Context: an optimization exercise on an open-source flow, tuned for small area, a short achievable clock period and few clock cycles. The choices shown serve that exercise and are no tape-out recipe. Only simulation tests tie the RTL to the original design; equivalence was not proved. Some runs may be left out. An edit can pass the tests and still lose a function that they never use.

File: flow/design.v
`timescale 1ns/100ps
`default_nettype none
module milestone1(
   input  logic        clock,
   input  logic        resetn,
   input  logic [15:0] SRAM_read_data,
   output logic [17:0] SRAM_address,
   output logic [15:0] SRAM_write_data,
   output logic        SRAM_we_n,
   input  logic        M1_start,
   output logic        M1_end
);
logic [4:0]  t;
logic        run;
logic        st;          
logic [6:0]  gr;          
logic [15:0] yaddr;       
logic [17:0] waddr;       
wire last_grp = (gr == 7'd79);
wire g78      = (gr == 7'd78);
wire img_done = yaddr[15] & yaddr[12] & yaddr[10] & yaddr[9] & yaddr[1];  
logic [7:0]  win [1:11];   
logic [7:0]  st_u, st_v;   
logic [7:0]  yl;           
logic [8:0]  cu;           
logic [7:0]  py;           
logic [8:0]  pu, pv;
logic [10:0] pu3, pv3;     
logic [7:0]  h1, h2;       
logic clamp5;    
always_ff @(posedge clock) clamp5 <= (t == 5'd9 && g78) || (t == 5'd0 && last_grp);
wire [7:0] tp0 = win[1], tp1 = win[3], tp2 = win[5], tp3 = win[7], tp4 = win[9];
wire [7:0] tp5 = clamp5 ? win[9] : win[11];
wire [8:0] s1 = tp2 + tp3;
wire [8:0] s3 = tp1 + tp4;
wire [8:0] s5 = tp0 + tp5;
wire ip_w1 = tp2[0] ^ tp3[0];
wire ip_w2 = tp2[0] & tp3[0];
wire ip_w4, ip_w3;
fadd u_ip_w3 (.a(tp2[1]), .b(tp3[1]), .c(tp1[3]), .s(ip_w3), .co(ip_w4));
wire ip_w6, ip_w5;
fadd u_ip_w5 (.a(tp1[4]), .b(tp4[3]), .c(tp4[4]), .s(ip_w5), .co(ip_w6));
wire ip_w8, ip_w7;
fadd u_ip_w7 (.a(tp2[0]), .b(tp2[2]), .c(tp3[0]), .s(ip_w7), .co(ip_w8));
wire ip_w10, ip_w9;
fadd u_ip_w9 (.a(tp3[2]), .b(tp1[4]), .c(tp1[5]), .s(ip_w9), .co(ip_w10));
wire ip_w12, ip_w11;
fadd u_ip_w11 (.a(tp4[4]), .b(tp4[5]), .c(tp0[3]), .s(ip_w11), .co(ip_w12));
wire ip_w13 = tp0[5] ^ tp0[7];
wire ip_w14 = tp0[5] & tp0[7];
wire ip_w15 = tp2[1] ^ tp2[3];
wire ip_w16 = tp2[1] | tp2[3];
wire ip_w18, ip_w17;
fadd u_ip_w17 (.a(tp3[1]), .b(tp3[3]), .c(tp1[5]), .s(ip_w17), .co(ip_w18));
wire ip_w20, ip_w19;
fadd u_ip_w19 (.a(tp1[6]), .b(tp4[5]), .c(tp4[6]), .s(ip_w19), .co(ip_w20));
wire ip_w21 = tp2[2] ^ tp2[4];
wire ip_w22 = tp2[2] | tp2[4];
wire ip_w24, ip_w23;
fadd u_ip_w23 (.a(tp3[2]), .b(tp3[4]), .c(tp1[6]), .s(ip_w23), .co(ip_w24));
wire ip_w25 = tp1[7] ^ tp4[6];
wire ip_w26 = tp1[7] & tp4[6];
wire ip_w27 = ~1'b0 ^ tp2[3];
wire ip_w28 = ~1'b0 & tp2[3];
wire ip_w29 = tp1[0] ^ tp1[1];
wire ip_w30 = tp1[0] & tp1[1];
wire ip_w32, ip_w31;
fadd u_ip_w31 (.a(tp1[1]), .b(tp1[2]), .c(tp4[1]), .s(ip_w31), .co(ip_w32));
wire ip_w34, ip_w33;
fadd u_ip_w33 (.a(tp4[2]), .b(tp0[0]), .c(tp0[2]), .s(ip_w33), .co(ip_w34));
wire ip_w36, ip_w35;
fadd u_ip_w35 (.a(tp1[2]), .b(tp1[3]), .c(tp4[2]), .s(ip_w35), .co(ip_w36));
wire ip_w38, ip_w37;
fadd u_ip_w37 (.a(tp4[3]), .b(tp0[1]), .c(tp0[3]), .s(ip_w37), .co(ip_w38));
wire ip_w40, ip_w39;
fadd u_ip_w39 (.a(tp2[5]), .b(tp3[5]), .c(~tp0[5]), .s(ip_w39), .co(ip_w40));
wire ip_w42, ip_w41;
fadd u_ip_w41 (.a(tp0[2]), .b(tp0[4]), .c(tp0[6]), .s(ip_w41), .co(ip_w42));
wire ip_w44, ip_w43;
fadd u_ip_w43 (.a(tp2[6]), .b(tp3[6]), .c(tp1[0]), .s(ip_w43), .co(ip_w44));
wire ip_w46, ip_w45;
fadd u_ip_w45 (.a(~tp4[0]), .b(ip_w2), .c(ip_w3), .s(ip_w45), .co(ip_w46));
wire ip_w47 = ip_w5 ^ ip_w41;
wire ip_w48 = ip_w5 & ip_w41;
wire ip_w50, ip_w49;
fadd u_ip_w49 (.a(tp2[7]), .b(tp3[7]), .c(tp1[1]), .s(ip_w49), .co(ip_w50));
wire ip_w52, ip_w51;
fadd u_ip_w51 (.a(~tp4[1]), .b(ip_w13), .c(ip_w4), .s(ip_w51), .co(ip_w52));
wire ip_w54, ip_w53;
fadd u_ip_w53 (.a(ip_w6), .b(ip_w7), .c(ip_w9), .s(ip_w53), .co(ip_w54));
wire ip_w56, ip_w55;
fadd u_ip_w55 (.a(ip_w11), .b(tp5[3]), .c(tp5[5]), .s(ip_w55), .co(ip_w56));
wire ip_w58, ip_w57;
fadd u_ip_w57 (.a(tp1[2]), .b(tp4[2]), .c(~tp0[4]), .s(ip_w57), .co(ip_w58));
wire ip_w60, ip_w59;
fadd u_ip_w59 (.a(tp0[6]), .b(~ip_w15), .c(ip_w14), .s(ip_w59), .co(ip_w60));
wire ip_w62, ip_w61;
fadd u_ip_w61 (.a(ip_w8), .b(ip_w10), .c(ip_w12), .s(ip_w61), .co(ip_w62));
wire ip_w64, ip_w63;
fadd u_ip_w63 (.a(ip_w17), .b(ip_w19), .c(tp5[4]), .s(ip_w63), .co(ip_w64));
wire ip_w66, ip_w65;
fadd u_ip_w65 (.a(tp4[7]), .b(tp0[5]), .c(tp0[7]), .s(ip_w65), .co(ip_w66));
wire ip_w68, ip_w67;
fadd u_ip_w67 (.a(tp1[3]), .b(tp4[3]), .c(ip_w21), .s(ip_w67), .co(ip_w68));
wire ip_w70, ip_w69;
fadd u_ip_w69 (.a(ip_w25), .b(ip_w16), .c(ip_w18), .s(ip_w69), .co(ip_w70));
wire ip_w72, ip_w71;
fadd u_ip_w71 (.a(ip_w20), .b(ip_w23), .c(ip_w65), .s(ip_w71), .co(ip_w72));
wire ip_w74, ip_w73;
fadd u_ip_w73 (.a(tp2[5]), .b(tp3[3]), .c(tp3[5]), .s(ip_w73), .co(ip_w74));
wire ip_w76, ip_w75;
fadd u_ip_w75 (.a(tp1[7]), .b(tp4[7]), .c(tp0[6]), .s(ip_w75), .co(ip_w76));
wire ip_w78, ip_w77;
fadd u_ip_w77 (.a(tp1[4]), .b(tp4[4]), .c(~ip_w27), .s(ip_w77), .co(ip_w78));
wire ip_w80, ip_w79;
fadd u_ip_w79 (.a(ip_w22), .b(ip_w26), .c(ip_w24), .s(ip_w79), .co(ip_w80));
wire ip_w81 = tp2[4] ^ tp2[6];
wire ip_w82 = tp2[4] | tp2[6];
wire ip_w84, ip_w83;
fadd u_ip_w83 (.a(tp3[4]), .b(tp3[6]), .c(tp0[7]), .s(ip_w83), .co(ip_w84));
wire ip_w85 = tp1[5] ^ tp4[5];
wire ip_w86 = ~(tp1[5] | tp4[5]);
wire ip_w87 = ~1'b0 ^ tp2[5];
wire ip_w88 = ~1'b0 & tp2[5];
wire ip_w90, ip_w89;
fadd u_ip_w89 (.a(tp1[0]), .b(tp4[0]), .c(tp0[0]), .s(ip_w89), .co(ip_w90));
wire ip_w92, ip_w91;
fadd u_ip_w91 (.a(tp4[0]), .b(tp4[1]), .c(tp0[1]), .s(ip_w91), .co(ip_w92));
wire ip_w94, ip_w93;
fadd u_ip_w93 (.a(tp2[3]), .b(tp3[3]), .c(~tp0[3]), .s(ip_w93), .co(ip_w94));
wire ip_w96, ip_w95;
fadd u_ip_w95 (.a(tp2[4]), .b(tp3[4]), .c(~tp0[4]), .s(ip_w95), .co(ip_w96));
wire ip_w98, ip_w97;
fadd u_ip_w97 (.a(ip_w30), .b(ip_w31), .c(ip_w33), .s(ip_w97), .co(ip_w98));
wire ip_w99 = tp5[0] ^ tp5[2];
wire ip_w100 = tp5[0] & tp5[2];
wire ip_w102, ip_w101;
fadd u_ip_w101 (.a(ip_w1), .b(ip_w32), .c(ip_w34), .s(ip_w101), .co(ip_w102));
wire ip_w104, ip_w103;
fadd u_ip_w103 (.a(ip_w35), .b(ip_w37), .c(tp5[1]), .s(ip_w103), .co(ip_w104));
wire ip_w106, ip_w105;
fadd u_ip_w105 (.a(~ip_w39), .b(tp5[3]), .c(tp5[5]), .s(ip_w105), .co(ip_w106));
wire ip_w108, ip_w107;
fadd u_ip_w107 (.a(ip_w36), .b(ip_w38), .c(~ip_w40), .s(ip_w107), .co(ip_w108));
wire ip_w110, ip_w109;
fadd u_ip_w109 (.a(tp5[2]), .b(tp5[4]), .c(tp5[6]), .s(ip_w109), .co(ip_w110));
wire ip_w112, ip_w111;
fadd u_ip_w111 (.a(~ip_w43), .b(ip_w47), .c(ip_w107), .s(ip_w111), .co(ip_w112));
wire ip_w114, ip_w113;
fadd u_ip_w113 (.a(~ip_w42), .b(ip_w44), .c(ip_w49), .s(ip_w113), .co(ip_w114));
wire ip_w116, ip_w115;
fadd u_ip_w115 (.a(tp5[7]), .b(ip_w48), .c(ip_w51), .s(ip_w115), .co(ip_w116));
wire ip_w118, ip_w117;
fadd u_ip_w117 (.a(ip_w46), .b(ip_w53), .c(~ip_w113), .s(ip_w117), .co(ip_w118));
wire ip_w120, ip_w119;
fadd u_ip_w119 (.a(ip_w50), .b(ip_w57), .c(~tp5[6]), .s(ip_w119), .co(ip_w120));
wire ip_w122, ip_w121;
fadd u_ip_w121 (.a(ip_w59), .b(ip_w52), .c(ip_w61), .s(ip_w121), .co(ip_w122));
wire ip_w124, ip_w123;
fadd u_ip_w123 (.a(ip_w54), .b(ip_w56), .c(ip_w63), .s(ip_w123), .co(ip_w124));
wire ip_w126, ip_w125;
fadd u_ip_w125 (.a(~ip_w58), .b(tp5[5]), .c(tp5[7]), .s(ip_w125), .co(ip_w126));
wire ip_w128, ip_w127;
fadd u_ip_w127 (.a(ip_w60), .b(ip_w62), .c(ip_w69), .s(ip_w127), .co(ip_w128));
wire ip_w130, ip_w129;
fadd u_ip_w129 (.a(~ip_w67), .b(ip_w71), .c(ip_w64), .s(ip_w129), .co(ip_w130));
wire ip_w132, ip_w131;
fadd u_ip_w131 (.a(ip_w66), .b(ip_w73), .c(ip_w75), .s(ip_w131), .co(ip_w132));
wire ip_w134, ip_w133;
fadd u_ip_w133 (.a(tp5[6]), .b(ip_w70), .c(ip_w79), .s(ip_w133), .co(ip_w134));
wire ip_w136, ip_w135;
fadd u_ip_w135 (.a(ip_w68), .b(ip_w77), .c(~ip_w72), .s(ip_w135), .co(ip_w136));
wire ip_w138, ip_w137;
fadd u_ip_w137 (.a(ip_w28), .b(ip_w85), .c(ip_w74), .s(ip_w137), .co(ip_w138));
wire ip_w140, ip_w139;
fadd u_ip_w139 (.a(~ip_w81), .b(ip_w76), .c(ip_w83), .s(ip_w139), .co(ip_w140));
wire ip_w142, ip_w141;
fadd u_ip_w141 (.a(tp5[7]), .b(ip_w80), .c(ip_w137), .s(ip_w141), .co(ip_w142));
wire ip_w144, ip_w143;
fadd u_ip_w143 (.a(tp2[7]), .b(tp3[5]), .c(tp3[7]), .s(ip_w143), .co(ip_w144));
wire ip_w146, ip_w145;
fadd u_ip_w145 (.a(tp1[6]), .b(tp4[6]), .c(~ip_w87), .s(ip_w145), .co(ip_w146));
wire ip_w148, ip_w147;
fadd u_ip_w147 (.a(ip_w82), .b(ip_w86), .c(ip_w84), .s(ip_w147), .co(ip_w148));
wire ip_w149 = tp2[6] ^ tp3[6];
wire ip_w150 = tp2[6] | tp3[6];
wire ip_w151 = tp1[7] ^ tp4[7];
wire ip_w152 = ~(tp1[7] | tp4[7]);
wire ip_w153 = 1'b0 ^ tp2[1];
wire ip_w154 = ~(1'b0 | tp2[1]);
wire ip_w156, ip_w155;
fadd u_ip_w155 (.a(tp2[2]), .b(tp3[2]), .c(~tp0[2]), .s(ip_w155), .co(ip_w156));
wire ip_w157 = ip_w89 ^ tp5[0];
wire ip_w158 = ip_w89 & tp5[0];
wire ip_w160, ip_w159;
fadd u_ip_w159 (.a(ip_w29), .b(ip_w90), .c(ip_w91), .s(ip_w159), .co(ip_w160));
wire ip_w162, ip_w161;
fadd u_ip_w161 (.a(~ip_w93), .b(tp5[1]), .c(tp5[3]), .s(ip_w161), .co(ip_w162));
wire ip_w164, ip_w163;
fadd u_ip_w163 (.a(~ip_w92), .b(ip_w94), .c(ip_w95), .s(ip_w163), .co(ip_w164));
wire ip_w166, ip_w165;
fadd u_ip_w165 (.a(tp5[4]), .b(ip_w97), .c(ip_w99), .s(ip_w165), .co(ip_w166));
wire ip_w168, ip_w167;
fadd u_ip_w167 (.a(~ip_w96), .b(ip_w101), .c(ip_w98), .s(ip_w167), .co(ip_w168));
wire ip_w170, ip_w169;
fadd u_ip_w169 (.a(ip_w100), .b(ip_w103), .c(ip_w105), .s(ip_w169), .co(ip_w170));
wire ip_w172, ip_w171;
fadd u_ip_w171 (.a(ip_w102), .b(ip_w45), .c(ip_w104), .s(ip_w171), .co(ip_w172));
wire ip_w174, ip_w173;
fadd u_ip_w173 (.a(ip_w106), .b(ip_w109), .c(ip_w111), .s(ip_w173), .co(ip_w174));
wire ip_w176, ip_w175;
fadd u_ip_w175 (.a(ip_w108), .b(ip_w110), .c(ip_w55), .s(ip_w175), .co(ip_w176));
wire ip_w178, ip_w177;
fadd u_ip_w177 (.a(ip_w112), .b(ip_w115), .c(ip_w117), .s(ip_w177), .co(ip_w178));
wire ip_w180, ip_w179;
fadd u_ip_w179 (.a(ip_w114), .b(ip_w119), .c(~ip_w116), .s(ip_w179), .co(ip_w180));
wire ip_w182, ip_w181;
fadd u_ip_w181 (.a(ip_w121), .b(ip_w118), .c(ip_w123), .s(ip_w181), .co(ip_w182));
wire ip_w184, ip_w183;
fadd u_ip_w183 (.a(~ip_w120), .b(ip_w125), .c(ip_w122), .s(ip_w183), .co(ip_w184));
wire ip_w186, ip_w185;
fadd u_ip_w185 (.a(ip_w127), .b(ip_w129), .c(ip_w124), .s(ip_w185), .co(ip_w186));
wire ip_w188, ip_w187;
fadd u_ip_w187 (.a(ip_w131), .b(ip_w126), .c(ip_w128), .s(ip_w187), .co(ip_w188));
wire ip_w190, ip_w189;
fadd u_ip_w189 (.a(ip_w133), .b(~ip_w135), .c(ip_w130), .s(ip_w189), .co(ip_w190));
wire ip_w192, ip_w191;
fadd u_ip_w191 (.a(~ip_w78), .b(ip_w132), .c(ip_w139), .s(ip_w191), .co(ip_w192));
wire ip_w194, ip_w193;
fadd u_ip_w193 (.a(ip_w134), .b(ip_w141), .c(ip_w191), .s(ip_w193), .co(ip_w194));
wire ip_w196, ip_w195;
fadd u_ip_w195 (.a(ip_w143), .b(~ip_w145), .c(ip_w138), .s(ip_w195), .co(ip_w196));
wire ip_w198, ip_w197;
fadd u_ip_w197 (.a(ip_w147), .b(ip_w140), .c(ip_w142), .s(ip_w197), .co(ip_w198));
wire ip_w200, ip_w199;
fadd u_ip_w199 (.a(ip_w88), .b(ip_w151), .c(ip_w144), .s(ip_w199), .co(ip_w200));
wire ip_w202, ip_w201;
fadd u_ip_w201 (.a(ip_w149), .b(ip_w146), .c(~ip_w148), .s(ip_w201), .co(ip_w202));
wire ip_w203 = tp2[7] ^ tp3[7];
wire ip_w204 = tp2[7] | tp3[7];
wire ip_w205 = ip_w150 ^ ip_w152;
wire ip_w206 = ip_w150 & ip_w152;
wire ip_w207 = tp2[0] ^ tp3[0];
wire ip_w208 = ~(tp2[0] | tp3[0]);
wire ip_w210, ip_w209;
fadd u_ip_w209 (.a(~tp3[1]), .b(tp0[1]), .c(ip_w153), .s(ip_w209), .co(ip_w210));
wire ip_w212, ip_w211;
fadd u_ip_w211 (.a(ip_w154), .b(~ip_w155), .c(tp5[2]), .s(ip_w211), .co(ip_w212));
wire ip_w214, ip_w213;
fadd u_ip_w213 (.a(~ip_w156), .b(ip_w159), .c(ip_w158), .s(ip_w213), .co(ip_w214));
wire ip_w216, ip_w215;
fadd u_ip_w215 (.a(ip_w160), .b(~ip_w163), .c(ip_w162), .s(ip_w215), .co(ip_w216));
wire ip_w218, ip_w217;
fadd u_ip_w217 (.a(~ip_w164), .b(ip_w167), .c(ip_w166), .s(ip_w217), .co(ip_w218));
wire ip_w220, ip_w219;
fadd u_ip_w219 (.a(ip_w168), .b(ip_w171), .c(ip_w170), .s(ip_w219), .co(ip_w220));
wire ip_w222, ip_w221;
fadd u_ip_w221 (.a(ip_w172), .b(ip_w175), .c(ip_w174), .s(ip_w221), .co(ip_w222));
wire ip_w224, ip_w223;
fadd u_ip_w223 (.a(ip_w176), .b(~ip_w179), .c(ip_w178), .s(ip_w223), .co(ip_w224));
wire ip_w226, ip_w225;
fadd u_ip_w225 (.a(~ip_w180), .b(ip_w183), .c(ip_w185), .s(ip_w225), .co(ip_w226));
wire ip_w228, ip_w227;
fadd u_ip_w227 (.a(ip_w184), .b(ip_w187), .c(ip_w189), .s(ip_w227), .co(ip_w228));
wire ip_w230, ip_w229;
fadd u_ip_w229 (.a(~ip_w136), .b(ip_w188), .c(ip_w190), .s(ip_w229), .co(ip_w230));
wire ip_w232, ip_w231;
fadd u_ip_w231 (.a(ip_w195), .b(ip_w192), .c(ip_w197), .s(ip_w231), .co(ip_w232));
wire ip_w234, ip_w233;
fadd u_ip_w233 (.a(ip_w199), .b(ip_w196), .c(~ip_w201), .s(ip_w233), .co(ip_w234));
wire ip_w236, ip_w235;
fadd u_ip_w235 (.a(~ip_w203), .b(ip_w205), .c(ip_w200), .s(ip_w235), .co(ip_w236));
wire ip_w237 = ~1'b0 ^ ip_w204;
wire ip_w238 = ~1'b0 & ip_w204;
wire ip_w239 = tp0[0] ^ ip_w207;
wire ip_w240 = tp0[0] & ip_w207;
wire ip_w242, ip_w241;
fadd u_ip_w241 (.a(ip_w208), .b(tp5[1]), .c(ip_w209), .s(ip_w241), .co(ip_w242));
wire ip_w244, ip_w243;
fadd u_ip_w243 (.a(ip_w210), .b(ip_w157), .c(ip_w211), .s(ip_w243), .co(ip_w244));
wire ip_w246, ip_w245;
fadd u_ip_w245 (.a(ip_w212), .b(ip_w161), .c(ip_w213), .s(ip_w245), .co(ip_w246));
wire ip_w248, ip_w247;
fadd u_ip_w247 (.a(ip_w214), .b(ip_w165), .c(ip_w215), .s(ip_w247), .co(ip_w248));
wire ip_w250, ip_w249;
fadd u_ip_w249 (.a(ip_w216), .b(ip_w169), .c(ip_w217), .s(ip_w249), .co(ip_w250));
wire ip_w252, ip_w251;
fadd u_ip_w251 (.a(ip_w218), .b(ip_w173), .c(ip_w219), .s(ip_w251), .co(ip_w252));
wire ip_w254, ip_w253;
fadd u_ip_w253 (.a(ip_w177), .b(ip_w220), .c(ip_w221), .s(ip_w253), .co(ip_w254));
wire ip_w256, ip_w255;
fadd u_ip_w255 (.a(ip_w181), .b(ip_w222), .c(ip_w223), .s(ip_w255), .co(ip_w256));
wire ip_w258, ip_w257;
fadd u_ip_w257 (.a(ip_w182), .b(ip_w224), .c(ip_w225), .s(ip_w257), .co(ip_w258));
wire ip_w260, ip_w259;
fadd u_ip_w259 (.a(ip_w186), .b(ip_w227), .c(ip_w226), .s(ip_w259), .co(ip_w260));
wire ip_w262, ip_w261;
fadd u_ip_w261 (.a(ip_w193), .b(ip_w229), .c(ip_w228), .s(ip_w261), .co(ip_w262));
wire ip_w264, ip_w263;
fadd u_ip_w263 (.a(ip_w194), .b(ip_w231), .c(ip_w230), .s(ip_w263), .co(ip_w264));
wire ip_w266, ip_w265;
fadd u_ip_w265 (.a(ip_w198), .b(ip_w233), .c(ip_w232), .s(ip_w265), .co(ip_w266));
wire ip_w268, ip_w267;
fadd u_ip_w267 (.a(~ip_w202), .b(ip_w235), .c(ip_w234), .s(ip_w267), .co(ip_w268));
wire ip_w270, ip_w269;
fadd u_ip_w269 (.a(ip_w206), .b(ip_w237), .c(ip_w236), .s(ip_w269), .co(ip_w270));
wire ip_w271 = ~1'b0 ^ ip_w238;
wire ip_w272 = ~1'b0 & ip_w238;
wire [16:0] ip_a = {ip_w271, ip_w269, ip_w267, ip_w265, ip_w263, ip_w261, ip_w259, ip_w257, ip_w255, ip_w253, ip_w251, ip_w249, ip_w247, ip_w245, ip_w243, ip_w241, tp5[0]};
wire [16:0] ip_b = {ip_w270, ip_w268, ip_w266, ip_w264, ip_w262, ip_w260, ip_w258, ip_w256, ip_w254, ip_w252, ip_w250, ip_w248, ip_w246, ip_w244, ip_w242, ip_w240, ip_w239};
wire [6:0] ip_lo = {1'b0, ip_a[5:0]} + {1'b0, ip_b[5:0]};
logic [10:0] ip_ha, ip_hb; logic ip_c;
always_ff @(posedge clock) begin ip_ha <= ip_a[16:6]; ip_hb <= ip_b[16:6]; ip_c <= ip_lo[6]; end
wire [10:0] ip_s = ip_ha + ip_hb + {10'd0, ip_c};
wire [8:0] ival = ip_s[10:2];    
wire ur_w1 = ~1'b0 ^ py[2];
wire ur_w2 = ~1'b0 & py[2];
wire ur_w3 = py[0] ^ py[3];
wire ur_w4 = py[0] & py[3];
wire ur_w5 = 1'b0 ^ py[6];
wire ur_w6 = ~(1'b0 | py[6]);
wire ur_w8, ur_w7;
fadd u_ur_w7 (.a(py[0]), .b(pv[2]), .c(pv[5]), .s(ur_w7), .co(ur_w8));
wire ur_w9 = py[1] ^ pv[3];
wire ur_w10 = py[1] & pv[3];
wire ur_w11 = py[0] ^ py[2];
wire ur_w12 = py[0] | py[2];
wire ur_w13 = pv3[0] ^ pv[4];
wire ur_w14 = pv3[0] & pv[4];
wire ur_w16, ur_w15;
fadd u_ur_w15 (.a(py[1]), .b(py[3]), .c(pv3[1]), .s(ur_w15), .co(ur_w16));
wire ur_w17 = pv[5] ^ pv[8];
wire ur_w18 = pv[5] & pv[8];
wire ur_w20, ur_w19;
fadd u_ur_w19 (.a(py[0]), .b(py[2]), .c(py[4]), .s(ur_w19), .co(ur_w20));
wire ur_w21 = pv3[2] ^ pv[6];
wire ur_w22 = pv3[2] & pv[6];
wire ur_w23 = py[1] ^ py[3];
wire ur_w24 = py[1] | py[3];
wire ur_w26, ur_w25;
fadd u_ur_w25 (.a(py[5]), .b(pv3[3]), .c(pv[7]), .s(ur_w25), .co(ur_w26));
wire ur_w28, ur_w27;
fadd u_ur_w27 (.a(py[4]), .b(py[6]), .c(pv3[0]), .s(ur_w27), .co(ur_w28));
wire ur_w30, ur_w29;
fadd u_ur_w29 (.a(pv3[4]), .b(pv[8]), .c(ur_w1), .s(ur_w29), .co(ur_w30));
wire ur_w32, ur_w31;
fadd u_ur_w31 (.a(py[5]), .b(py[7]), .c(pv3[1]), .s(ur_w31), .co(ur_w32));
wire ur_w34, ur_w33;
fadd u_ur_w33 (.a(pv3[5]), .b(ur_w3), .c(ur_w2), .s(ur_w33), .co(ur_w34));
wire ur_w36, ur_w35;
fadd u_ur_w35 (.a(py[1]), .b(py[4]), .c(py[6]), .s(ur_w35), .co(ur_w36));
wire ur_w38, ur_w37;
fadd u_ur_w37 (.a(pv3[2]), .b(pv3[6]), .c(ur_w4), .s(ur_w37), .co(ur_w38));
wire ur_w39 = py[2] ^ py[5];
wire ur_w40 = py[2] | py[5];
wire ur_w42, ur_w41;
fadd u_ur_w41 (.a(py[7]), .b(pv3[3]), .c(pv3[7]), .s(ur_w41), .co(ur_w42));
wire ur_w44, ur_w43;
fadd u_ur_w43 (.a(py[3]), .b(py[6]), .c(pv3[4]), .s(ur_w43), .co(ur_w44));
wire ur_w45 = py[4] ^ py[7];
wire ur_w46 = py[4] | py[7];
wire ur_w47 = 1'b0 ^ py[4];
wire ur_w48 = ~(1'b0 | py[4]);
wire ur_w50, ur_w49;
fadd u_ur_w49 (.a(pv[0]), .b(pv[3]), .c(pv3[7]), .s(ur_w49), .co(ur_w50));
wire ur_w52, ur_w51;
fadd u_ur_w51 (.a(pv[1]), .b(pv[4]), .c(pv3[8]), .s(ur_w51), .co(ur_w52));
wire ur_w54, ur_w53;
fadd u_ur_w53 (.a(~py[7]), .b(pv3[9]), .c(ur_w6), .s(ur_w53), .co(ur_w54));
wire ur_w56, ur_w55;
fadd u_ur_w55 (.a(pv[6]), .b(pv3[10]), .c(ur_w9), .s(ur_w55), .co(ur_w56));
wire ur_w58, ur_w57;
fadd u_ur_w57 (.a(pv[7]), .b(~ur_w11), .c(ur_w13), .s(ur_w57), .co(ur_w58));
wire ur_w60, ur_w59;
fadd u_ur_w59 (.a(ur_w17), .b(ur_w12), .c(ur_w14), .s(ur_w59), .co(ur_w60));
wire ur_w62, ur_w61;
fadd u_ur_w61 (.a(ur_w21), .b(ur_w18), .c(ur_w16), .s(ur_w61), .co(ur_w62));
wire ur_w64, ur_w63;
fadd u_ur_w63 (.a(ur_w22), .b(ur_w20), .c(ur_w25), .s(ur_w63), .co(ur_w64));
wire ur_w66, ur_w65;
fadd u_ur_w65 (.a(ur_w24), .b(ur_w26), .c(ur_w27), .s(ur_w65), .co(ur_w66));
wire ur_w68, ur_w67;
fadd u_ur_w67 (.a(ur_w28), .b(ur_w31), .c(ur_w30), .s(ur_w67), .co(ur_w68));
wire ur_w70, ur_w69;
fadd u_ur_w69 (.a(ur_w32), .b(ur_w35), .c(ur_w34), .s(ur_w69), .co(ur_w70));
wire ur_w72, ur_w71;
fadd u_ur_w71 (.a(~ur_w39), .b(ur_w36), .c(ur_w41), .s(ur_w71), .co(ur_w72));
wire ur_w74, ur_w73;
fadd u_ur_w73 (.a(pv3[8]), .b(ur_w40), .c(ur_w42), .s(ur_w73), .co(ur_w74));
wire ur_w76, ur_w75;
fadd u_ur_w75 (.a(pv3[5]), .b(pv3[9]), .c(~ur_w45), .s(ur_w75), .co(ur_w76));
wire ur_w78, ur_w77;
fadd u_ur_w77 (.a(py[5]), .b(pv3[6]), .c(pv3[10]), .s(ur_w77), .co(ur_w78));
wire ur_w79 = ~1'b0 ^ py[6];
wire ur_w80 = ~1'b0 & py[6];
wire ur_w81 = 1'b0 ^ py[0];
wire ur_w82 = ~(1'b0 | py[0]);
wire ur_w83 = ~py[1] ^ pv3[3];
wire ur_w84 = ~py[1] & pv3[3];
wire ur_w86, ur_w85;
fadd u_ur_w85 (.a(~py[2]), .b(pv[0]), .c(pv3[4]), .s(ur_w85), .co(ur_w86));
wire ur_w88, ur_w87;
fadd u_ur_w87 (.a(~py[3]), .b(pv[1]), .c(pv3[5]), .s(ur_w87), .co(ur_w88));
wire ur_w90, ur_w89;
fadd u_ur_w89 (.a(pv[2]), .b(pv3[6]), .c(ur_w47), .s(ur_w89), .co(ur_w90));
wire ur_w92, ur_w91;
fadd u_ur_w91 (.a(~py[5]), .b(ur_w48), .c(ur_w49), .s(ur_w91), .co(ur_w92));
wire ur_w94, ur_w93;
fadd u_ur_w93 (.a(ur_w5), .b(ur_w50), .c(ur_w51), .s(ur_w93), .co(ur_w94));
wire ur_w96, ur_w95;
fadd u_ur_w95 (.a(ur_w52), .b(ur_w7), .c(ur_w53), .s(ur_w95), .co(ur_w96));
wire ur_w98, ur_w97;
fadd u_ur_w97 (.a(ur_w8), .b(ur_w54), .c(ur_w55), .s(ur_w97), .co(ur_w98));
wire ur_w100, ur_w99;
fadd u_ur_w99 (.a(ur_w10), .b(ur_w56), .c(ur_w57), .s(ur_w99), .co(ur_w100));
wire ur_w102, ur_w101;
fadd u_ur_w101 (.a(ur_w15), .b(ur_w58), .c(ur_w59), .s(ur_w101), .co(ur_w102));
wire ur_w104, ur_w103;
fadd u_ur_w103 (.a(ur_w19), .b(ur_w60), .c(ur_w61), .s(ur_w103), .co(ur_w104));
wire ur_w106, ur_w105;
fadd u_ur_w105 (.a(~ur_w23), .b(ur_w62), .c(ur_w63), .s(ur_w105), .co(ur_w106));
wire ur_w108, ur_w107;
fadd u_ur_w107 (.a(ur_w29), .b(ur_w64), .c(ur_w65), .s(ur_w107), .co(ur_w108));
wire ur_w110, ur_w109;
fadd u_ur_w109 (.a(ur_w33), .b(ur_w66), .c(ur_w67), .s(ur_w109), .co(ur_w110));
wire ur_w112, ur_w111;
fadd u_ur_w111 (.a(ur_w37), .b(ur_w68), .c(ur_w69), .s(ur_w111), .co(ur_w112));
wire ur_w114, ur_w113;
fadd u_ur_w113 (.a(ur_w38), .b(ur_w71), .c(ur_w70), .s(ur_w113), .co(ur_w114));
wire ur_w116, ur_w115;
fadd u_ur_w115 (.a(ur_w43), .b(ur_w73), .c(ur_w72), .s(ur_w115), .co(ur_w116));
wire ur_w118, ur_w117;
fadd u_ur_w117 (.a(ur_w44), .b(ur_w75), .c(ur_w74), .s(ur_w117), .co(ur_w118));
wire ur_w120, ur_w119;
fadd u_ur_w119 (.a(ur_w46), .b(ur_w77), .c(ur_w76), .s(ur_w119), .co(ur_w120));
wire ur_w122, ur_w121;
fadd u_ur_w121 (.a(pv3[7]), .b(ur_w79), .c(ur_w78), .s(ur_w121), .co(ur_w122));
wire ur_w124, ur_w123;
fadd u_ur_w123 (.a(py[7]), .b(pv3[8]), .c(ur_w80), .s(ur_w123), .co(ur_w124));
wire [26:0] ur_a = {~1'b0, pv3[10], pv3[9], ur_w123, ur_w121, ur_w119, ur_w117, ur_w115, ur_w113, ur_w111, ur_w109, ur_w107, ur_w105, ur_w103, ur_w101, ur_w99, ur_w97, ur_w95, ur_w93, ur_w91, ur_w89, ur_w87, ur_w85, ur_w83, pv3[2], pv3[1], pv3[0]};
wire [26:0] ur_b = {1'b0, ~1'b0, ur_w124, ur_w122, ur_w120, ur_w118, ur_w116, ur_w114, ur_w112, ur_w110, ur_w108, ur_w106, ur_w104, ur_w102, ur_w100, ur_w98, ur_w96, ur_w94, ur_w92, ur_w90, ur_w88, ur_w86, ur_w84, ur_w82, ur_w81, 1'b0, 1'b0};
wire [14:0] ur_lo = {1'b0, ur_a[13:0]} + {1'b0, ur_b[13:0]};
logic [12:0] ur_ha, ur_hb; logic ur_c;
always_ff @(posedge clock) begin ur_ha <= ur_a[26:14]; ur_hb <= ur_b[26:14]; ur_c <= ur_lo[14]; end
wire [12:0] ur_s = (ur_ha + ur_hb + {12'd0, ur_c});
wire [7:0] ur8 = ur_s[12] ? 8'd0 : (|ur_s[11:10]) ? 8'd255 : ur_s[9:2];
wire ug_w1 = 1'b0 ^ py[1];
wire ug_w2 = ~(1'b0 | py[1]);
wire ug_w4, ug_w3;
fadd u_ug_w3 (.a(pu3[0]), .b(pu[3]), .c(pu3[10]), .s(ug_w3), .co(ug_w4));
wire ug_w5 = pv[1] ^ pv[8];
wire ug_w6 = pv[1] & pv[8];
wire ug_w8, ug_w7;
fadd u_ug_w7 (.a(pu3[1]), .b(pu[4]), .c(pv3[0]), .s(ug_w7), .co(ug_w8));
wire ug_w9 = py[1] ^ py[3];
wire ug_w10 = ~(py[1] | py[3]);
wire ug_w11 = ~py[2] ^ ~py[4];
wire ug_w12 = ~py[2] | ~py[4];
wire ug_w14, ug_w13;
fadd u_ug_w13 (.a(pu3[2]), .b(pu[5]), .c(pv3[1]), .s(ug_w13), .co(ug_w14));
wire ug_w15 = ~py[0] ^ ~py[3];
wire ug_w16 = ~py[0] | ~py[3];
wire ug_w18, ug_w17;
fadd u_ug_w17 (.a(pu3[3]), .b(pu[6]), .c(pv3[2]), .s(ug_w17), .co(ug_w18));
wire ug_w19 = py[5] ^ py[7];
wire ug_w20 = ~(py[5] | py[7]);
wire ug_w22, ug_w21;
fadd u_ug_w21 (.a(pu3[4]), .b(pu[7]), .c(pv3[3]), .s(ug_w21), .co(ug_w22));
wire ug_w24, ug_w23;
fadd u_ug_w23 (.a(py[1]), .b(py[4]), .c(py[6]), .s(ug_w23), .co(ug_w24));
wire ug_w25 = ~py[2] ^ ~py[5];
wire ug_w26 = ~py[2] | ~py[5];
wire ug_w28, ug_w27;
fadd u_ug_w27 (.a(pu3[5]), .b(pu[8]), .c(pv3[4]), .s(ug_w27), .co(ug_w28));
wire ug_w29 = pu3[6] ^ pv3[5];
wire ug_w30 = pu3[6] & pv3[5];
wire ug_w31 = 1'b0 ^ py[4];
wire ug_w32 = ~(1'b0 | py[4]);
wire ug_w33 = ~1'b0 ^ py[3];
wire ug_w34 = ~1'b0 & py[3];
wire ug_w35 = py[4] ^ pu3[3];
wire ug_w36 = py[4] & pu3[3];
wire ug_w37 = py[5] ^ pu3[4];
wire ug_w38 = py[5] | pu3[4];
wire ug_w39 = py[6] ^ pu3[5];
wire ug_w40 = py[6] & pu3[5];
wire ug_w41 = py[7] ^ pu3[6];
wire ug_w42 = py[7] & pu3[6];
wire ug_w43 = pu[0] ^ pu3[7];
wire ug_w44 = pu[0] & pu3[7];
wire ug_w46, ug_w45;
fadd u_ug_w45 (.a(pu[1]), .b(pu3[8]), .c(pv[6]), .s(ug_w45), .co(ug_w46));
wire ug_w48, ug_w47;
fadd u_ug_w47 (.a(pu[2]), .b(pu3[9]), .c(pv[0]), .s(ug_w47), .co(ug_w48));
wire ug_w49 = ~py[3] ^ pv[7];
wire ug_w50 = ~py[3] & pv[7];
wire ug_w52, ug_w51;
fadd u_ug_w51 (.a(py[0]), .b(py[2]), .c(py[4]), .s(ug_w51), .co(ug_w52));
wire ug_w54, ug_w53;
fadd u_ug_w53 (.a(ug_w5), .b(ug_w2), .c(ug_w3), .s(ug_w53), .co(ug_w54));
wire ug_w56, ug_w55;
fadd u_ug_w55 (.a(~py[5]), .b(pv[2]), .c(ug_w9), .s(ug_w55), .co(ug_w56));
wire ug_w58, ug_w57;
fadd u_ug_w57 (.a(ug_w6), .b(ug_w4), .c(ug_w7), .s(ug_w57), .co(ug_w58));
wire ug_w60, ug_w59;
fadd u_ug_w59 (.a(py[6]), .b(~pv[3]), .c(ug_w11), .s(ug_w59), .co(ug_w60));
wire ug_w62, ug_w61;
fadd u_ug_w61 (.a(ug_w10), .b(ug_w8), .c(ug_w13), .s(ug_w61), .co(ug_w62));
wire ug_w64, ug_w63;
fadd u_ug_w63 (.a(pv[4]), .b(~ug_w15), .c(ug_w19), .s(ug_w63), .co(ug_w64));
wire ug_w66, ug_w65;
fadd u_ug_w65 (.a(ug_w12), .b(ug_w14), .c(ug_w17), .s(ug_w65), .co(ug_w66));
wire ug_w68, ug_w67;
fadd u_ug_w67 (.a(pv[5]), .b(ug_w16), .c(ug_w20), .s(ug_w67), .co(ug_w68));
wire ug_w70, ug_w69;
fadd u_ug_w69 (.a(ug_w18), .b(ug_w21), .c(~ug_w23), .s(ug_w69), .co(ug_w70));
wire ug_w72, ug_w71;
fadd u_ug_w71 (.a(py[7]), .b(~pv[6]), .c(ug_w25), .s(ug_w71), .co(ug_w72));
wire ug_w74, ug_w73;
fadd u_ug_w73 (.a(ug_w22), .b(~ug_w24), .c(ug_w27), .s(ug_w73), .co(ug_w74));
wire ug_w76, ug_w75;
fadd u_ug_w75 (.a(py[3]), .b(py[6]), .c(~pv[7]), .s(ug_w75), .co(ug_w76));
wire ug_w78, ug_w77;
fadd u_ug_w77 (.a(ug_w29), .b(ug_w26), .c(ug_w28), .s(ug_w77), .co(ug_w78));
wire ug_w80, ug_w79;
fadd u_ug_w79 (.a(pu3[7]), .b(pv3[6]), .c(pv[8]), .s(ug_w79), .co(ug_w80));
wire ug_w82, ug_w81;
fadd u_ug_w81 (.a(~py[7]), .b(ug_w31), .c(ug_w30), .s(ug_w81), .co(ug_w82));
wire ug_w83 = ~py[5] ^ pu3[8];
wire ug_w84 = ~py[5] | pu3[8];
wire ug_w85 = pv3[7] ^ ug_w32;
wire ug_w86 = pv3[7] & ug_w32;
wire ug_w87 = pu3[9] ^ pv3[8];
wire ug_w88 = pu3[9] & pv3[8];
wire ug_w89 = 1'b0 ^ py[7];
wire ug_w90 = ~(1'b0 | py[7]);
wire ug_w91 = ~1'b0 ^ py[1];
wire ug_w92 = ~1'b0 & py[1];
wire ug_w93 = py[2] ^ pu3[1];
wire ug_w94 = py[2] | pu3[1];
wire ug_w96, ug_w95;
fadd u_ug_w95 (.a(pu3[2]), .b(pv[0]), .c(pv[5]), .s(ug_w95), .co(ug_w96));
wire ug_w98, ug_w97;
fadd u_ug_w97 (.a(pv[1]), .b(pv[6]), .c(ug_w35), .s(ug_w97), .co(ug_w98));
wire ug_w100, ug_w99;
fadd u_ug_w99 (.a(pv[2]), .b(pv[7]), .c(~ug_w37), .s(ug_w99), .co(ug_w100));
wire ug_w102, ug_w101;
fadd u_ug_w101 (.a(pv[3]), .b(pv[8]), .c(ug_w39), .s(ug_w101), .co(ug_w102));
wire ug_w104, ug_w103;
fadd u_ug_w103 (.a(~py[0]), .b(pv[4]), .c(ug_w41), .s(ug_w103), .co(ug_w104));
wire ug_w106, ug_w105;
fadd u_ug_w105 (.a(~py[1]), .b(pv[5]), .c(ug_w43), .s(ug_w105), .co(ug_w106));
wire ug_w108, ug_w107;
fadd u_ug_w107 (.a(py[0]), .b(py[2]), .c(~ug_w44), .s(ug_w107), .co(ug_w108));
wire ug_w110, ug_w109;
fadd u_ug_w109 (.a(ug_w1), .b(ug_w49), .c(ug_w46), .s(ug_w109), .co(ug_w110));
wire ug_w112, ug_w111;
fadd u_ug_w111 (.a(ug_w50), .b(ug_w48), .c(~ug_w51), .s(ug_w111), .co(ug_w112));
wire ug_w114, ug_w113;
fadd u_ug_w113 (.a(~ug_w52), .b(ug_w55), .c(ug_w54), .s(ug_w113), .co(ug_w114));
wire ug_w116, ug_w115;
fadd u_ug_w115 (.a(ug_w56), .b(~ug_w59), .c(ug_w58), .s(ug_w115), .co(ug_w116));
wire ug_w118, ug_w117;
fadd u_ug_w117 (.a(~ug_w60), .b(ug_w63), .c(ug_w62), .s(ug_w117), .co(ug_w118));
wire ug_w120, ug_w119;
fadd u_ug_w119 (.a(ug_w64), .b(ug_w67), .c(ug_w66), .s(ug_w119), .co(ug_w120));
wire ug_w122, ug_w121;
fadd u_ug_w121 (.a(ug_w68), .b(~ug_w71), .c(ug_w70), .s(ug_w121), .co(ug_w122));
wire ug_w124, ug_w123;
fadd u_ug_w123 (.a(ug_w75), .b(ug_w72), .c(~ug_w77), .s(ug_w123), .co(ug_w124));
wire ug_w126, ug_w125;
fadd u_ug_w125 (.a(~ug_w76), .b(ug_w79), .c(ug_w81), .s(ug_w125), .co(ug_w126));
wire ug_w128, ug_w127;
fadd u_ug_w127 (.a(~ug_w83), .b(ug_w80), .c(ug_w85), .s(ug_w127), .co(ug_w128));
wire ug_w130, ug_w129;
fadd u_ug_w129 (.a(~py[6]), .b(ug_w87), .c(ug_w84), .s(ug_w129), .co(ug_w130));
wire ug_w132, ug_w131;
fadd u_ug_w131 (.a(pu3[10]), .b(pv3[9]), .c(ug_w89), .s(ug_w131), .co(ug_w132));
wire ug_w133 = ~1'b0 ^ pv3[10];
wire ug_w134 = ~1'b0 & pv3[10];
wire ug_w135 = ~1'b0 ^ py[0];
wire ug_w136 = ~1'b0 & py[0];
wire ug_w138, ug_w137;
fadd u_ug_w137 (.a(pu3[0]), .b(pv[3]), .c(ug_w91), .s(ug_w137), .co(ug_w138));
wire ug_w140, ug_w139;
fadd u_ug_w139 (.a(pv[4]), .b(~ug_w93), .c(ug_w92), .s(ug_w139), .co(ug_w140));
wire ug_w142, ug_w141;
fadd u_ug_w141 (.a(ug_w33), .b(ug_w94), .c(ug_w95), .s(ug_w141), .co(ug_w142));
wire ug_w144, ug_w143;
fadd u_ug_w143 (.a(ug_w34), .b(ug_w96), .c(ug_w97), .s(ug_w143), .co(ug_w144));
wire ug_w146, ug_w145;
fadd u_ug_w145 (.a(ug_w36), .b(ug_w98), .c(ug_w99), .s(ug_w145), .co(ug_w146));
wire ug_w148, ug_w147;
fadd u_ug_w147 (.a(ug_w38), .b(ug_w100), .c(ug_w101), .s(ug_w147), .co(ug_w148));
wire ug_w150, ug_w149;
fadd u_ug_w149 (.a(ug_w40), .b(ug_w102), .c(ug_w103), .s(ug_w149), .co(ug_w150));
wire ug_w152, ug_w151;
fadd u_ug_w151 (.a(ug_w42), .b(ug_w104), .c(ug_w105), .s(ug_w151), .co(ug_w152));
wire ug_w154, ug_w153;
fadd u_ug_w153 (.a(ug_w45), .b(ug_w106), .c(~ug_w107), .s(ug_w153), .co(ug_w154));
wire ug_w156, ug_w155;
fadd u_ug_w155 (.a(ug_w47), .b(~ug_w108), .c(ug_w109), .s(ug_w155), .co(ug_w156));
wire ug_w158, ug_w157;
fadd u_ug_w157 (.a(ug_w110), .b(ug_w53), .c(ug_w111), .s(ug_w157), .co(ug_w158));
wire ug_w160, ug_w159;
fadd u_ug_w159 (.a(ug_w112), .b(ug_w57), .c(ug_w113), .s(ug_w159), .co(ug_w160));
wire ug_w162, ug_w161;
fadd u_ug_w161 (.a(ug_w61), .b(ug_w114), .c(ug_w115), .s(ug_w161), .co(ug_w162));
wire ug_w164, ug_w163;
fadd u_ug_w163 (.a(ug_w65), .b(ug_w116), .c(ug_w117), .s(ug_w163), .co(ug_w164));
wire ug_w166, ug_w165;
fadd u_ug_w165 (.a(ug_w69), .b(ug_w118), .c(ug_w119), .s(ug_w165), .co(ug_w166));
wire ug_w168, ug_w167;
fadd u_ug_w167 (.a(ug_w73), .b(ug_w120), .c(ug_w121), .s(ug_w167), .co(ug_w168));
wire ug_w170, ug_w169;
fadd u_ug_w169 (.a(ug_w74), .b(ug_w122), .c(~ug_w123), .s(ug_w169), .co(ug_w170));
wire ug_w172, ug_w171;
fadd u_ug_w171 (.a(ug_w78), .b(ug_w125), .c(~ug_w124), .s(ug_w171), .co(ug_w172));
wire ug_w174, ug_w173;
fadd u_ug_w173 (.a(ug_w82), .b(ug_w127), .c(ug_w126), .s(ug_w173), .co(ug_w174));
wire ug_w176, ug_w175;
fadd u_ug_w175 (.a(ug_w86), .b(ug_w129), .c(ug_w128), .s(ug_w175), .co(ug_w176));
wire ug_w178, ug_w177;
fadd u_ug_w177 (.a(ug_w88), .b(ug_w130), .c(ug_w131), .s(ug_w177), .co(ug_w178));
wire ug_w180, ug_w179;
fadd u_ug_w179 (.a(ug_w90), .b(ug_w133), .c(ug_w132), .s(ug_w179), .co(ug_w180));
wire [26:0] ug_a = {~1'b0, ug_w134, ug_w179, ug_w177, ug_w175, ug_w173, ug_w171, ug_w169, ug_w167, ug_w165, ug_w163, ug_w161, ug_w159, ug_w157, ug_w155, ug_w153, ug_w151, ug_w149, ug_w147, ug_w145, ug_w143, ug_w141, ug_w139, ug_w137, pv[2], pv[1], pv[0]};
wire [26:0] ug_b = {1'b0, ug_w180, ug_w178, ug_w176, ug_w174, ug_w172, ug_w170, ug_w168, ug_w166, ug_w164, ug_w162, ug_w160, ug_w158, ug_w156, ug_w154, ug_w152, ug_w150, ug_w148, ug_w146, ug_w144, ug_w142, ug_w140, ug_w138, ug_w136, ug_w135, ~1'b0, ~1'b0};
wire [14:0] ug_lo = {1'b0, ug_a[13:0]} + {1'b0, ug_b[13:0]};
logic [12:0] ug_ha, ug_hb; logic ug_c;
always_ff @(posedge clock) begin ug_ha <= ug_a[26:14]; ug_hb <= ug_b[26:14]; ug_c <= ug_lo[14]; end
wire [12:0] ug_s = ~(ug_ha + ug_hb + {12'd0, ug_c});
wire [7:0] ug8 = ug_s[12] ? 8'd0 : (|ug_s[11:10]) ? 8'd255 : ug_s[9:2];
wire ub_w1 = 1'b0 ^ py[6];
wire ub_w2 = ~(1'b0 | py[6]);
wire ub_w4, ub_w3;
fadd u_ub_w3 (.a(py[0]), .b(pu[2]), .c(pu3[6]), .s(ub_w3), .co(ub_w4));
wire ub_w6, ub_w5;
fadd u_ub_w5 (.a(py[1]), .b(pu[0]), .c(pu[3]), .s(ub_w5), .co(ub_w6));
wire ub_w8, ub_w7;
fadd u_ub_w7 (.a(py[0]), .b(py[2]), .c(pu[1]), .s(ub_w7), .co(ub_w8));
wire ub_w10, ub_w9;
fadd u_ub_w9 (.a(py[1]), .b(py[3]), .c(pu[2]), .s(ub_w9), .co(ub_w10));
wire ub_w12, ub_w11;
fadd u_ub_w11 (.a(py[0]), .b(py[2]), .c(py[4]), .s(ub_w11), .co(ub_w12));
wire ub_w13 = pu[3] ^ pu[6];
wire ub_w14 = pu[3] & pu[6];
wire ub_w15 = py[1] ^ py[3];
wire ub_w16 = py[1] | py[3];
wire ub_w18, ub_w17;
fadd u_ub_w17 (.a(py[5]), .b(pu[4]), .c(pu[7]), .s(ub_w17), .co(ub_w18));
wire ub_w19 = py[2] ^ py[4];
wire ub_w20 = py[2] | py[4];
wire ub_w22, ub_w21;
fadd u_ub_w21 (.a(py[6]), .b(pu[5]), .c(pu[8]), .s(ub_w21), .co(ub_w22));
wire ub_w24, ub_w23;
fadd u_ub_w23 (.a(py[0]), .b(py[3]), .c(py[5]), .s(ub_w23), .co(ub_w24));
wire ub_w25 = py[7] ^ pu[6];
wire ub_w26 = py[7] & pu[6];
wire ub_w28, ub_w27;
fadd u_ub_w27 (.a(py[1]), .b(py[4]), .c(py[6]), .s(ub_w27), .co(ub_w28));
wire ub_w29 = pu[0] ^ pu[7];
wire ub_w30 = pu[0] & pu[7];
wire ub_w32, ub_w31;
fadd u_ub_w31 (.a(py[2]), .b(py[5]), .c(py[7]), .s(ub_w31), .co(ub_w32));
wire ub_w33 = pu[1] ^ pu[8];
wire ub_w34 = pu[1] & pu[8];
wire ub_w35 = py[3] ^ py[6];
wire ub_w36 = py[3] | py[6];
wire ub_w37 = 1'b0 ^ py[4];
wire ub_w38 = ~(1'b0 | py[4]);
wire ub_w40, ub_w39;
fadd u_ub_w39 (.a(pu[0]), .b(pu3[4]), .c(pu3[7]), .s(ub_w39), .co(ub_w40));
wire ub_w42, ub_w41;
fadd u_ub_w41 (.a(pu[1]), .b(pu3[5]), .c(pu3[8]), .s(ub_w41), .co(ub_w42));
wire ub_w44, ub_w43;
fadd u_ub_w43 (.a(~py[7]), .b(pu3[9]), .c(ub_w2), .s(ub_w43), .co(ub_w44));
wire ub_w46, ub_w45;
fadd u_ub_w45 (.a(pu3[7]), .b(pu3[10]), .c(ub_w4), .s(ub_w45), .co(ub_w46));
wire ub_w48, ub_w47;
fadd u_ub_w47 (.a(pu[4]), .b(pu3[8]), .c(ub_w6), .s(ub_w47), .co(ub_w48));
wire ub_w50, ub_w49;
fadd u_ub_w49 (.a(pu[5]), .b(pu3[9]), .c(ub_w8), .s(ub_w49), .co(ub_w50));
wire ub_w52, ub_w51;
fadd u_ub_w51 (.a(pu3[10]), .b(ub_w13), .c(ub_w10), .s(ub_w51), .co(ub_w52));
wire ub_w54, ub_w53;
fadd u_ub_w53 (.a(ub_w14), .b(ub_w12), .c(ub_w17), .s(ub_w53), .co(ub_w54));
wire ub_w56, ub_w55;
fadd u_ub_w55 (.a(ub_w16), .b(ub_w18), .c(ub_w21), .s(ub_w55), .co(ub_w56));
wire ub_w58, ub_w57;
fadd u_ub_w57 (.a(ub_w25), .b(ub_w20), .c(ub_w22), .s(ub_w57), .co(ub_w58));
wire ub_w60, ub_w59;
fadd u_ub_w59 (.a(ub_w29), .b(ub_w26), .c(ub_w24), .s(ub_w59), .co(ub_w60));
wire ub_w62, ub_w61;
fadd u_ub_w61 (.a(ub_w33), .b(ub_w30), .c(ub_w28), .s(ub_w61), .co(ub_w62));
wire ub_w64, ub_w63;
fadd u_ub_w63 (.a(pu[2]), .b(~ub_w35), .c(ub_w34), .s(ub_w63), .co(ub_w64));
wire ub_w66, ub_w65;
fadd u_ub_w65 (.a(py[4]), .b(py[7]), .c(pu[3]), .s(ub_w65), .co(ub_w66));
wire ub_w67 = ~1'b0 ^ py[5];
wire ub_w68 = ~1'b0 & py[5];
wire ub_w69 = ~1'b0 ^ py[6];
wire ub_w70 = ~1'b0 & py[6];
wire ub_w71 = ~1'b0 ^ py[7];
wire ub_w72 = ~1'b0 & py[7];
wire ub_w73 = 1'b0 ^ py[0];
wire ub_w74 = ~(1'b0 | py[0]);
wire ub_w76, ub_w75;
fadd u_ub_w75 (.a(~py[1]), .b(pu3[0]), .c(pu3[3]), .s(ub_w75), .co(ub_w76));
wire ub_w78, ub_w77;
fadd u_ub_w77 (.a(~py[2]), .b(pu3[1]), .c(pu3[4]), .s(ub_w77), .co(ub_w78));
wire ub_w80, ub_w79;
fadd u_ub_w79 (.a(~py[3]), .b(pu3[2]), .c(pu3[5]), .s(ub_w79), .co(ub_w80));
wire ub_w82, ub_w81;
fadd u_ub_w81 (.a(pu3[3]), .b(pu3[6]), .c(ub_w37), .s(ub_w81), .co(ub_w82));
wire ub_w84, ub_w83;
fadd u_ub_w83 (.a(~py[5]), .b(ub_w38), .c(ub_w39), .s(ub_w83), .co(ub_w84));
wire ub_w86, ub_w85;
fadd u_ub_w85 (.a(ub_w1), .b(ub_w40), .c(ub_w41), .s(ub_w85), .co(ub_w86));
wire ub_w88, ub_w87;
fadd u_ub_w87 (.a(ub_w42), .b(ub_w3), .c(ub_w43), .s(ub_w87), .co(ub_w88));
wire ub_w90, ub_w89;
fadd u_ub_w89 (.a(ub_w5), .b(ub_w44), .c(ub_w45), .s(ub_w89), .co(ub_w90));
wire ub_w92, ub_w91;
fadd u_ub_w91 (.a(ub_w7), .b(ub_w46), .c(ub_w47), .s(ub_w91), .co(ub_w92));
wire ub_w94, ub_w93;
fadd u_ub_w93 (.a(ub_w9), .b(ub_w48), .c(ub_w49), .s(ub_w93), .co(ub_w94));
wire ub_w96, ub_w95;
fadd u_ub_w95 (.a(ub_w11), .b(ub_w50), .c(ub_w51), .s(ub_w95), .co(ub_w96));
wire ub_w98, ub_w97;
fadd u_ub_w97 (.a(~ub_w15), .b(ub_w52), .c(ub_w53), .s(ub_w97), .co(ub_w98));
wire ub_w100, ub_w99;
fadd u_ub_w99 (.a(~ub_w19), .b(ub_w54), .c(ub_w55), .s(ub_w99), .co(ub_w100));
wire ub_w102, ub_w101;
fadd u_ub_w101 (.a(ub_w23), .b(ub_w57), .c(ub_w56), .s(ub_w101), .co(ub_w102));
wire ub_w104, ub_w103;
fadd u_ub_w103 (.a(ub_w27), .b(ub_w58), .c(ub_w59), .s(ub_w103), .co(ub_w104));
wire ub_w106, ub_w105;
fadd u_ub_w105 (.a(ub_w31), .b(ub_w60), .c(ub_w61), .s(ub_w105), .co(ub_w106));
wire ub_w108, ub_w107;
fadd u_ub_w107 (.a(ub_w32), .b(ub_w63), .c(ub_w62), .s(ub_w107), .co(ub_w108));
wire ub_w110, ub_w109;
fadd u_ub_w109 (.a(ub_w36), .b(ub_w65), .c(ub_w64), .s(ub_w109), .co(ub_w110));
wire ub_w112, ub_w111;
fadd u_ub_w111 (.a(pu[4]), .b(ub_w67), .c(ub_w66), .s(ub_w111), .co(ub_w112));
wire ub_w114, ub_w113;
fadd u_ub_w113 (.a(pu[5]), .b(ub_w69), .c(ub_w68), .s(ub_w113), .co(ub_w114));
wire ub_w116, ub_w115;
fadd u_ub_w115 (.a(pu[6]), .b(ub_w71), .c(ub_w70), .s(ub_w115), .co(ub_w116));
wire ub_w117 = pu[7] ^ ub_w72;
wire ub_w118 = pu[7] | ub_w72;
wire [26:0] ub_a = {~1'b0, pu[8], ~ub_w117, ub_w115, ub_w113, ub_w111, ub_w109, ub_w107, ub_w105, ub_w103, ub_w101, ub_w99, ub_w97, ub_w95, ub_w93, ub_w91, ub_w89, ub_w87, ub_w85, ub_w83, ub_w81, ub_w79, ub_w77, ub_w75, pu3[2], pu3[1], pu3[0]};
wire [26:0] ub_b = {1'b0, ub_w118, ub_w116, ub_w114, ub_w112, ub_w110, ub_w108, ub_w106, ub_w104, ub_w102, ub_w100, ub_w98, ub_w96, ub_w94, ub_w92, ub_w90, ub_w88, ub_w86, ub_w84, ub_w82, ub_w80, ub_w78, ub_w76, ub_w74, ub_w73, 1'b0, 1'b0};
wire [14:0] ub_lo = {1'b0, ub_a[13:0]} + {1'b0, ub_b[13:0]};
logic [12:0] ub_ha, ub_hb; logic ub_c;
always_ff @(posedge clock) begin ub_ha <= ub_a[26:14]; ub_hb <= ub_b[26:14]; ub_c <= ub_lo[14]; end
wire [12:0] ub_s = (ub_ha + ub_hb + {12'd0, ub_c});
wire [7:0] ub8 = ub_s[12] ? 8'd0 : (|ub_s[11:10]) ? 8'd255 : ub_s[9:2];
wire t_we    = !st && ((t <= 5'd4) || (t == 5'd9));
wire t_yrd   = (t == 5'd5) || (t == 5'd8 && !(st && g78)) || (t == 5'd14);
wire t_crd   = (t == 5'd6) || (t == 5'd7) || (t == 5'd10) || (t == 5'd11) || (t == 5'd15);
wire t_le    = (t == 5'd1) || (t == 5'd8);
logic sh, sh_bus, sh_stu, sh_stv;    
always_comb begin
   sh = 1'b0; sh_bus = 1'b0; sh_stu = 1'b0; sh_stv = 1'b0;
   case (t)
      5'd0:  begin sh = 1'b1; sh_bus = !g78; end
      5'd1, 5'd2, 5'd3: sh = last_grp;
      5'd4:  begin sh = 1'b1; sh_stu = !g78 && !last_grp; end
      5'd7:  begin sh = 1'b1; sh_stv = !g78; end
      5'd9:  begin sh = 1'b1; sh_bus = (gr != 7'd77); end
      5'd13, 5'd14: begin sh = 1'b1; sh_bus = 1'b1; end
      5'd10, 5'd15: begin sh = 1'b1; sh_stu = 1'b1; end
      5'd11: begin sh = 1'b1; sh_stv = 1'b1; end
      default: ;
   endcase
end
wire [7:0] sh_in = sh_bus ? SRAM_read_data[15:8] : sh_stu ? st_u : sh_stv ? st_v : win[10];
wire [8:0] nu = t_le ? {win[4][7], ~win[4][7], win[4][6:0]} : cu;
wire [8:0] nv = t_le ? {win[5][7], ~win[5][7], win[5][6:0]} : ival;
always_ff @(posedge clock) begin
   if (sh) begin
      for (int i = 1; i < 11; i++) win[i] <= win[i+1];
      win[11] <= sh_in;
   end
   if ((t == 5'd9) || (t == 5'd13)) st_u <= SRAM_read_data[7:0];
   if ((t == 5'd0) || (t == 5'd14)) st_v <= SRAM_read_data[7:0];
   cu <= ival;
   yl <= SRAM_read_data[7:0];
   py <= t_le ? SRAM_read_data[15:8] : yl;
   pu <= nu;
   pv <= nv;
   pu3 <= {2'b00, nu} + {1'b0, nu, 1'b0};
   pv3 <= {2'b00, nv} + {1'b0, nv, 1'b0};
   h1 <= ((t == 5'd0) || (t == 5'd3)) ? ub8 : ug8;
   h2 <= ub8;
   case (t)
      5'd0, 5'd3: SRAM_write_data <= {ur8, ug8};
      5'd1, 5'd4: SRAM_write_data <= {h1, ur8};
      5'd2, 5'd5, 5'd10: SRAM_write_data <= {h1, h2};
      default: ;
   endcase
end
logic [16:0] cbase;
always_comb begin
   case (t)
      5'd6:    cbase = g78 ? (st ? 17'd38400 : 17'd38401) : 17'd38402;
      5'd7:    cbase = g78 ? (st ? 17'd57600 : 17'd57601) : 17'd57602;
      5'd10:   cbase = 17'd38401;
      5'd11:   cbase = 17'd57601;
      default: cbase = 17'd38402;
   endcase
end
wire [17:0] caddr = {3'b000, yaddr[15:1]} + {1'b0, cbase};
wire fin = (t == 5'd0) && img_done;    
always_ff @(posedge clock or negedge resetn) begin
   if (!resetn) begin
      t <= 5'd6;
      run <= 1'b0;
      st <= 1'b1;
      gr <= 7'd78;
      yaddr <= 16'd0;
      waddr <= 18'd146944;
      SRAM_we_n <= 1'b1;
      M1_end <= 1'b0;
   end else if (!run) begin
      SRAM_we_n <= 1'b1;
      if (M1_start && !M1_end) run <= 1'b1;
   end else begin
      if (fin) begin
         run <= 1'b0;
         M1_end <= 1'b1;
      end
      if (t == 5'd9) begin
         t <= 5'd0;
         gr <= last_grp ? 7'd0 : gr + 7'd1;
         if (last_grp) st <= 1'b0;
      end else if (t == 5'd4)
         t <= last_grp ? 5'd10 : 5'd5;
      else if (t == 5'd15)
         t <= 5'd7;
      else
         t <= t + 5'd1;
      SRAM_we_n <= ~t_we | fin;
      if (t_we) waddr <= waddr + 18'd1;
      if (t_yrd) yaddr <= yaddr + 16'd1;
   end
end
always_ff @(posedge clock) begin
   if (t_we)       SRAM_address <= waddr;
   else if (t_yrd) SRAM_address <= {2'b00, yaddr};
   else            SRAM_address <= caddr;
end
endmodule
module fadd(input logic a, input logic b, input logic c, output logic s, output logic co);
assign s = a ^ b ^ c;
assign co = (a & b) | (a & c) | (b & c);
endmodule
File: flow/run.sh
#!/bin/bash
# synth_recipe.tcl (not shown) runs the flow's synth.tcl, then flattens the netlist and writes it again
# the make line also repeats each setting of config.mk as NAME=value (left out here)
make -C /OpenROAD-flow-scripts/flow DESIGN_CONFIG=/design/flow/config.mk WORK_HOME=/design/flow/orfs CLKGATE_MAP_FILE= SYNTH_SCRIPT=/design/flow/synth_recipe.tcl finish
File: flow/config.mk
export PLATFORM = sky130hd
export DESIGN_NAME = milestone1
export DESIGN_NICKNAME = milestone1
export VERILOG_FILES = /design/flow/design.v
export SDC_FILE = /design/flow/constraint.sdc
export NUM_CORES = 4
export LEC_CHECK = 0
export CAP_MARGIN = 20
export CORE_MARGIN = 2
export CORE_UTILIZATION = 40
export SLEW_MARGIN = 20
export SYNTH_HIERARCHICAL = 1
export SYNTH_MINIMUM_KEEP_SIZE = 0
File: flow/constraint.sdc
create_clock -name core_clock -period 11.0 [get_ports {clock}]
set_input_delay 2.2000 -clock core_clock [delete_from_list [all_inputs] [get_ports {clock}]]
set_output_delay 2.2000 -clock core_clock [all_outputs]
set_load 0.01 [all_outputs]
==> run_1/density.png <==
Bar = 50 µm. The die is cut into 24 by 24 equal tiles; white is low, dark blue is high, 0 to 100% covered.
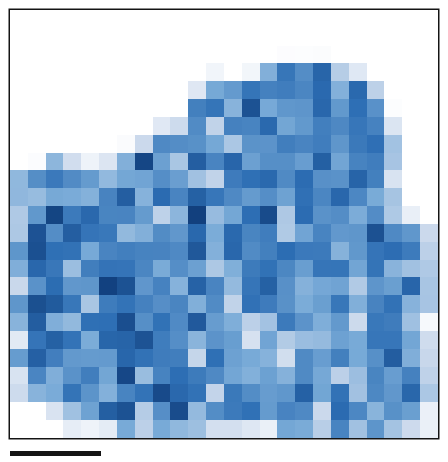
- tiles over 75% full: 11%
- nearly empty tiles: 25%
- mean over tiles: 42%
- emptiest ninth of the die: top left

==> run_1/final_worst_path.png <==
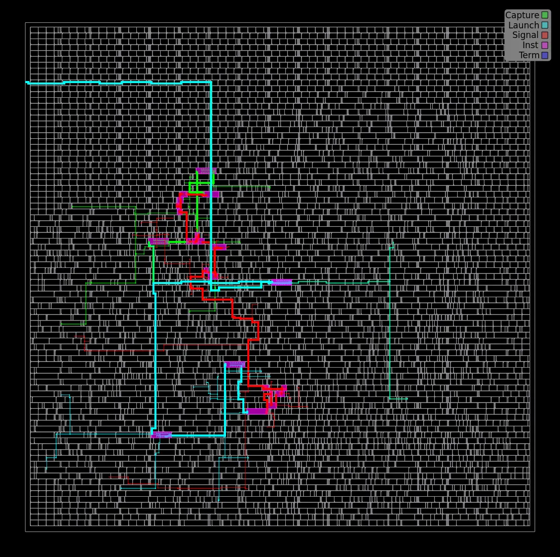
Setup TNS: 0 ns
Non-Filler Instances: 2467

==> run_1/final_routing.png <==
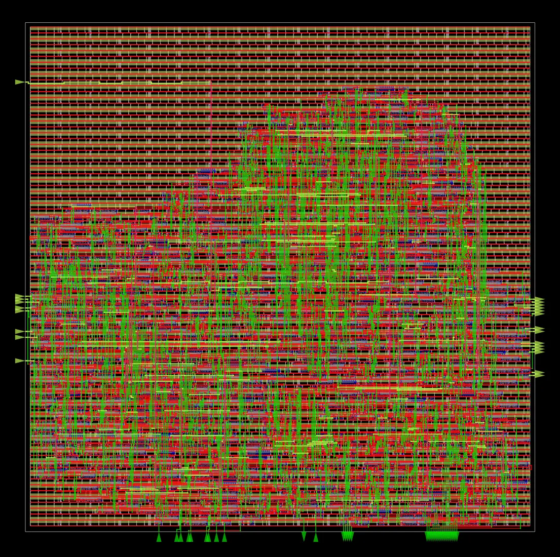
WL met1: 22200 µm
DRT Wirelength: 48000 µm
routed wl met2: 22500 µm
Tot GR Track Use: 0.177
met3 wire length: 2120 µm

==> qor.csv, run 1 <==
stage,metric,value,unit
setup_path,cp_data_required_time,11.43,ns
logic_synthesis,ys_warn_count,8,
cts,post_cts_buffers,0,
floorplanning,io-pin-count,55,
floorplanning,initial_core_util,0.402,
place,hpwl,37100,µm
sta,rsz0062_at_grt,false,
global_routing,use_met3,0.0308,
setup_path,cp.depth,17,
floorplanning,core_area,53500,µm²
sta,worst_pin_slew,0.918,ns
global_routing,grt_pass1_wl,76300,µm
setup_path,startpoint,t[1]$_DFFE_PN1P_,
logic_synthesis,syn_nets,2127,
cts,cts-root-buf,clkbuf_16,
setup_path,slowest_delay,0.56,ns
final_layout,top_register,win,
detailed_routing,wire_per_inst,19.4,µm
setup_path,crit_end,pv3[9]$_DFF_P_,
place,place_area,22900,µm²
setup_path,endpoint_kind,flop,
logic_synthesis,ys.flop_type,dfxtp_1,
final_layout,final_area,24300,µm²
final_layout,bufAreaShareNonClock,0.0262,
setup_path,worstPathMaxFanout,35,
detailed_routing,routed-via-count,12506,
final_layout,clk_share,0.0563,
global_routing,overflow,0,
detailed_routing,viasPerCell,5.07,
final_layout,multi_input_cells,1131,
sta,timing.hold.ws,0.417,ns
setup_path,start_kind,flop,
logic_synthesis,synth.distinct_cells,79,
detailed_routing,drt-initial-drc-count,746,
place,dp.cells,2399,
final_layout,seqCellArea,8760,µm²
logic_synthesis,seq_area_frac_synth,0.407,
floorplanning,row_count,85,
status,outcome,"complete, no violations",
sta,maxSlewViolCount,0,
place,port-buffer-count,54,
global_routing,grt_pass1_vias,13320,
logic_synthesis,post-synth-top-count-cell,fa_1,
setup_path,cp_slowest_cell,dfstp_2,
Testbench counts for the RTL of run 1, summed over its fixed seeds: cycles 1,157,880.
==> run 2: changes to the inputs <==
--- a/flow/design.v
+++ b/flow/design.v
@@ -757,23 +757,56 @@
 wire [12:0] ub_s = (ub_ha + ub_hb + {12'd0, ub_c});
 wire [7:0] ub8 = ub_s[12] ? 8'd0 : (|ub_s[11:10]) ? 8'd255 : ub_s[9:2];
-wire t_we    = !st && ((t <= 5'd4) || (t == 5'd9));
-wire t_yrd   = (t == 5'd5) || (t == 5'd8 && !(st && g78)) || (t == 5'd14);
-wire t_crd   = (t == 5'd6) || (t == 5'd7) || (t == 5'd10) || (t == 5'd11) || (t == 5'd15);
-wire t_le    = (t == 5'd1) || (t == 5'd8);
+logic [4:0] tn;
+logic [6:0] grn;
+logic       stn;
+always_comb begin
+   tn = t; grn = gr; stn = st;
+   if (run) begin
+      if (t == 5'd9) begin
+         tn = 5'd0;
+         grn = last_grp ? 7'd0 : gr + 7'd1;
+         if (last_grp) stn = 1'b0;
+      end else if (t == 5'd4)
+         tn = last_grp ? 5'd10 : 5'd5;
+      else if (t == 5'd15)
+         tn = 5'd7;
+      else
+         tn = t + 5'd1;
+   end
+end
+wire n_g78  = (grn == 7'd78);
+wire n_last = (grn == 7'd79);
+logic t_we, t_yrd, t_le, isv;
+logic [1:0] coff;
 logic sh, sh_bus, sh_stu, sh_stv;    
+logic d_sh, d_bus, d_stu, d_stv;
 always_comb begin
-   sh = 1'b0; sh_bus = 1'b0; sh_stu = 1'b0; sh_stv = 1'b0;
-   case (t)
-      5'd0:  begin sh = 1'b1; sh_bus = !g78; end
-      5'd1, 5'd2, 5'd3: sh = last_grp;
-      5'd4:  begin sh = 1'b1; sh_stu = !g78 && !last_grp; end
-      5'd7:  begin sh = 1'b1; sh_stv = !g78; end
-      5'd9:  begin sh = 1'b1; sh_bus = (gr != 7'd77); end
-      5'd13, 5'd14: begin sh = 1'b1; sh_bus = 1'b1; end
-      5'd10, 5'd15: begin sh = 1'b1; sh_stu = 1'b1; end
-      5'd11: begin sh = 1'b1; sh_stv = 1'b1; end
+   d_sh = 1'b0; d_bus = 1'b0; d_stu = 1'b0; d_stv = 1'b0;
+   case (tn)
+      5'd0:  begin d_sh = 1'b1; d_bus = !n_g78; end
+      5'd1, 5'd2, 5'd3: d_sh = n_last;
+      5'd4:  begin d_sh = 1'b1; d_stu = !n_g78 && !n_last; end
+      5'd7:  begin d_sh = 1'b1; d_stv = !n_g78; end
+      5'd9:  begin d_sh = 1'b1; d_bus = (grn != 7'd77); end
+      5'd13, 5'd14: begin d_sh = 1'b1; d_bus = 1'b1; end
+      5'd10, 5'd15: begin d_sh = 1'b1; d_stu = 1'b1; end
+      5'd11: begin d_sh = 1'b1; d_stv = 1'b1; end
       default: ;
    endcase
 end
+always_ff @(posedge clock or negedge resetn) begin
+   if (!resetn) begin
+      t_we <= 1'b0; t_yrd <= 1'b0; t_le <= 1'b0; isv <= 1'b0; coff <= 2'd0;
+      sh <= 1'b0; sh_bus <= 1'b0; sh_stu <= 1'b0; sh_stv <= 1'b0;
+   end else begin
+      t_we  <= !stn && ((tn <= 5'd4) || (tn == 5'd9));
+      t_yrd <= (tn == 5'd5) || (tn == 5'd8 && !(stn && n_g78)) || (tn == 5'd14);
+      t_le  <= (tn == 5'd1) || (tn == 5'd8);
+      isv   <= (tn == 5'd7) || (tn == 5'd11);
+      coff  <= ((tn == 5'd6) || (tn == 5'd7)) ? (n_g78 ? (stn ? 2'd0 : 2'd1) : 2'd2)
+             : ((tn == 5'd10) || (tn == 5'd11)) ? 2'd1 : 2'd2;
+      sh <= d_sh; sh_bus <= d_bus; sh_stu <= d_stu; sh_stv <= d_stv;
+   end
+end
 wire [7:0] sh_in = sh_bus ? SRAM_read_data[15:8] : sh_stu ? st_u : sh_stv ? st_v : win[10];
 wire [8:0] nu = t_le ? {win[4][7], ~win[4][7], win[4][6:0]} : cu;
@@ -802,14 +835,5 @@
    endcase
 end
-logic [16:0] cbase;
-always_comb begin
-   case (t)
-      5'd6:    cbase = g78 ? (st ? 17'd38400 : 17'd38401) : 17'd38402;
-      5'd7:    cbase = g78 ? (st ? 17'd57600 : 17'd57601) : 17'd57602;
-      5'd10:   cbase = 17'd38401;
-      5'd11:   cbase = 17'd57601;
-      default: cbase = 17'd38402;
-   endcase
-end
+wire [16:0] cbase = (isv ? 17'd57600 : 17'd38400) + {15'd0, coff};
 wire [17:0] caddr = {3'b000, yaddr[15:1]} + {1'b0, cbase};
 wire fin = (t == 5'd0) && img_done;    
@@ -832,14 +856,7 @@
          M1_end <= 1'b1;
       end
-      if (t == 5'd9) begin
-         t <= 5'd0;
-         gr <= last_grp ? 7'd0 : gr + 7'd1;
-         if (last_grp) st <= 1'b0;
-      end else if (t == 5'd4)
-         t <= last_grp ? 5'd10 : 5'd5;
-      else if (t == 5'd15)
-         t <= 5'd7;
-      else
-         t <= t + 5'd1;
+      t <= tn;
+      gr <= grn;
+      st <= stn;
       SRAM_we_n <= ~t_we | fin;
       if (t_we) waddr <= waddr + 18'd1;
--- a/flow/config.mk
+++ b/flow/config.mk
@@ -9,4 +9,5 @@
 export CORE_MARGIN = 2
 export CORE_UTILIZATION = 40
+export CTS_BUF_LIST = sky130_fd_sc_hd__clkbuf_4
 export SLEW_MARGIN = 20
 export SYNTH_HIERARCHICAL = 1
==> run_2/gate_families.png <==
Bar = 50 µm.
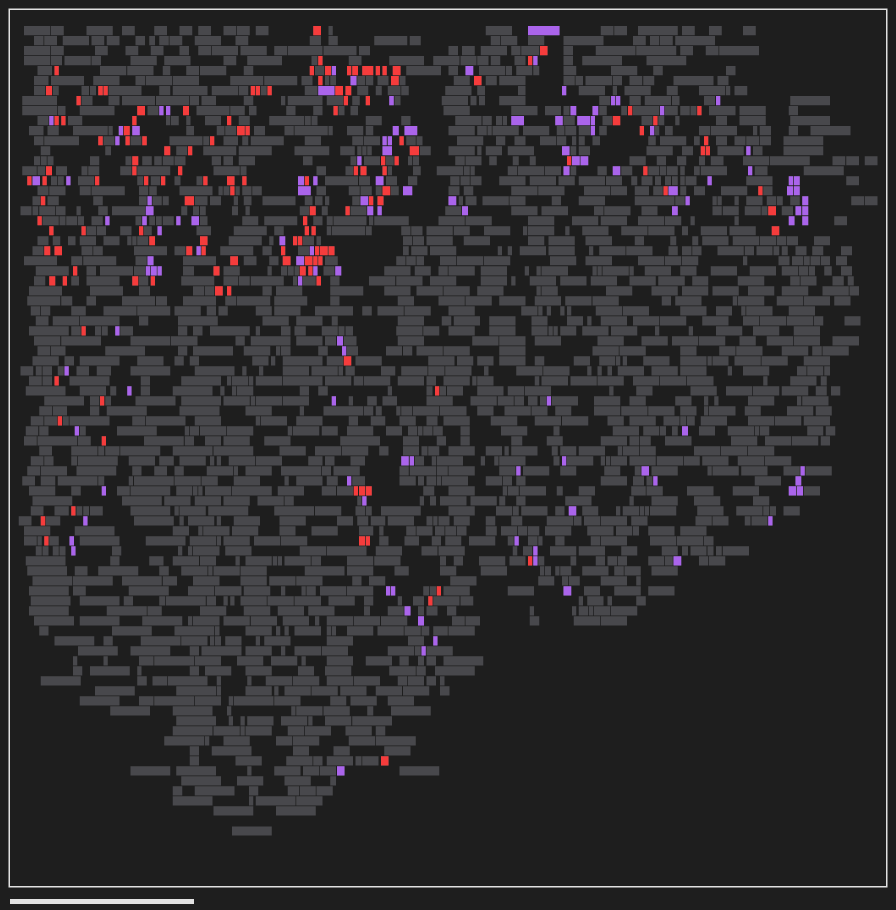
- red: NAND gates (cells 139)
- purple: NOR gates (cells 121)
most common cell after layout, fill and taps aside: fa_1
Non-Filler Instances: 2635
multi-input gate share of the layout cell area: 0.497

==> qor.csv, run 2 <==
stage,metric,value,unit,change
detailed_routing,wirelength,49900,µm,+4.0%
final_layout,top_register,win,,
detailed_routing,viasPerCell,5.07,,about the same
floorplanning,core_area,54000,µm²,+0.99%
sta,fin_worst_skew,0.0690,ns,
final_layout,largest_class,multi-input combinational cells,,
sta,rsz0062_at_grt,false,,
setup_path,startpoint,SRAM_we_n$_DFF_PN1_,,
final_layout,final_area,24600,µm²,+1.4%
final_layout,multi_input_cells,1158,,+2.4%
logic_synthesis,synth.distinct_cells,74,,-6.3%
sta,worst_pin_slew,1.06,ns,+0.145 ns
global_routing,grt.busiest_layer,met2,,
setup_path,cp_data_required_time,8.80,ns,-2.63 ns
final_layout,bufAreaShareNonClock,0.0254,,-0.000819
logic_synthesis,syn_nets,2180,,+2.5%
cts,post_cts_buffers,0,,unchanged
detailed_routing,wire_per_inst,18.9,µm,-2.7%
detailed_routing,routed-via-count,13370,,+6.9%
cts,ctsHoldBuffers,0,,
setup_path,endpoint_kind,output port,,
setup_path,start_kind,flop,,
logic_synthesis,ys_warn_count,8,,unchanged
floorplanning,row_count,85,,unchanged
detailed_routing,wl_met1,21900,µm,-1.1%
setup_path,cp.depth,1,,-16
global_routing,grt_pass1_vias,14864,,+12%
detailed_routing,drt-initial-drc-count,736,,-1.3%
cts,cts-root-buf,clkbuf_4,,
global_routing,grt_usage,0.185,,+0.00796
global_routing,grt_pass1_wl,80600,µm,+5.6%
setup_path,slowest_delay,0.54,ns,-0.02 ns
setup_path,cp_slowest_cell,clkdlybuf4s50_1,,
setup_path,worstPathMaxFanout,1,,-97%
logic_synthesis,seq_area_frac_synth,0.411,,+0.00382
setup_path,r2r_slack,7.25,ns,
logic_synthesis,async_reset_ff_frac,0.160,,
final_layout,clk_share,0.0533,,-0.00296
status,outcome,"complete, no violations",,
final_layout,seqCellArea,9010,µm²,+2.9%
place,dp.cells,2447,,+2.0%
place,port-buffer-count,54,,unchanged
cts,h-tree-depth,3,,
sta,timing.hold.ws,0.413,ns,-0.00459 ns
place,place_area,23300,µm²,+1.7%
floorplanning,io-pin-count,55,,unchanged
global_routing,use_met3,0.0422,,+0.0114
logic_synthesis,post-synth-top-count-cell,fa_1,,
Testbench counts for the RTL of run 2, summed over its fixed seeds: cycles 1,157,880.
==> run_2/drive_strength.png <==
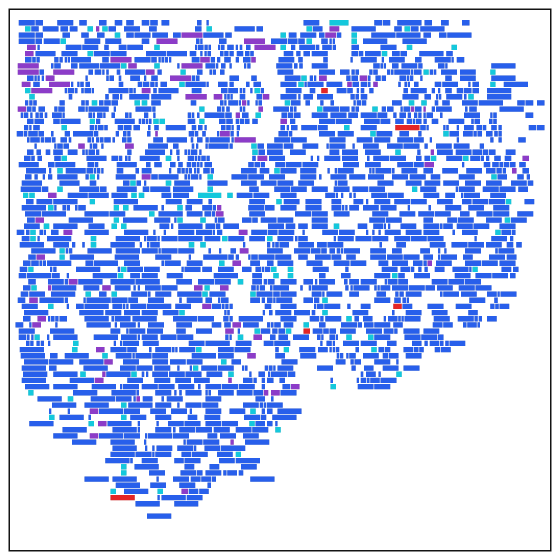
- cyan: drive 3 to 4 (cells 156; most used clkbuf_4)
- red: drive 6 and up (cells 5)
- purple: drive 2 (cells 86; most used mux2_2)
- blue: drive 1 or less (cells 1691; most used fa_1)

==> run 3: changes to the inputs <==
--- a/flow/config.mk
+++ b/flow/config.mk
@@ -9,5 +9,6 @@
 export CORE_MARGIN = 2
 export CORE_UTILIZATION = 40
-export CTS_BUF_LIST = sky130_fd_sc_hd__clkbuf_4
+export CTS_CLUSTER_DIAMETER = 100
+export CTS_CLUSTER_SIZE = 30
 export SLEW_MARGIN = 20
 export SYNTH_HIERARCHICAL = 1
==> run_3/density.png <==
Bar = 50 µm. The die is cut into 24 by 24 equal tiles; white is low, dark blue is high, 0 to 100% covered.
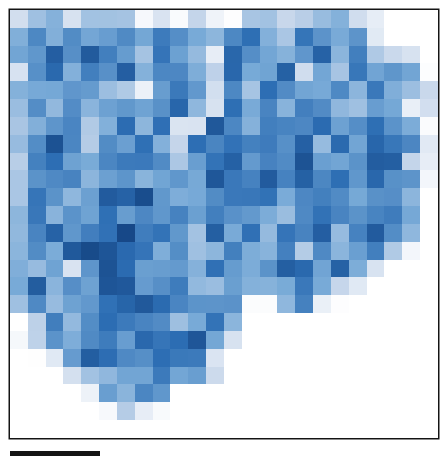
- emptiest ninth of the die: bottom right
- tiles over 75% full: 9.4%
- nearly empty tiles: 25%
- mean over tiles: 41%

==> qor.csv, run 3 <==
stage,metric,value,unit,change
cts,numCtsBuffers,20,,
setup_path,r2r_slack,7.26,ns,about the same
detailed_routing,wire_per_inst,19.5,µm,+2.8%
setup_path,cp_data_required_time,8.80,ns,about the same
logic_synthesis,seq_area_frac_synth,0.411,,unchanged
setup_path,slowest_delay,0.54,ns,about the same
detailed_routing,drc,0,,
place,place_area,23300,µm²,unchanged
place,port-buffer-count,54,,unchanged
floorplanning,initial_core_util,0.406,,
sta,worst_pin_slew,1.06,ns,+0.000405 ns
floorplanning,row_count,85,,unchanged
setup_path,worst-setup-path-type,reg -> out,,
floorplanning,dieWidth,238,µm,
final_layout,area_delta_synth_final,9.57,%,
final_layout,final_common_cell,fa_1,,
final_layout,num-nets-final,2236,,
logic_synthesis,syn_nets,2180,,unchanged
setup_path,worstPathMaxFanout,1,,unchanged
floorplanning,core_area,54000,µm²,unchanged
detailed_routing,viasPerCell,5.17,,+1.9%
global_routing,grt.busiest_layer,met2,,
sta,timing.hold.ws,0.426,ns,+0.0131 ns
logic_synthesis,synth.distinct_cells,74,,unchanged
setup_path,start_kind,flop,,
place,gp_congestion,0.911,,
global_routing,met2_usage,0.304,,
logic_synthesis,ys_warn_count,8,,unchanged
status,outcome,"complete, no violations",,
setup_path,cp_slowest_cell,clkdlybuf4s50_1,,
sta,rsz0062_at_grt,false,,
final_layout,multiInputGateArea,12200,µm²,
cts,cts-root-buf,clkbuf_16,,
global_routing,grt_pass1_wl,77900,µm,-3.2%
final_layout,final_util,0.445,,
cts,clk_pin_slew_worst_paths,0.11,ns,
final_layout,bufAreaShareNonClock,0.0260,,+0.000637
final_layout,multi_input_cells,1158,,unchanged
final_layout,final_layout_size_suffix_gt1_frac,0.0677,,
setup_path,startpoint,SRAM_we_n$_DFF_PN1_,,
setup_path,endpoint_kind,output port,,
final_layout,seqCellArea,9010,µm²,unchanged
final_layout,multi_input_area_share,0.509,,+0.0125
place,dp.cells,2447,,unchanged
detailed_routing,wirelength,48300,µm,-3.1%
cts,h-tree-depth,1,,-2
final_layout,final_cells,2483,,-5.8%
logic_synthesis,async_reset_ff_frac,0.160,,unchanged
final_layout,largest_reg_flops,88,,
final_layout,top_register,win,,
global_routing,use_met3,0.0229,,-0.0193
hold_path,hold_path_depth,0,,
floorplanning,io-pin-count,55,,unchanged
cts,ctsHoldBuffers,0,,unchanged
final_layout,largest_class,multi-input combinational cells,,
sta,fin_worst_skew,0.0552,ns,-0.0139 ns
floorplanning,tapCellCount,696,,
cts,post_cts_buffers,0,,unchanged
logic_synthesis,synth_edf_count,120,,
final_layout,final_cell_mix,"fa_1 (275), dfxtp_1 (194), ha_1 (169)",,
final_layout,clk_share,0.0297,,-0.0236
logic_synthesis,post-synth-top-count-cell,fa_1,,
setup_path,cp.depth,1,,unchanged
final_layout,final_area,24000,µm²,-2.4%
detailed_routing,drt-initial-drc-count,847,,+15%
global_routing,grt_pass1_vias,14020,,-5.7%
logic_synthesis,synthSimpleGateAreaFrac,0.0662,,
==> run_3/final_routing.png <==
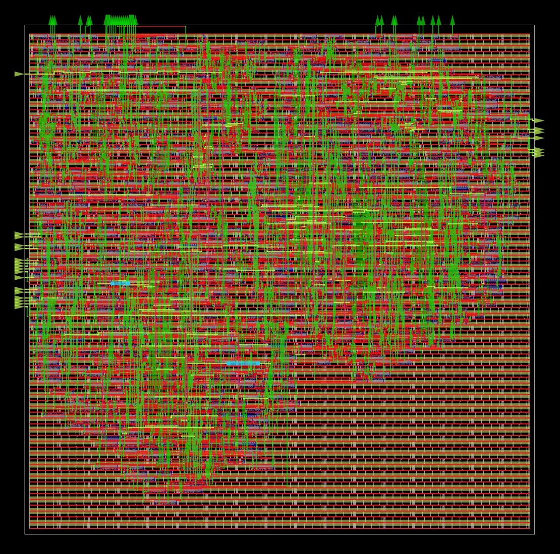
uppermost layer routed: met5
WL met1: 21600 µm
Tot GR Track Use: 0.178
DR vias: 12841

==> run 4: changes to the inputs <==
--- a/flow/config.mk
+++ b/flow/config.mk
@@ -9,6 +9,4 @@
 export CORE_MARGIN = 2
 export CORE_UTILIZATION = 40
-export CTS_CLUSTER_DIAMETER = 100
-export CTS_CLUSTER_SIZE = 30
 export SLEW_MARGIN = 20
 export SYNTH_HIERARCHICAL = 1
==> run_4/final_routing.png <==
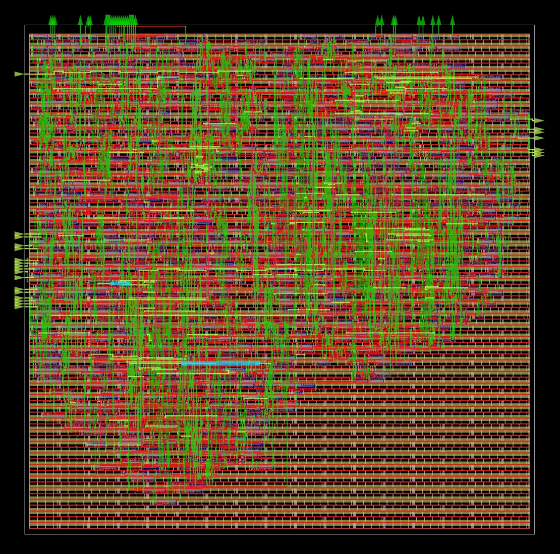
routed wl met2: 23600 µm
Tot GR Track Use: 0.182
WL met1: 21800 µm
average wire per standard cell: 19.4 µm

==> qor.csv, run 4 <==
stage,metric,value,unit,change
status,outcome,"complete, no violations",,
setup_path,startpoint,SRAM_we_n$_DFF_PN1_,,
detailed_routing,routed-via-count,12968,,+0.99%
detailed_routing,routed.top_layer,met5,,
final_layout,final_cell_mix,"fa_1 (275), dfxtp_1 (194), ha_1 (169)",,
logic_synthesis,synthSimpleGateAreaFrac,0.0662,,unchanged
cts,cts-root-buf,clkbuf_16,,
setup_path,worstPathMaxFanout,1,,unchanged
final_layout,final_common_cell,fa_1,,
floorplanning,dieWidth,238,µm,unchanged
final_layout,bufAreaShareNonClock,0.0253,,-0.000708
final_layout,seqCellArea,9010,µm²,unchanged
setup_path,worst-setup-path-type,reg -> out,,
sta,fin_worst_skew,0.0509,ns,-0.00426 ns
setup_path,r2r_slack,7.27,ns,about the same
cts,h-tree-depth,2,,+1
sta,timing.hold.ws,0.416,ns,-0.00999 ns
floorplanning,tapCellCount,696,,unchanged
setup_path,cp.depth,1,,unchanged
sta,worst_pin_slew,1.07,ns,+0.00901 ns
final_layout,multi_input_area_share,0.495,,-0.0139
final_layout,final_layout_size_suffix_gt1_frac,0.0858,,+0.0181
final_layout,multi_input_cells,1158,,unchanged
sta,rsz0062_at_grt,false,,
final_layout,num-nets-final,2258,,+0.98%
cts,post_cts_buffers,0,,unchanged
logic_synthesis,synth.distinct_cells,74,,unchanged
setup_path,cp_data_required_time,8.80,ns,about the same
detailed_routing,wirelength,49000,µm,+1.4%
logic_synthesis,syn_nets,2180,,unchanged
global_routing,grt_pass1_wl,79000,µm,+1.3%
final_layout,final_cells,2525,,+1.7%
global_routing,grt.busiest_layer,met2,,
logic_synthesis,post-synth-top-count-cell,fa_1,,
setup_path,cp_slowest_cell,clkdlybuf4s50_1,,
cts,numCtsBuffers,42,,+110%
global_routing,met2_usage,0.306,,+0.00265
final_layout,top_register,win,,
final_layout,clk_share,0.0561,,+0.0264
==> run_4/density.png <==
Bar = 50 µm. The die is cut into 24 by 24 equal tiles; white is low, dark blue is high, 0 to 100% covered.
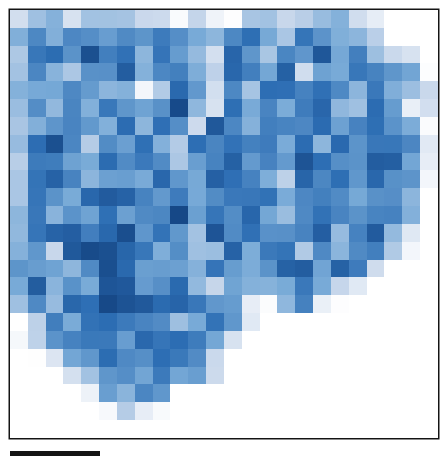
- fullest tile: 90%
- mean over tiles: 42%
- tiles over 75% full: 12%
- nearly empty tiles: 25%
- emptiest ninth of the die: bottom right
initial core utilization: 0.406
post-layout util: 0.457
Core ar.: 54000 µm²

==> run 5: changes to the inputs <==
--- a/flow/config.mk
+++ b/flow/config.mk
@@ -9,4 +9,6 @@
 export CORE_MARGIN = 2
 export CORE_UTILIZATION = 40
+export CTS_CLUSTER_DIAMETER = 80
+export CTS_CLUSTER_SIZE = 40
 export SLEW_MARGIN = 20
 export SYNTH_HIERARCHICAL = 1
==> run_5/gate_families.png <==
Bar = 50 µm.
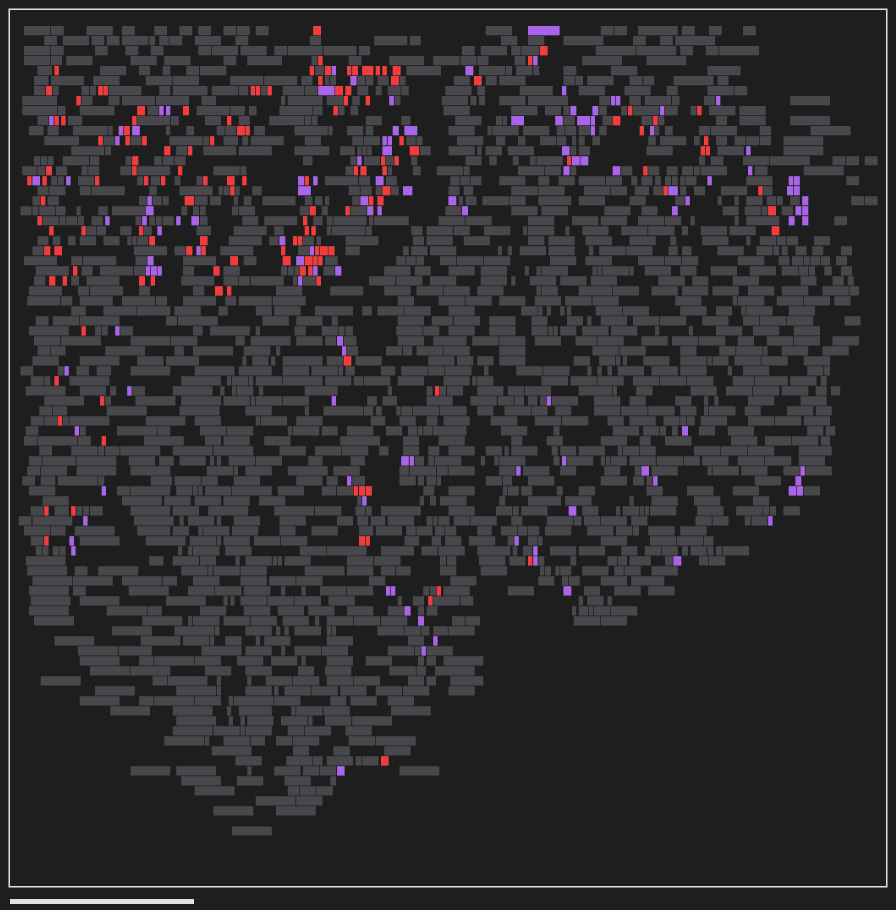
- purple: NOR gates (cells 121)
- red: NAND gates (cells 139)

==> qor.csv, run 5 <==
stage,metric,value,unit,change
detailed_routing,antenna_left,0,,
floorplanning,initial_core_util,0.406,,unchanged
final_layout,top_register,win,,
setup_path,start_kind,flop,,
detailed_routing,routed-via-count,12910,,-0.45%
logic_synthesis,syn_nets,2180,,unchanged
setup_path,r2r-start,ip_ha[0]$_DFF_P_,,
final_layout,multi_input_cells,1158,,unchanged
logic_synthesis,synth.distinct_cells,74,,unchanged
detailed_routing,met2_wirelength,23200,µm,-1.6%
sta,worst_slack,7.15,ns,
sta,fin_worst_skew,0.0255,ns,-0.0254 ns
logic_synthesis,netlist_top_cells_count,"fa_1 (275), dfxtp_1 (194), ha_1 (169), inv_1 (153), edfxtp_1 (120)",,
setup_path,r2r_slack,7.30,ns,+0.03 ns
global_routing,grt_usage,0.178,,-0.00387
global_routing,antenna_found_initial,3,,
detailed_routing,wl_met1,21500,µm,-1.4%
detailed_routing,routed.top_layer,met5,,
setup_path,rr_worst_depth,17,,
final_layout,multiInputGateArea,12200,µm²,
final_layout,multi_input_area_share,0.504,,+0.00827
logic_synthesis,synth_edf_count,120,,
final_layout,clk_share,0.0403,,-0.0157
detailed_routing,wirelength,48400,µm,-1.1%
final_layout,seqCellArea,9010,µm²,unchanged
floorplanning,tapCellCount,696,,unchanged
floorplanning,dieWidth,238,µm,unchanged
floorplanning,dieHeight,238,µm,
status,outcome,"complete, no violations",,
global_routing,grt_pass1_wl,78000,µm,-1.2%
run,max_cap_viol_count,0,,
final_layout,bufAreaShareNonClock,0.0257,,+0.000422
setup_path,worstPathMaxFanout,1,,unchanged
setup_path,endpoint_kind,output port,,
cts,numCtsBuffers,27,,-36%
cts,postCtsResizedCells,0,,
global_routing,grt_max_degree,70,,
logic_synthesis,post-synth-top-count-cell,fa_1,,
setup_path,cp_slowest_cell,clkdlybuf4s50_1,,
logic_synthesis,synth_compound_area_frac,0.0833,,
final_layout,n_all_inverters,153,,
logic_synthesis,synthSimpleGateAreaFrac,0.0662,,unchanged
setup_path,cp.depth,1,,unchanged
floorplanning,core_area,54000,µm²,unchanged
hold_path,hold_start,win[6][4]$_DFFE_PP_,,
sta,rsz0062_at_grt,false,,
setup_path,startpoint,SRAM_we_n$_DFF_PN1_,,
final_layout,final_layout_size_suffix_gt1_frac,0.0767,,-0.00917
final_layout,num-nets-final,2243,,-0.66%
global_routing,met2_usage,0.300,,-0.00654
setup_path,worst-setup-path-type,reg -> out,,
sta,worst_pin_slew,1.08,ns,+0.00460 ns
logic_synthesis,yosys-top-cells-area,"fa_1 (25%), dfxtp_1 (18%), edfxtp_1 (16%), ha_1 (9.6%), dfrtp_1 (5.2%)",,
detailed_routing,wire_per_inst,19.4,µm,about the same
setup_path,cp_data_required_time,8.80,ns,about the same
logic_synthesis,synth_top_area_frac,0.251,,
global_routing,grt.busiest_layer,met2,,
cts,post_cts_buffers,0,,unchanged
logic_synthesis,seq_area_frac_synth,0.411,,
cts,cts-root-buf,clkbuf_16,,
cts,h-tree-depth,1,,-1
sta,timing.hold.ws,0.420,ns,+0.00434 ns
final_layout,final_common_cell,fa_1,,
final_layout,final_cell_mix,"fa_1 (275), dfxtp_1 (194), ha_1 (169)",,
==> run_5/final_worst_path.png <==
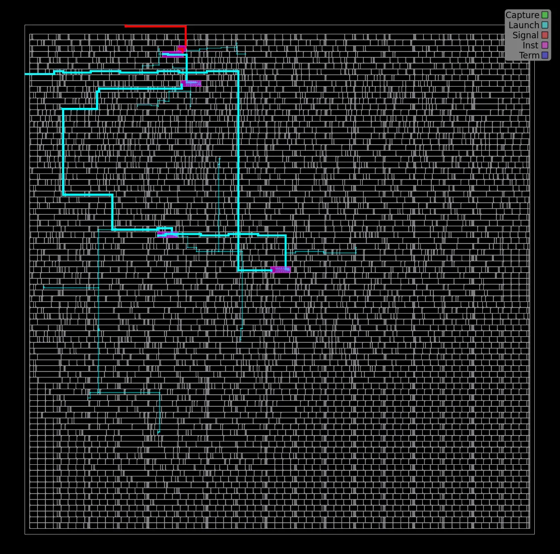
minimum clock period: 3.85 ns
Non-Filler Instances: 2496
post-layout util: 0.450

==> run 6: changes to the inputs <==
==> flow/flow/run.sh (new file) <==
#!/bin/bash
# The standard layout; the timing repair aims at a tighter setup target
# (repair_timing setup margin). Clock and constraints are unchanged.
set -euo pipefail
bash standard.sh SETUP_SLACK_MARGIN=7.8 finish > standard.log 2>&1
==> flow/standard.sh (new file) <==
#!/bin/bash
# synth_recipe.tcl (not shown) runs the flow's synth.tcl, then flattens the netlist and writes it again
# the make line also repeats each setting of config.mk as NAME=value (left out here)
make -C /OpenROAD-flow-scripts/flow DESIGN_CONFIG=/design/flow/config.mk WORK_HOME=/design/flow/orfs CLKGATE_MAP_FILE= SYNTH_SCRIPT=/design/flow/synth_recipe.tcl "${@:-finish}"
--- a/flow/config.mk
+++ b/flow/config.mk
@@ -9,6 +9,4 @@
 export CORE_MARGIN = 2
 export CORE_UTILIZATION = 40
-export CTS_CLUSTER_DIAMETER = 80
-export CTS_CLUSTER_SIZE = 40
 export SLEW_MARGIN = 20
 export SYNTH_HIERARCHICAL = 1
removed: flow/run.sh
==> run_6/drive_strength.png <==
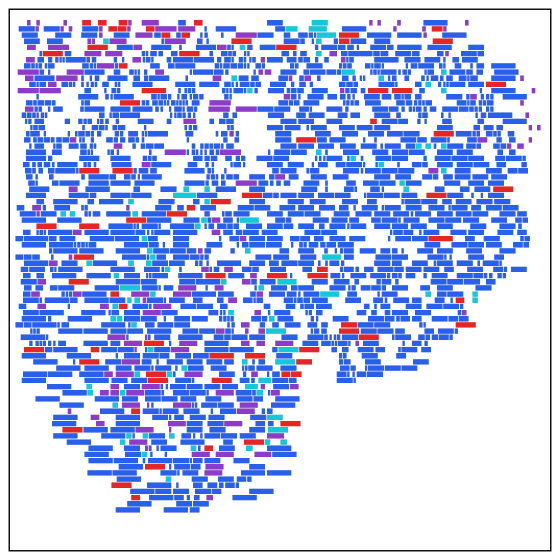
- red: drive 6 and up (cells 73; most used clkbuf_16)
- blue: drive 1 or less (cells 1565; most used fa_1)
- purple: drive 2 (cells 160; most used mux2_2)
- cyan: drive 3 to 4 (cells 89; most used buf_4)

==> qor.csv, run 6 <==
stage,metric,value,unit,change
cts,cts-root-buf,clkbuf_16,,
detailed_routing,met2_wirelength,24200,µm,+4.1%
setup_path,worst-setup-path-type,reg -> reg,,
logic_synthesis,post-synth-top-count-cell,fa_1,,
sta,worst_slack,7.47,ns,+0.321 ns
setup_path,r2r-start,win[3][6]$_DFFE_PP_,,
cts,post_cts_buffers,33,,+33
final_layout,final_util,0.470,,+0.0197
sta,timing.hold.ws,0.416,ns,-0.00434 ns
final_layout,bufAreaShareNonClock,0.0389,,+0.0131
detailed_routing,wire_per_inst,19.3,µm,-0.30%
final_layout,num-nets-final,2316,,+3.3%
setup_path,rr_worst_depth,6,,-11
logic_synthesis,seq_area_frac_synth,0.411,,unchanged
setup_path,worstPathMaxFanout,3,,+2
logic_synthesis,synthSimpleGateAreaFrac,0.0662,,unchanged
sta,fin_worst_skew,0.0120,ns,-0.0135 ns
floorplanning,tapCellCount,696,,unchanged
sta,post-route-min-period,3.53,ns,-0.321 ns
final_layout,multi_input_cells,1158,,unchanged
final_layout,top_register,win,,
global_routing,grt_pass1_wl,78400,µm,+0.54%
setup_path,startpoint,win[3][6]$_DFFE_PP_,,
floorplanning,dieWidth,238,µm,unchanged
run,max_cap_viol_count,0,,unchanged
final_layout,final_cell_mix,"fa_1 (247), dfxtp_1 (180), ha_1 (164)",,
logic_synthesis,synth_edf_count,120,,unchanged
detailed_routing,wirelength,50000,µm,+3.2%
cts,h-tree-depth,2,,+1
status,outcome,"complete, no violations",,
global_routing,grt_usage,0.181,,+0.00306
detailed_routing,routed-via-count,13237,,+2.5%
final_layout,seqCellArea,9040,µm²,+0.31%
global_routing,grt.busiest_layer,met2,,
global_routing,antenna_found_initial,0,,-3
cts,postCtsResizedCells,193,,+193
cts,numCtsBuffers,42,,+56%
final_layout,final_common_cell,fa_1,,
detailed_routing,routed.top_layer,met4,,
final_layout,final_cells,2583,,+3.5%
logic_synthesis,synth_top_area_frac,0.251,,unchanged
final_layout,clk_share,0.0554,,+0.0151
detailed_routing,antenna_left,0,,unchanged
setup_path,cp_data_required_time,11.45,ns,+2.65 ns
logic_synthesis,synth_compound_area_frac,0.0833,,unchanged
final_layout,multi_input_area_share,0.492,,-0.0119
sta,rsz0062_at_grt,true,,
setup_path,cp_slowest_cell,fa_2,,
sta,worst_pin_slew,0.958,ns,-0.119 ns
final_layout,n_all_inverters,153,,unchanged
==> run_6/density.png <==
Bar = 50 µm. The die is cut into 24 by 24 equal tiles; white is low, dark blue is high, 0 to 100% covered.
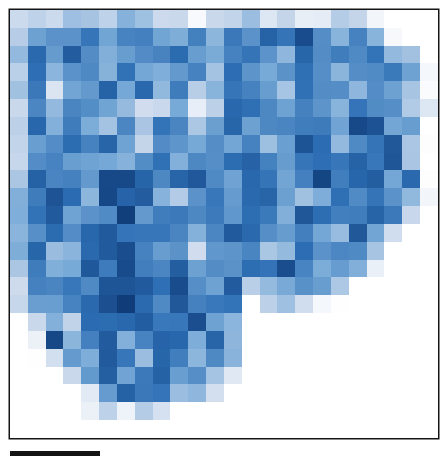
- tiles over 75% full: 16%
- nearly empty tiles: 25%
- mean over tiles: 43%
- emptiest ninth of the die: bottom right

==> run 7: changes to the inputs <==
--- a/flow/design.v
+++ b/flow/design.v
@@ -837,4 +837,6 @@
 wire [16:0] cbase = (isv ? 17'd57600 : 17'd38400) + {15'd0, coff};
 wire [17:0] caddr = {3'b000, yaddr[15:1]} + {1'b0, cbase};
+logic we;                     
+assign SRAM_we_n = ~we;
 wire fin = (t == 5'd0) && img_done;    
 always_ff @(posedge clock or negedge resetn) begin
@@ -846,8 +848,8 @@
       yaddr <= 16'd0;
       waddr <= 18'd146944;
-      SRAM_we_n <= 1'b1;
+      we <= 1'b0;
       M1_end <= 1'b0;
    end else if (!run) begin
-      SRAM_we_n <= 1'b1;
+      we <= 1'b0;
       if (M1_start && !M1_end) run <= 1'b1;
    end else begin
@@ -859,5 +861,5 @@
       gr <= grn;
       st <= stn;
-      SRAM_we_n <= ~t_we | fin;
+      we <= t_we & ~fin;
       if (t_we) waddr <= waddr + 18'd1;
       if (t_yrd) yaddr <= yaddr + 16'd1;
==> flow/flow/run.sh (replaced) <==
#!/bin/bash
# The standard layout; the timing repair aims at a tighter setup target
# (repair_timing setup margin), the clock tree is built without dummy loads, and
# the port buffers are plain buffers. Clock and constraints are unchanged.
set -euo pipefail
bash standard.sh SETUP_SLACK_MARGIN=7.8 \
  "CTS_ARGS=-sink_clustering_enable -repair_clock_nets -sink_clustering_size 30 -sink_clustering_max_diameter 100 -dont_use_dummy_load" \
  "BUFFER_PORTS_ARGS=-buffer_cell sky130_fd_sc_hd__buf_2" \
  finish > standard.log 2>&1
--- a/flow/config.mk
+++ b/flow/config.mk
@@ -9,4 +9,6 @@
 export CORE_MARGIN = 2
 export CORE_UTILIZATION = 40
+export CTS_CLUSTER_DIAMETER = 100
+export CTS_CLUSTER_SIZE = 30
 export SLEW_MARGIN = 20
 export SYNTH_HIERARCHICAL = 1
==> run_7/density.png <==
Bar = 50 µm. The die is cut into 24 by 24 equal tiles; white is low, dark blue is high, 0 to 100% covered.
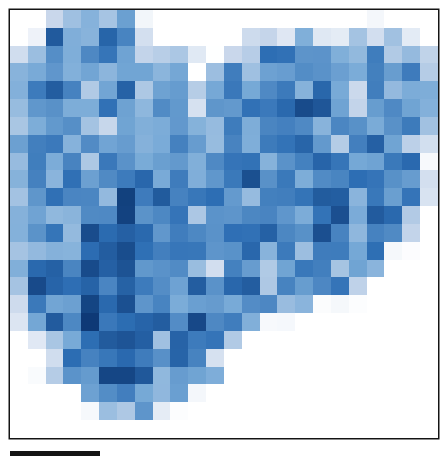
- emptiest ninth of the die: bottom right
- fullest tile: 96%
- nearly empty tiles: 26%
- mean over tiles: 41%
- tiles over 75% full: 12%

==> qor.csv, run 7 <==
stage,metric,value,unit,change
final_layout,seqCellArea,9020,µm²,-0.17%
detailed_routing,wl_met1,22100,µm,
setup_path,slowest_delay,0.59,ns,
setup_path,startpoint,win[3][6]$_DFFE_PP_,,
sta,relSlewSlack,0.319,,
place,port-buffer-count,54,,
final_layout,multi_input_cells,1173,,+1.3%
final_layout,clk_share,0.0174,,-0.0380
floorplanning,tapCellCount,696,,unchanged
setup_path,crit_end,ip_ha[3]$_DFF_P_,,
final_layout,top_regs,"win (88), SRAM_address (18), waddr (18)",,
detailed_routing,wirelength,49400,µm,-1.0%
sta,worst_slack,7.44,ns,-0.0367 ns
final_layout,final_cell_mix,"fa_1 (236), dfxtp_1 (185), ha_1 (164)",,
logic_synthesis,synth_top_area_frac,0.250,,-0.000585
run,max_cap_viol_count,0,,unchanged
global_routing,grt_pass1_wl,78300,µm,-0.22%
setup_path,endpoint_kind,flop,,
place,gp_congestion,0.899,,
setup_path,r2r_slack,7.44,ns,
setup_path,arrival,4.00,ns,
detailed_routing,routed.top_layer,met4,,
final_layout,n_sequential_cell,374,,
floorplanning,dieWidth,238,µm,+0.12%
final_layout,bufAreaShareNonClock,0.0401,,+0.00119
setup_path,rr_worst_depth,6,,unchanged
detailed_routing,routed-via-count,13113,,-0.94%
sta,rsz0062_at_grt,true,,
final_layout,num-nets-final,2318,,+0.086%
cts,cts-root-buf,clkbuf_16,,
setup_path,critPathTopFamily,adder cells,,
setup_path,r2r-start,win[3][6]$_DFFE_PP_,,
sta,timing.hold.ws,0.380,ns,-0.0359 ns
floorplanning,initial_core_util,0.406,,
global_routing,grt_usage,0.179,,-0.00226
sta,fin_worst_skew,0.0627,ns,+0.0507 ns
logic_synthesis,synthSimpleGateAreaFrac,0.0662,,+0.0000733
sta,max_freq,0.281,GHz,
cts,numCtsBuffers,17,,-60%
global_routing,overflow,0,,
setup_path,cp_slowest_cell,fa_2,,
final_layout,n_all_buffers,135,,
final_layout,multi_input_area_share,0.513,,+0.0211
sta,worst_pin_slew,1.02,ns,+0.0639 ns
detailed_routing,dr_wl_met3,2460,µm,
logic_synthesis,syn_area,22000,µm²,
setup_path,worstPathMaxFanout,3,,unchanged
final_layout,final_area,24400,µm²,
hold_path,worst_hold_path.endpoint,win[7][0]$_DFFE_PP_,,
global_routing,antenna_found_initial,0,,unchanged
logic_synthesis,synth_compound_area_frac,0.0832,,about the same
sta,post-route-min-period,3.56,ns,+0.0367 ns
detailed_routing,wire_per_inst,19.4,µm,+0.32%
final_layout,largest_class,multi-input combinational cells,,
setup_path,start_kind,flop,,
final_layout,seq_share,0.369,,
status,outcome,"complete, no violations",,
final_layout,top_register,win,,
detailed_routing,met2_wirelength,23800,µm,-1.7%
sta,maxSlewViolCount,0,,
cts,ctsHoldBuffers,0,,
floorplanning,dieHeight,238,µm,
detailed_routing,antenna_left,0,,unchanged
logic_synthesis,post-synth-top-count-cell,fa_1,,
cts,post_cts_buffers,37,,+12%
logic_synthesis,netlist_top_cells_count,"fa_1 (275), dfxtp_1 (194), ha_1 (169), inv_1 (152), edfxtp_1 (120)",,
setup_path,path_buf_inv,0,,
cts,clk_pin_slew_worst_paths,0.11,ns,
logic_synthesis,ys_seq_elements,374,,
logic_synthesis,ys.flop_type,dfxtp_1,,
sta,setup_violations,0,,
logic_synthesis,yosys-top-cells-area,"fa_1 (25%), dfxtp_1 (18%), edfxtp_1 (16%), ha_1 (9.6%), dfrtp_1 (5.3%)",,
final_layout,n_all_inverters,154,,+0.65%
cts,postCtsResizedCells,37,,-81%
cts,h-tree-depth,1,,-1
setup_path,cp_data_required_time,11.44,ns,about the same
logic_synthesis,synth_xor_area_frac,0.0343,,
global_routing,grt_pass1_vias,14017,,
final_layout,final_common_cell,fa_1,,
final_layout,final_util,0.451,,-0.0183
logic_synthesis,seq_area_frac_synth,0.410,,-0.00101
logic_synthesis,ys_warn_count,8,,
logic_synthesis,synth_edf_count,120,,unchanged
global_routing,grt.busiest_layer,met2,,
setup_path,crit_chain,"fa_2, fa_2, fa_2, fa_1, fa_1, fa_1",,
hold_path,hold_start,win[8][0]$_DFFE_PP_,,
detailed_routing,drt-initial-drc-count,639,,
floorplanning,row_count,85,,
setup_path,r2r_end,ip_ha[3]$_DFF_P_,,
setup_path,worst-setup-path-type,reg -> reg,,
final_layout,final_cells,2549,,-1.3%
Testbench counts for the RTL of run 7, summed over its fixed seeds: cycles 1,157,880.
==> run_7/gate_families.png <==
Bar = 50 µm.
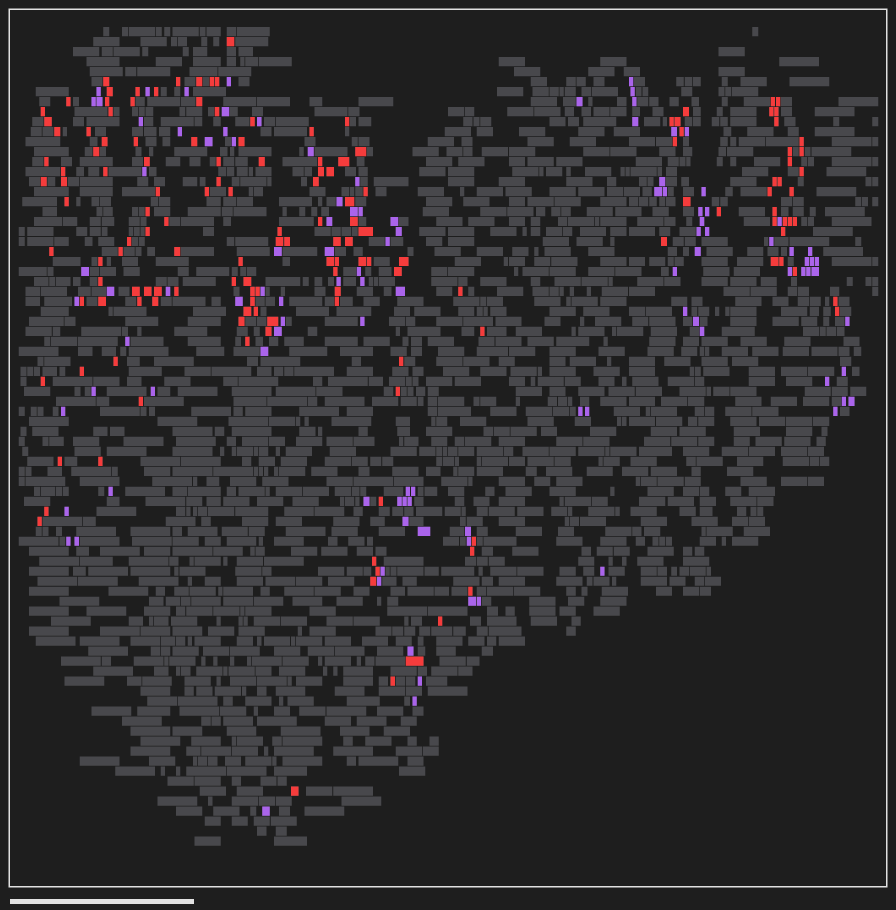
- purple: NOR gates (cells 107)
- red: NAND gates (cells 150)

==> run 8: changes to the inputs <==
==> flow/flow/run.sh (replaced) <==
#!/bin/bash
# The standard layout; the timing repair aims at a tighter setup target
# (repair_timing setup margin), and the clock tree is built without dummy loads.
# Clock and constraints are unchanged.
set -euo pipefail
bash standard.sh SETUP_SLACK_MARGIN=7.5 "CTS_ARGS=-sink_clustering_enable -repair_clock_nets -sink_clustering_size 30 -sink_clustering_max_diameter 100 -dont_use_dummy_load" finish > standard.log 2>&1
==> run_8/density.png <==
Bar = 50 µm. The die is cut into 24 by 24 equal tiles; white is low, dark blue is high, 0 to 100% covered.
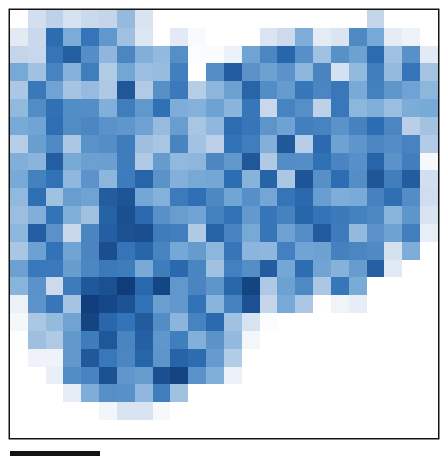
- fullest tile: 95%
- tiles over 75% full: 11%
- nearly empty tiles: 25%
- emptiest ninth of the die: bottom right

==> qor.csv, run 8 <==
stage,metric,value,unit,change
sta,post-route-min-period,3.54,ns,-0.0183 ns
setup_path,r2r_slack,7.46,ns,+0.02 ns
logic_synthesis,synth_top_area_frac,0.250,,unchanged
final_layout,clk_share,0.0185,,+0.00109
setup_path,path_buf_inv,0,,unchanged
final_layout,seq_share,0.370,,+0.00105
detailed_routing,drt-initial-drc-count,764,,+20%
final_layout,num-nets-final,2298,,-0.86%
sta,setup_violations,0,,unchanged
cts,h-tree-depth,1,,unchanged
sta,rsz0062_at_grt,true,,
final_layout,multiInputGateArea,12500,µm²,
final_layout,final_area,24300,µm²,-0.38%
cts,post_cts_buffers,26,,-30%
final_layout,n_all_buffers,114,,-16%
setup_path,r2r-start,win[3][6]$_DFFE_PP_,,
setup_path,worstPathMaxFanout,3,,unchanged
final_layout,largest_class,multi-input combinational cells,,
detailed_routing,wirelength,49400,µm,-0.11%
final_layout,seqCellArea,9010,µm²,about the same
final_layout,top_regs,"win (88), SRAM_address (18), waddr (18)",,
setup_path,cp_slowest_cell,fa_2,,
logic_synthesis,ys_warn_count,8,,unchanged
logic_synthesis,synth_edf_count,120,,unchanged
sta,final_hold_viol_count,0,,
floorplanning,tapCellCount,696,,unchanged
cts,postCtsResizedCells,47,,+27%
sta,timing.hold.ws,0.382,ns,+0.00196 ns
logic_synthesis,syn_area,22000,µm²,unchanged
cts,ctsHoldBuffers,0,,unchanged
detailed_routing,dr_wl_met3,2320,µm,-5.7%
final_layout,n_all_inverters,154,,unchanged
setup_path,slowest_delay,0.58,ns,about the same
final_layout,bufAreaShareNonClock,0.0389,,-0.00118
final_layout,multi_input_cells,1173,,unchanged
place,gp_congestion,0.878,,-2.2%
global_routing,antenna_found_initial,0,,unchanged
logic_synthesis,synth_compound_area_frac,0.0832,,unchanged
setup_path,crit_end,ip_ha[3]$_DFF_P_,,
detailed_routing,routed.top_layer,met4,,
logic_synthesis,ys.flop_type,dfxtp_1,,
cts,clk_pin_slew_worst_paths,0.12,ns,about the same
global_routing,grt_pass1_vias,13848,,-1.2%
logic_synthesis,netlist_top_cells_count,"fa_1 (275), dfxtp_1 (194), ha_1 (169), inv_1 (152), edfxtp_1 (120)",,
setup_path,endpoint_kind,flop,,
final_layout,final_common_cell,fa_1,,
logic_synthesis,synthSimpleGateAreaFrac,0.0662,,unchanged
final_layout,multi_input_area_share,0.512,,-0.000567
final_layout,n_sequential_cell,374,,unchanged
global_routing,grt_usage,0.177,,-0.00131
cts,cts_buffer_depth,3,,
logic_synthesis,ys_seq_elements,374,,unchanged
sta,max_freq,0.282,GHz,+0.52%
global_routing,overflow,0,,unchanged
setup_path,cp_data_required_time,11.45,ns,about the same
logic_synthesis,synth_xor_area_frac,0.0343,,unchanged
global_routing,grt_pass1_wl,77800,µm,-0.62%
setup_path,crit_chain,"fa_2, fa_1, fa_1, fa_1, fa_1, fa_2",,
floorplanning,core_area,54100,µm²,
status,outcome,"complete, no violations",,
floorplanning,dieWidth,238,µm,unchanged
cts,cts-root-buf,clkbuf_16,,
logic_synthesis,post-synth-top-count-cell,fa_1,,
setup_path,critPathTopFamily,adder cells,,
setup_path,startpoint,win[3][6]$_DFFE_PP_,,
sta,relSlewSlack,0.273,,-0.0455
floorplanning,row_count,85,,unchanged
sta,worst_pin_slew,1.09,ns,+0.0682 ns
final_layout,top_register,win,,
run,max_cap_viol_count,0,,unchanged
hold_path,hold_start,win[2][2]$_DFFE_PP_,,
logic_synthesis,yosys-top-cells-area,"fa_1 (25%), dfxtp_1 (18%), edfxtp_1 (16%), ha_1 (9.6%), dfrtp_1 (5.3%)",,
setup_path,worst-setup-path-type,reg -> reg,,
sta,fin_worst_skew,0.0840,ns,+0.0213 ns
detailed_routing,wire_per_inst,19.5,µm,+0.68%
setup_path,r2r_end,ip_ha[3]$_DFF_P_,,
floorplanning,initial_core_util,0.406,,unchanged
global_routing,grt.busiest_layer,met2,,
final_layout,final_cell_mix,"fa_1 (259), dfxtp_1 (190), ha_1 (161)",,
detailed_routing,met2_wirelength,23800,µm,unchanged
logic_synthesis,seq_area_frac_synth,0.410,,unchanged
setup_path,rr_worst_depth,6,,unchanged
cts,numCtsBuffers,18,,+1
detailed_routing,antenna_left,0,,unchanged
setup_path,start_kind,flop,,
cts,cts_tree,done,,
sta,maxSlewViolCount,0,,unchanged
==> run_8/final_routing.png <==
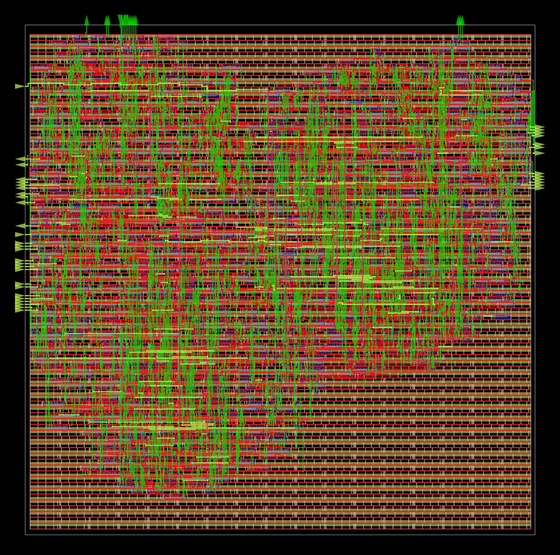
WL met1: 22300 µm
DR vias: 13073

==> run 9: changes to the inputs <==
==> flow/flow/run.sh (replaced) <==
#!/bin/bash
# The standard layout; the timing repair aims at a tighter setup target
# (repair_timing setup margin), and the clock tree is built without dummy loads.
# Clock and constraints are unchanged.
set -euo pipefail
bash standard.sh SETUP_SLACK_MARGIN=7.8 "CTS_ARGS=-sink_clustering_enable -repair_clock_nets -sink_clustering_size 30 -sink_clustering_max_diameter 100 -dont_use_dummy_load" finish > standard.log 2>&1
==> run_9/final_worst_path.png <==
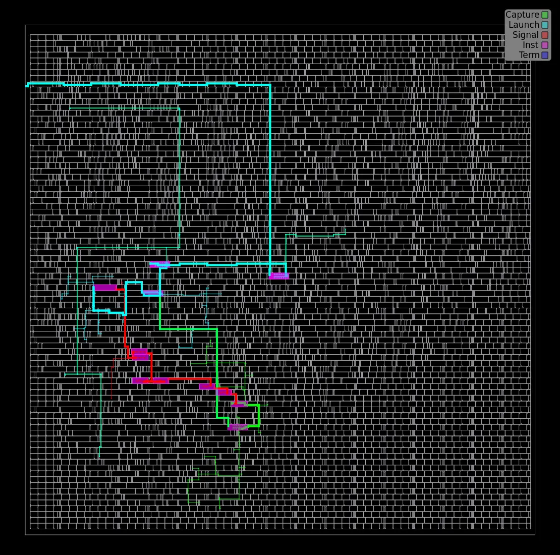
Non-Filler Instances: 2538
setup ws final: 7.47 ns
minimum clock period: 3.53 ns

==> qor.csv, run 9 <==
stage,metric,value,unit,change
cts,cts-root-buf,clkbuf_16,,
cts,post_cts_buffers,44,,+69%
floorplanning,row_count,85,,unchanged
cts,numCtsBuffers,19,,+1
detailed_routing,dr_wl_met3,2220,µm,-4.5%
final_layout,top_regs,"win (88), SRAM_address (18), waddr (18)",,
floorplanning,initial_core_util,0.406,,unchanged
global_routing,grt_pass1_wl,78200,µm,+0.59%
final_layout,multiInputGateArea,12500,µm²,about the same
final_layout,seq_share,0.370,,-0.000778
final_layout,n_all_buffers,121,,+6.1%
logic_synthesis,synth_cells,1735,,
logic_synthesis,synth_xor_area_frac,0.0343,,unchanged
logic_synthesis,synth_compound_area_frac,0.0832,,unchanged
final_layout,multi_input_area_share,0.511,,-0.00153
floorplanning,core_area,54100,µm²,unchanged
setup_path,start_kind,flop,,
setup_path,crit_chain,"fa_1, fa_1, fa_1, fa_1, fa_1, fa_1",,
logic_synthesis,post-synth-top-count-cell,fa_1,,
setup_path,path_buf_inv,0,,unchanged
final_layout,num-nets-final,2306,,+0.35%
status,outcome,"complete, no violations",,
floorplanning,tapCellCount,696,,unchanged
global_routing,grt_pass1_vias,14049,,+1.5%
final_layout,final_common_cell,fa_1,,
logic_synthesis,synth_top_area_frac,0.250,,unchanged
setup_path,r2r-start,win[9][5]$_DFFE_PP_,,
global_routing,grt.busiest_layer,met2,,
logic_synthesis,yosys-top-cells-area,"fa_1 (25%), dfxtp_1 (18%), edfxtp_1 (16%), ha_1 (9.6%), dfrtp_1 (5.3%)",,
setup_path,endpoint_kind,flop,,
hold_path,hold_start,win[8][2]$_DFFE_PP_,,
cts,ctsHoldBuffers,0,,unchanged
final_layout,largest_class,multi-input combinational cells,,
setup_path,r2r_slack,7.47,ns,+0.02 ns
floorplanning,dieWidth,238,µm,unchanged
logic_synthesis,synth_edf_count,120,,unchanged
final_layout,bufAreaShareNonClock,0.0396,,+0.000736
cts,postCtsResizedCells,186,,+300%
cts,h-tree-depth,1,,unchanged
setup_path,crit_end,ip_ha[3]$_DFF_P_,,
setup_path,worstPathMaxFanout,4,,+1
setup_path,rr_worst_depth,6,,unchanged
logic_synthesis,seq_area_frac_synth,0.410,,unchanged
detailed_routing,wire_per_inst,19.5,µm,-0.38%
sta,max_freq,0.284,GHz,+0.55%
final_layout,n_sequential_cell,374,,unchanged
setup_path,slowest_delay,0.58,ns,about the same
final_layout,seqCellArea,9030,µm²,+0.14%
sta,timing.hold.ws,0.403,ns,+0.0210 ns
logic_synthesis,ys.flop_type,dfxtp_1,,
logic_synthesis,ys_warn_count,8,,unchanged
setup_path,startpoint,win[9][5]$_DFFE_PP_,,
logic_synthesis,netlist_top_cells_count,"fa_1 (275), dfxtp_1 (194), ha_1 (169), inv_1 (152), edfxtp_1 (120)",,
sta,final_hold_viol_count,0,,unchanged
final_layout,clk_share,0.0195,,+0.000960
global_routing,antenna_found_initial,0,,unchanged
logic_synthesis,ys_seq_elements,374,,unchanged
sta,fin_worst_skew,0.0721,ns,-0.0120 ns
place,place_area,23400,µm²,
logic_synthesis,syn_area,22000,µm²,unchanged
global_routing,overflow,0,,unchanged
run,max_cap_viol_count,0,,unchanged
setup_path,cp_data_required_time,11.44,ns,about the same
setup_path,r2r_end,ip_ha[3]$_DFF_P_,,
setup_path,cp_slowest_cell,fa_1,,
detailed_routing,antenna_left,0,,unchanged
logic_synthesis,synthSimpleGateAreaFrac,0.0662,,unchanged
detailed_routing,wl_met1,22000,µm,-1.3%
setup_path,worst-setup-path-type,reg -> reg,,
final_layout,n_all_inverters,154,,unchanged
place,gp_congestion,0.916,,+4.2%
final_layout,final_layout_size_suffix_gt1_frac,0.141,,
sta,setup_violations,0,,unchanged
sta,maxSlewViolCount,0,,unchanged
cts,clk_pin_slew_worst_paths,0.11,ns,about the same
final_layout,multi_input_cells,1173,,unchanged
cts,cts_buffer_depth,3,,unchanged
==> run_9/final_routing.png <==
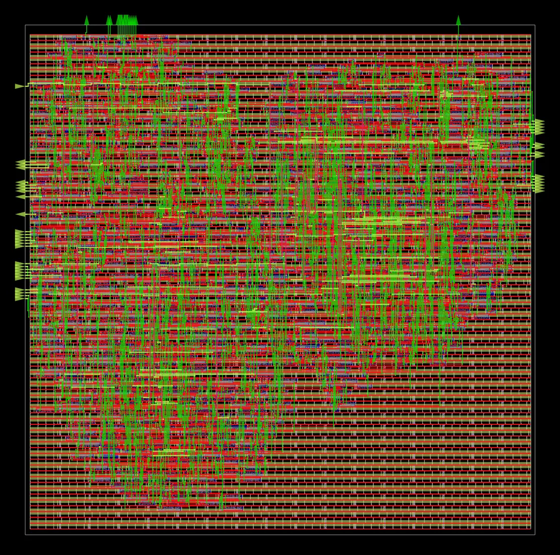
DR vias: 13131
DRT Wirelength: 49400 µm
Tot GR Track Use: 0.178
uppermost layer routed: met4

--- run 10 (changed files replaced; the others as in run 9) ---
==> flow/design.v <==
`timescale 1ns/100ps
`default_nettype none
module milestone1(
   input  logic        clock,
   input  logic        resetn,
   input  logic [15:0] SRAM_read_data,
   output logic [17:0] SRAM_address,
   output logic [15:0] SRAM_write_data,
   output logic        SRAM_we_n,
   input  logic        M1_start,
   output logic        M1_end
);
logic [4:0]  t;
logic        run;
logic        st;          
logic [6:0]  gr;          
logic [15:0] yaddr;       
logic [17:0] waddr;       
wire last_grp = (gr == 7'd79);
wire g78      = (gr == 7'd78);
wire img_done = yaddr[15] & yaddr[12] & yaddr[10] & yaddr[9] & yaddr[1];  
logic [7:0]  win [1:11];   
logic [7:0]  st_u, st_v;   
logic [7:0]  yl;           
logic [8:0]  cu;           
logic [7:0]  py;           
logic [8:0]  pu, pv;
logic [10:0] pu3, pv3;     
logic [7:0]  h1, h2;       
logic clamp5;    
always_ff @(posedge clock) clamp5 <= (t == 5'd9 && g78) || (t == 5'd0 && last_grp);
wire [7:0] tp5 = clamp5 ? win[9] : win[11];
wire [7:0] w2 = win[2], w4 = win[4], w6 = win[6], w8 = win[8], w10 = win[10];
wire ip_w2, ip_w1;
fadd u_ip_w1 (.a(w2[3]), .b(w2[5]), .c(w2[7]), .s(ip_w1), .co(ip_w2));
wire ip_w3 = ~1'b0 ^ w2[4];
wire ip_w4 = ~1'b0 & w2[4];
wire ip_w5 = ~1'b0 ^ w2[5];
wire ip_w6 = ~1'b0 & w2[5];
wire ip_w8, ip_w7;
fadd u_ip_w7 (.a(w2[1]), .b(w2[3]), .c(w2[5]), .s(ip_w7), .co(ip_w8));
wire ip_w10, ip_w9;
fadd u_ip_w9 (.a(w2[2]), .b(w2[4]), .c(w2[6]), .s(ip_w9), .co(ip_w10));
wire ip_w12, ip_w11;
fadd u_ip_w11 (.a(w4[3]), .b(w4[4]), .c(w10[3]), .s(ip_w11), .co(ip_w12));
wire ip_w13 = w10[4] ^ w6[1];
wire ip_w14 = w10[4] & w6[1];
wire ip_w16, ip_w15;
fadd u_ip_w15 (.a(w4[4]), .b(w4[5]), .c(w10[4]), .s(ip_w15), .co(ip_w16));
wire ip_w18, ip_w17;
fadd u_ip_w17 (.a(w10[5]), .b(w6[0]), .c(w6[2]), .s(ip_w17), .co(ip_w18));
wire ip_w20, ip_w19;
fadd u_ip_w19 (.a(w4[1]), .b(w10[1]), .c(w6[7]), .s(ip_w19), .co(ip_w20));
wire ip_w21 = w8[0] ^ w8[2];
wire ip_w22 = w8[0] & w8[2];
wire ip_w24, ip_w23;
fadd u_ip_w23 (.a(w2[6]), .b(w4[5]), .c(w4[6]), .s(ip_w23), .co(ip_w24));
wire ip_w26, ip_w25;
fadd u_ip_w25 (.a(w10[5]), .b(w10[6]), .c(w6[1]), .s(ip_w25), .co(ip_w26));
wire ip_w28, ip_w27;
fadd u_ip_w27 (.a(w6[3]), .b(w8[1]), .c(w8[3]), .s(ip_w27), .co(ip_w28));
wire ip_w30, ip_w29;
fadd u_ip_w29 (.a(w4[2]), .b(w10[2]), .c(~ip_w3), .s(ip_w29), .co(ip_w30));
wire ip_w32, ip_w31;
fadd u_ip_w31 (.a(w2[7]), .b(w4[6]), .c(w4[7]), .s(ip_w31), .co(ip_w32));
wire ip_w34, ip_w33;
fadd u_ip_w33 (.a(w10[6]), .b(w10[7]), .c(w6[2]), .s(ip_w33), .co(ip_w34));
wire ip_w36, ip_w35;
fadd u_ip_w35 (.a(w6[4]), .b(w8[2]), .c(w8[4]), .s(ip_w35), .co(ip_w36));
wire ip_w38, ip_w37;
fadd u_ip_w37 (.a(w4[3]), .b(w10[3]), .c(~ip_w5), .s(ip_w37), .co(ip_w38));
wire ip_w39 = w2[6] ^ ~w4[4];
wire ip_w40 = w2[6] | ~w4[4];
wire ip_w42, ip_w41;
fadd u_ip_w41 (.a(w4[7]), .b(w10[7]), .c(w6[3]), .s(ip_w41), .co(ip_w42));
wire ip_w44, ip_w43;
fadd u_ip_w43 (.a(w6[5]), .b(w8[3]), .c(w8[5]), .s(ip_w43), .co(ip_w44));
wire ip_w45 = w2[7] ^ ~w4[5];
wire ip_w46 = w2[7] | ~w4[5];
wire ip_w48, ip_w47;
fadd u_ip_w47 (.a(w2[1]), .b(w2[3]), .c(w4[0]), .s(ip_w47), .co(ip_w48));
wire ip_w50, ip_w49;
fadd u_ip_w49 (.a(w2[0]), .b(w2[2]), .c(w2[4]), .s(ip_w49), .co(ip_w50));
wire ip_w52, ip_w51;
fadd u_ip_w51 (.a(w4[1]), .b(w4[2]), .c(w10[1]), .s(ip_w51), .co(ip_w52));
wire ip_w54, ip_w53;
fadd u_ip_w53 (.a(w4[2]), .b(w4[3]), .c(w10[2]), .s(ip_w53), .co(ip_w54));
wire ip_w56, ip_w55;
fadd u_ip_w55 (.a(w10[3]), .b(w6[0]), .c(w8[0]), .s(ip_w55), .co(ip_w56));
wire ip_w57 = w6[5] ^ w8[5];
wire ip_w58 = ~(w6[5] | w8[5]);
wire ip_w60, ip_w59;
fadd u_ip_w59 (.a(w4[0]), .b(w10[0]), .c(w6[6]), .s(ip_w59), .co(ip_w60));
wire ip_w62, ip_w61;
fadd u_ip_w61 (.a(w8[1]), .b(~w8[6]), .c(ip_w13), .s(ip_w61), .co(ip_w62));
wire ip_w64, ip_w63;
fadd u_ip_w63 (.a(ip_w8), .b(ip_w9), .c(ip_w11), .s(ip_w63), .co(ip_w64));
wire ip_w66, ip_w65;
fadd u_ip_w65 (.a(~w8[7]), .b(ip_w21), .c(ip_w14), .s(ip_w65), .co(ip_w66));
wire ip_w68, ip_w67;
fadd u_ip_w67 (.a(ip_w10), .b(ip_w12), .c(ip_w1), .s(ip_w67), .co(ip_w68));
wire ip_w70, ip_w69;
fadd u_ip_w69 (.a(ip_w15), .b(ip_w17), .c(~ip_w19), .s(ip_w69), .co(ip_w70));
wire ip_w72, ip_w71;
fadd u_ip_w71 (.a(ip_w22), .b(ip_w2), .c(ip_w16), .s(ip_w71), .co(ip_w72));
wire ip_w74, ip_w73;
fadd u_ip_w73 (.a(ip_w18), .b(ip_w23), .c(ip_w25), .s(ip_w73), .co(ip_w74));
wire ip_w76, ip_w75;
fadd u_ip_w75 (.a(ip_w20), .b(~ip_w27), .c(ip_w29), .s(ip_w75), .co(ip_w76));
wire ip_w78, ip_w77;
fadd u_ip_w77 (.a(ip_w4), .b(ip_w24), .c(ip_w26), .s(ip_w77), .co(ip_w78));
wire ip_w80, ip_w79;
fadd u_ip_w79 (.a(ip_w28), .b(ip_w31), .c(ip_w33), .s(ip_w79), .co(ip_w80));
wire ip_w82, ip_w81;
fadd u_ip_w81 (.a(~ip_w35), .b(ip_w30), .c(ip_w37), .s(ip_w81), .co(ip_w82));
wire ip_w84, ip_w83;
fadd u_ip_w83 (.a(w10[4]), .b(~ip_w6), .c(ip_w39), .s(ip_w83), .co(ip_w84));
wire ip_w86, ip_w85;
fadd u_ip_w85 (.a(ip_w32), .b(ip_w34), .c(ip_w36), .s(ip_w85), .co(ip_w86));
wire ip_w88, ip_w87;
fadd u_ip_w87 (.a(ip_w41), .b(ip_w43), .c(~ip_w38), .s(ip_w87), .co(ip_w88));
wire ip_w90, ip_w89;
fadd u_ip_w89 (.a(w6[4]), .b(w6[6]), .c(w8[4]), .s(ip_w89), .co(ip_w90));
wire ip_w92, ip_w91;
fadd u_ip_w91 (.a(w10[5]), .b(~w8[6]), .c(ip_w45), .s(ip_w91), .co(ip_w92));
wire ip_w94, ip_w93;
fadd u_ip_w93 (.a(ip_w40), .b(ip_w42), .c(ip_w44), .s(ip_w93), .co(ip_w94));
wire ip_w95 = ~w4[6] ^ ~w10[6];
wire ip_w96 = ~w4[6] | ~w10[6];
wire ip_w98, ip_w97;
fadd u_ip_w97 (.a(w6[5]), .b(w6[7]), .c(w8[5]), .s(ip_w97), .co(ip_w98));
wire ip_w99 = w8[7] ^ ip_w46;
wire ip_w100 = w8[7] & ip_w46;
wire ip_w101 = ~w4[7] ^ ~w10[7];
wire ip_w102 = ~w4[7] | ~w10[7];
wire ip_w104, ip_w103;
fadd u_ip_w103 (.a(w2[0]), .b(w2[2]), .c(w4[0]), .s(ip_w103), .co(ip_w104));
wire ip_w106, ip_w105;
fadd u_ip_w105 (.a(w4[1]), .b(w10[0]), .c(w10[1]), .s(ip_w105), .co(ip_w106));
wire ip_w107 = w6[3] ^ w8[3];
wire ip_w108 = ~(w6[3] | w8[3]);
wire ip_w110, ip_w109;
fadd u_ip_w109 (.a(~w10[2]), .b(w6[4]), .c(w8[4]), .s(ip_w109), .co(ip_w110));
wire ip_w112, ip_w111;
fadd u_ip_w111 (.a(ip_w48), .b(ip_w49), .c(ip_w51), .s(ip_w111), .co(ip_w112));
wire ip_w114, ip_w113;
fadd u_ip_w113 (.a(ip_w57), .b(ip_w50), .c(ip_w52), .s(ip_w113), .co(ip_w114));
wire ip_w116, ip_w115;
fadd u_ip_w115 (.a(ip_w7), .b(ip_w53), .c(ip_w55), .s(ip_w115), .co(ip_w116));
wire ip_w118, ip_w117;
fadd u_ip_w117 (.a(ip_w58), .b(ip_w54), .c(ip_w56), .s(ip_w117), .co(ip_w118));
wire ip_w120, ip_w119;
fadd u_ip_w119 (.a(~ip_w59), .b(ip_w61), .c(ip_w117), .s(ip_w119), .co(ip_w120));
wire ip_w122, ip_w121;
fadd u_ip_w121 (.a(~ip_w60), .b(ip_w62), .c(ip_w65), .s(ip_w121), .co(ip_w122));
wire ip_w124, ip_w123;
fadd u_ip_w123 (.a(ip_w64), .b(ip_w67), .c(ip_w69), .s(ip_w123), .co(ip_w124));
wire ip_w126, ip_w125;
fadd u_ip_w125 (.a(ip_w66), .b(ip_w71), .c(ip_w68), .s(ip_w125), .co(ip_w126));
wire ip_w128, ip_w127;
fadd u_ip_w127 (.a(ip_w70), .b(ip_w73), .c(~ip_w75), .s(ip_w127), .co(ip_w128));
wire ip_w130, ip_w129;
fadd u_ip_w129 (.a(ip_w72), .b(ip_w77), .c(ip_w74), .s(ip_w129), .co(ip_w130));
wire ip_w132, ip_w131;
fadd u_ip_w131 (.a(~ip_w79), .b(ip_w76), .c(ip_w81), .s(ip_w131), .co(ip_w132));
wire ip_w134, ip_w133;
fadd u_ip_w133 (.a(ip_w78), .b(ip_w85), .c(ip_w80), .s(ip_w133), .co(ip_w134));
wire ip_w136, ip_w135;
fadd u_ip_w135 (.a(ip_w83), .b(~ip_w87), .c(ip_w82), .s(ip_w135), .co(ip_w136));
wire ip_w138, ip_w137;
fadd u_ip_w137 (.a(~ip_w89), .b(ip_w84), .c(ip_w91), .s(ip_w137), .co(ip_w138));
wire ip_w140, ip_w139;
fadd u_ip_w139 (.a(ip_w86), .b(ip_w93), .c(ip_w88), .s(ip_w139), .co(ip_w140));
wire ip_w142, ip_w141;
fadd u_ip_w141 (.a(~ip_w95), .b(ip_w90), .c(ip_w97), .s(ip_w141), .co(ip_w142));
wire ip_w144, ip_w143;
fadd u_ip_w143 (.a(ip_w99), .b(~ip_w92), .c(ip_w94), .s(ip_w143), .co(ip_w144));
wire ip_w146, ip_w145;
fadd u_ip_w145 (.a(w6[6]), .b(w8[6]), .c(~ip_w101), .s(ip_w145), .co(ip_w146));
wire ip_w148, ip_w147;
fadd u_ip_w147 (.a(ip_w96), .b(ip_w98), .c(ip_w100), .s(ip_w147), .co(ip_w148));
wire ip_w149 = w6[7] ^ w8[7];
wire ip_w150 = w6[7] | w8[7];
wire ip_w151 = ~1'b0 ^ w2[1];
wire ip_w152 = ~1'b0 & w2[1];
wire ip_w154, ip_w153;
fadd u_ip_w153 (.a(~w10[0]), .b(w6[2]), .c(w8[2]), .s(ip_w153), .co(ip_w154));
wire ip_w156, ip_w155;
fadd u_ip_w155 (.a(ip_w107), .b(ip_w104), .c(ip_w47), .s(ip_w155), .co(ip_w156));
wire ip_w158, ip_w157;
fadd u_ip_w157 (.a(ip_w108), .b(ip_w106), .c(~ip_w109), .s(ip_w157), .co(ip_w158));
wire ip_w160, ip_w159;
fadd u_ip_w159 (.a(~ip_w110), .b(ip_w113), .c(ip_w112), .s(ip_w159), .co(ip_w160));
wire ip_w162, ip_w161;
fadd u_ip_w161 (.a(ip_w114), .b(ip_w116), .c(ip_w63), .s(ip_w161), .co(ip_w162));
wire ip_w164, ip_w163;
fadd u_ip_w163 (.a(ip_w118), .b(ip_w121), .c(ip_w120), .s(ip_w163), .co(ip_w164));
wire ip_w166, ip_w165;
fadd u_ip_w165 (.a(ip_w122), .b(ip_w125), .c(ip_w124), .s(ip_w165), .co(ip_w166));
wire ip_w168, ip_w167;
fadd u_ip_w167 (.a(ip_w126), .b(ip_w129), .c(ip_w128), .s(ip_w167), .co(ip_w168));
wire ip_w170, ip_w169;
fadd u_ip_w169 (.a(ip_w130), .b(ip_w133), .c(~ip_w135), .s(ip_w169), .co(ip_w170));
wire ip_w172, ip_w171;
fadd u_ip_w171 (.a(~ip_w137), .b(ip_w134), .c(ip_w139), .s(ip_w171), .co(ip_w172));
wire ip_w174, ip_w173;
fadd u_ip_w173 (.a(ip_w141), .b(~ip_w138), .c(ip_w143), .s(ip_w173), .co(ip_w174));
wire ip_w176, ip_w175;
fadd u_ip_w175 (.a(ip_w145), .b(ip_w142), .c(ip_w147), .s(ip_w175), .co(ip_w176));
wire ip_w178, ip_w177;
fadd u_ip_w177 (.a(ip_w102), .b(~ip_w149), .c(ip_w146), .s(ip_w177), .co(ip_w178));
wire ip_w179 = w6[0] ^ w8[0];
wire ip_w180 = ~(w6[0] | w8[0]);
wire ip_w182, ip_w181;
fadd u_ip_w181 (.a(w6[1]), .b(w8[1]), .c(~ip_w151), .s(ip_w181), .co(ip_w182));
wire ip_w184, ip_w183;
fadd u_ip_w183 (.a(ip_w152), .b(ip_w103), .c(~ip_w153), .s(ip_w183), .co(ip_w184));
wire ip_w186, ip_w185;
fadd u_ip_w185 (.a(~ip_w154), .b(ip_w105), .c(ip_w155), .s(ip_w185), .co(ip_w186));
wire ip_w188, ip_w187;
fadd u_ip_w187 (.a(ip_w156), .b(ip_w111), .c(ip_w157), .s(ip_w187), .co(ip_w188));
wire ip_w190, ip_w189;
fadd u_ip_w189 (.a(ip_w158), .b(ip_w115), .c(ip_w159), .s(ip_w189), .co(ip_w190));
wire ip_w192, ip_w191;
fadd u_ip_w191 (.a(ip_w160), .b(ip_w119), .c(ip_w161), .s(ip_w191), .co(ip_w192));
wire ip_w194, ip_w193;
fadd u_ip_w193 (.a(ip_w162), .b(ip_w123), .c(ip_w163), .s(ip_w193), .co(ip_w194));
wire ip_w196, ip_w195;
fadd u_ip_w195 (.a(ip_w164), .b(ip_w127), .c(ip_w165), .s(ip_w195), .co(ip_w196));
wire ip_w198, ip_w197;
fadd u_ip_w197 (.a(~ip_w131), .b(ip_w166), .c(ip_w167), .s(ip_w197), .co(ip_w198));
wire ip_w200, ip_w199;
fadd u_ip_w199 (.a(~ip_w132), .b(ip_w168), .c(ip_w169), .s(ip_w199), .co(ip_w200));
wire ip_w202, ip_w201;
fadd u_ip_w201 (.a(~ip_w136), .b(ip_w171), .c(ip_w170), .s(ip_w201), .co(ip_w202));
wire ip_w204, ip_w203;
fadd u_ip_w203 (.a(ip_w140), .b(ip_w173), .c(ip_w172), .s(ip_w203), .co(ip_w204));
wire ip_w206, ip_w205;
fadd u_ip_w205 (.a(ip_w144), .b(ip_w175), .c(ip_w174), .s(ip_w205), .co(ip_w206));
wire ip_w208, ip_w207;
fadd u_ip_w207 (.a(ip_w148), .b(ip_w177), .c(ip_w176), .s(ip_w207), .co(ip_w208));
wire ip_w209 = ip_w150 ^ ip_w178;
wire ip_w210 = ip_w150 | ip_w178;
wire [16:0] ip_a = {~1'b0, ~ip_w209, ip_w207, ip_w205, ip_w203, ip_w201, ip_w199, ip_w197, ip_w195, ip_w193, ip_w191, ip_w189, ip_w187, ip_w185, ip_w183, ~ip_w181, w2[0]};
wire [16:0] ip_b = {ip_w210, ip_w208, ip_w206, ip_w204, ip_w202, ip_w200, ip_w198, ip_w196, ip_w194, ip_w192, ip_w190, ip_w188, ip_w186, ip_w184, ~ip_w182, ip_w180, ip_w179};
logic [16:0] pa, pb;
always_ff @(posedge clock) begin pa <= ip_a; pb <= ip_b; end
wire iq_w1 = pa[4] ^ pb[4];
wire iq_w2 = pa[4] & pb[4];
wire iq_w4, iq_w3;
fadd u_iq_w3 (.a(pa[5]), .b(pb[5]), .c(tp5[1]), .s(iq_w3), .co(iq_w4));
wire iq_w6, iq_w5;
fadd u_iq_w5 (.a(pa[6]), .b(pb[6]), .c(tp5[2]), .s(iq_w5), .co(iq_w6));
wire iq_w8, iq_w7;
fadd u_iq_w7 (.a(pa[7]), .b(pb[7]), .c(tp5[3]), .s(iq_w7), .co(iq_w8));
wire iq_w9 = pa[8] ^ pb[8];
wire iq_w10 = pa[8] & pb[8];
wire iq_w11 = pa[9] ^ pb[9];
wire iq_w12 = pa[9] & pb[9];
wire iq_w13 = pa[2] ^ pb[2];
wire iq_w14 = pa[2] & pb[2];
wire iq_w16, iq_w15;
fadd u_iq_w15 (.a(pa[3]), .b(pb[3]), .c(tp5[1]), .s(iq_w15), .co(iq_w16));
wire iq_w18, iq_w17;
fadd u_iq_w17 (.a(iq_w1), .b(tp5[0]), .c(tp5[2]), .s(iq_w17), .co(iq_w18));
wire iq_w20, iq_w19;
fadd u_iq_w19 (.a(iq_w2), .b(tp5[3]), .c(tp5[5]), .s(iq_w19), .co(iq_w20));
wire iq_w22, iq_w21;
fadd u_iq_w21 (.a(tp5[4]), .b(tp5[6]), .c(iq_w4), .s(iq_w21), .co(iq_w22));
wire iq_w24, iq_w23;
fadd u_iq_w23 (.a(tp5[5]), .b(tp5[7]), .c(iq_w6), .s(iq_w23), .co(iq_w24));
wire iq_w26, iq_w25;
fadd u_iq_w25 (.a(iq_w9), .b(tp5[4]), .c(tp5[6]), .s(iq_w25), .co(iq_w26));
wire iq_w28, iq_w27;
fadd u_iq_w27 (.a(iq_w11), .b(iq_w10), .c(tp5[5]), .s(iq_w27), .co(iq_w28));
wire iq_w30, iq_w29;
fadd u_iq_w29 (.a(pa[10]), .b(pb[10]), .c(iq_w12), .s(iq_w29), .co(iq_w30));
wire iq_w31 = pa[11] ^ pb[11];
wire iq_w32 = pa[11] & pb[11];
wire iq_w33 = pa[0] ^ pb[0];
wire iq_w34 = pa[0] & pb[0];
wire iq_w36, iq_w35;
fadd u_iq_w35 (.a(pa[1]), .b(pb[1]), .c(tp5[1]), .s(iq_w35), .co(iq_w36));
wire iq_w38, iq_w37;
fadd u_iq_w37 (.a(iq_w13), .b(tp5[0]), .c(tp5[2]), .s(iq_w37), .co(iq_w38));
wire iq_w40, iq_w39;
fadd u_iq_w39 (.a(iq_w14), .b(tp5[3]), .c(iq_w15), .s(iq_w39), .co(iq_w40));
wire iq_w42, iq_w41;
fadd u_iq_w41 (.a(tp5[4]), .b(iq_w16), .c(iq_w17), .s(iq_w41), .co(iq_w42));
wire iq_w44, iq_w43;
fadd u_iq_w43 (.a(iq_w18), .b(iq_w3), .c(iq_w19), .s(iq_w43), .co(iq_w44));
wire iq_w46, iq_w45;
fadd u_iq_w45 (.a(iq_w20), .b(iq_w5), .c(iq_w21), .s(iq_w45), .co(iq_w46));
wire iq_w48, iq_w47;
fadd u_iq_w47 (.a(iq_w7), .b(iq_w22), .c(iq_w23), .s(iq_w47), .co(iq_w48));
wire iq_w50, iq_w49;
fadd u_iq_w49 (.a(iq_w8), .b(iq_w25), .c(iq_w24), .s(iq_w49), .co(iq_w50));
wire iq_w52, iq_w51;
fadd u_iq_w51 (.a(tp5[7]), .b(iq_w26), .c(iq_w27), .s(iq_w51), .co(iq_w52));
wire iq_w54, iq_w53;
fadd u_iq_w53 (.a(tp5[6]), .b(iq_w29), .c(iq_w28), .s(iq_w53), .co(iq_w54));
wire iq_w56, iq_w55;
fadd u_iq_w55 (.a(iq_w31), .b(tp5[7]), .c(iq_w30), .s(iq_w55), .co(iq_w56));
wire iq_w58, iq_w57;
fadd u_iq_w57 (.a(pa[12]), .b(pb[12]), .c(iq_w32), .s(iq_w57), .co(iq_w58));
wire iq_w59 = pa[13] ^ pb[13];
wire iq_w60 = pa[13] & pb[13];
wire iq_w61 = pa[14] ^ pb[14];
wire iq_w62 = pa[14] & pb[14];
wire iq_w63 = pa[15] ^ pb[15];
wire iq_w64 = pa[15] & pb[15];
wire iq_w65 = pa[16] ^ pb[16];
wire iq_w66 = pa[16] & pb[16];
wire [16:0] iq_a = {iq_w65, iq_w63, iq_w61, iq_w59, iq_w57, iq_w55, iq_w53, iq_w51, iq_w49, iq_w47, iq_w45, iq_w43, iq_w41, iq_w39, iq_w37, iq_w35, tp5[0]};
wire [16:0] iq_b = {iq_w64, iq_w62, iq_w60, iq_w58, iq_w56, iq_w54, iq_w52, iq_w50, iq_w48, iq_w46, iq_w44, iq_w42, iq_w40, iq_w38, iq_w36, iq_w34, iq_w33};
wire [8:0] iq_lo = {1'b0, iq_a[7:0]} + {1'b0, iq_b[7:0]};
logic [8:0] iq_ha, iq_hb; logic iq_c;
always_ff @(posedge clock) begin iq_ha <= iq_a[16:8]; iq_hb <= iq_b[16:8]; iq_c <= iq_lo[8]; end
wire [8:0] ival = iq_ha + iq_hb + {8'd0, iq_c};    
wire ur_w1 = ~1'b0 ^ py[2];
wire ur_w2 = ~1'b0 & py[2];
wire ur_w3 = py[0] ^ py[3];
wire ur_w4 = py[0] & py[3];
wire ur_w5 = 1'b0 ^ py[6];
wire ur_w6 = ~(1'b0 | py[6]);
wire ur_w8, ur_w7;
fadd u_ur_w7 (.a(py[0]), .b(pv[2]), .c(pv[5]), .s(ur_w7), .co(ur_w8));
wire ur_w9 = py[1] ^ pv[3];
wire ur_w10 = py[1] & pv[3];
wire ur_w11 = py[0] ^ py[2];
wire ur_w12 = py[0] | py[2];
wire ur_w13 = pv3[0] ^ pv[4];
wire ur_w14 = pv3[0] & pv[4];
wire ur_w16, ur_w15;
fadd u_ur_w15 (.a(py[1]), .b(py[3]), .c(pv3[1]), .s(ur_w15), .co(ur_w16));
wire ur_w17 = pv[5] ^ pv[8];
wire ur_w18 = pv[5] & pv[8];
wire ur_w20, ur_w19;
fadd u_ur_w19 (.a(py[0]), .b(py[2]), .c(py[4]), .s(ur_w19), .co(ur_w20));
wire ur_w21 = pv3[2] ^ pv[6];
wire ur_w22 = pv3[2] & pv[6];
wire ur_w23 = py[1] ^ py[3];
wire ur_w24 = py[1] | py[3];
wire ur_w26, ur_w25;
fadd u_ur_w25 (.a(py[5]), .b(pv3[3]), .c(pv[7]), .s(ur_w25), .co(ur_w26));
wire ur_w28, ur_w27;
fadd u_ur_w27 (.a(py[4]), .b(py[6]), .c(pv3[0]), .s(ur_w27), .co(ur_w28));
wire ur_w30, ur_w29;
fadd u_ur_w29 (.a(pv3[4]), .b(pv[8]), .c(ur_w1), .s(ur_w29), .co(ur_w30));
wire ur_w32, ur_w31;
fadd u_ur_w31 (.a(py[5]), .b(py[7]), .c(pv3[1]), .s(ur_w31), .co(ur_w32));
wire ur_w34, ur_w33;
fadd u_ur_w33 (.a(pv3[5]), .b(ur_w3), .c(ur_w2), .s(ur_w33), .co(ur_w34));
wire ur_w36, ur_w35;
fadd u_ur_w35 (.a(py[1]), .b(py[4]), .c(py[6]), .s(ur_w35), .co(ur_w36));
wire ur_w38, ur_w37;
fadd u_ur_w37 (.a(pv3[2]), .b(pv3[6]), .c(ur_w4), .s(ur_w37), .co(ur_w38));
wire ur_w39 = py[2] ^ py[5];
wire ur_w40 = py[2] | py[5];
wire ur_w42, ur_w41;
fadd u_ur_w41 (.a(py[7]), .b(pv3[3]), .c(pv3[7]), .s(ur_w41), .co(ur_w42));
wire ur_w44, ur_w43;
fadd u_ur_w43 (.a(py[3]), .b(py[6]), .c(pv3[4]), .s(ur_w43), .co(ur_w44));
wire ur_w45 = py[4] ^ py[7];
wire ur_w46 = py[4] | py[7];
wire ur_w47 = 1'b0 ^ py[4];
wire ur_w48 = ~(1'b0 | py[4]);
wire ur_w50, ur_w49;
fadd u_ur_w49 (.a(pv[0]), .b(pv[3]), .c(pv3[7]), .s(ur_w49), .co(ur_w50));
wire ur_w52, ur_w51;
fadd u_ur_w51 (.a(pv[1]), .b(pv[4]), .c(pv3[8]), .s(ur_w51), .co(ur_w52));
wire ur_w54, ur_w53;
fadd u_ur_w53 (.a(~py[7]), .b(pv3[9]), .c(ur_w6), .s(ur_w53), .co(ur_w54));
wire ur_w56, ur_w55;
fadd u_ur_w55 (.a(pv[6]), .b(pv3[10]), .c(ur_w9), .s(ur_w55), .co(ur_w56));
wire ur_w58, ur_w57;
fadd u_ur_w57 (.a(pv[7]), .b(~ur_w11), .c(ur_w13), .s(ur_w57), .co(ur_w58));
wire ur_w60, ur_w59;
fadd u_ur_w59 (.a(ur_w17), .b(ur_w12), .c(ur_w14), .s(ur_w59), .co(ur_w60));
wire ur_w62, ur_w61;
fadd u_ur_w61 (.a(ur_w21), .b(ur_w18), .c(ur_w16), .s(ur_w61), .co(ur_w62));
wire ur_w64, ur_w63;
fadd u_ur_w63 (.a(ur_w22), .b(ur_w20), .c(ur_w25), .s(ur_w63), .co(ur_w64));
wire ur_w66, ur_w65;
fadd u_ur_w65 (.a(ur_w24), .b(ur_w26), .c(ur_w27), .s(ur_w65), .co(ur_w66));
wire ur_w68, ur_w67;
fadd u_ur_w67 (.a(ur_w28), .b(ur_w31), .c(ur_w30), .s(ur_w67), .co(ur_w68));
wire ur_w70, ur_w69;
fadd u_ur_w69 (.a(ur_w32), .b(ur_w35), .c(ur_w34), .s(ur_w69), .co(ur_w70));
wire ur_w72, ur_w71;
fadd u_ur_w71 (.a(~ur_w39), .b(ur_w36), .c(ur_w41), .s(ur_w71), .co(ur_w72));
wire ur_w74, ur_w73;
fadd u_ur_w73 (.a(pv3[8]), .b(ur_w40), .c(ur_w42), .s(ur_w73), .co(ur_w74));
wire ur_w76, ur_w75;
fadd u_ur_w75 (.a(pv3[5]), .b(pv3[9]), .c(~ur_w45), .s(ur_w75), .co(ur_w76));
wire ur_w78, ur_w77;
fadd u_ur_w77 (.a(py[5]), .b(pv3[6]), .c(pv3[10]), .s(ur_w77), .co(ur_w78));
wire ur_w79 = ~1'b0 ^ py[6];
wire ur_w80 = ~1'b0 & py[6];
wire ur_w81 = 1'b0 ^ py[0];
wire ur_w82 = ~(1'b0 | py[0]);
wire ur_w83 = ~py[1] ^ pv3[3];
wire ur_w84 = ~py[1] & pv3[3];
wire ur_w86, ur_w85;
fadd u_ur_w85 (.a(~py[2]), .b(pv[0]), .c(pv3[4]), .s(ur_w85), .co(ur_w86));
wire ur_w88, ur_w87;
fadd u_ur_w87 (.a(~py[3]), .b(pv[1]), .c(pv3[5]), .s(ur_w87), .co(ur_w88));
wire ur_w90, ur_w89;
fadd u_ur_w89 (.a(pv[2]), .b(pv3[6]), .c(ur_w47), .s(ur_w89), .co(ur_w90));
wire ur_w92, ur_w91;
fadd u_ur_w91 (.a(~py[5]), .b(ur_w48), .c(ur_w49), .s(ur_w91), .co(ur_w92));
wire ur_w94, ur_w93;
fadd u_ur_w93 (.a(ur_w5), .b(ur_w50), .c(ur_w51), .s(ur_w93), .co(ur_w94));
wire ur_w96, ur_w95;
fadd u_ur_w95 (.a(ur_w52), .b(ur_w7), .c(ur_w53), .s(ur_w95), .co(ur_w96));
wire ur_w98, ur_w97;
fadd u_ur_w97 (.a(ur_w8), .b(ur_w54), .c(ur_w55), .s(ur_w97), .co(ur_w98));
wire ur_w100, ur_w99;
fadd u_ur_w99 (.a(ur_w10), .b(ur_w56), .c(ur_w57), .s(ur_w99), .co(ur_w100));
wire ur_w102, ur_w101;
fadd u_ur_w101 (.a(ur_w15), .b(ur_w58), .c(ur_w59), .s(ur_w101), .co(ur_w102));
wire ur_w104, ur_w103;
fadd u_ur_w103 (.a(ur_w19), .b(ur_w60), .c(ur_w61), .s(ur_w103), .co(ur_w104));
wire ur_w106, ur_w105;
fadd u_ur_w105 (.a(~ur_w23), .b(ur_w62), .c(ur_w63), .s(ur_w105), .co(ur_w106));
wire ur_w108, ur_w107;
fadd u_ur_w107 (.a(ur_w29), .b(ur_w64), .c(ur_w65), .s(ur_w107), .co(ur_w108));
wire ur_w110, ur_w109;
fadd u_ur_w109 (.a(ur_w33), .b(ur_w66), .c(ur_w67), .s(ur_w109), .co(ur_w110));
wire ur_w112, ur_w111;
fadd u_ur_w111 (.a(ur_w37), .b(ur_w68), .c(ur_w69), .s(ur_w111), .co(ur_w112));
wire ur_w114, ur_w113;
fadd u_ur_w113 (.a(ur_w38), .b(ur_w71), .c(ur_w70), .s(ur_w113), .co(ur_w114));
wire ur_w116, ur_w115;
fadd u_ur_w115 (.a(ur_w43), .b(ur_w73), .c(ur_w72), .s(ur_w115), .co(ur_w116));
wire ur_w118, ur_w117;
fadd u_ur_w117 (.a(ur_w44), .b(ur_w75), .c(ur_w74), .s(ur_w117), .co(ur_w118));
wire ur_w120, ur_w119;
fadd u_ur_w119 (.a(ur_w46), .b(ur_w77), .c(ur_w76), .s(ur_w119), .co(ur_w120));
wire ur_w122, ur_w121;
fadd u_ur_w121 (.a(pv3[7]), .b(ur_w79), .c(ur_w78), .s(ur_w121), .co(ur_w122));
wire ur_w124, ur_w123;
fadd u_ur_w123 (.a(py[7]), .b(pv3[8]), .c(ur_w80), .s(ur_w123), .co(ur_w124));
wire [26:0] ur_a = {~1'b0, pv3[10], pv3[9], ur_w123, ur_w121, ur_w119, ur_w117, ur_w115, ur_w113, ur_w111, ur_w109, ur_w107, ur_w105, ur_w103, ur_w101, ur_w99, ur_w97, ur_w95, ur_w93, ur_w91, ur_w89, ur_w87, ur_w85, ur_w83, pv3[2], pv3[1], pv3[0]};
wire [26:0] ur_b = {1'b0, ~1'b0, ur_w124, ur_w122, ur_w120, ur_w118, ur_w116, ur_w114, ur_w112, ur_w110, ur_w108, ur_w106, ur_w104, ur_w102, ur_w100, ur_w98, ur_w96, ur_w94, ur_w92, ur_w90, ur_w88, ur_w86, ur_w84, ur_w82, ur_w81, 1'b0, 1'b0};
wire [14:0] ur_lo = {1'b0, ur_a[13:0]} + {1'b0, ur_b[13:0]};
logic [12:0] ur_ha, ur_hb; logic ur_c;
always_ff @(posedge clock) begin ur_ha <= ur_a[26:14]; ur_hb <= ur_b[26:14]; ur_c <= ur_lo[14]; end
wire [12:0] ur_s = (ur_ha + ur_hb + {12'd0, ur_c});
wire [7:0] ur8 = ur_s[12] ? 8'd0 : (|ur_s[11:10]) ? 8'd255 : ur_s[9:2];
wire ug_w1 = 1'b0 ^ py[1];
wire ug_w2 = ~(1'b0 | py[1]);
wire ug_w4, ug_w3;
fadd u_ug_w3 (.a(pu3[0]), .b(pu[3]), .c(pu3[10]), .s(ug_w3), .co(ug_w4));
wire ug_w5 = pv[1] ^ pv[8];
wire ug_w6 = pv[1] & pv[8];
wire ug_w8, ug_w7;
fadd u_ug_w7 (.a(pu3[1]), .b(pu[4]), .c(pv3[0]), .s(ug_w7), .co(ug_w8));
wire ug_w9 = py[1] ^ py[3];
wire ug_w10 = ~(py[1] | py[3]);
wire ug_w11 = ~py[2] ^ ~py[4];
wire ug_w12 = ~py[2] | ~py[4];
wire ug_w14, ug_w13;
fadd u_ug_w13 (.a(pu3[2]), .b(pu[5]), .c(pv3[1]), .s(ug_w13), .co(ug_w14));
wire ug_w15 = ~py[0] ^ ~py[3];
wire ug_w16 = ~py[0] | ~py[3];
wire ug_w18, ug_w17;
fadd u_ug_w17 (.a(pu3[3]), .b(pu[6]), .c(pv3[2]), .s(ug_w17), .co(ug_w18));
wire ug_w19 = py[5] ^ py[7];
wire ug_w20 = ~(py[5] | py[7]);
wire ug_w22, ug_w21;
fadd u_ug_w21 (.a(pu3[4]), .b(pu[7]), .c(pv3[3]), .s(ug_w21), .co(ug_w22));
wire ug_w24, ug_w23;
fadd u_ug_w23 (.a(py[1]), .b(py[4]), .c(py[6]), .s(ug_w23), .co(ug_w24));
wire ug_w25 = ~py[2] ^ ~py[5];
wire ug_w26 = ~py[2] | ~py[5];
wire ug_w28, ug_w27;
fadd u_ug_w27 (.a(pu3[5]), .b(pu[8]), .c(pv3[4]), .s(ug_w27), .co(ug_w28));
wire ug_w29 = pu3[6] ^ pv3[5];
wire ug_w30 = pu3[6] & pv3[5];
wire ug_w31 = 1'b0 ^ py[4];
wire ug_w32 = ~(1'b0 | py[4]);
wire ug_w33 = ~1'b0 ^ py[3];
wire ug_w34 = ~1'b0 & py[3];
wire ug_w35 = py[4] ^ pu3[3];
wire ug_w36 = py[4] & pu3[3];
wire ug_w37 = py[5] ^ pu3[4];
wire ug_w38 = py[5] | pu3[4];
wire ug_w39 = py[6] ^ pu3[5];
wire ug_w40 = py[6] & pu3[5];
wire ug_w41 = py[7] ^ pu3[6];
wire ug_w42 = py[7] & pu3[6];
wire ug_w43 = pu[0] ^ pu3[7];
wire ug_w44 = pu[0] & pu3[7];
wire ug_w46, ug_w45;
fadd u_ug_w45 (.a(pu[1]), .b(pu3[8]), .c(pv[6]), .s(ug_w45), .co(ug_w46));
wire ug_w48, ug_w47;
fadd u_ug_w47 (.a(pu[2]), .b(pu3[9]), .c(pv[0]), .s(ug_w47), .co(ug_w48));
wire ug_w49 = ~py[3] ^ pv[7];
wire ug_w50 = ~py[3] & pv[7];
wire ug_w52, ug_w51;
fadd u_ug_w51 (.a(py[0]), .b(py[2]), .c(py[4]), .s(ug_w51), .co(ug_w52));
wire ug_w54, ug_w53;
fadd u_ug_w53 (.a(ug_w5), .b(ug_w2), .c(ug_w3), .s(ug_w53), .co(ug_w54));
wire ug_w56, ug_w55;
fadd u_ug_w55 (.a(~py[5]), .b(pv[2]), .c(ug_w9), .s(ug_w55), .co(ug_w56));
wire ug_w58, ug_w57;
fadd u_ug_w57 (.a(ug_w6), .b(ug_w4), .c(ug_w7), .s(ug_w57), .co(ug_w58));
wire ug_w60, ug_w59;
fadd u_ug_w59 (.a(py[6]), .b(~pv[3]), .c(ug_w11), .s(ug_w59), .co(ug_w60));
wire ug_w62, ug_w61;
fadd u_ug_w61 (.a(ug_w10), .b(ug_w8), .c(ug_w13), .s(ug_w61), .co(ug_w62));
wire ug_w64, ug_w63;
fadd u_ug_w63 (.a(pv[4]), .b(~ug_w15), .c(ug_w19), .s(ug_w63), .co(ug_w64));
wire ug_w66, ug_w65;
fadd u_ug_w65 (.a(ug_w12), .b(ug_w14), .c(ug_w17), .s(ug_w65), .co(ug_w66));
wire ug_w68, ug_w67;
fadd u_ug_w67 (.a(pv[5]), .b(ug_w16), .c(ug_w20), .s(ug_w67), .co(ug_w68));
wire ug_w70, ug_w69;
fadd u_ug_w69 (.a(ug_w18), .b(ug_w21), .c(~ug_w23), .s(ug_w69), .co(ug_w70));
wire ug_w72, ug_w71;
fadd u_ug_w71 (.a(py[7]), .b(~pv[6]), .c(ug_w25), .s(ug_w71), .co(ug_w72));
wire ug_w74, ug_w73;
fadd u_ug_w73 (.a(ug_w22), .b(~ug_w24), .c(ug_w27), .s(ug_w73), .co(ug_w74));
wire ug_w76, ug_w75;
fadd u_ug_w75 (.a(py[3]), .b(py[6]), .c(~pv[7]), .s(ug_w75), .co(ug_w76));
wire ug_w78, ug_w77;
fadd u_ug_w77 (.a(ug_w29), .b(ug_w26), .c(ug_w28), .s(ug_w77), .co(ug_w78));
wire ug_w80, ug_w79;
fadd u_ug_w79 (.a(pu3[7]), .b(pv3[6]), .c(pv[8]), .s(ug_w79), .co(ug_w80));
wire ug_w82, ug_w81;
fadd u_ug_w81 (.a(~py[7]), .b(ug_w31), .c(ug_w30), .s(ug_w81), .co(ug_w82));
wire ug_w83 = ~py[5] ^ pu3[8];
wire ug_w84 = ~py[5] | pu3[8];
wire ug_w85 = pv3[7] ^ ug_w32;
wire ug_w86 = pv3[7] & ug_w32;
wire ug_w87 = pu3[9] ^ pv3[8];
wire ug_w88 = pu3[9] & pv3[8];
wire ug_w89 = 1'b0 ^ py[7];
wire ug_w90 = ~(1'b0 | py[7]);
wire ug_w91 = ~1'b0 ^ py[1];
wire ug_w92 = ~1'b0 & py[1];
wire ug_w93 = py[2] ^ pu3[1];
wire ug_w94 = py[2] | pu3[1];
wire ug_w96, ug_w95;
fadd u_ug_w95 (.a(pu3[2]), .b(pv[0]), .c(pv[5]), .s(ug_w95), .co(ug_w96));
wire ug_w98, ug_w97;
fadd u_ug_w97 (.a(pv[1]), .b(pv[6]), .c(ug_w35), .s(ug_w97), .co(ug_w98));
wire ug_w100, ug_w99;
fadd u_ug_w99 (.a(pv[2]), .b(pv[7]), .c(~ug_w37), .s(ug_w99), .co(ug_w100));
wire ug_w102, ug_w101;
fadd u_ug_w101 (.a(pv[3]), .b(pv[8]), .c(ug_w39), .s(ug_w101), .co(ug_w102));
wire ug_w104, ug_w103;
fadd u_ug_w103 (.a(~py[0]), .b(pv[4]), .c(ug_w41), .s(ug_w103), .co(ug_w104));
wire ug_w106, ug_w105;
fadd u_ug_w105 (.a(~py[1]), .b(pv[5]), .c(ug_w43), .s(ug_w105), .co(ug_w106));
wire ug_w108, ug_w107;
fadd u_ug_w107 (.a(py[0]), .b(py[2]), .c(~ug_w44), .s(ug_w107), .co(ug_w108));
wire ug_w110, ug_w109;
fadd u_ug_w109 (.a(ug_w1), .b(ug_w49), .c(ug_w46), .s(ug_w109), .co(ug_w110));
wire ug_w112, ug_w111;
fadd u_ug_w111 (.a(ug_w50), .b(ug_w48), .c(~ug_w51), .s(ug_w111), .co(ug_w112));
wire ug_w114, ug_w113;
fadd u_ug_w113 (.a(~ug_w52), .b(ug_w55), .c(ug_w54), .s(ug_w113), .co(ug_w114));
wire ug_w116, ug_w115;
fadd u_ug_w115 (.a(ug_w56), .b(~ug_w59), .c(ug_w58), .s(ug_w115), .co(ug_w116));
wire ug_w118, ug_w117;
fadd u_ug_w117 (.a(~ug_w60), .b(ug_w63), .c(ug_w62), .s(ug_w117), .co(ug_w118));
wire ug_w120, ug_w119;
fadd u_ug_w119 (.a(ug_w64), .b(ug_w67), .c(ug_w66), .s(ug_w119), .co(ug_w120));
wire ug_w122, ug_w121;
fadd u_ug_w121 (.a(ug_w68), .b(~ug_w71), .c(ug_w70), .s(ug_w121), .co(ug_w122));
wire ug_w124, ug_w123;
fadd u_ug_w123 (.a(ug_w75), .b(ug_w72), .c(~ug_w77), .s(ug_w123), .co(ug_w124));
wire ug_w126, ug_w125;
fadd u_ug_w125 (.a(~ug_w76), .b(ug_w79), .c(ug_w81), .s(ug_w125), .co(ug_w126));
wire ug_w128, ug_w127;
fadd u_ug_w127 (.a(~ug_w83), .b(ug_w80), .c(ug_w85), .s(ug_w127), .co(ug_w128));
wire ug_w130, ug_w129;
fadd u_ug_w129 (.a(~py[6]), .b(ug_w87), .c(ug_w84), .s(ug_w129), .co(ug_w130));
wire ug_w132, ug_w131;
fadd u_ug_w131 (.a(pu3[10]), .b(pv3[9]), .c(ug_w89), .s(ug_w131), .co(ug_w132));
wire ug_w133 = ~1'b0 ^ pv3[10];
wire ug_w134 = ~1'b0 & pv3[10];
wire ug_w135 = ~1'b0 ^ py[0];
wire ug_w136 = ~1'b0 & py[0];
wire ug_w138, ug_w137;
fadd u_ug_w137 (.a(pu3[0]), .b(pv[3]), .c(ug_w91), .s(ug_w137), .co(ug_w138));
wire ug_w140, ug_w139;
fadd u_ug_w139 (.a(pv[4]), .b(~ug_w93), .c(ug_w92), .s(ug_w139), .co(ug_w140));
wire ug_w142, ug_w141;
fadd u_ug_w141 (.a(ug_w33), .b(ug_w94), .c(ug_w95), .s(ug_w141), .co(ug_w142));
wire ug_w144, ug_w143;
fadd u_ug_w143 (.a(ug_w34), .b(ug_w96), .c(ug_w97), .s(ug_w143), .co(ug_w144));
wire ug_w146, ug_w145;
fadd u_ug_w145 (.a(ug_w36), .b(ug_w98), .c(ug_w99), .s(ug_w145), .co(ug_w146));
wire ug_w148, ug_w147;
fadd u_ug_w147 (.a(ug_w38), .b(ug_w100), .c(ug_w101), .s(ug_w147), .co(ug_w148));
wire ug_w150, ug_w149;
fadd u_ug_w149 (.a(ug_w40), .b(ug_w102), .c(ug_w103), .s(ug_w149), .co(ug_w150));
wire ug_w152, ug_w151;
fadd u_ug_w151 (.a(ug_w42), .b(ug_w104), .c(ug_w105), .s(ug_w151), .co(ug_w152));
wire ug_w154, ug_w153;
fadd u_ug_w153 (.a(ug_w45), .b(ug_w106), .c(~ug_w107), .s(ug_w153), .co(ug_w154));
wire ug_w156, ug_w155;
fadd u_ug_w155 (.a(ug_w47), .b(~ug_w108), .c(ug_w109), .s(ug_w155), .co(ug_w156));
wire ug_w158, ug_w157;
fadd u_ug_w157 (.a(ug_w110), .b(ug_w53), .c(ug_w111), .s(ug_w157), .co(ug_w158));
wire ug_w160, ug_w159;
fadd u_ug_w159 (.a(ug_w112), .b(ug_w57), .c(ug_w113), .s(ug_w159), .co(ug_w160));
wire ug_w162, ug_w161;
fadd u_ug_w161 (.a(ug_w61), .b(ug_w114), .c(ug_w115), .s(ug_w161), .co(ug_w162));
wire ug_w164, ug_w163;
fadd u_ug_w163 (.a(ug_w65), .b(ug_w116), .c(ug_w117), .s(ug_w163), .co(ug_w164));
wire ug_w166, ug_w165;
fadd u_ug_w165 (.a(ug_w69), .b(ug_w118), .c(ug_w119), .s(ug_w165), .co(ug_w166));
wire ug_w168, ug_w167;
fadd u_ug_w167 (.a(ug_w73), .b(ug_w120), .c(ug_w121), .s(ug_w167), .co(ug_w168));
wire ug_w170, ug_w169;
fadd u_ug_w169 (.a(ug_w74), .b(ug_w122), .c(~ug_w123), .s(ug_w169), .co(ug_w170));
wire ug_w172, ug_w171;
fadd u_ug_w171 (.a(ug_w78), .b(ug_w125), .c(~ug_w124), .s(ug_w171), .co(ug_w172));
wire ug_w174, ug_w173;
fadd u_ug_w173 (.a(ug_w82), .b(ug_w127), .c(ug_w126), .s(ug_w173), .co(ug_w174));
wire ug_w176, ug_w175;
fadd u_ug_w175 (.a(ug_w86), .b(ug_w129), .c(ug_w128), .s(ug_w175), .co(ug_w176));
wire ug_w178, ug_w177;
fadd u_ug_w177 (.a(ug_w88), .b(ug_w130), .c(ug_w131), .s(ug_w177), .co(ug_w178));
wire ug_w180, ug_w179;
fadd u_ug_w179 (.a(ug_w90), .b(ug_w133), .c(ug_w132), .s(ug_w179), .co(ug_w180));
wire [26:0] ug_a = {~1'b0, ug_w134, ug_w179, ug_w177, ug_w175, ug_w173, ug_w171, ug_w169, ug_w167, ug_w165, ug_w163, ug_w161, ug_w159, ug_w157, ug_w155, ug_w153, ug_w151, ug_w149, ug_w147, ug_w145, ug_w143, ug_w141, ug_w139, ug_w137, pv[2], pv[1], pv[0]};
wire [26:0] ug_b = {1'b0, ug_w180, ug_w178, ug_w176, ug_w174, ug_w172, ug_w170, ug_w168, ug_w166, ug_w164, ug_w162, ug_w160, ug_w158, ug_w156, ug_w154, ug_w152, ug_w150, ug_w148, ug_w146, ug_w144, ug_w142, ug_w140, ug_w138, ug_w136, ug_w135, ~1'b0, ~1'b0};
wire [14:0] ug_lo = {1'b0, ug_a[13:0]} + {1'b0, ug_b[13:0]};
logic [12:0] ug_ha, ug_hb; logic ug_c;
always_ff @(posedge clock) begin ug_ha <= ug_a[26:14]; ug_hb <= ug_b[26:14]; ug_c <= ug_lo[14]; end
wire [12:0] ug_s = ~(ug_ha + ug_hb + {12'd0, ug_c});
wire [7:0] ug8 = ug_s[12] ? 8'd0 : (|ug_s[11:10]) ? 8'd255 : ug_s[9:2];
wire ub_w1 = 1'b0 ^ py[6];
wire ub_w2 = ~(1'b0 | py[6]);
wire ub_w4, ub_w3;
fadd u_ub_w3 (.a(py[0]), .b(pu[2]), .c(pu3[6]), .s(ub_w3), .co(ub_w4));
wire ub_w6, ub_w5;
fadd u_ub_w5 (.a(py[1]), .b(pu[0]), .c(pu[3]), .s(ub_w5), .co(ub_w6));
wire ub_w8, ub_w7;
fadd u_ub_w7 (.a(py[0]), .b(py[2]), .c(pu[1]), .s(ub_w7), .co(ub_w8));
wire ub_w10, ub_w9;
fadd u_ub_w9 (.a(py[1]), .b(py[3]), .c(pu[2]), .s(ub_w9), .co(ub_w10));
wire ub_w12, ub_w11;
fadd u_ub_w11 (.a(py[0]), .b(py[2]), .c(py[4]), .s(ub_w11), .co(ub_w12));
wire ub_w13 = pu[3] ^ pu[6];
wire ub_w14 = pu[3] & pu[6];
wire ub_w15 = py[1] ^ py[3];
wire ub_w16 = py[1] | py[3];
wire ub_w18, ub_w17;
fadd u_ub_w17 (.a(py[5]), .b(pu[4]), .c(pu[7]), .s(ub_w17), .co(ub_w18));
wire ub_w19 = py[2] ^ py[4];
wire ub_w20 = py[2] | py[4];
wire ub_w22, ub_w21;
fadd u_ub_w21 (.a(py[6]), .b(pu[5]), .c(pu[8]), .s(ub_w21), .co(ub_w22));
wire ub_w24, ub_w23;
fadd u_ub_w23 (.a(py[0]), .b(py[3]), .c(py[5]), .s(ub_w23), .co(ub_w24));
wire ub_w25 = py[7] ^ pu[6];
wire ub_w26 = py[7] & pu[6];
wire ub_w28, ub_w27;
fadd u_ub_w27 (.a(py[1]), .b(py[4]), .c(py[6]), .s(ub_w27), .co(ub_w28));
wire ub_w29 = pu[0] ^ pu[7];
wire ub_w30 = pu[0] & pu[7];
wire ub_w32, ub_w31;
fadd u_ub_w31 (.a(py[2]), .b(py[5]), .c(py[7]), .s(ub_w31), .co(ub_w32));
wire ub_w33 = pu[1] ^ pu[8];
wire ub_w34 = pu[1] & pu[8];
wire ub_w35 = py[3] ^ py[6];
wire ub_w36 = py[3] | py[6];
wire ub_w37 = 1'b0 ^ py[4];
wire ub_w38 = ~(1'b0 | py[4]);
wire ub_w40, ub_w39;
fadd u_ub_w39 (.a(pu[0]), .b(pu3[4]), .c(pu3[7]), .s(ub_w39), .co(ub_w40));
wire ub_w42, ub_w41;
fadd u_ub_w41 (.a(pu[1]), .b(pu3[5]), .c(pu3[8]), .s(ub_w41), .co(ub_w42));
wire ub_w44, ub_w43;
fadd u_ub_w43 (.a(~py[7]), .b(pu3[9]), .c(ub_w2), .s(ub_w43), .co(ub_w44));
wire ub_w46, ub_w45;
fadd u_ub_w45 (.a(pu3[7]), .b(pu3[10]), .c(ub_w4), .s(ub_w45), .co(ub_w46));
wire ub_w48, ub_w47;
fadd u_ub_w47 (.a(pu[4]), .b(pu3[8]), .c(ub_w6), .s(ub_w47), .co(ub_w48));
wire ub_w50, ub_w49;
fadd u_ub_w49 (.a(pu[5]), .b(pu3[9]), .c(ub_w8), .s(ub_w49), .co(ub_w50));
wire ub_w52, ub_w51;
fadd u_ub_w51 (.a(pu3[10]), .b(ub_w13), .c(ub_w10), .s(ub_w51), .co(ub_w52));
wire ub_w54, ub_w53;
fadd u_ub_w53 (.a(ub_w14), .b(ub_w12), .c(ub_w17), .s(ub_w53), .co(ub_w54));
wire ub_w56, ub_w55;
fadd u_ub_w55 (.a(ub_w16), .b(ub_w18), .c(ub_w21), .s(ub_w55), .co(ub_w56));
wire ub_w58, ub_w57;
fadd u_ub_w57 (.a(ub_w25), .b(ub_w20), .c(ub_w22), .s(ub_w57), .co(ub_w58));
wire ub_w60, ub_w59;
fadd u_ub_w59 (.a(ub_w29), .b(ub_w26), .c(ub_w24), .s(ub_w59), .co(ub_w60));
wire ub_w62, ub_w61;
fadd u_ub_w61 (.a(ub_w33), .b(ub_w30), .c(ub_w28), .s(ub_w61), .co(ub_w62));
wire ub_w64, ub_w63;
fadd u_ub_w63 (.a(pu[2]), .b(~ub_w35), .c(ub_w34), .s(ub_w63), .co(ub_w64));
wire ub_w66, ub_w65;
fadd u_ub_w65 (.a(py[4]), .b(py[7]), .c(pu[3]), .s(ub_w65), .co(ub_w66));
wire ub_w67 = ~1'b0 ^ py[5];
wire ub_w68 = ~1'b0 & py[5];
wire ub_w69 = ~1'b0 ^ py[6];
wire ub_w70 = ~1'b0 & py[6];
wire ub_w71 = ~1'b0 ^ py[7];
wire ub_w72 = ~1'b0 & py[7];
wire ub_w73 = 1'b0 ^ py[0];
wire ub_w74 = ~(1'b0 | py[0]);
wire ub_w76, ub_w75;
fadd u_ub_w75 (.a(~py[1]), .b(pu3[0]), .c(pu3[3]), .s(ub_w75), .co(ub_w76));
wire ub_w78, ub_w77;
fadd u_ub_w77 (.a(~py[2]), .b(pu3[1]), .c(pu3[4]), .s(ub_w77), .co(ub_w78));
wire ub_w80, ub_w79;
fadd u_ub_w79 (.a(~py[3]), .b(pu3[2]), .c(pu3[5]), .s(ub_w79), .co(ub_w80));
wire ub_w82, ub_w81;
fadd u_ub_w81 (.a(pu3[3]), .b(pu3[6]), .c(ub_w37), .s(ub_w81), .co(ub_w82));
wire ub_w84, ub_w83;
fadd u_ub_w83 (.a(~py[5]), .b(ub_w38), .c(ub_w39), .s(ub_w83), .co(ub_w84));
wire ub_w86, ub_w85;
fadd u_ub_w85 (.a(ub_w1), .b(ub_w40), .c(ub_w41), .s(ub_w85), .co(ub_w86));
wire ub_w88, ub_w87;
fadd u_ub_w87 (.a(ub_w42), .b(ub_w3), .c(ub_w43), .s(ub_w87), .co(ub_w88));
wire ub_w90, ub_w89;
fadd u_ub_w89 (.a(ub_w5), .b(ub_w44), .c(ub_w45), .s(ub_w89), .co(ub_w90));
wire ub_w92, ub_w91;
fadd u_ub_w91 (.a(ub_w7), .b(ub_w46), .c(ub_w47), .s(ub_w91), .co(ub_w92));
wire ub_w94, ub_w93;
fadd u_ub_w93 (.a(ub_w9), .b(ub_w48), .c(ub_w49), .s(ub_w93), .co(ub_w94));
wire ub_w96, ub_w95;
fadd u_ub_w95 (.a(ub_w11), .b(ub_w50), .c(ub_w51), .s(ub_w95), .co(ub_w96));
wire ub_w98, ub_w97;
fadd u_ub_w97 (.a(~ub_w15), .b(ub_w52), .c(ub_w53), .s(ub_w97), .co(ub_w98));
wire ub_w100, ub_w99;
fadd u_ub_w99 (.a(~ub_w19), .b(ub_w54), .c(ub_w55), .s(ub_w99), .co(ub_w100));
wire ub_w102, ub_w101;
fadd u_ub_w101 (.a(ub_w23), .b(ub_w57), .c(ub_w56), .s(ub_w101), .co(ub_w102));
wire ub_w104, ub_w103;
fadd u_ub_w103 (.a(ub_w27), .b(ub_w58), .c(ub_w59), .s(ub_w103), .co(ub_w104));
wire ub_w106, ub_w105;
fadd u_ub_w105 (.a(ub_w31), .b(ub_w60), .c(ub_w61), .s(ub_w105), .co(ub_w106));
wire ub_w108, ub_w107;
fadd u_ub_w107 (.a(ub_w32), .b(ub_w63), .c(ub_w62), .s(ub_w107), .co(ub_w108));
wire ub_w110, ub_w109;
fadd u_ub_w109 (.a(ub_w36), .b(ub_w65), .c(ub_w64), .s(ub_w109), .co(ub_w110));
wire ub_w112, ub_w111;
fadd u_ub_w111 (.a(pu[4]), .b(ub_w67), .c(ub_w66), .s(ub_w111), .co(ub_w112));
wire ub_w114, ub_w113;
fadd u_ub_w113 (.a(pu[5]), .b(ub_w69), .c(ub_w68), .s(ub_w113), .co(ub_w114));
wire ub_w116, ub_w115;
fadd u_ub_w115 (.a(pu[6]), .b(ub_w71), .c(ub_w70), .s(ub_w115), .co(ub_w116));
wire ub_w117 = pu[7] ^ ub_w72;
wire ub_w118 = pu[7] | ub_w72;
wire [26:0] ub_a = {~1'b0, pu[8], ~ub_w117, ub_w115, ub_w113, ub_w111, ub_w109, ub_w107, ub_w105, ub_w103, ub_w101, ub_w99, ub_w97, ub_w95, ub_w93, ub_w91, ub_w89, ub_w87, ub_w85, ub_w83, ub_w81, ub_w79, ub_w77, ub_w75, pu3[2], pu3[1], pu3[0]};
wire [26:0] ub_b = {1'b0, ub_w118, ub_w116, ub_w114, ub_w112, ub_w110, ub_w108, ub_w106, ub_w104, ub_w102, ub_w100, ub_w98, ub_w96, ub_w94, ub_w92, ub_w90, ub_w88, ub_w86, ub_w84, ub_w82, ub_w80, ub_w78, ub_w76, ub_w74, ub_w73, 1'b0, 1'b0};
wire [14:0] ub_lo = {1'b0, ub_a[13:0]} + {1'b0, ub_b[13:0]};
logic [12:0] ub_ha, ub_hb; logic ub_c;
always_ff @(posedge clock) begin ub_ha <= ub_a[26:14]; ub_hb <= ub_b[26:14]; ub_c <= ub_lo[14]; end
wire [12:0] ub_s = (ub_ha + ub_hb + {12'd0, ub_c});
wire [7:0] ub8 = ub_s[12] ? 8'd0 : (|ub_s[11:10]) ? 8'd255 : ub_s[9:2];
logic [4:0] tn;
logic [6:0] grn;
logic       stn;
always_comb begin
   tn = t; grn = gr; stn = st;
   if (run) begin
      if (t == 5'd9) begin
         tn = 5'd0;
         grn = last_grp ? 7'd0 : gr + 7'd1;
         if (last_grp) stn = 1'b0;
      end else if (t == 5'd4)
         tn = last_grp ? 5'd10 : 5'd5;
      else if (t == 5'd15)
         tn = 5'd7;
      else
         tn = t + 5'd1;
   end
end
wire n_g78  = (grn == 7'd78);
wire n_last = (grn == 7'd79);
logic t_we, t_yrd, t_le, isv;
logic [1:0] coff;
logic sh, sh_bus, sh_stu, sh_stv;    
logic d_sh, d_bus, d_stu, d_stv;
always_comb begin
   d_sh = 1'b0; d_bus = 1'b0; d_stu = 1'b0; d_stv = 1'b0;
   case (tn)
      5'd0:  begin d_sh = 1'b1; d_bus = !n_g78; end
      5'd1, 5'd2, 5'd3: d_sh = n_last;
      5'd4:  d_sh = n_last;
      5'd6:  begin d_sh = 1'b1; d_stu = !n_g78; end
      5'd7:  begin d_sh = 1'b1; d_stv = !n_g78; end
      5'd9:  begin d_sh = 1'b1; d_bus = (grn != 7'd77); end
      5'd13, 5'd14: begin d_sh = 1'b1; d_bus = 1'b1; end
      5'd10, 5'd15: begin d_sh = 1'b1; d_stu = 1'b1; end
      5'd11: begin d_sh = 1'b1; d_stv = 1'b1; end
      default: ;
   endcase
end
always_ff @(posedge clock or negedge resetn) begin
   if (!resetn) begin
      t_we <= 1'b0; t_yrd <= 1'b0; t_le <= 1'b0; isv <= 1'b0; coff <= 2'd0;
      sh <= 1'b0; sh_bus <= 1'b0; sh_stu <= 1'b0; sh_stv <= 1'b0;
   end else begin
      t_we  <= !stn && ((tn <= 5'd4) || (tn == 5'd9));
      t_yrd <= (tn == 5'd5) || (tn == 5'd8 && !(stn && n_g78)) || (tn == 5'd14);
      t_le  <= (tn == 5'd1) || (tn == 5'd8);
      isv   <= (tn == 5'd7) || (tn == 5'd11);
      coff  <= ((tn == 5'd6) || (tn == 5'd7)) ? (n_g78 ? (stn ? 2'd0 : 2'd1) : 2'd2)
             : ((tn == 5'd10) || (tn == 5'd11)) ? 2'd1 : 2'd2;
      sh <= d_sh; sh_bus <= d_bus; sh_stu <= d_stu; sh_stv <= d_stv;
   end
end
wire [7:0] sh_in = sh_bus ? SRAM_read_data[15:8] : sh_stu ? st_u : sh_stv ? st_v : win[10];
wire [8:0] nu = t_le ? {win[4][7], ~win[4][7], win[4][6:0]} : cu;
wire [8:0] nv = t_le ? {win[5][7], ~win[5][7], win[5][6:0]} : ival;
always_ff @(posedge clock) begin
   if (sh) begin
      for (int i = 1; i < 11; i++) win[i] <= win[i+1];
      win[11] <= sh_in;
   end
   if ((t == 5'd9) || (t == 5'd13)) st_u <= SRAM_read_data[7:0];
   if ((t == 5'd0) || (t == 5'd14)) st_v <= SRAM_read_data[7:0];
   cu <= ival;
   yl <= SRAM_read_data[7:0];
   py <= t_le ? SRAM_read_data[15:8] : yl;
   pu <= nu;
   pv <= nv;
   pu3 <= {2'b00, nu} + {1'b0, nu, 1'b0};
   pv3 <= {2'b00, nv} + {1'b0, nv, 1'b0};
   h1 <= ((t == 5'd0) || (t == 5'd3)) ? ub8 : ug8;
   h2 <= ub8;
   case (t)
      5'd0, 5'd3: SRAM_write_data <= {ur8, ug8};
      5'd1, 5'd4: SRAM_write_data <= {h1, ur8};
      5'd2, 5'd5, 5'd10: SRAM_write_data <= {h1, h2};
      default: ;
   endcase
end
wire [16:0] cbase = (isv ? 17'd57600 : 17'd38400) + {15'd0, coff};
wire [17:0] caddr = {3'b000, yaddr[15:1]} + {1'b0, cbase};
logic we;                     
assign SRAM_we_n = ~we;
wire fin = (t == 5'd0) && img_done;    
always_ff @(posedge clock or negedge resetn) begin
   if (!resetn) begin
      t <= 5'd6;
      run <= 1'b0;
      st <= 1'b1;
      gr <= 7'd78;
      yaddr <= 16'd0;
      waddr <= 18'd146944;
      we <= 1'b0;
      M1_end <= 1'b0;
   end else if (!run) begin
      we <= 1'b0;
      if (M1_start && !M1_end) run <= 1'b1;
   end else begin
      if (fin) begin
         run <= 1'b0;
         M1_end <= 1'b1;
      end
      t <= tn;
      gr <= grn;
      st <= stn;
      we <= t_we & ~fin;
      if (t_we) waddr <= waddr + 18'd1;
      if (t_yrd) yaddr <= yaddr + 16'd1;
   end
end
always_ff @(posedge clock) begin
   if (t_we)       SRAM_address <= waddr;
   else if (t_yrd) SRAM_address <= {2'b00, yaddr};
   else            SRAM_address <= caddr;
end
endmodule
module fadd(input logic a, input logic b, input logic c, output logic s, output logic co);
assign s = a ^ b ^ c;
assign co = (a & b) | (a & c) | (b & c);
endmodule
==> flow/flow/run.sh <==
#!/bin/bash
# The standard layout; the timing repair aims at a tighter setup target
# (repair_timing setup margin), and the clock tree is built without dummy loads.
# Clock and constraints are unchanged.
set -euo pipefail
bash standard.sh SETUP_SLACK_MARGIN=8.0 "CTS_ARGS=-sink_clustering_enable -repair_clock_nets -sink_clustering_size 30 -sink_clustering_max_diameter 100 -dont_use_dummy_load" finish > standard.log 2>&1
==> run_10/drive_strength.png <==
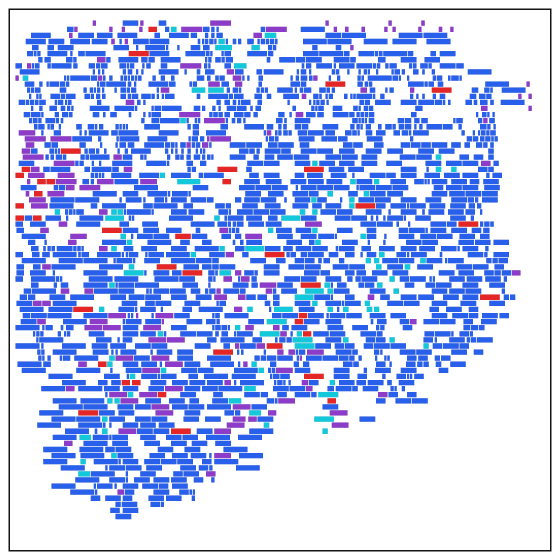
- purple: drive 2 (cells 156; most used mux2_2)
- cyan: drive 3 to 4 (cells 100; most used buf_4)
- red: drive 6 and up (cells 39; most used clkbuf_16)
- blue: drive 1 or less (cells 1586; most used fa_1)
non-clock buffer count in the final layout: 131
Layout Area Growth over Synthesis: 11.8%
setup ws final: 7.69 ns
Final Cell Area: 25200 µm²

==> qor.csv, run 10 <==
stage,metric,value,unit,change
global_routing,grt_usage,0.184,,+0.00653
final_layout,final_common_cell,fa_1,,
sta,fin_worst_skew,0.0833,ns,+0.0113 ns
setup_path,endpoint_kind,output port,,
setup_path,slowest_delay,0.38,ns,-0.20 ns
final_layout,largest_class,multi-input combinational cells,,
detailed_routing,wire_per_inst,19.7,µm,+1.2%
setup_path,r2r-start,win[8][4]$_DFFE_PP_,,
logic_synthesis,ys_seq_elements,395,,+5.6%
logic_synthesis,synth_top_area_frac,0.246,,-0.00483
setup_path,startpoint,we$_DFF_PN0_,,
logic_synthesis,synth_compound_area_frac,0.0870,,+0.00371
cts,h-tree-depth,1,,unchanged
sta,maxSlewViolCount,0,,unchanged
final_layout,top_regs,"win (80), SRAM_address (18), waddr (18)",,
place,gp_congestion,0.910,,-0.59%
final_layout,final_layout_size_suffix_gt1_frac,0.157,,+0.0161
sta,timing.hold.ws,0.372,ns,-0.0306 ns
setup_path,path_buf_inv,2,,+2
global_routing,grt.busiest_layer,met2,,
final_layout,final_cells,2630,,+3.6%
logic_synthesis,synth_cells,1764,,+1.7%
setup_path,rr_worst_depth,7,,+1
global_routing,grt_pass1_wl,82100,µm,+5.0%
logic_synthesis,seq_area_frac_synth,0.415,,+0.00577
run,max_cap_viol_count,0,,unchanged
final_layout,multiInputGateArea,12700,µm²,+2.2%
logic_synthesis,yosys-top-cells-area,"fa_1 (25%), dfxtp_1 (20%), edfxtp_1 (15%), ha_1 (9.6%), dfrtp_1 (5.2%)",,
sta,setup_violations,0,,unchanged
detailed_routing,routed.top_layer,met4,,
global_routing,antenna_found_initial,0,,unchanged
detailed_routing,wirelength,51800,µm,+4.9%
logic_synthesis,syn_area,22500,µm²,+2.3%
final_layout,seqCellArea,9390,µm²,+4.1%
cts,post_cts_buffers,40,,-9.1%
detailed_routing,antenna_left,0,,unchanged
setup_path,worstPathMaxFanout,1,,-3
cts,clk_pin_slew_worst_paths,0.11,ns,about the same
floorplanning,dieWidth,241,µm,+1.1%
final_layout,n_sequential_cell,395,,+5.6%
detailed_routing,wl_met1,23700,µm,+7.9%
logic_synthesis,synth_xor_area_frac,0.0327,,-0.00156
final_layout,bufAreaShareNonClock,0.0417,,+0.00206
global_routing,grt_pass1_vias,14530,,+3.4%
sta,post-route-min-period,3.31,ns,-0.213 ns
floorplanning,row_count,86,,+1.2%
global_routing,overflow,0,,unchanged
final_layout,num-nets-final,2350,,+1.9%
final_layout,n_all_inverters,143,,-7.1%
setup_path,crit_chain,"inv_1, buf_2",,
status,outcome,"complete, no violations",,
place,place_area,23900,µm²,+2.2%
setup_path,worst-setup-path-type,reg -> out,,
setup_path,start_kind,flop,,
setup_path,crit_end,SRAM_we_n,,
cts,cts-root-buf,clkbuf_16,,
setup_path,r2r_slack,7.84,ns,+0.37 ns
logic_synthesis,post-synth-top-count-cell,fa_1,,
detailed_routing,dr_wl_met3,1770,µm,-20%
setup_path,r2r_end,pa[10]$_DFF_P_,,
final_layout,multi_input_cells,1193,,+1.7%
cts,cts_buffer_depth,3,,unchanged
logic_synthesis,ys_warn_count,8,,unchanged
setup_path,cp_slowest_cell,dfrtp_1,,
Testbench counts for the RTL of run 10, summed over its fixed seeds: cycles 1,157,880.
==> run_10/density.png <==
Bar = 50 µm. The die is cut into 24 by 24 equal tiles; white is low, dark blue is high, 0 to 100% covered.
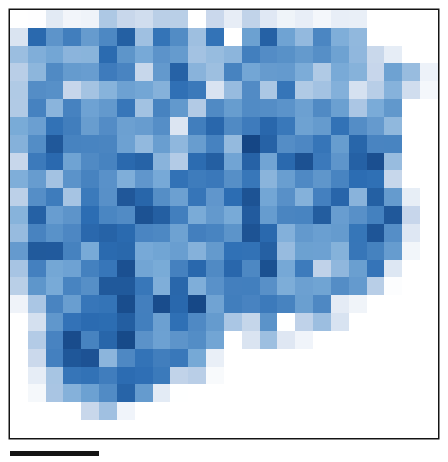
- fullest tile: 91%
- nearly empty tiles: 24%
- emptiest ninth of the die: bottom right
- mean over tiles: 42%
Core ar.: 55300 µm²
initial core utilization: 0.407
post-layout util: 0.455

==> run 11: changes to the inputs <==
==> flow/flow/run.sh (replaced) <==
#!/bin/bash
# The standard layout; the timing repair aims at a tighter setup target
# (repair_timing setup margin), and the clock tree is built without dummy loads.
# Clock and constraints are unchanged.
set -euo pipefail
bash standard.sh SETUP_SLACK_MARGIN=7.8 "CTS_ARGS=-sink_clustering_enable -repair_clock_nets -sink_clustering_size 30 -sink_clustering_max_diameter 100 -dont_use_dummy_load" finish > standard.log 2>&1
==> run_11/final_worst_path.png <==
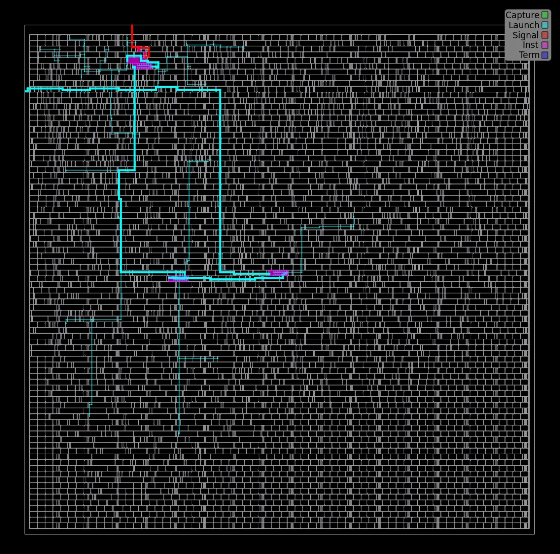
Non-Filler Instances: 2593
post-layout util: 0.445

==> qor.csv, run 11 <==
stage,metric,value,unit,change
status,outcome,"complete, no violations",,
global_routing,overflow,0,,unchanged
logic_synthesis,syn_area,22500,µm²,unchanged
global_routing,grt_usage,0.180,,-0.00410
final_layout,n_sequential_cell,395,,unchanged
setup_path,r2r_slack,7.78,ns,-0.06 ns
cts,cts_buffer_depth,3,,unchanged
setup_path,worst-setup-path-type,reg -> out,,
final_layout,multiInputGateArea,12600,µm²,-1.3%
floorplanning,initial_core_util,0.407,,unchanged
cts,post_cts_buffers,11,,-73%
final_layout,largest_class,multi-input combinational cells,,
final_layout,num-nets-final,2313,,-1.6%
setup_path,worstPathMaxFanout,1,,unchanged
place,place_area,23900,µm²,unchanged
final_layout,multi_input_cells,1193,,unchanged
setup_path,start_kind,flop,,
final_layout,seqCellArea,9380,µm²,-0.20%
detailed_routing,routed.top_layer,met4,,
global_routing,antenna_found_initial,1,,+1
cts,clk_pin_slew_worst_paths,0.11,ns,about the same
cts,cts-root-buf,clkbuf_16,,
sta,timing.hold.ws,0.365,ns,-0.00778 ns
logic_synthesis,synth_xor_area_frac,0.0327,,unchanged
sta,post-route-min-period,3.31,ns,unchanged
logic_synthesis,post-synth-top-count-cell,fa_1,,
floorplanning,core_area,55300,µm²,unchanged
sta,maxSlewViolCount,0,,unchanged
setup_path,endpoint_kind,output port,,
logic_synthesis,ys_seq_elements,395,,unchanged
setup_path,r2r-start,win[4][7]$_DFFE_PP_,,
global_routing,grt_pass1_vias,14246,,-2.0%
setup_path,crit_chain,"inv_1, buf_2",,
setup_path,path_buf_inv,2,,unchanged
final_layout,n_all_inverters,143,,unchanged
logic_synthesis,synth_cells,1764,,unchanged
setup_path,startpoint,we$_DFF_PN0_,,
sta,worst_slack,7.69,ns,unchanged
place,gp_congestion,0.901,,-0.98%
setup_path,cp_slowest_cell,dfrtp_1,,
detailed_routing,antenna_left,0,,unchanged
setup_path,r2r_end,pa[10]$_DFF_P_,,
setup_path,rr_worst_depth,6,,-1
final_layout,top_regs,"win (80), SRAM_address (18), waddr (18)",,
run,max_cap_viol_count,0,,unchanged
floorplanning,row_count,86,,unchanged
detailed_routing,wire_per_inst,19.5,µm,-0.97%
final_layout,final_common_cell,fa_1,,
cts,h-tree-depth,1,,unchanged
logic_synthesis,ys_warn_count,8,,unchanged
==> run_11/drive_strength.png <==
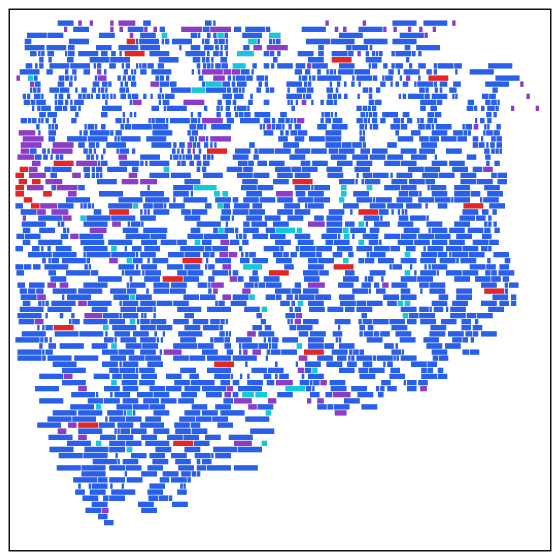
- cyan: drive 3 to 4 (cells 56; most used buf_4)
- purple: drive 2 (cells 128; most used mux2_2)
- red: drive 6 and up (cells 29; most used clkbuf_16)
- blue: drive 1 or less (cells 1631; most used fa_1)
non-clock buffer count in the final layout: 94
Layout Area Growth over Synthesis: 9.47%

==> run 12: changes to the inputs <==
==> flow/flow/run.sh (replaced) <==
#!/bin/bash
# The standard layout; the timing repair aims at a tighter setup target
# (repair_timing setup margin), and the clock tree is built without dummy loads.
# Clock and constraints are unchanged.
set -euo pipefail
bash standard.sh SETUP_SLACK_MARGIN=7.7 "CTS_ARGS=-sink_clustering_enable -repair_clock_nets -sink_clustering_size 30 -sink_clustering_max_diameter 100 -dont_use_dummy_load" finish > standard.log 2>&1
==> run_12/drive_strength.png <==
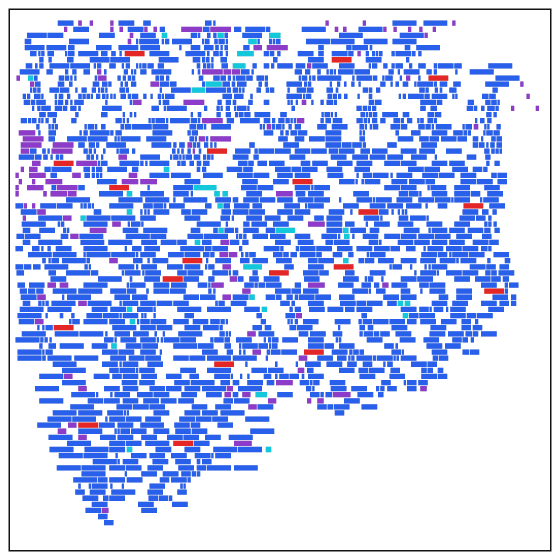
- red: drive 6 and up (cells 19; most used clkbuf_16)
- purple: drive 2 (cells 126; most used mux2_2)
- cyan: drive 3 to 4 (cells 35; most used buf_4)
- blue: drive 1 or less (cells 1646; most used fa_1)

==> qor.csv, run 12 <==
stage,metric,value,unit,change
setup_path,worst-setup-path-type,reg -> out,,
cts,h-tree-depth,1,,unchanged
place,gp_congestion,0.901,,unchanged
final_layout,largest_class,multi-input combinational cells,,
cts,cts.sinks,395,,
final_layout,seqCellArea,9370,µm²,about the same
logic_synthesis,synth_xor_area_frac,0.0327,,unchanged
logic_synthesis,ys_warn_count,8,,unchanged
final_layout,n_sequential_cell,395,,unchanged
logic_synthesis,post-synth-top-count-cell,fa_1,,
cts,post_cts_buffers,3,,-8
setup_path,r2r_end,pa[10]$_DFF_P_,,
final_layout,multiInputGateArea,12500,µm²,-0.41%
cts,ctsHoldBuffers,0,,
final_layout,n_antenna_cell,0,,
setup_path,endpoint_kind,output port,,
final_layout,multi_input_cells,1193,,unchanged
logic_synthesis,synth_cells,1764,,unchanged
place,place_area,23900,µm²,unchanged
final_layout,multi_input_area_share,0.514,,
logic_synthesis,synth_compound_area_frac,0.0870,,
final_layout,n_all_inverters,143,,unchanged
final_layout,n_all_buffers,76,,-19%
logic_synthesis,netlist_top_cells_count,"fa_1 (276), dfxtp_1 (223), ha_1 (172), inv_1 (140), edfxtp_1 (112)",,
setup_path,r2r-start,win[6][3]$_DFFE_PP_,,
final_layout,final_common_cell,fa_1,,
floorplanning,core_area,55300,µm²,unchanged
global_routing,antenna_found_initial,1,,unchanged
setup_path,cp_data_required_time,8.80,ns,
final_layout,top_regs,"win (80), SRAM_address (18), waddr (18)",,
setup_path,rr_worst_depth,7,,+1
global_routing,grtUsageMet1,0.249,,
detailed_routing,antenna_left,0,,unchanged
final_layout,final_util,0.441,,-0.00468
global_routing,overflow,0,,unchanged
sta,post-route-min-period,3.31,ns,-0.00649 ns
floorplanning,fp.dieArea,58200,µm²,
global_routing,use_met3,0.0189,,
final_layout,num-nets-final,2295,,-0.78%
sta,timing.hold.ws,0.364,ns,-0.000914 ns
setup_path,critPathTopFamily,flip-flops,,
detailed_routing,dr.pass1.iters,5,,
global_routing,grt_pass1_vias,14206,,-0.28%
cts,numCtsBuffers,19,,
cts,clk_pin_slew_worst_paths,0.11,ns,about the same
hold_path,worst_hold_path.endpoint,iq_ha[8]$_DFF_P_,,
hold_path,worstHoldPathType,reg -> reg,,
detailed_routing,wire_per_inst,19.5,µm,+0.10%
setup_path,path_buf_inv,2,,unchanged
global_routing,grt_max_degree,81,,
final_layout,area_delta_synth_final,8.32,%,
sta,worst_slack,7.69,ns,+0.00649 ns
final_layout,final_cells,2574,,-0.73%
detailed_routing,drc,0,,
cts,cts-root-buf,clkbuf_16,,
logic_synthesis,ys_seq_elements,395,,unchanged
status,outcome,"complete, no violations",,
setup_path,start_kind,flop,,
detailed_routing,routed.top_layer,met4,,
setup_path,r2r_slack,7.79,ns,about the same
cts,cts_buffer_depth,3,,unchanged
sta,final_hold_viol_count,0,,
setup_path,cp_slowest_cell,dfrtp_1,,
sta,maxSlewViolCount,0,,unchanged
setup_path,startpoint,we$_DFF_PN0_,,
run,max_cap_viol_count,0,,unchanged
setup_path,worstPathMaxFanout,1,,unchanged
floorplanning,initial_core_util,0.407,,unchanged
logic_synthesis,syn_area,22500,µm²,unchanged
setup_path,crit_chain,"inv_1, buf_2",,
setup_path,arrival,1.11,ns,
floorplanning,row_count,86,,unchanged
detailed_routing,drt-initial-drc-count,717,,
==> run_12/final_routing.png <==
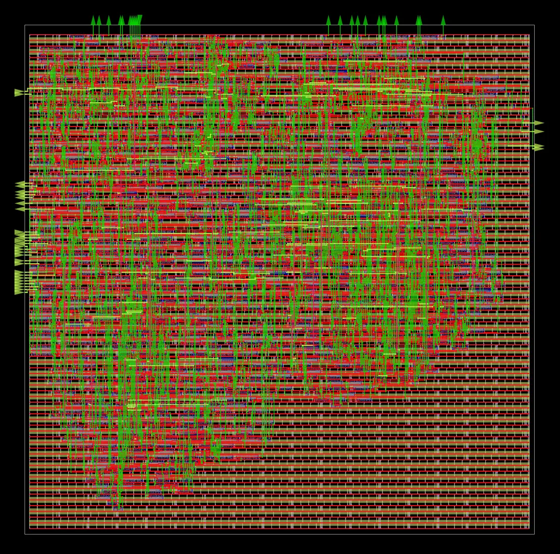
Tot GR Track Use: 0.180
DR vias: 13199

==> run 13: changes to the inputs <==
--- a/flow/design.v
+++ b/flow/design.v
@@ -800,9 +800,6 @@
    endcase
 end
-always_ff @(posedge clock or negedge resetn) begin
-   if (!resetn) begin
-      t_we <= 1'b0; t_yrd <= 1'b0; t_le <= 1'b0; isv <= 1'b0; coff <= 2'd0;
-      sh <= 1'b0; sh_bus <= 1'b0; sh_stu <= 1'b0; sh_stv <= 1'b0;
-   end else begin
+always_ff @(posedge clock) begin
+   begin
       t_we  <= !stn && ((tn <= 5'd4) || (tn == 5'd9));
       t_yrd <= (tn == 5'd5) || (tn == 5'd8 && !(stn && n_g78)) || (tn == 5'd14);
==> run_13/final_worst_path.png <==
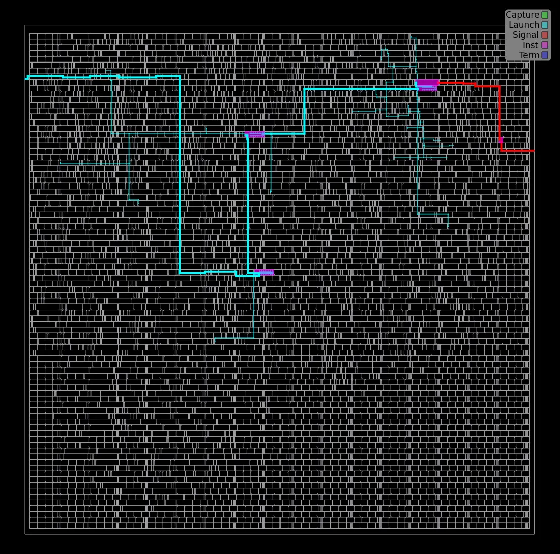
Non-Filler Instances: 2569
minimum clock period: 3.34 ns

==> qor.csv, run 13 <==
stage,metric,value,unit,change
status,outcome,"complete, no violations",,
setup_path,r2r_slack,7.79,ns,about the same
sta,timing.hold.ws,0.369,ns,+0.00528 ns
setup_path,rr_worst_depth,7,,unchanged
floorplanning,initial_core_util,0.406,,-0.00116
detailed_routing,routed.top_layer,met5,,
global_routing,overflow,0,,unchanged
cts,post_cts_buffers,1,,-2
detailed_routing,drt-initial-drc-count,879,,+23%
global_routing,met2_usage,0.298,,
cts,ctsHoldBuffers,0,,unchanged
logic_synthesis,netlist_top_cells_count,"fa_1 (276), dfxtp_1 (233), ha_1 (172), inv_1 (137), edfxtp_1 (112)",,
logic_synthesis,ys_warn_count,8,,unchanged
global_routing,grtUsageMet1,0.239,,-0.00983
sta,worst_slack,7.66,ns,-0.0311 ns
final_layout,n_antenna_cell,0,,unchanged
cts,h-tree-depth,1,,unchanged
detailed_routing,routed-via-count,13073,,-0.95%
sta,tns,0,ns,
global_routing,grt_pass1_wl,77200,µm,
cts,cts_buffer_depth,3,,unchanged
setup_path,crit_chain,buf_2,,
setup_path,cp.depth,1,,
final_layout,fillerInstances,5006,,
logic_synthesis,synth_compound_area_frac,0.0818,,-0.00511
final_layout,multiInputGateArea,12500,µm²,-0.19%
setup_path,arrival,1.14,ns,+0.03 ns
hold_path,worstHoldPathType,reg -> reg,,
final_layout,final_util,0.440,,-0.00102
floorplanning,fp.dieArea,57900,µm²,-0.47%
setup_path,cp_data_required_time,8.80,ns,about the same
cts,cts-root-buf,clkbuf_16,,
setup_path,startpoint,SRAM_write_data[0]$_DFFE_PP_,,
detailed_routing,antenna_left,0,,unchanged
detailed_routing,wire_per_inst,19.1,µm,-1.9%
setup_path,r2r_end,h1[6]$_DFF_P_,,
logic_synthesis,syn_area,22400,µm²,-0.48%
floorplanning,core_area,55200,µm²,-0.19%
global_routing,grt_pass1_vias,13654,,-3.9%
sta,final_hold_viol_count,0,,unchanged
global_routing,grt_usage,0.175,,-0.00455
logic_synthesis,synth_cells,1764,,unchanged
hold_path,worst_hold_path.endpoint,iq_ha[8]$_DFF_P_,,
final_layout,final_common_cell,fa_1,,
detailed_routing,met2_wirelength,23800,µm,
logic_synthesis,post-synth-top-count-cell,fa_1,,
setup_path,slowest_delay,0.43,ns,
final_layout,n_all_buffers,69,,-9.2%
logic_synthesis,ys_seq_elements,395,,unchanged
final_layout,seqCellArea,9310,µm²,-0.63%
setup_path,critPathTopFamily,flip-flops,,
setup_path,worst-setup-path-type,reg -> out,,
sta,fin_crit_sh,0.303,,
final_layout,n_sequential_cell,395,,unchanged
sta,fin_worst_skew,0.0493,ns,
cts,cts.sinks,395,,unchanged
final_layout,num-nets-final,2290,,-0.22%
setup_path,start_kind,flop,,
floorplanning,tapCellCount,748,,
floorplanning,row_count,86,,unchanged
detailed_routing,viasPerCell,5.09,,
final_layout,n_all_inverters,143,,unchanged
final_layout,largest_class,multi-input combinational cells,,
logic_synthesis,synthSimpleGateAreaFrac,0.0742,,
logic_synthesis,synth_top_family_by_area,adder cells,,
sta,maxSlewViolCount,0,,unchanged
cts,insertion_delay,0.55,ns,
global_routing,use_met3,0.0231,,+0.00423
final_layout,multi_input_cells,1195,,+0.17%
logic_synthesis,avgSynthCellArea,12.7,µm²,
cts,clk_pin_slew_worst_paths,0.10,ns,about the same
setup_path,worstPathMaxFanout,1,,unchanged
setup_path,path_buf_inv,1,,-1
floorplanning,io-pin-count,55,,
setup_path,endpoint_kind,output port,,
final_layout,top_register,win,,
final_layout,top_regs,"win (80), SRAM_address (18), waddr (18)",,
cts,numCtsBuffers,19,,unchanged
setup_path,cp_slowest_cell,edfxtp_1,,
detailed_routing,dr_wl_met3,2110,µm,
final_layout,multi_input_area_share,0.515,,+0.00122
run,max_cap_viol_count,0,,unchanged
place,place_area,23800,µm²,-0.44%
detailed_routing,drc,0,,unchanged
global_routing,antenna_found_initial,2,,+1
detailed_routing,dr.pass1.iters,5,,unchanged
logic_synthesis,synth_xor_area_frac,0.0313,,-0.00141
setup_path,r2r-start,ub_ha[0]$_DFF_P_,,
place,gp_congestion,0.872,,-3.2%
global_routing,grt_max_degree,81,,unchanged
Testbench counts for the RTL of run 13, summed over its fixed seeds: cycles 1,157,880.
==> run_13/drive_strength.png <==
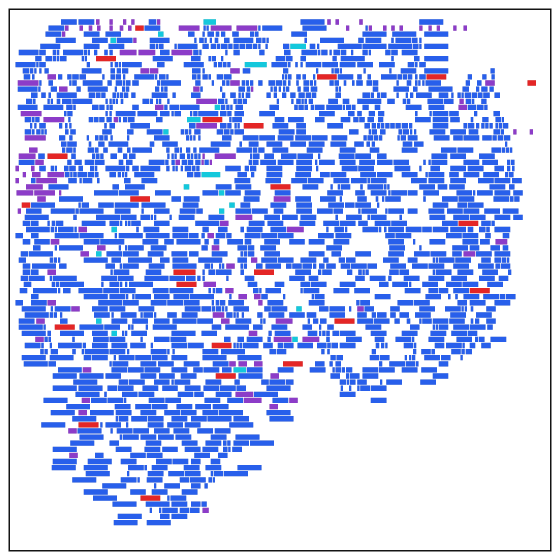
- cyan: drive 3 to 4 (cells 20; most used buf_4)
- red: drive 6 and up (cells 23; most used clkbuf_16)
- purple: drive 2 (cells 120)
- blue: drive 1 or less (cells 1658; most used fa_1)
Layout Area Growth over Synthesis: 8.37%
Final Cell Area: 24300 µm²

==> run 14: changes to the inputs <==
--- a/flow/config.mk
+++ b/flow/config.mk
@@ -8,7 +8,8 @@
 export CAP_MARGIN = 20
 export CORE_MARGIN = 2
-export CORE_UTILIZATION = 40
+export CORE_UTILIZATION = 70
 export CTS_CLUSTER_DIAMETER = 100
 export CTS_CLUSTER_SIZE = 30
+export PLACE_DENSITY = 0.85
 export SLEW_MARGIN = 20
 export SYNTH_HIERARCHICAL = 1
==> run_14/density.png <==
Bar = 50 µm. The die is cut into 18 by 18 equal tiles; white is low, dark blue is high, 0 to 100% covered.
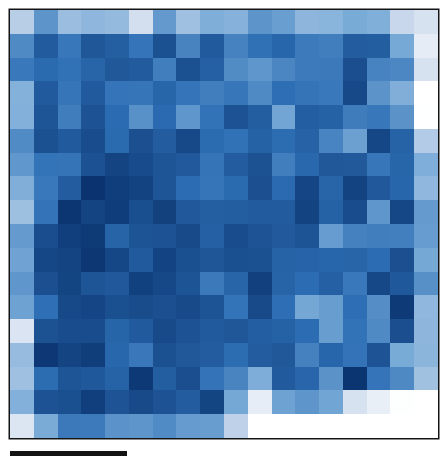
- emptiest ninth of the die: bottom right
- fullest tile: 99%
- tiles over 75% full: 54%
- nearly empty tiles: 3.7%
- mean over tiles: 70%
post-layout util: 0.756
Core ar.: 31600 µm²
initial core utilization: 0.710

==> qor.csv, run 14 <==
stage,metric,value,unit,change
logic_synthesis,netlist_top_cells_count,"fa_1 (276), dfxtp_1 (233), ha_1 (172), inv_1 (137), edfxtp_1 (112)",,
final_layout,final_common_cell,fa_1,,
setup_path,r2r_slack,7.77,ns,-0.02 ns
setup_path,endpoint_kind,output port,,
hold_path,worst_hold_path.endpoint,iq_ha[8]$_DFF_P_,,
setup_path,critPathTopFamily,flip-flops,,
sta,maxSlewViolCount,0,,unchanged
logic_synthesis,post-synth-top-count-cell,fa_1,,
detailed_routing,viasPerCell,6.14,,+21%
detailed_routing,dr.pass1.iters,5,,unchanged
final_layout,top_register,win,,
floorplanning,io-pin-count,55,,unchanged
setup_path,arrival,1.10,ns,-0.04 ns
sta,worst_slack,7.70,ns,+0.0390 ns
cts,numCtsBuffers,17,,-2
logic_synthesis,syn_area,22400,µm²,unchanged
logic_synthesis,synth_top_family_by_area,adder cells,,
sta,tns,0,ns,unchanged
global_routing,antenna_found_initial,1,,-1
sta,final_hold_viol_count,0,,unchanged
logic_synthesis,synth_compound_area_frac,0.0818,,unchanged
final_layout,multi_input_cells,1195,,unchanged
global_routing,use_met3,0.0481,,+0.0249
cts,cts.sinks,395,,unchanged
detailed_routing,antenna_left,0,,unchanged
final_layout,final_area,23800,µm²,-1.7%
setup_path,rr_worst_depth,7,,unchanged
setup_path,cp_data_required_time,8.80,ns,about the same
place,place_area,23400,µm²,-1.8%
final_layout,n_antenna_cell,1,,+1
final_layout,num-nets-final,2301,,+0.48%
setup_path,cp_slowest_cell,edfxtp_1,,
final_layout,fillerInstances,1999,,-60%
sta,post-route-min-period,3.30,ns,-0.0390 ns
final_layout,n_all_inverters,143,,unchanged
global_routing,grt_max_degree,81,,unchanged
logic_synthesis,synthSimpleGateAreaFrac,0.0742,,unchanged
setup_path,crit_chain,buf_2,,
global_routing,grt_pass1_wl,79200,µm,+2.6%
sta,timing.hold.ws,0.370,ns,+0.000850 ns
logic_synthesis,ys_seq_elements,395,,unchanged
setup_path,slowest_delay,0.42,ns,about the same
setup_path,startpoint,SRAM_write_data[6]$_DFFE_PP_,,
cts,ctsHoldBuffers,0,,unchanged
final_layout,seqCellArea,9310,µm²,about the same
final_layout,n_sequential_cell,395,,unchanged
setup_path,worstPathMaxFanout,1,,unchanged
cts,clk_pin_slew_worst_paths,0.11,ns,about the same
setup_path,r2r_end,pa[9]$_DFF_P_,,
global_routing,met2_usage,0.528,,+0.230
floorplanning,fp.dieArea,33400,µm²,-42%
logic_synthesis,synth_xor_area_frac,0.0313,,unchanged
final_layout,top_regs,"win (80), SRAM_address (18), waddr (18)",,
run,max_cap_viol_count,0,,unchanged
status,outcome,"complete, no violations",,
cts,insertion_delay,0.54,ns,about the same
setup_path,worst-setup-path-type,reg -> out,,
final_layout,multi_input_area_share,0.524,,+0.00885
cts,cts-root-buf,clkbuf_16,,
setup_path,path_buf_inv,1,,unchanged
detailed_routing,routed.top_layer,met4,,
detailed_routing,drc,0,,unchanged
==> run_14/final_routing.png <==
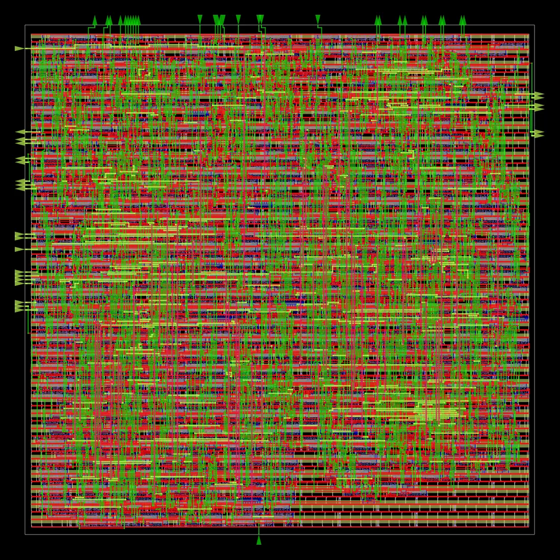
average wire per standard cell: 22.3 µm
routed wl met2: 24800 µm
Tot GR Track Use: 0.312

==> run 15: changes to the inputs <==
--- a/flow/config.mk
+++ b/flow/config.mk
@@ -8,8 +8,7 @@
 export CAP_MARGIN = 20
 export CORE_MARGIN = 2
-export CORE_UTILIZATION = 70
+export CORE_UTILIZATION = 60
 export CTS_CLUSTER_DIAMETER = 100
 export CTS_CLUSTER_SIZE = 30
-export PLACE_DENSITY = 0.85
 export SLEW_MARGIN = 20
 export SYNTH_HIERARCHICAL = 1
==> run_15/final_worst_path.png <==
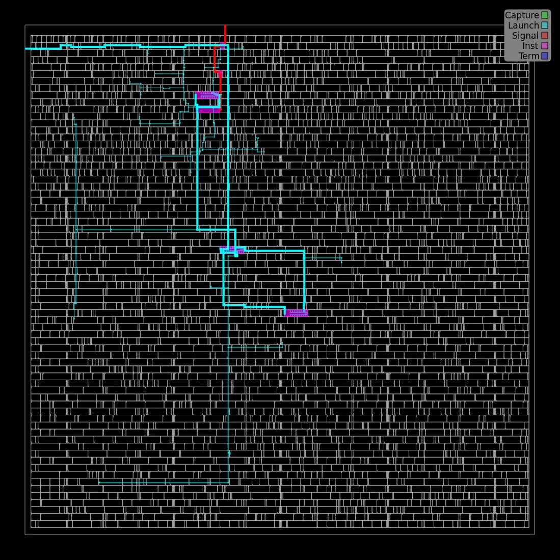
minimum clock period: 3.30 ns
Non-Filler Instances: 2299
setup ws final: 7.70 ns
post-layout util: 0.652

==> qor.csv, run 15 <==
stage,metric,value,unit,change
sta,final_hold_viol_count,0,,unchanged
final_layout,fillerInstances,2783,,+39%
setup_path,crit_chain,"inv_1, buf_2",,
logic_synthesis,synth-adder-area-share,0.343,,
sta,timing.hold.ws,0.379,ns,+0.00893 ns
final_layout,n_sequential_cell,395,,unchanged
hold_path,worst_hold_path.endpoint,iq_ha[8]$_DFF_P_,,
final_layout,multi_input_area_share,0.522,,-0.00182
global_routing,use_met3,0.0362,,-0.0119
final_layout,n_all_inverters,143,,unchanged
run,max_cap_viol_count,0,,unchanged
final_layout,final_area,23900,µm²,+0.30%
logic_synthesis,synth_top_family_by_area,adder cells,,
setup_path,rr_worst_depth,7,,unchanged
detailed_routing,routed.top_layer,met5,,
detailed_routing,wire_per_inst,21.2,µm,-5.2%
detailed_routing,dr_wl_met3,1970,µm,
global_routing,grt_pass1_wl,77500,µm,-2.2%
logic_synthesis,ys_seq_elements,395,,unchanged
cts,cts-root-buf,clkbuf_16,,
place,place_area,23400,µm²,+0.35%
setup_path,worst-setup-path-type,reg -> out,,
status,outcome,"complete, no violations",,
floorplanning,dieWidth,197,µm,
setup_path,critPathTopFamily,flip-flops,,
logic_synthesis,post-synth-top-count-cell,fa_1,,
cts,cts.sinks,395,,unchanged
global_routing,grt_max_degree,81,,unchanged
final_layout,seqCellArea,9320,µm²,about the same
cts,numCtsBuffers,17,,unchanged
setup_path,arrival,1.10,ns,about the same
logic_synthesis,synthSimpleGateAreaFrac,0.0742,,unchanged
setup_path,worstPathMaxFanout,1,,unchanged
cts,insertion_delay,0.54,ns,about the same
logic_synthesis,syn_area,22400,µm²,unchanged
logic_synthesis,synth_compound_area_frac,0.0818,,unchanged
setup_path,cp_data_required_time,8.80,ns,about the same
final_layout,top_register,win,,
setup_path,cp_slowest_cell,dfrtp_1,,
logic_synthesis,netlist_top_cells_count,"fa_1 (276), dfxtp_1 (233), ha_1 (172), inv_1 (137), edfxtp_1 (112)",,
global_routing,antenna_found_initial,2,,+1
setup_path,r2r_end,pa[9]$_DFF_P_,,
sta,maxSlewViolCount,0,,unchanged
detailed_routing,dr.pass1.iters,7,,+2
detailed_routing,drc,0,,unchanged
setup_path,path_buf_inv,2,,+1
floorplanning,io-pin-count,55,,unchanged
detailed_routing,met2_wirelength,23500,µm,-5.1%
setup_path,endpoint_kind,output port,,
logic_synthesis,synth_xor_area_frac,0.0313,,unchanged
sta,tns,0,ns,unchanged
setup_path,startpoint,we$_DFF_PN0_,,
global_routing,grt_usage,0.265,,-0.0468
final_layout,final_common_cell,fa_1,,
final_layout,num-nets-final,2300,,-0.043%
cts,clk_pin_slew_worst_paths,0.11,ns,about the same
setup_path,r2r_slack,7.79,ns,+0.02 ns
final_layout,n_antenna_cell,0,,-1
cts,ctsHoldBuffers,0,,unchanged
detailed_routing,viasPerCell,5.71,,-7.1%
final_layout,top_regs,"win (80), SRAM_address (18), waddr (18)",,
detailed_routing,antenna_left,0,,unchanged
==> run_15/density.png <==
Bar = 50 µm. The die is cut into 20 by 20 equal tiles; white is low, dark blue is high, 0 to 100% covered.
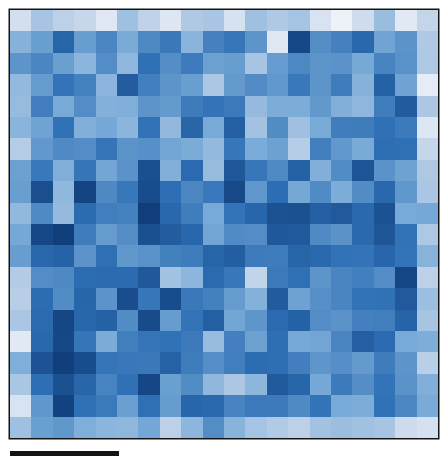
- fullest tile: 94%
- tiles over 75% full: 21%
- mean over tiles: 60%
initial core utilization: 0.610
Core ar.: 36700 µm²

==> run 16: changes to the inputs <==
--- a/flow/config.mk
+++ b/flow/config.mk
@@ -11,5 +11,7 @@
 export CTS_CLUSTER_DIAMETER = 100
 export CTS_CLUSTER_SIZE = 30
+export PLACE_DENSITY = 0.75
 export SLEW_MARGIN = 20
 export SYNTH_HIERARCHICAL = 1
 export SYNTH_MINIMUM_KEEP_SIZE = 0
+export TNS_END_PERCENT = 20
==> run_16/density.png <==
Bar = 50 µm. The die is cut into 20 by 20 equal tiles; white is low, dark blue is high, 0 to 100% covered.
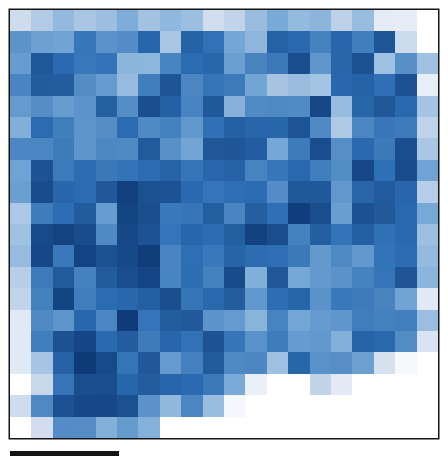
- mean over tiles: 60%
- nearly empty tiles: 8.3%
- tiles over 75% full: 35%
- fullest tile: 96%
- emptiest ninth of the die: bottom right

==> qor.csv, run 16 <==
stage,metric,value,unit,change
global_routing,grt_usage,0.255,,-0.0100
sta,post-route-min-period,3.37,ns,+0.0649 ns
floorplanning,io-pin-count,55,,unchanged
logic_synthesis,post-synth-top-count-cell,fa_1,,
setup_path,r2r_end,pa[10]$_DFF_P_,,
sta,tns,0,ns,unchanged
detailed_routing,viasPerCell,5.78,,+1.3%
sta,fin_crit_sh,0.306,,
final_layout,final_common_cell,fa_1,,
cts,cts_buffer_depth,3,,
setup_path,crit_chain,dlygate4sd2_1,,
logic_synthesis,avgSynthCellArea,12.7,µm²,
logic_synthesis,ys.flop_type,dfxtp_1,,
place,pre_cts_ws,7.63,ns,
logic_synthesis,syn_area,22400,µm²,unchanged
place,hpwl,37000,µm,
detailed_routing,dr.pass1.iters,5,,-2
setup_path,r2r_slack,7.76,ns,-0.03 ns
logic_synthesis,yosys-top-cells-area,"fa_1 (25%), dfxtp_1 (21%), edfxtp_1 (15%), ha_1 (9.6%), dfrtp_1 (4.1%)",,
logic_synthesis,netlist_top_cells_count,"fa_1 (276), dfxtp_1 (233), ha_1 (172), inv_1 (137), edfxtp_1 (112)",,
logic_synthesis,synth_edf_count,112,,
setup_path,endpoint_kind,output port,,
logic_synthesis,synth_top_area_frac,0.247,,
detailed_routing,antenna_left,0,,unchanged
logic_synthesis,synthSimpleGateAreaFrac,0.0742,,unchanged
hold_path,worst_hold_path.endpoint,iq_ha[8]$_DFF_P_,,
cts,cts.sinks,395,,unchanged
setup_path,worstPathMaxFanout,1,,unchanged
logic_synthesis,synth-adder-area-share,0.343,,unchanged
floorplanning,initial_core_util,0.610,,unchanged
detailed_routing,drc,0,,unchanged
detailed_routing,wire_per_inst,20.7,µm,-2.3%
final_layout,n_all_buffers,64,,
final_layout,top_register,win,,
logic_synthesis,synth_top_family_by_area,adder cells,,
final_layout,n_antenna_cell,0,,unchanged
logic_synthesis,synth.distinct_cells,79,,
cts,clk_pin_slew_worst_paths,0.11,ns,about the same
global_routing,use_met3,0.0364,,+0.000171
sta,maxSlewViolCount,0,,unchanged
detailed_routing,met2_wirelength,22900,µm,-2.8%
setup_path,worst-setup-path-type,reg -> out,,
setup_path,startpoint,SRAM_write_data[4]$_DFFE_PP_,,
cts,numCtsBuffers,17,,unchanged
cts,h-tree-depth,1,,
cts,ctsHoldBuffers,0,,unchanged
logic_synthesis,ys_seq_elements,395,,unchanged
final_layout,final_area,23900,µm²,-0.16%
final_layout,top_regs,"win (80), SRAM_address (18), waddr (18)",,
detailed_routing,dr_wl_met3,2220,µm,+13%
hold_path,worstHoldPathType,reg -> reg,,
setup_path,critPathTopFamily,flip-flops,,
run,max_cap_viol_count,0,,unchanged
setup_path,start_kind,flop,,
final_layout,fillerInstances,2736,,-1.7%
sta,final_hold_viol_count,0,,unchanged
status,outcome,"complete, no violations",,
final_layout,n_sequential_cell,395,,unchanged
final_layout,final_layout_size_suffix_gt1_frac,0.0667,,
final_layout,multi_input_area_share,0.522,,about the same
cts,cts-root-buf,clkbuf_16,,
setup_path,arrival,1.17,ns,+0.07 ns
floorplanning,dieHeight,197,µm,
floorplanning,core_area,36700,µm²,unchanged
sta,relSlewSlack,0.298,,
cts,insertion_delay,0.54,ns,about the same
global_routing,grtUsageMet1,0.342,,
final_layout,n_all_inverters,143,,unchanged
setup_path,cp_data_required_time,8.80,ns,about the same
global_routing,grt_max_degree,81,,unchanged
detailed_routing,routed.top_layer,met4,,
setup_path,path_buf_inv,1,,-1
final_layout,seqCellArea,9310,µm²,about the same
final_layout,final_util,0.651,,-0.00102
place,place_area,23400,µm²,unchanged
logic_synthesis,synth_compound_area_frac,0.0818,,unchanged
place,dp.cells,2263,,
floorplanning,fp.dieArea,38900,µm²,
setup_path,cp_slowest_cell,edfxtp_1,,
final_layout,largest_reg_flops,80,,
setup_path,rr_worst_depth,7,,unchanged
logic_synthesis,synthMuxAreaShare,0.0249,,
final_layout,area_delta_synth_final,6.63,%,
logic_synthesis,synth_xor_area_frac,0.0313,,unchanged
floorplanning,dieWidth,197,µm,unchanged
sta,setup_violations,0,,
sta,worst_slack,7.64,ns,-0.0649 ns
global_routing,grt_pass1_wl,76100,µm,-1.9%
final_layout,final_cells,2282,,-0.74%
sta,timing.hold.ws,0.367,ns,-0.0117 ns
final_layout,num-nets-final,2283,,-0.74%
global_routing,antenna_found_initial,1,,-1
==> run_16/drive_strength.png <==
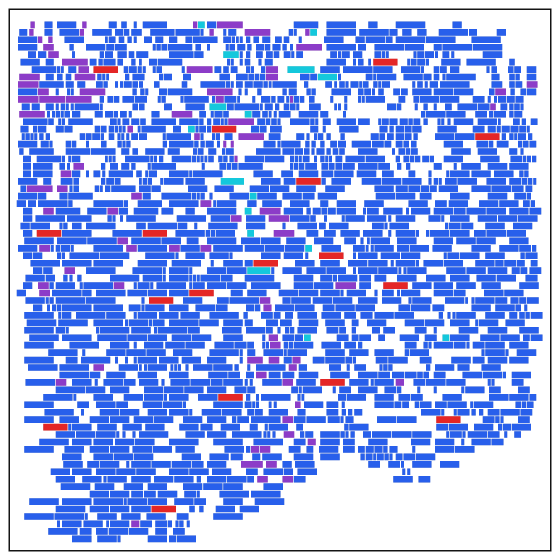
- purple: drive 2 (cells 88; most used mux2_2)
- red: drive 6 and up (cells 17; most used clkbuf_16)
- cyan: drive 3 to 4 (cells 16; most used buf_4)
- blue: drive 1 or less (cells 1693; most used fa_1)

==> run 17: changes to the inputs <==
--- a/flow/config.mk
+++ b/flow/config.mk
@@ -15,3 +15,2 @@
 export SYNTH_HIERARCHICAL = 1
 export SYNTH_MINIMUM_KEEP_SIZE = 0
-export TNS_END_PERCENT = 20
==> run_17/density.png <==
Bar = 50 µm. The die is cut into 20 by 20 equal tiles; white is low, dark blue is high, 0 to 100% covered.
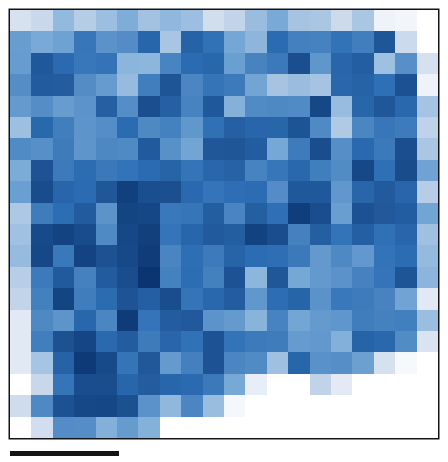
- nearly empty tiles: 8.3%
- fullest tile: 98%
- emptiest ninth of the die: bottom right
post-layout util: 0.649

==> qor.csv, run 17 <==
stage,metric,value,unit,change
setup_path,worst-setup-path-type,reg -> out,,
logic_synthesis,netlist_top_cells_count,"fa_1 (276), dfxtp_1 (233), ha_1 (172), inv_1 (137), edfxtp_1 (112)",,
setup_path,start_kind,flop,,
final_layout,final_cells,2286,,+0.18%
cts,numCtsBuffers,17,,unchanged
setup_path,arrival,1.10,ns,-0.07 ns
detailed_routing,drc,0,,unchanged
place,pre_cts_ws,7.63,ns,unchanged
sta,timing.hold.ws,0.367,ns,+0.000242 ns
floorplanning,dieHeight,197,µm,unchanged
final_layout,seqCellArea,9320,µm²,about the same
setup_path,path_buf_inv,2,,+1
logic_synthesis,yosys-top-cells-area,"fa_1 (25%), dfxtp_1 (21%), edfxtp_1 (15%), ha_1 (9.6%), dfrtp_1 (4.1%)",,
setup_path,r2r_slack,7.76,ns,about the same
cts,h-tree-depth,1,,unchanged
setup_path,cp_data_required_time,8.80,ns,about the same
floorplanning,io-pin-count,55,,unchanged
logic_synthesis,ys.flop_type,dfxtp_1,,
detailed_routing,routed.top_layer,met4,,
sta,final_hold_viol_count,0,,unchanged
cts,cts-root-buf,clkbuf_16,,
setup_path,critPathTopFamily,flip-flops,,
run,max_cap_viol_count,0,,unchanged
place,place_area,23400,µm²,unchanged
final_layout,top_register,win,,
final_layout,n_antenna_cell,0,,unchanged
logic_synthesis,synth.distinct_cells,79,,unchanged
setup_path,crit_chain,"inv_1, buf_2",,
detailed_routing,dr_wl_met3,2400,µm,+8.1%
hold_path,worstHoldPathType,reg -> reg,,
logic_synthesis,synth_xor_area_frac,0.0313,,unchanged
status,outcome,"complete, no violations",,
global_routing,antenna_found_initial,1,,unchanged
sta,post-route-min-period,3.30,ns,-0.0685 ns
final_layout,n_sequential_cell,395,,unchanged
logic_synthesis,synth_top_area_frac,0.247,,unchanged
final_layout,multi_input_area_share,0.524,,+0.00232
logic_synthesis,synth_compound_area_frac,0.0818,,unchanged
setup_path,startpoint,we$_DFF_PN0_,,
setup_path,rr_worst_depth,7,,unchanged
final_layout,n_all_inverters,143,,unchanged
logic_synthesis,synth_top_family_by_area,adder cells,,
setup_path,endpoint_kind,output port,,
hold_path,worst_hold_path.endpoint,iq_ha[8]$_DFF_P_,,
floorplanning,core_area,36700,µm²,unchanged
logic_synthesis,synthSimpleGateAreaFrac,0.0742,,unchanged
detailed_routing,met2_wirelength,23000,µm,+0.53%
final_layout,top_regs,"win (80), SRAM_address (18), waddr (18)",,
sta,maxSlewViolCount,0,,unchanged
cts,cts_buffer_depth,3,,unchanged
logic_synthesis,avgSynthCellArea,12.7,µm²,unchanged
logic_synthesis,syn_area,22400,µm²,unchanged
floorplanning,initial_core_util,0.610,,unchanged
==> run_17/drive_strength.png <==
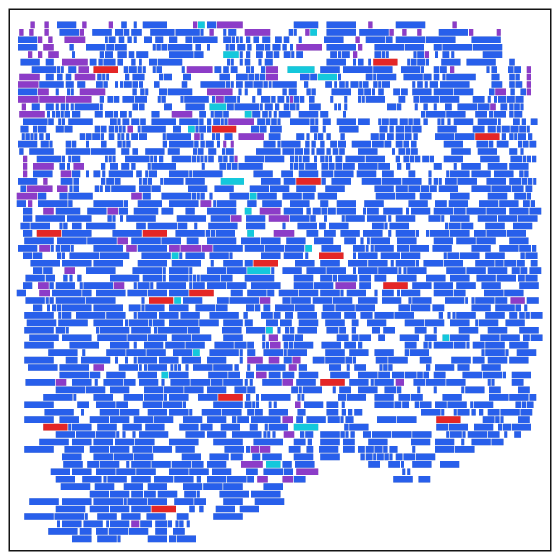
- purple: drive 2 (cells 118; most used buf_2)
- blue: drive 1 or less (cells 1661; most used fa_1)
- red: drive 6 and up (cells 17; most used clkbuf_16)
- cyan: drive 3 to 4 (cells 22; most used buf_4)
Final Cell Area: 23800 µm²
Layout Area Growth over Synthesis: 6.33%
setup ws final: 7.70 ns
non-clock buffer count in the final layout: 68

==> run 18: changes to the inputs <==
--- a/flow/config.mk
+++ b/flow/config.mk
@@ -11,4 +11,5 @@
 export CTS_CLUSTER_DIAMETER = 100
 export CTS_CLUSTER_SIZE = 30
+export GPL_ROUTABILITY_DRIVEN = 0
 export PLACE_DENSITY = 0.75
 export SLEW_MARGIN = 20
==> run_18/final_routing.png <==
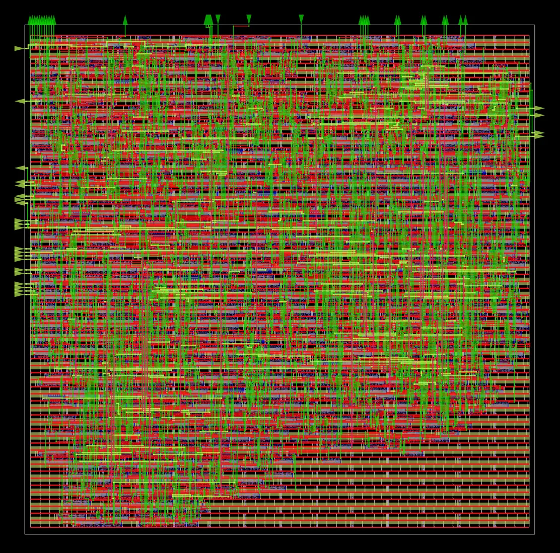
DRT Wirelength: 47800 µm
DR vias: 13458
Tot GR Track Use: 0.257

==> qor.csv, run 18 <==
stage,metric,value,unit,change
setup_path,crit_chain,buf_2,,
run,max_cap_viol_count,0,,unchanged
cts,cts-root-buf,clkbuf_16,,
detailed_routing,dr_wl_met3,2990,µm,+25%
final_layout,top_register,win,,
hold_path,worstHoldPathType,reg -> reg,,
setup_path,endpoint_kind,output port,,
logic_synthesis,synthSimpleGateAreaFrac,0.0742,,unchanged
cts,numCtsBuffers,17,,unchanged
hold_path,worst_hold_path.endpoint,iq_ha[8]$_DFF_P_,,
final_layout,seqCellArea,9320,µm²,unchanged
final_layout,fillerInstances,2705,,
place,place_area,23400,µm²,about the same
logic_synthesis,synth_compound_area_frac,0.0818,,unchanged
sta,worst_slack,7.69,ns,-0.00915 ns
final_layout,largest_reg_flops,80,,
setup_path,start_kind,flop,,
logic_synthesis,synth_edf_count,112,,
final_layout,n_all_inverters,143,,unchanged
global_routing,overflow,0,,
cts,cts_buffer_depth,3,,unchanged
floorplanning,initial_core_util,0.610,,unchanged
global_routing,antenna_found_initial,1,,unchanged
final_layout,n_sequential_cell,395,,unchanged
global_routing,met2_usage,0.436,,
sta,maxSlewViolCount,0,,unchanged
hold_path,hold_path_depth,1,,
place,pre_cts_ws,7.59,ns,-0.0338 ns
logic_synthesis,yosys-top-cells-area,"fa_1 (25%), dfxtp_1 (21%), edfxtp_1 (15%), ha_1 (9.6%), dfrtp_1 (4.1%)",,
detailed_routing,drc,0,,unchanged
final_layout,top_regs,"win (80), SRAM_address (18), waddr (18)",,
status,outcome,"complete, no violations",,
setup_path,worst-setup-path-type,reg -> out,,
detailed_routing,met2_wirelength,23400,µm,+1.8%
final_layout,multi_input_cells,1195,,
setup_path,cp_data_required_time,8.80,ns,about the same
logic_synthesis,synth_xor_area_frac,0.0313,,unchanged
setup_path,r2r-start,win[10][7]$_DFFE_PP_,,
detailed_routing,wire_per_inst,20.9,µm,
setup_path,path_buf_inv,1,,-1
logic_synthesis,syn_area,22400,µm²,unchanged
detailed_routing,routed.top_layer,met4,,
setup_path,r2r_slack,7.79,ns,+0.03 ns
floorplanning,row_count,70,,
logic_synthesis,synth_top_area_frac,0.247,,unchanged
setup_path,startpoint,SRAM_write_data[10]$_DFFE_PP_,,
global_routing,use_met3,0.0478,,
final_layout,final_area,23800,µm²,about the same
final_layout,n_antenna_cell,1,,+1
logic_synthesis,avgSynthCellArea,12.7,µm²,unchanged
setup_path,critPathTopFamily,flip-flops,,
floorplanning,dieHeight,197,µm,unchanged
setup_path,arrival,1.11,ns,about the same
final_layout,n_all_buffers,67,,-1.5%
logic_synthesis,seq_area_frac_synth,0.415,,
logic_synthesis,synth.distinct_cells,79,,unchanged
logic_synthesis,ys.flop_type,dfxtp_1,,
final_layout,area_delta_synth_final,6.40,%,about the same
floorplanning,io-pin-count,55,,unchanged
final_layout,final_util,0.649,,about the same
sta,timing.hold.ws,0.404,ns,+0.0366 ns
sta,post-route-min-period,3.31,ns,+0.00915 ns
sta,final_hold_viol_count,0,,unchanged
floorplanning,core_area,36700,µm²,unchanged
logic_synthesis,netlist_top_cells_count,"fa_1 (276), dfxtp_1 (233), ha_1 (172), inv_1 (137), edfxtp_1 (112)",,
logic_synthesis,synth_top_family_by_area,adder cells,,
setup_path,rr_worst_depth,7,,unchanged
cts,h-tree-depth,1,,unchanged
==> run_18/gate_families.png <==
Bar = 50 µm.
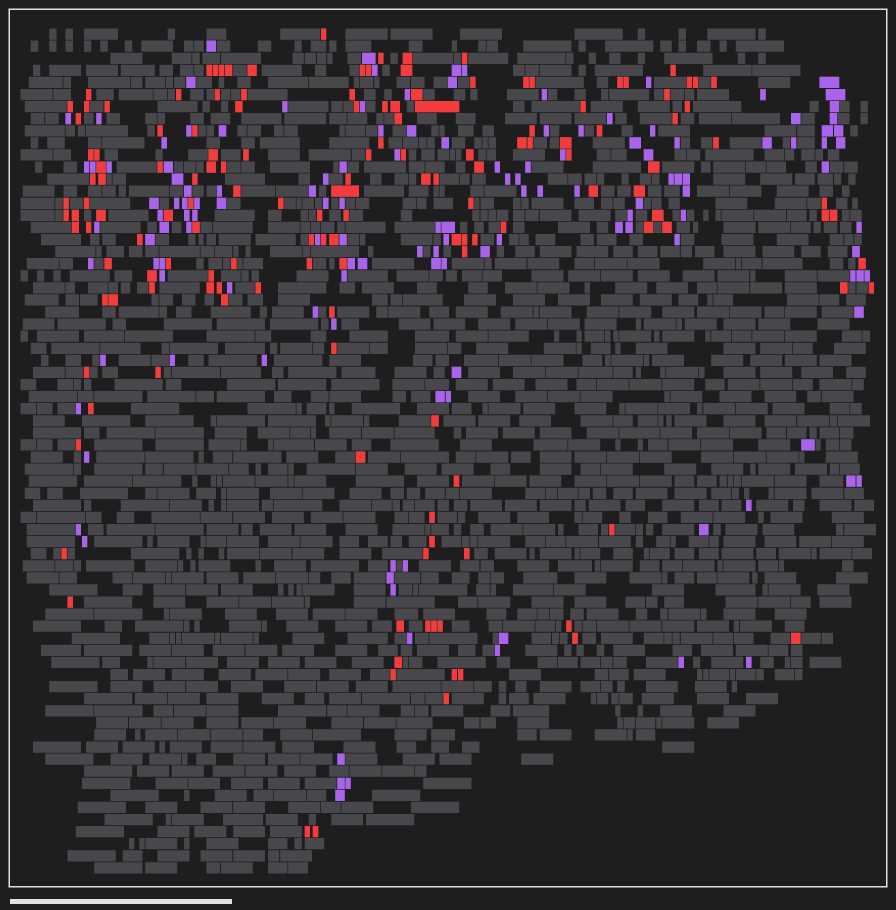
- red: NAND gates (cells 150)
- purple: NOR gates (cells 138)
Non-Filler Instances: 2286
multi-input gate share of the layout cell area: 0.525

==> run 19: changes to the inputs <==
==> flow/flow/run.sh (replaced) <==
#!/bin/bash
# The standard layout; the timing repair aims at a tighter setup target
# (repair_timing setup margin), and the clock tree is built without dummy loads.
# Clock and constraints are unchanged.
set -euo pipefail
bash standard.sh SETUP_SLACK_MARGIN=7.75 "CTS_ARGS=-sink_clustering_enable -repair_clock_nets -sink_clustering_size 30 -sink_clustering_max_diameter 100 -dont_use_dummy_load" finish > standard.log 2>&1
--- a/flow/config.mk
+++ b/flow/config.mk
@@ -11,5 +11,4 @@
 export CTS_CLUSTER_DIAMETER = 100
 export CTS_CLUSTER_SIZE = 30
-export GPL_ROUTABILITY_DRIVEN = 0
 export PLACE_DENSITY = 0.75
 export SLEW_MARGIN = 20
==> run_19/final_routing.png <==
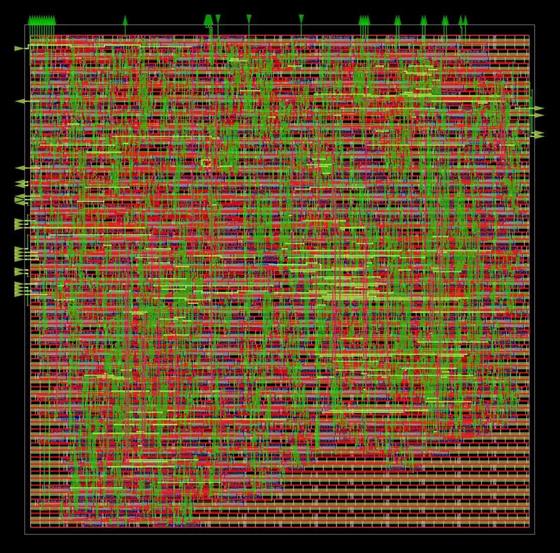
DR vias: 13282
met3 wire length: 2170 µm

==> qor.csv, run 19 <==
stage,metric,value,unit,change
final_layout,top_regs,"win (80), SRAM_address (18), waddr (18)",,
cts,h-tree-depth,1,,unchanged
cts,cts_tree,done,,
logic_synthesis,syn_area,22400,µm²,unchanged
place,pre_cts_ws,7.63,ns,+0.0338 ns
detailed_routing,dr.pass1.iters,5,,
sta,final_hold_viol_count,0,,unchanged
logic_synthesis,seq_area_frac_synth,0.415,,unchanged
logic_synthesis,yosys-top-cells-area,"fa_1 (25%), dfxtp_1 (21%), edfxtp_1 (15%), ha_1 (9.6%), dfrtp_1 (4.1%)",,
logic_synthesis,ys_warn_count,8,,
global_routing,grt_usage,0.255,,-0.00227
logic_synthesis,synth.distinct_cells,79,,unchanged
final_layout,bufAreaShareNonClock,0.0246,,
global_routing,grt_pass1_vias,14047,,
logic_synthesis,ys.flop_type,dfxtp_1,,
final_layout,multi_input_cells,1195,,unchanged
sta,worst_slack,7.70,ns,+0.00624 ns
floorplanning,fp.dieArea,38900,µm²,
detailed_routing,wirelength,47600,µm,-0.45%
floorplanning,row_count,70,,unchanged
final_layout,final_area,24000,µm²,+0.56%
setup_path,r2r-start,win[8][3]$_DFFE_PP_,,
sta,timing.hold.ws,0.368,ns,-0.0357 ns
final_layout,top_register,win,,
cts,ctsHoldBuffers,0,,
cts,cts-root-buf,clkbuf_16,,
setup_path,worstPathMaxFanout,1,,
final_layout,final_layout_size_suffix_gt1_frac,0.0986,,
setup_path,path_buf_inv,2,,+1
setup_path,rr_worst_depth,7,,unchanged
final_layout,n_antenna_cell,0,,-1
hold_path,hold_path_depth,1,,unchanged
sta,setup_violations,0,,
global_routing,overflow,0,,unchanged
setup_path,r2r_slack,7.80,ns,about the same
final_layout,final.clkbuf_count,17,,
status,outcome,"complete, no violations",,
floorplanning,tapCellCount,468,,
detailed_routing,drc,0,,unchanged
floorplanning,dieHeight,197,µm,unchanged
sta,maxSlewViolCount,0,,unchanged
sta,post-route-min-period,3.30,ns,-0.00624 ns
logic_synthesis,netlist_top_cells_count,"fa_1 (276), dfxtp_1 (233), ha_1 (172), inv_1 (137), edfxtp_1 (112)",,
place,place_area,23400,µm²,about the same
global_routing,antenna_found_initial,1,,unchanged
global_routing,use_met3,0.0359,,-0.0120
cts,clk_pin_slew_worst_paths,0.11,ns,
setup_path,start_kind,flop,,
detailed_routing,routed.top_layer,met4,,
setup_path,startpoint,we$_DFF_PN0_,,
final_layout,seq_share,0.389,,
detailed_routing,wire_per_inst,20.7,µm,-1.2%
final_layout,largest_reg_flops,80,,unchanged
setup_path,endpoint_kind,output port,,
setup_path,arrival,1.10,ns,about the same
setup_path,crit_chain,"inv_1, buf_2",,
logic_synthesis,synth_compound_area_frac,0.0818,,unchanged
final_layout,n_all_buffers,85,,+27%
floorplanning,initial_core_util,0.610,,unchanged
detailed_routing,antenna_left,0,,
final_layout,area_delta_synth_final,6.99,%,
cts,insertion_delay,0.54,ns,
final_layout,fillerInstances,2719,,+0.52%
final_layout,final_cells,2303,,+0.74%
logic_synthesis,synth_xor_area_frac,0.0313,,unchanged
sta,rsz0062_at_grt,true,,
logic_synthesis,ys_seq_elements,395,,
place,gp_congestion,0.919,,
floorplanning,io-pin-count,55,,unchanged
logic_synthesis,synthSimpleGateAreaFrac,0.0742,,unchanged
floorplanning,core_area,36700,µm²,unchanged
global_routing,grt_max_degree,81,,
detailed_routing,drt-initial-drc-count,874,,
cts,cts_buffer_depth,3,,unchanged
logic_synthesis,async_reset_ff_frac,0.127,,
logic_synthesis,synth_area_leader_cell,fa_1,,
final_layout,multi_input_area_share,0.521,,-0.00338
hold_path,worstHoldPathType,reg -> reg,,
setup_path,worst-setup-path-type,reg -> out,,
global_routing,grtUsageMet1,0.341,,
logic_synthesis,synth_edf_count,112,,unchanged
final_layout,final_util,0.653,,+0.00361
setup_path,critPathTopFamily,flip-flops,,
final_layout,num-nets-final,2304,,
logic_synthesis,synth_cells,1764,,
setup_path,cp_data_required_time,8.80,ns,about the same
final_layout,n_sequential_cell,395,,unchanged
cts,numCtsBuffers,17,,unchanged
global_routing,met2_usage,0.434,,-0.00196
detailed_routing,met2_wirelength,23200,µm,-0.69%
final_layout,n_all_inverters,143,,unchanged
run,max_cap_viol_count,0,,unchanged
sta,fin_crit_sh,0.300,,
sta,relSlewSlack,0.304,,
logic_synthesis,synth_top_family_by_area,adder cells,,
setup_path,r2r_end,pa[10]$_DFF_P_,,
setup_path,cp.depth,2,,
final_layout,seqCellArea,9320,µm²,about the same
logic_synthesis,synth_top_area_frac,0.247,,unchanged
setup_path,crit_end,SRAM_we_n,,
hold_path,worst_hold_path.endpoint,iq_ha[8]$_DFF_P_,,
logic_synthesis,avgSynthCellArea,12.7,µm²,unchanged
==> run_19/wire_density.png <==
The die is cut into 39 by 39 equal tiles; white is low, dark blue is high, scaled to the fullest tile. Values are wire area over tile area, all layers added.
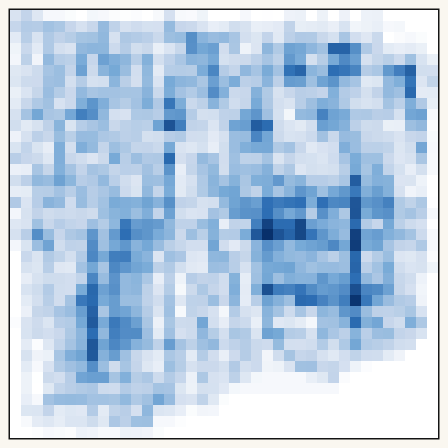
- tiles over half the peak: 15%
- nearly empty tiles: 12%
- emptiest ninth of the die: bottom right

==> run 20: changes to the inputs <==
==> flow/flow/run.sh (replaced) <==
#!/bin/bash
# The standard layout; the timing repair aims at a tighter setup target
# (repair_timing setup margin), and the clock tree is built without dummy loads.
# Clock and constraints are unchanged.
set -euo pipefail
bash standard.sh SETUP_SLACK_MARGIN=7.7 "CTS_ARGS=-sink_clustering_enable -repair_clock_nets -sink_clustering_size 20 -sink_clustering_max_diameter 80 -buf_list sky130_fd_sc_hd__clkbuf_8 -dont_use_dummy_load" finish > standard.log 2>&1
--- a/flow/config.mk
+++ b/flow/config.mk
@@ -9,6 +9,7 @@
 export CORE_MARGIN = 2
 export CORE_UTILIZATION = 60
-export CTS_CLUSTER_DIAMETER = 100
-export CTS_CLUSTER_SIZE = 30
+export CTS_BUF_LIST = sky130_fd_sc_hd__clkbuf_8
+export CTS_CLUSTER_DIAMETER = 80
+export CTS_CLUSTER_SIZE = 20
 export PLACE_DENSITY = 0.75
 export SLEW_MARGIN = 20
==> run_20/final_routing.png <==
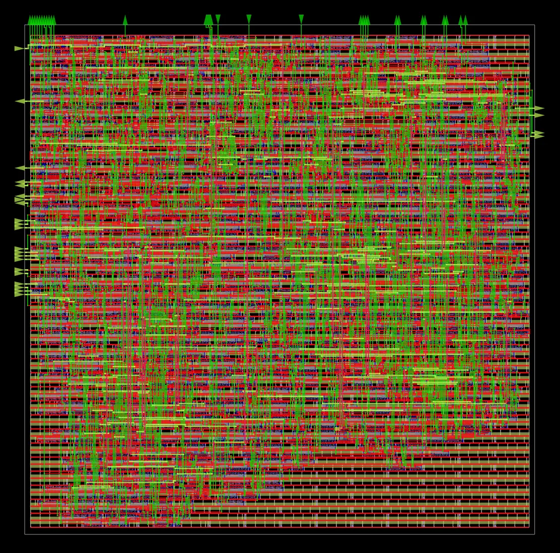
met3 wire length: 2800 µm
Tot GR Track Use: 0.254
WL met1: 20100 µm
routed wl met2: 22800 µm
average wire per standard cell: 20.5 µm

==> qor.csv, run 20 <==
stage,metric,value,unit,change
status,outcome,"complete, no violations",,
final_layout,n_all_inverters,143,,unchanged
place,place_area,23400,µm²,unchanged
final_layout,fillerInstances,2711,,-0.29%
hold_path,worst_hold_path.endpoint,iq_ha[8]$_DFF_P_,,
sta,fin_crit_sh,0.312,,+0.0123
setup_path,rr_worst_depth,7,,unchanged
detailed_routing,drc,0,,unchanged
logic_synthesis,seq_area_frac_synth,0.415,,unchanged
final_layout,seqCellArea,9330,µm²,+0.11%
place,gp_congestion,0.919,,unchanged
sta,setup_violations,0,,unchanged
detailed_routing,routed.top_layer,met4,,
setup_path,r2r-start,win[8][5]$_DFFE_PP_,,
final_layout,n_sequential_cell,395,,unchanged
logic_synthesis,synth_cells,1764,,unchanged
sta,post-route-min-period,3.43,ns,+0.136 ns
detailed_routing,antenna_left,0,,unchanged
final_layout,area_delta_synth_final,6.61,%,
final_layout,final_util,0.651,,-0.00232
global_routing,grtUsageMet1,0.341,,-0.000355
floorplanning,io-pin-count,55,,unchanged
logic_synthesis,avgSynthCellArea,12.7,µm²,unchanged
final_layout,bufAreaShareNonClock,0.0258,,+0.00114
floorplanning,initial_core_util,0.610,,unchanged
sta,maxSlewViolCount,0,,unchanged
logic_synthesis,synthSimpleGateAreaFrac,0.0742,,unchanged
detailed_routing,wirelength,47200,µm,-0.76%
final_layout,final_cells,2303,,unchanged
global_routing,overflow,0,,unchanged
logic_synthesis,ys.flop_type,dfxtp_1,,
sta,rsz0062_at_grt,true,,
logic_synthesis,syn_area,22400,µm²,unchanged
cts,numCtsBuffers,25,,+8
setup_path,cp_data_required_time,8.80,ns,about the same
detailed_routing,routed-via-count,13297,,+0.11%
global_routing,met2_usage,0.425,,-0.00848
logic_synthesis,ys_warn_count,8,,unchanged
setup_path,cp.depth,1,,-1
logic_synthesis,yosys-top-cells-area,"fa_1 (25%), dfxtp_1 (21%), edfxtp_1 (15%), ha_1 (9.6%), dfrtp_1 (4.1%)",,
global_routing,grt_pass1_vias,14041,,-0.043%
final_layout,top_regs,"win (80), SRAM_address (18), waddr (18)",,
global_routing,antenna_found_initial,1,,unchanged
setup_path,crit_chain,buf_2,,
setup_path,critPathTopFamily,flip-flops,,
setup_path,worstPathMaxFanout,1,,unchanged
final_layout,largest_reg_flops,80,,unchanged
final_layout,final_layout_size_suffix_gt1_frac,0.0975,,-0.00109
cts,ctsHoldBuffers,0,,unchanged
logic_synthesis,netlist_top_cells_count,"fa_1 (276), dfxtp_1 (233), ha_1 (172), inv_1 (137), edfxtp_1 (112)",,
floorplanning,fp.dieArea,38900,µm²,unchanged
hold_path,hold_path_depth,1,,unchanged
final_layout,seq_share,0.391,,+0.00181
setup_path,start_kind,flop,,
floorplanning,tapCellCount,468,,unchanged
sta,worst_slack,7.57,ns,-0.136 ns
logic_synthesis,synth.distinct_cells,79,,unchanged
logic_synthesis,synth_top_area_frac,0.247,,unchanged
final_layout,multi_input_cells,1195,,unchanged
final_layout,num-nets-final,2304,,unchanged
logic_synthesis,synth_area_leader_cell,fa_1,,
setup_path,worst-setup-path-type,reg -> out,,
hold_path,worstHoldPathType,reg -> reg,,
logic_synthesis,async_reset_ff_frac,0.127,,unchanged
setup_path,r2r_end,pa[10]$_DFF_P_,,
global_routing,grt_max_degree,81,,unchanged
logic_synthesis,ys_seq_elements,395,,unchanged
setup_path,endpoint_kind,output port,,
cts,cts_tree,done,,
detailed_routing,dr.pass1.iters,6,,+1
sta,final_hold_viol_count,0,,unchanged
final_layout,top_register,win,,
logic_synthesis,synth_edf_count,112,,unchanged
setup_path,path_buf_inv,1,,-1
global_routing,use_met3,0.0408,,+0.00495
setup_path,startpoint,SRAM_write_data[2]$_DFFE_PP_,,
cts,cts_buffer_depth,3,,unchanged
==> run_20/wire_density.png <==
The die is cut into 39 by 39 equal tiles; white is low, dark blue is high, scaled to the fullest tile. Values are wire area over tile area, all layers added.
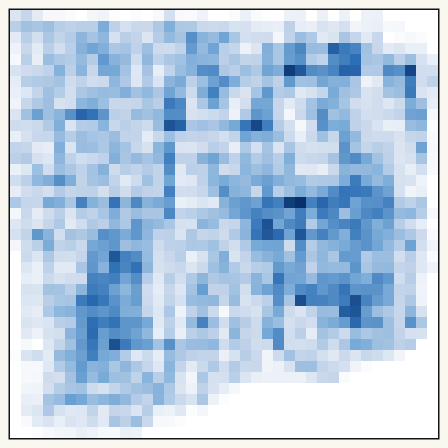
- emptiest ninth of the die: bottom right
- mean over tiles: 0.20
- fullest tile: 0.65
- tiles over half the peak: 17%
- nearly empty tiles: 12%


==> notes/layouts.md <==
Pictures saved along the way, in no particular order.

Wire density map.
picture 1
The die is cut into 24 by 24 equal tiles; white is low, dark blue is high, scaled to the fullest tile. Values are wire area over tile area, all layers added.
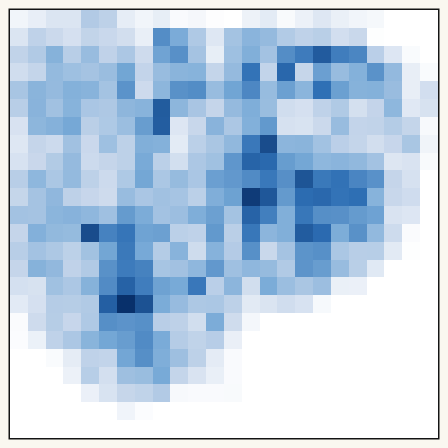
picture 2
The die is cut into 24 by 24 equal tiles; white is low, dark blue is high, scaled to the fullest tile. Values are wire area over tile area, all layers added.
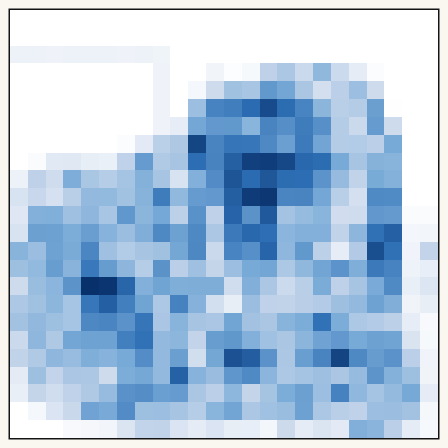
picture 3
The die is cut into 24 by 24 equal tiles; white is low, dark blue is high, scaled to the fullest tile. Values are wire area over tile area, all layers added.
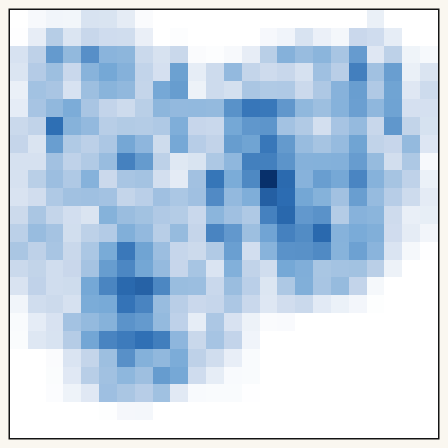
picture 4
The die is cut into 39 by 39 equal tiles; white is low, dark blue is high, scaled to the fullest tile. Values are wire area over tile area, all layers added.
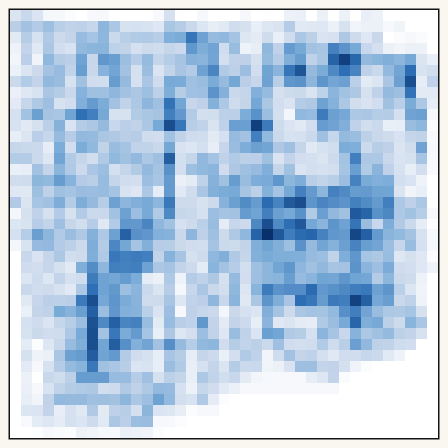
picture 5
The die is cut into 39 by 39 equal tiles; white is low, dark blue is high, scaled to the fullest tile. Values are wire area over tile area, all layers added.
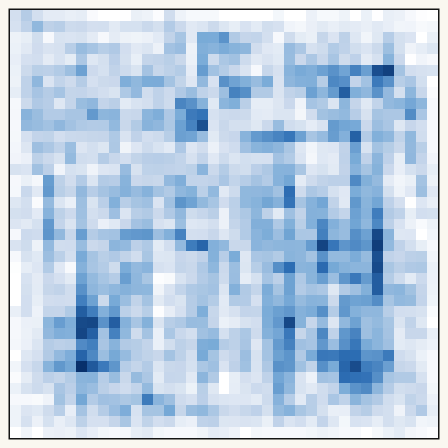
- run 1 = picture 2
- run 16 = picture 4
- run 8 = picture 3
- run 2 = picture 1
- run 15 = picture 5

Key to picture 5:
- tiles over half the peak: 12%
- nearly empty tiles: 2.3%
- emptiest ninth of the die: top left
- fullest tile: 0.68
- mean over tiles: 0.20


==> gallery <==
Signal routing as the flow saved it.
shot_01.png
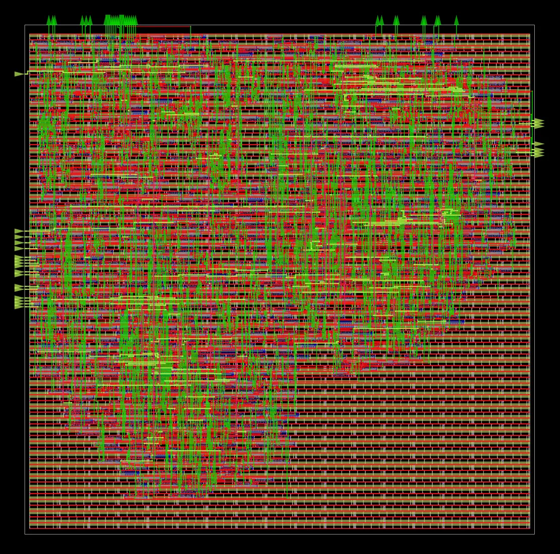
shot_02.png
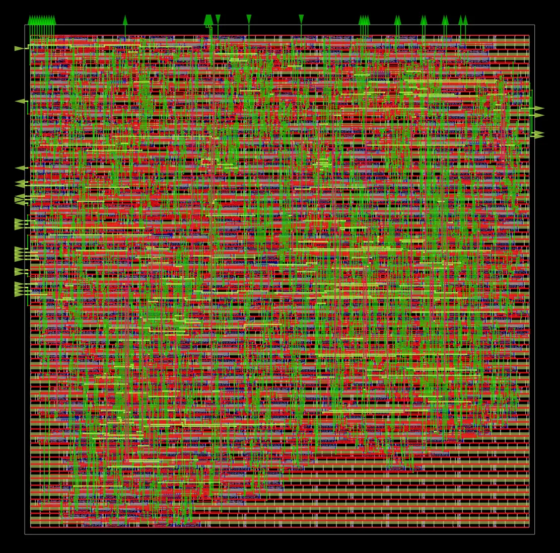
- highest track usage: shot_02.png
| picture | from |
|---|---|
| shot_02.png | run 16 |
| shot_01.png | run 6 |

-- separate check: timing with driven ports --
No port has a modelled driver above. Below, the same layouts with a new extraction and two added sets of constraints.
Step 1 assumes that a clkbuf_16 drives the clock port and a buf_2 every other input.
Step 2 times the ports against the registers' clock, not the clock port: input delays grow and output delays shrink by t, the midpoint of the rising clock arrivals with the driver on.
Slacks: ideal ports / drivers / drivers and shift; pairs: ideal ports / drivers.
| run | t (ns) | slack for setup (ns) | worst register clock-pin slew, ns | worst data-port slew with drivers (ns) | cell pins on the clock port's net |
|---|---|---|---|---|---|
| run 1 | 0.593 | 7.077 / 7.077 / 7.077 | 0.07 / 0.07 | 0.06 | 1 |
| run 2 | 0.865 | 6.917 / 6.867 / 7.249 | 0.07 / 0.07 | 0.04 | 1 |
| run 3 | 0.605 | 7.152 / 7.094 / 7.262 | 0.11 / 0.11 | 0.04 | 1 |
| run 4 | 0.629 | 7.169 / 7.110 / 7.270 | 0.07 / 0.07 | 0.04 | 1 |
| run 5 | 0.633 | 7.153 / 7.095 / 7.297 | 0.10 / 0.10 | 0.04 | 1 |
| run 6 | 0.629 | 7.474 / 7.474 / 7.474 | 0.06 / 0.06 | 0.04 | 1 |
| run 7 | 0.578 | 7.437 / 7.437 / 7.437 | 0.11 / 0.11 | 0.03 | 1 |
| run 8 | 0.570 | 7.455 / 7.455 / 7.455 | 0.12 / 0.12 | 0.04 | 1 |
| run 9 | 0.573 | 7.474 / 7.474 / 7.474 | 0.11 / 0.11 | 0.04 | 1 |
| run 10 | 0.577 | 7.688 / 7.633 / 7.822 | 0.11 / 0.11 | 0.03 | 1 |
| run 11 | 0.580 | 7.688 / 7.630 / 7.778 | 0.11 / 0.11 | 0.04 | 1 |
| run 12 | 0.579 | 7.694 / 7.636 / 7.789 | 0.11 / 0.11 | 0.04 | 1 |
| run 13 | 0.588 | 7.663 / 7.604 / 7.792 | 0.11 / 0.11 | 0.03 | 1 |
| run 14 | 0.558 | 7.702 / 7.648 / 7.734 | 0.12 / 0.12 | 0.08 | 1 |
| run 15 | 0.566 | 7.700 / 7.644 / 7.787 | 0.12 / 0.12 | 0.07 | 1 |
| run 16 | 0.559 | 7.635 / 7.583 / 7.763 | 0.11 / 0.11 | 0.07 | 1 |
| run 17 | 0.559 | 7.704 / 7.652 / 7.764 | 0.11 / 0.11 | 0.07 | 1 |
| run 18 | 0.560 | 7.694 / 7.640 / 7.792 | 0.11 / 0.11 | 0.08 | 1 |
| run 19 | 0.561 | 7.701 / 7.649 / 7.796 | 0.11 / 0.11 | 0.07 | 1 |
| run 20 | 0.657 | 7.565 / 7.512 / 7.768 | 0.12 / 0.12 | 0.07 | 1 |
After both steps setup and hold are still met in every run listed.
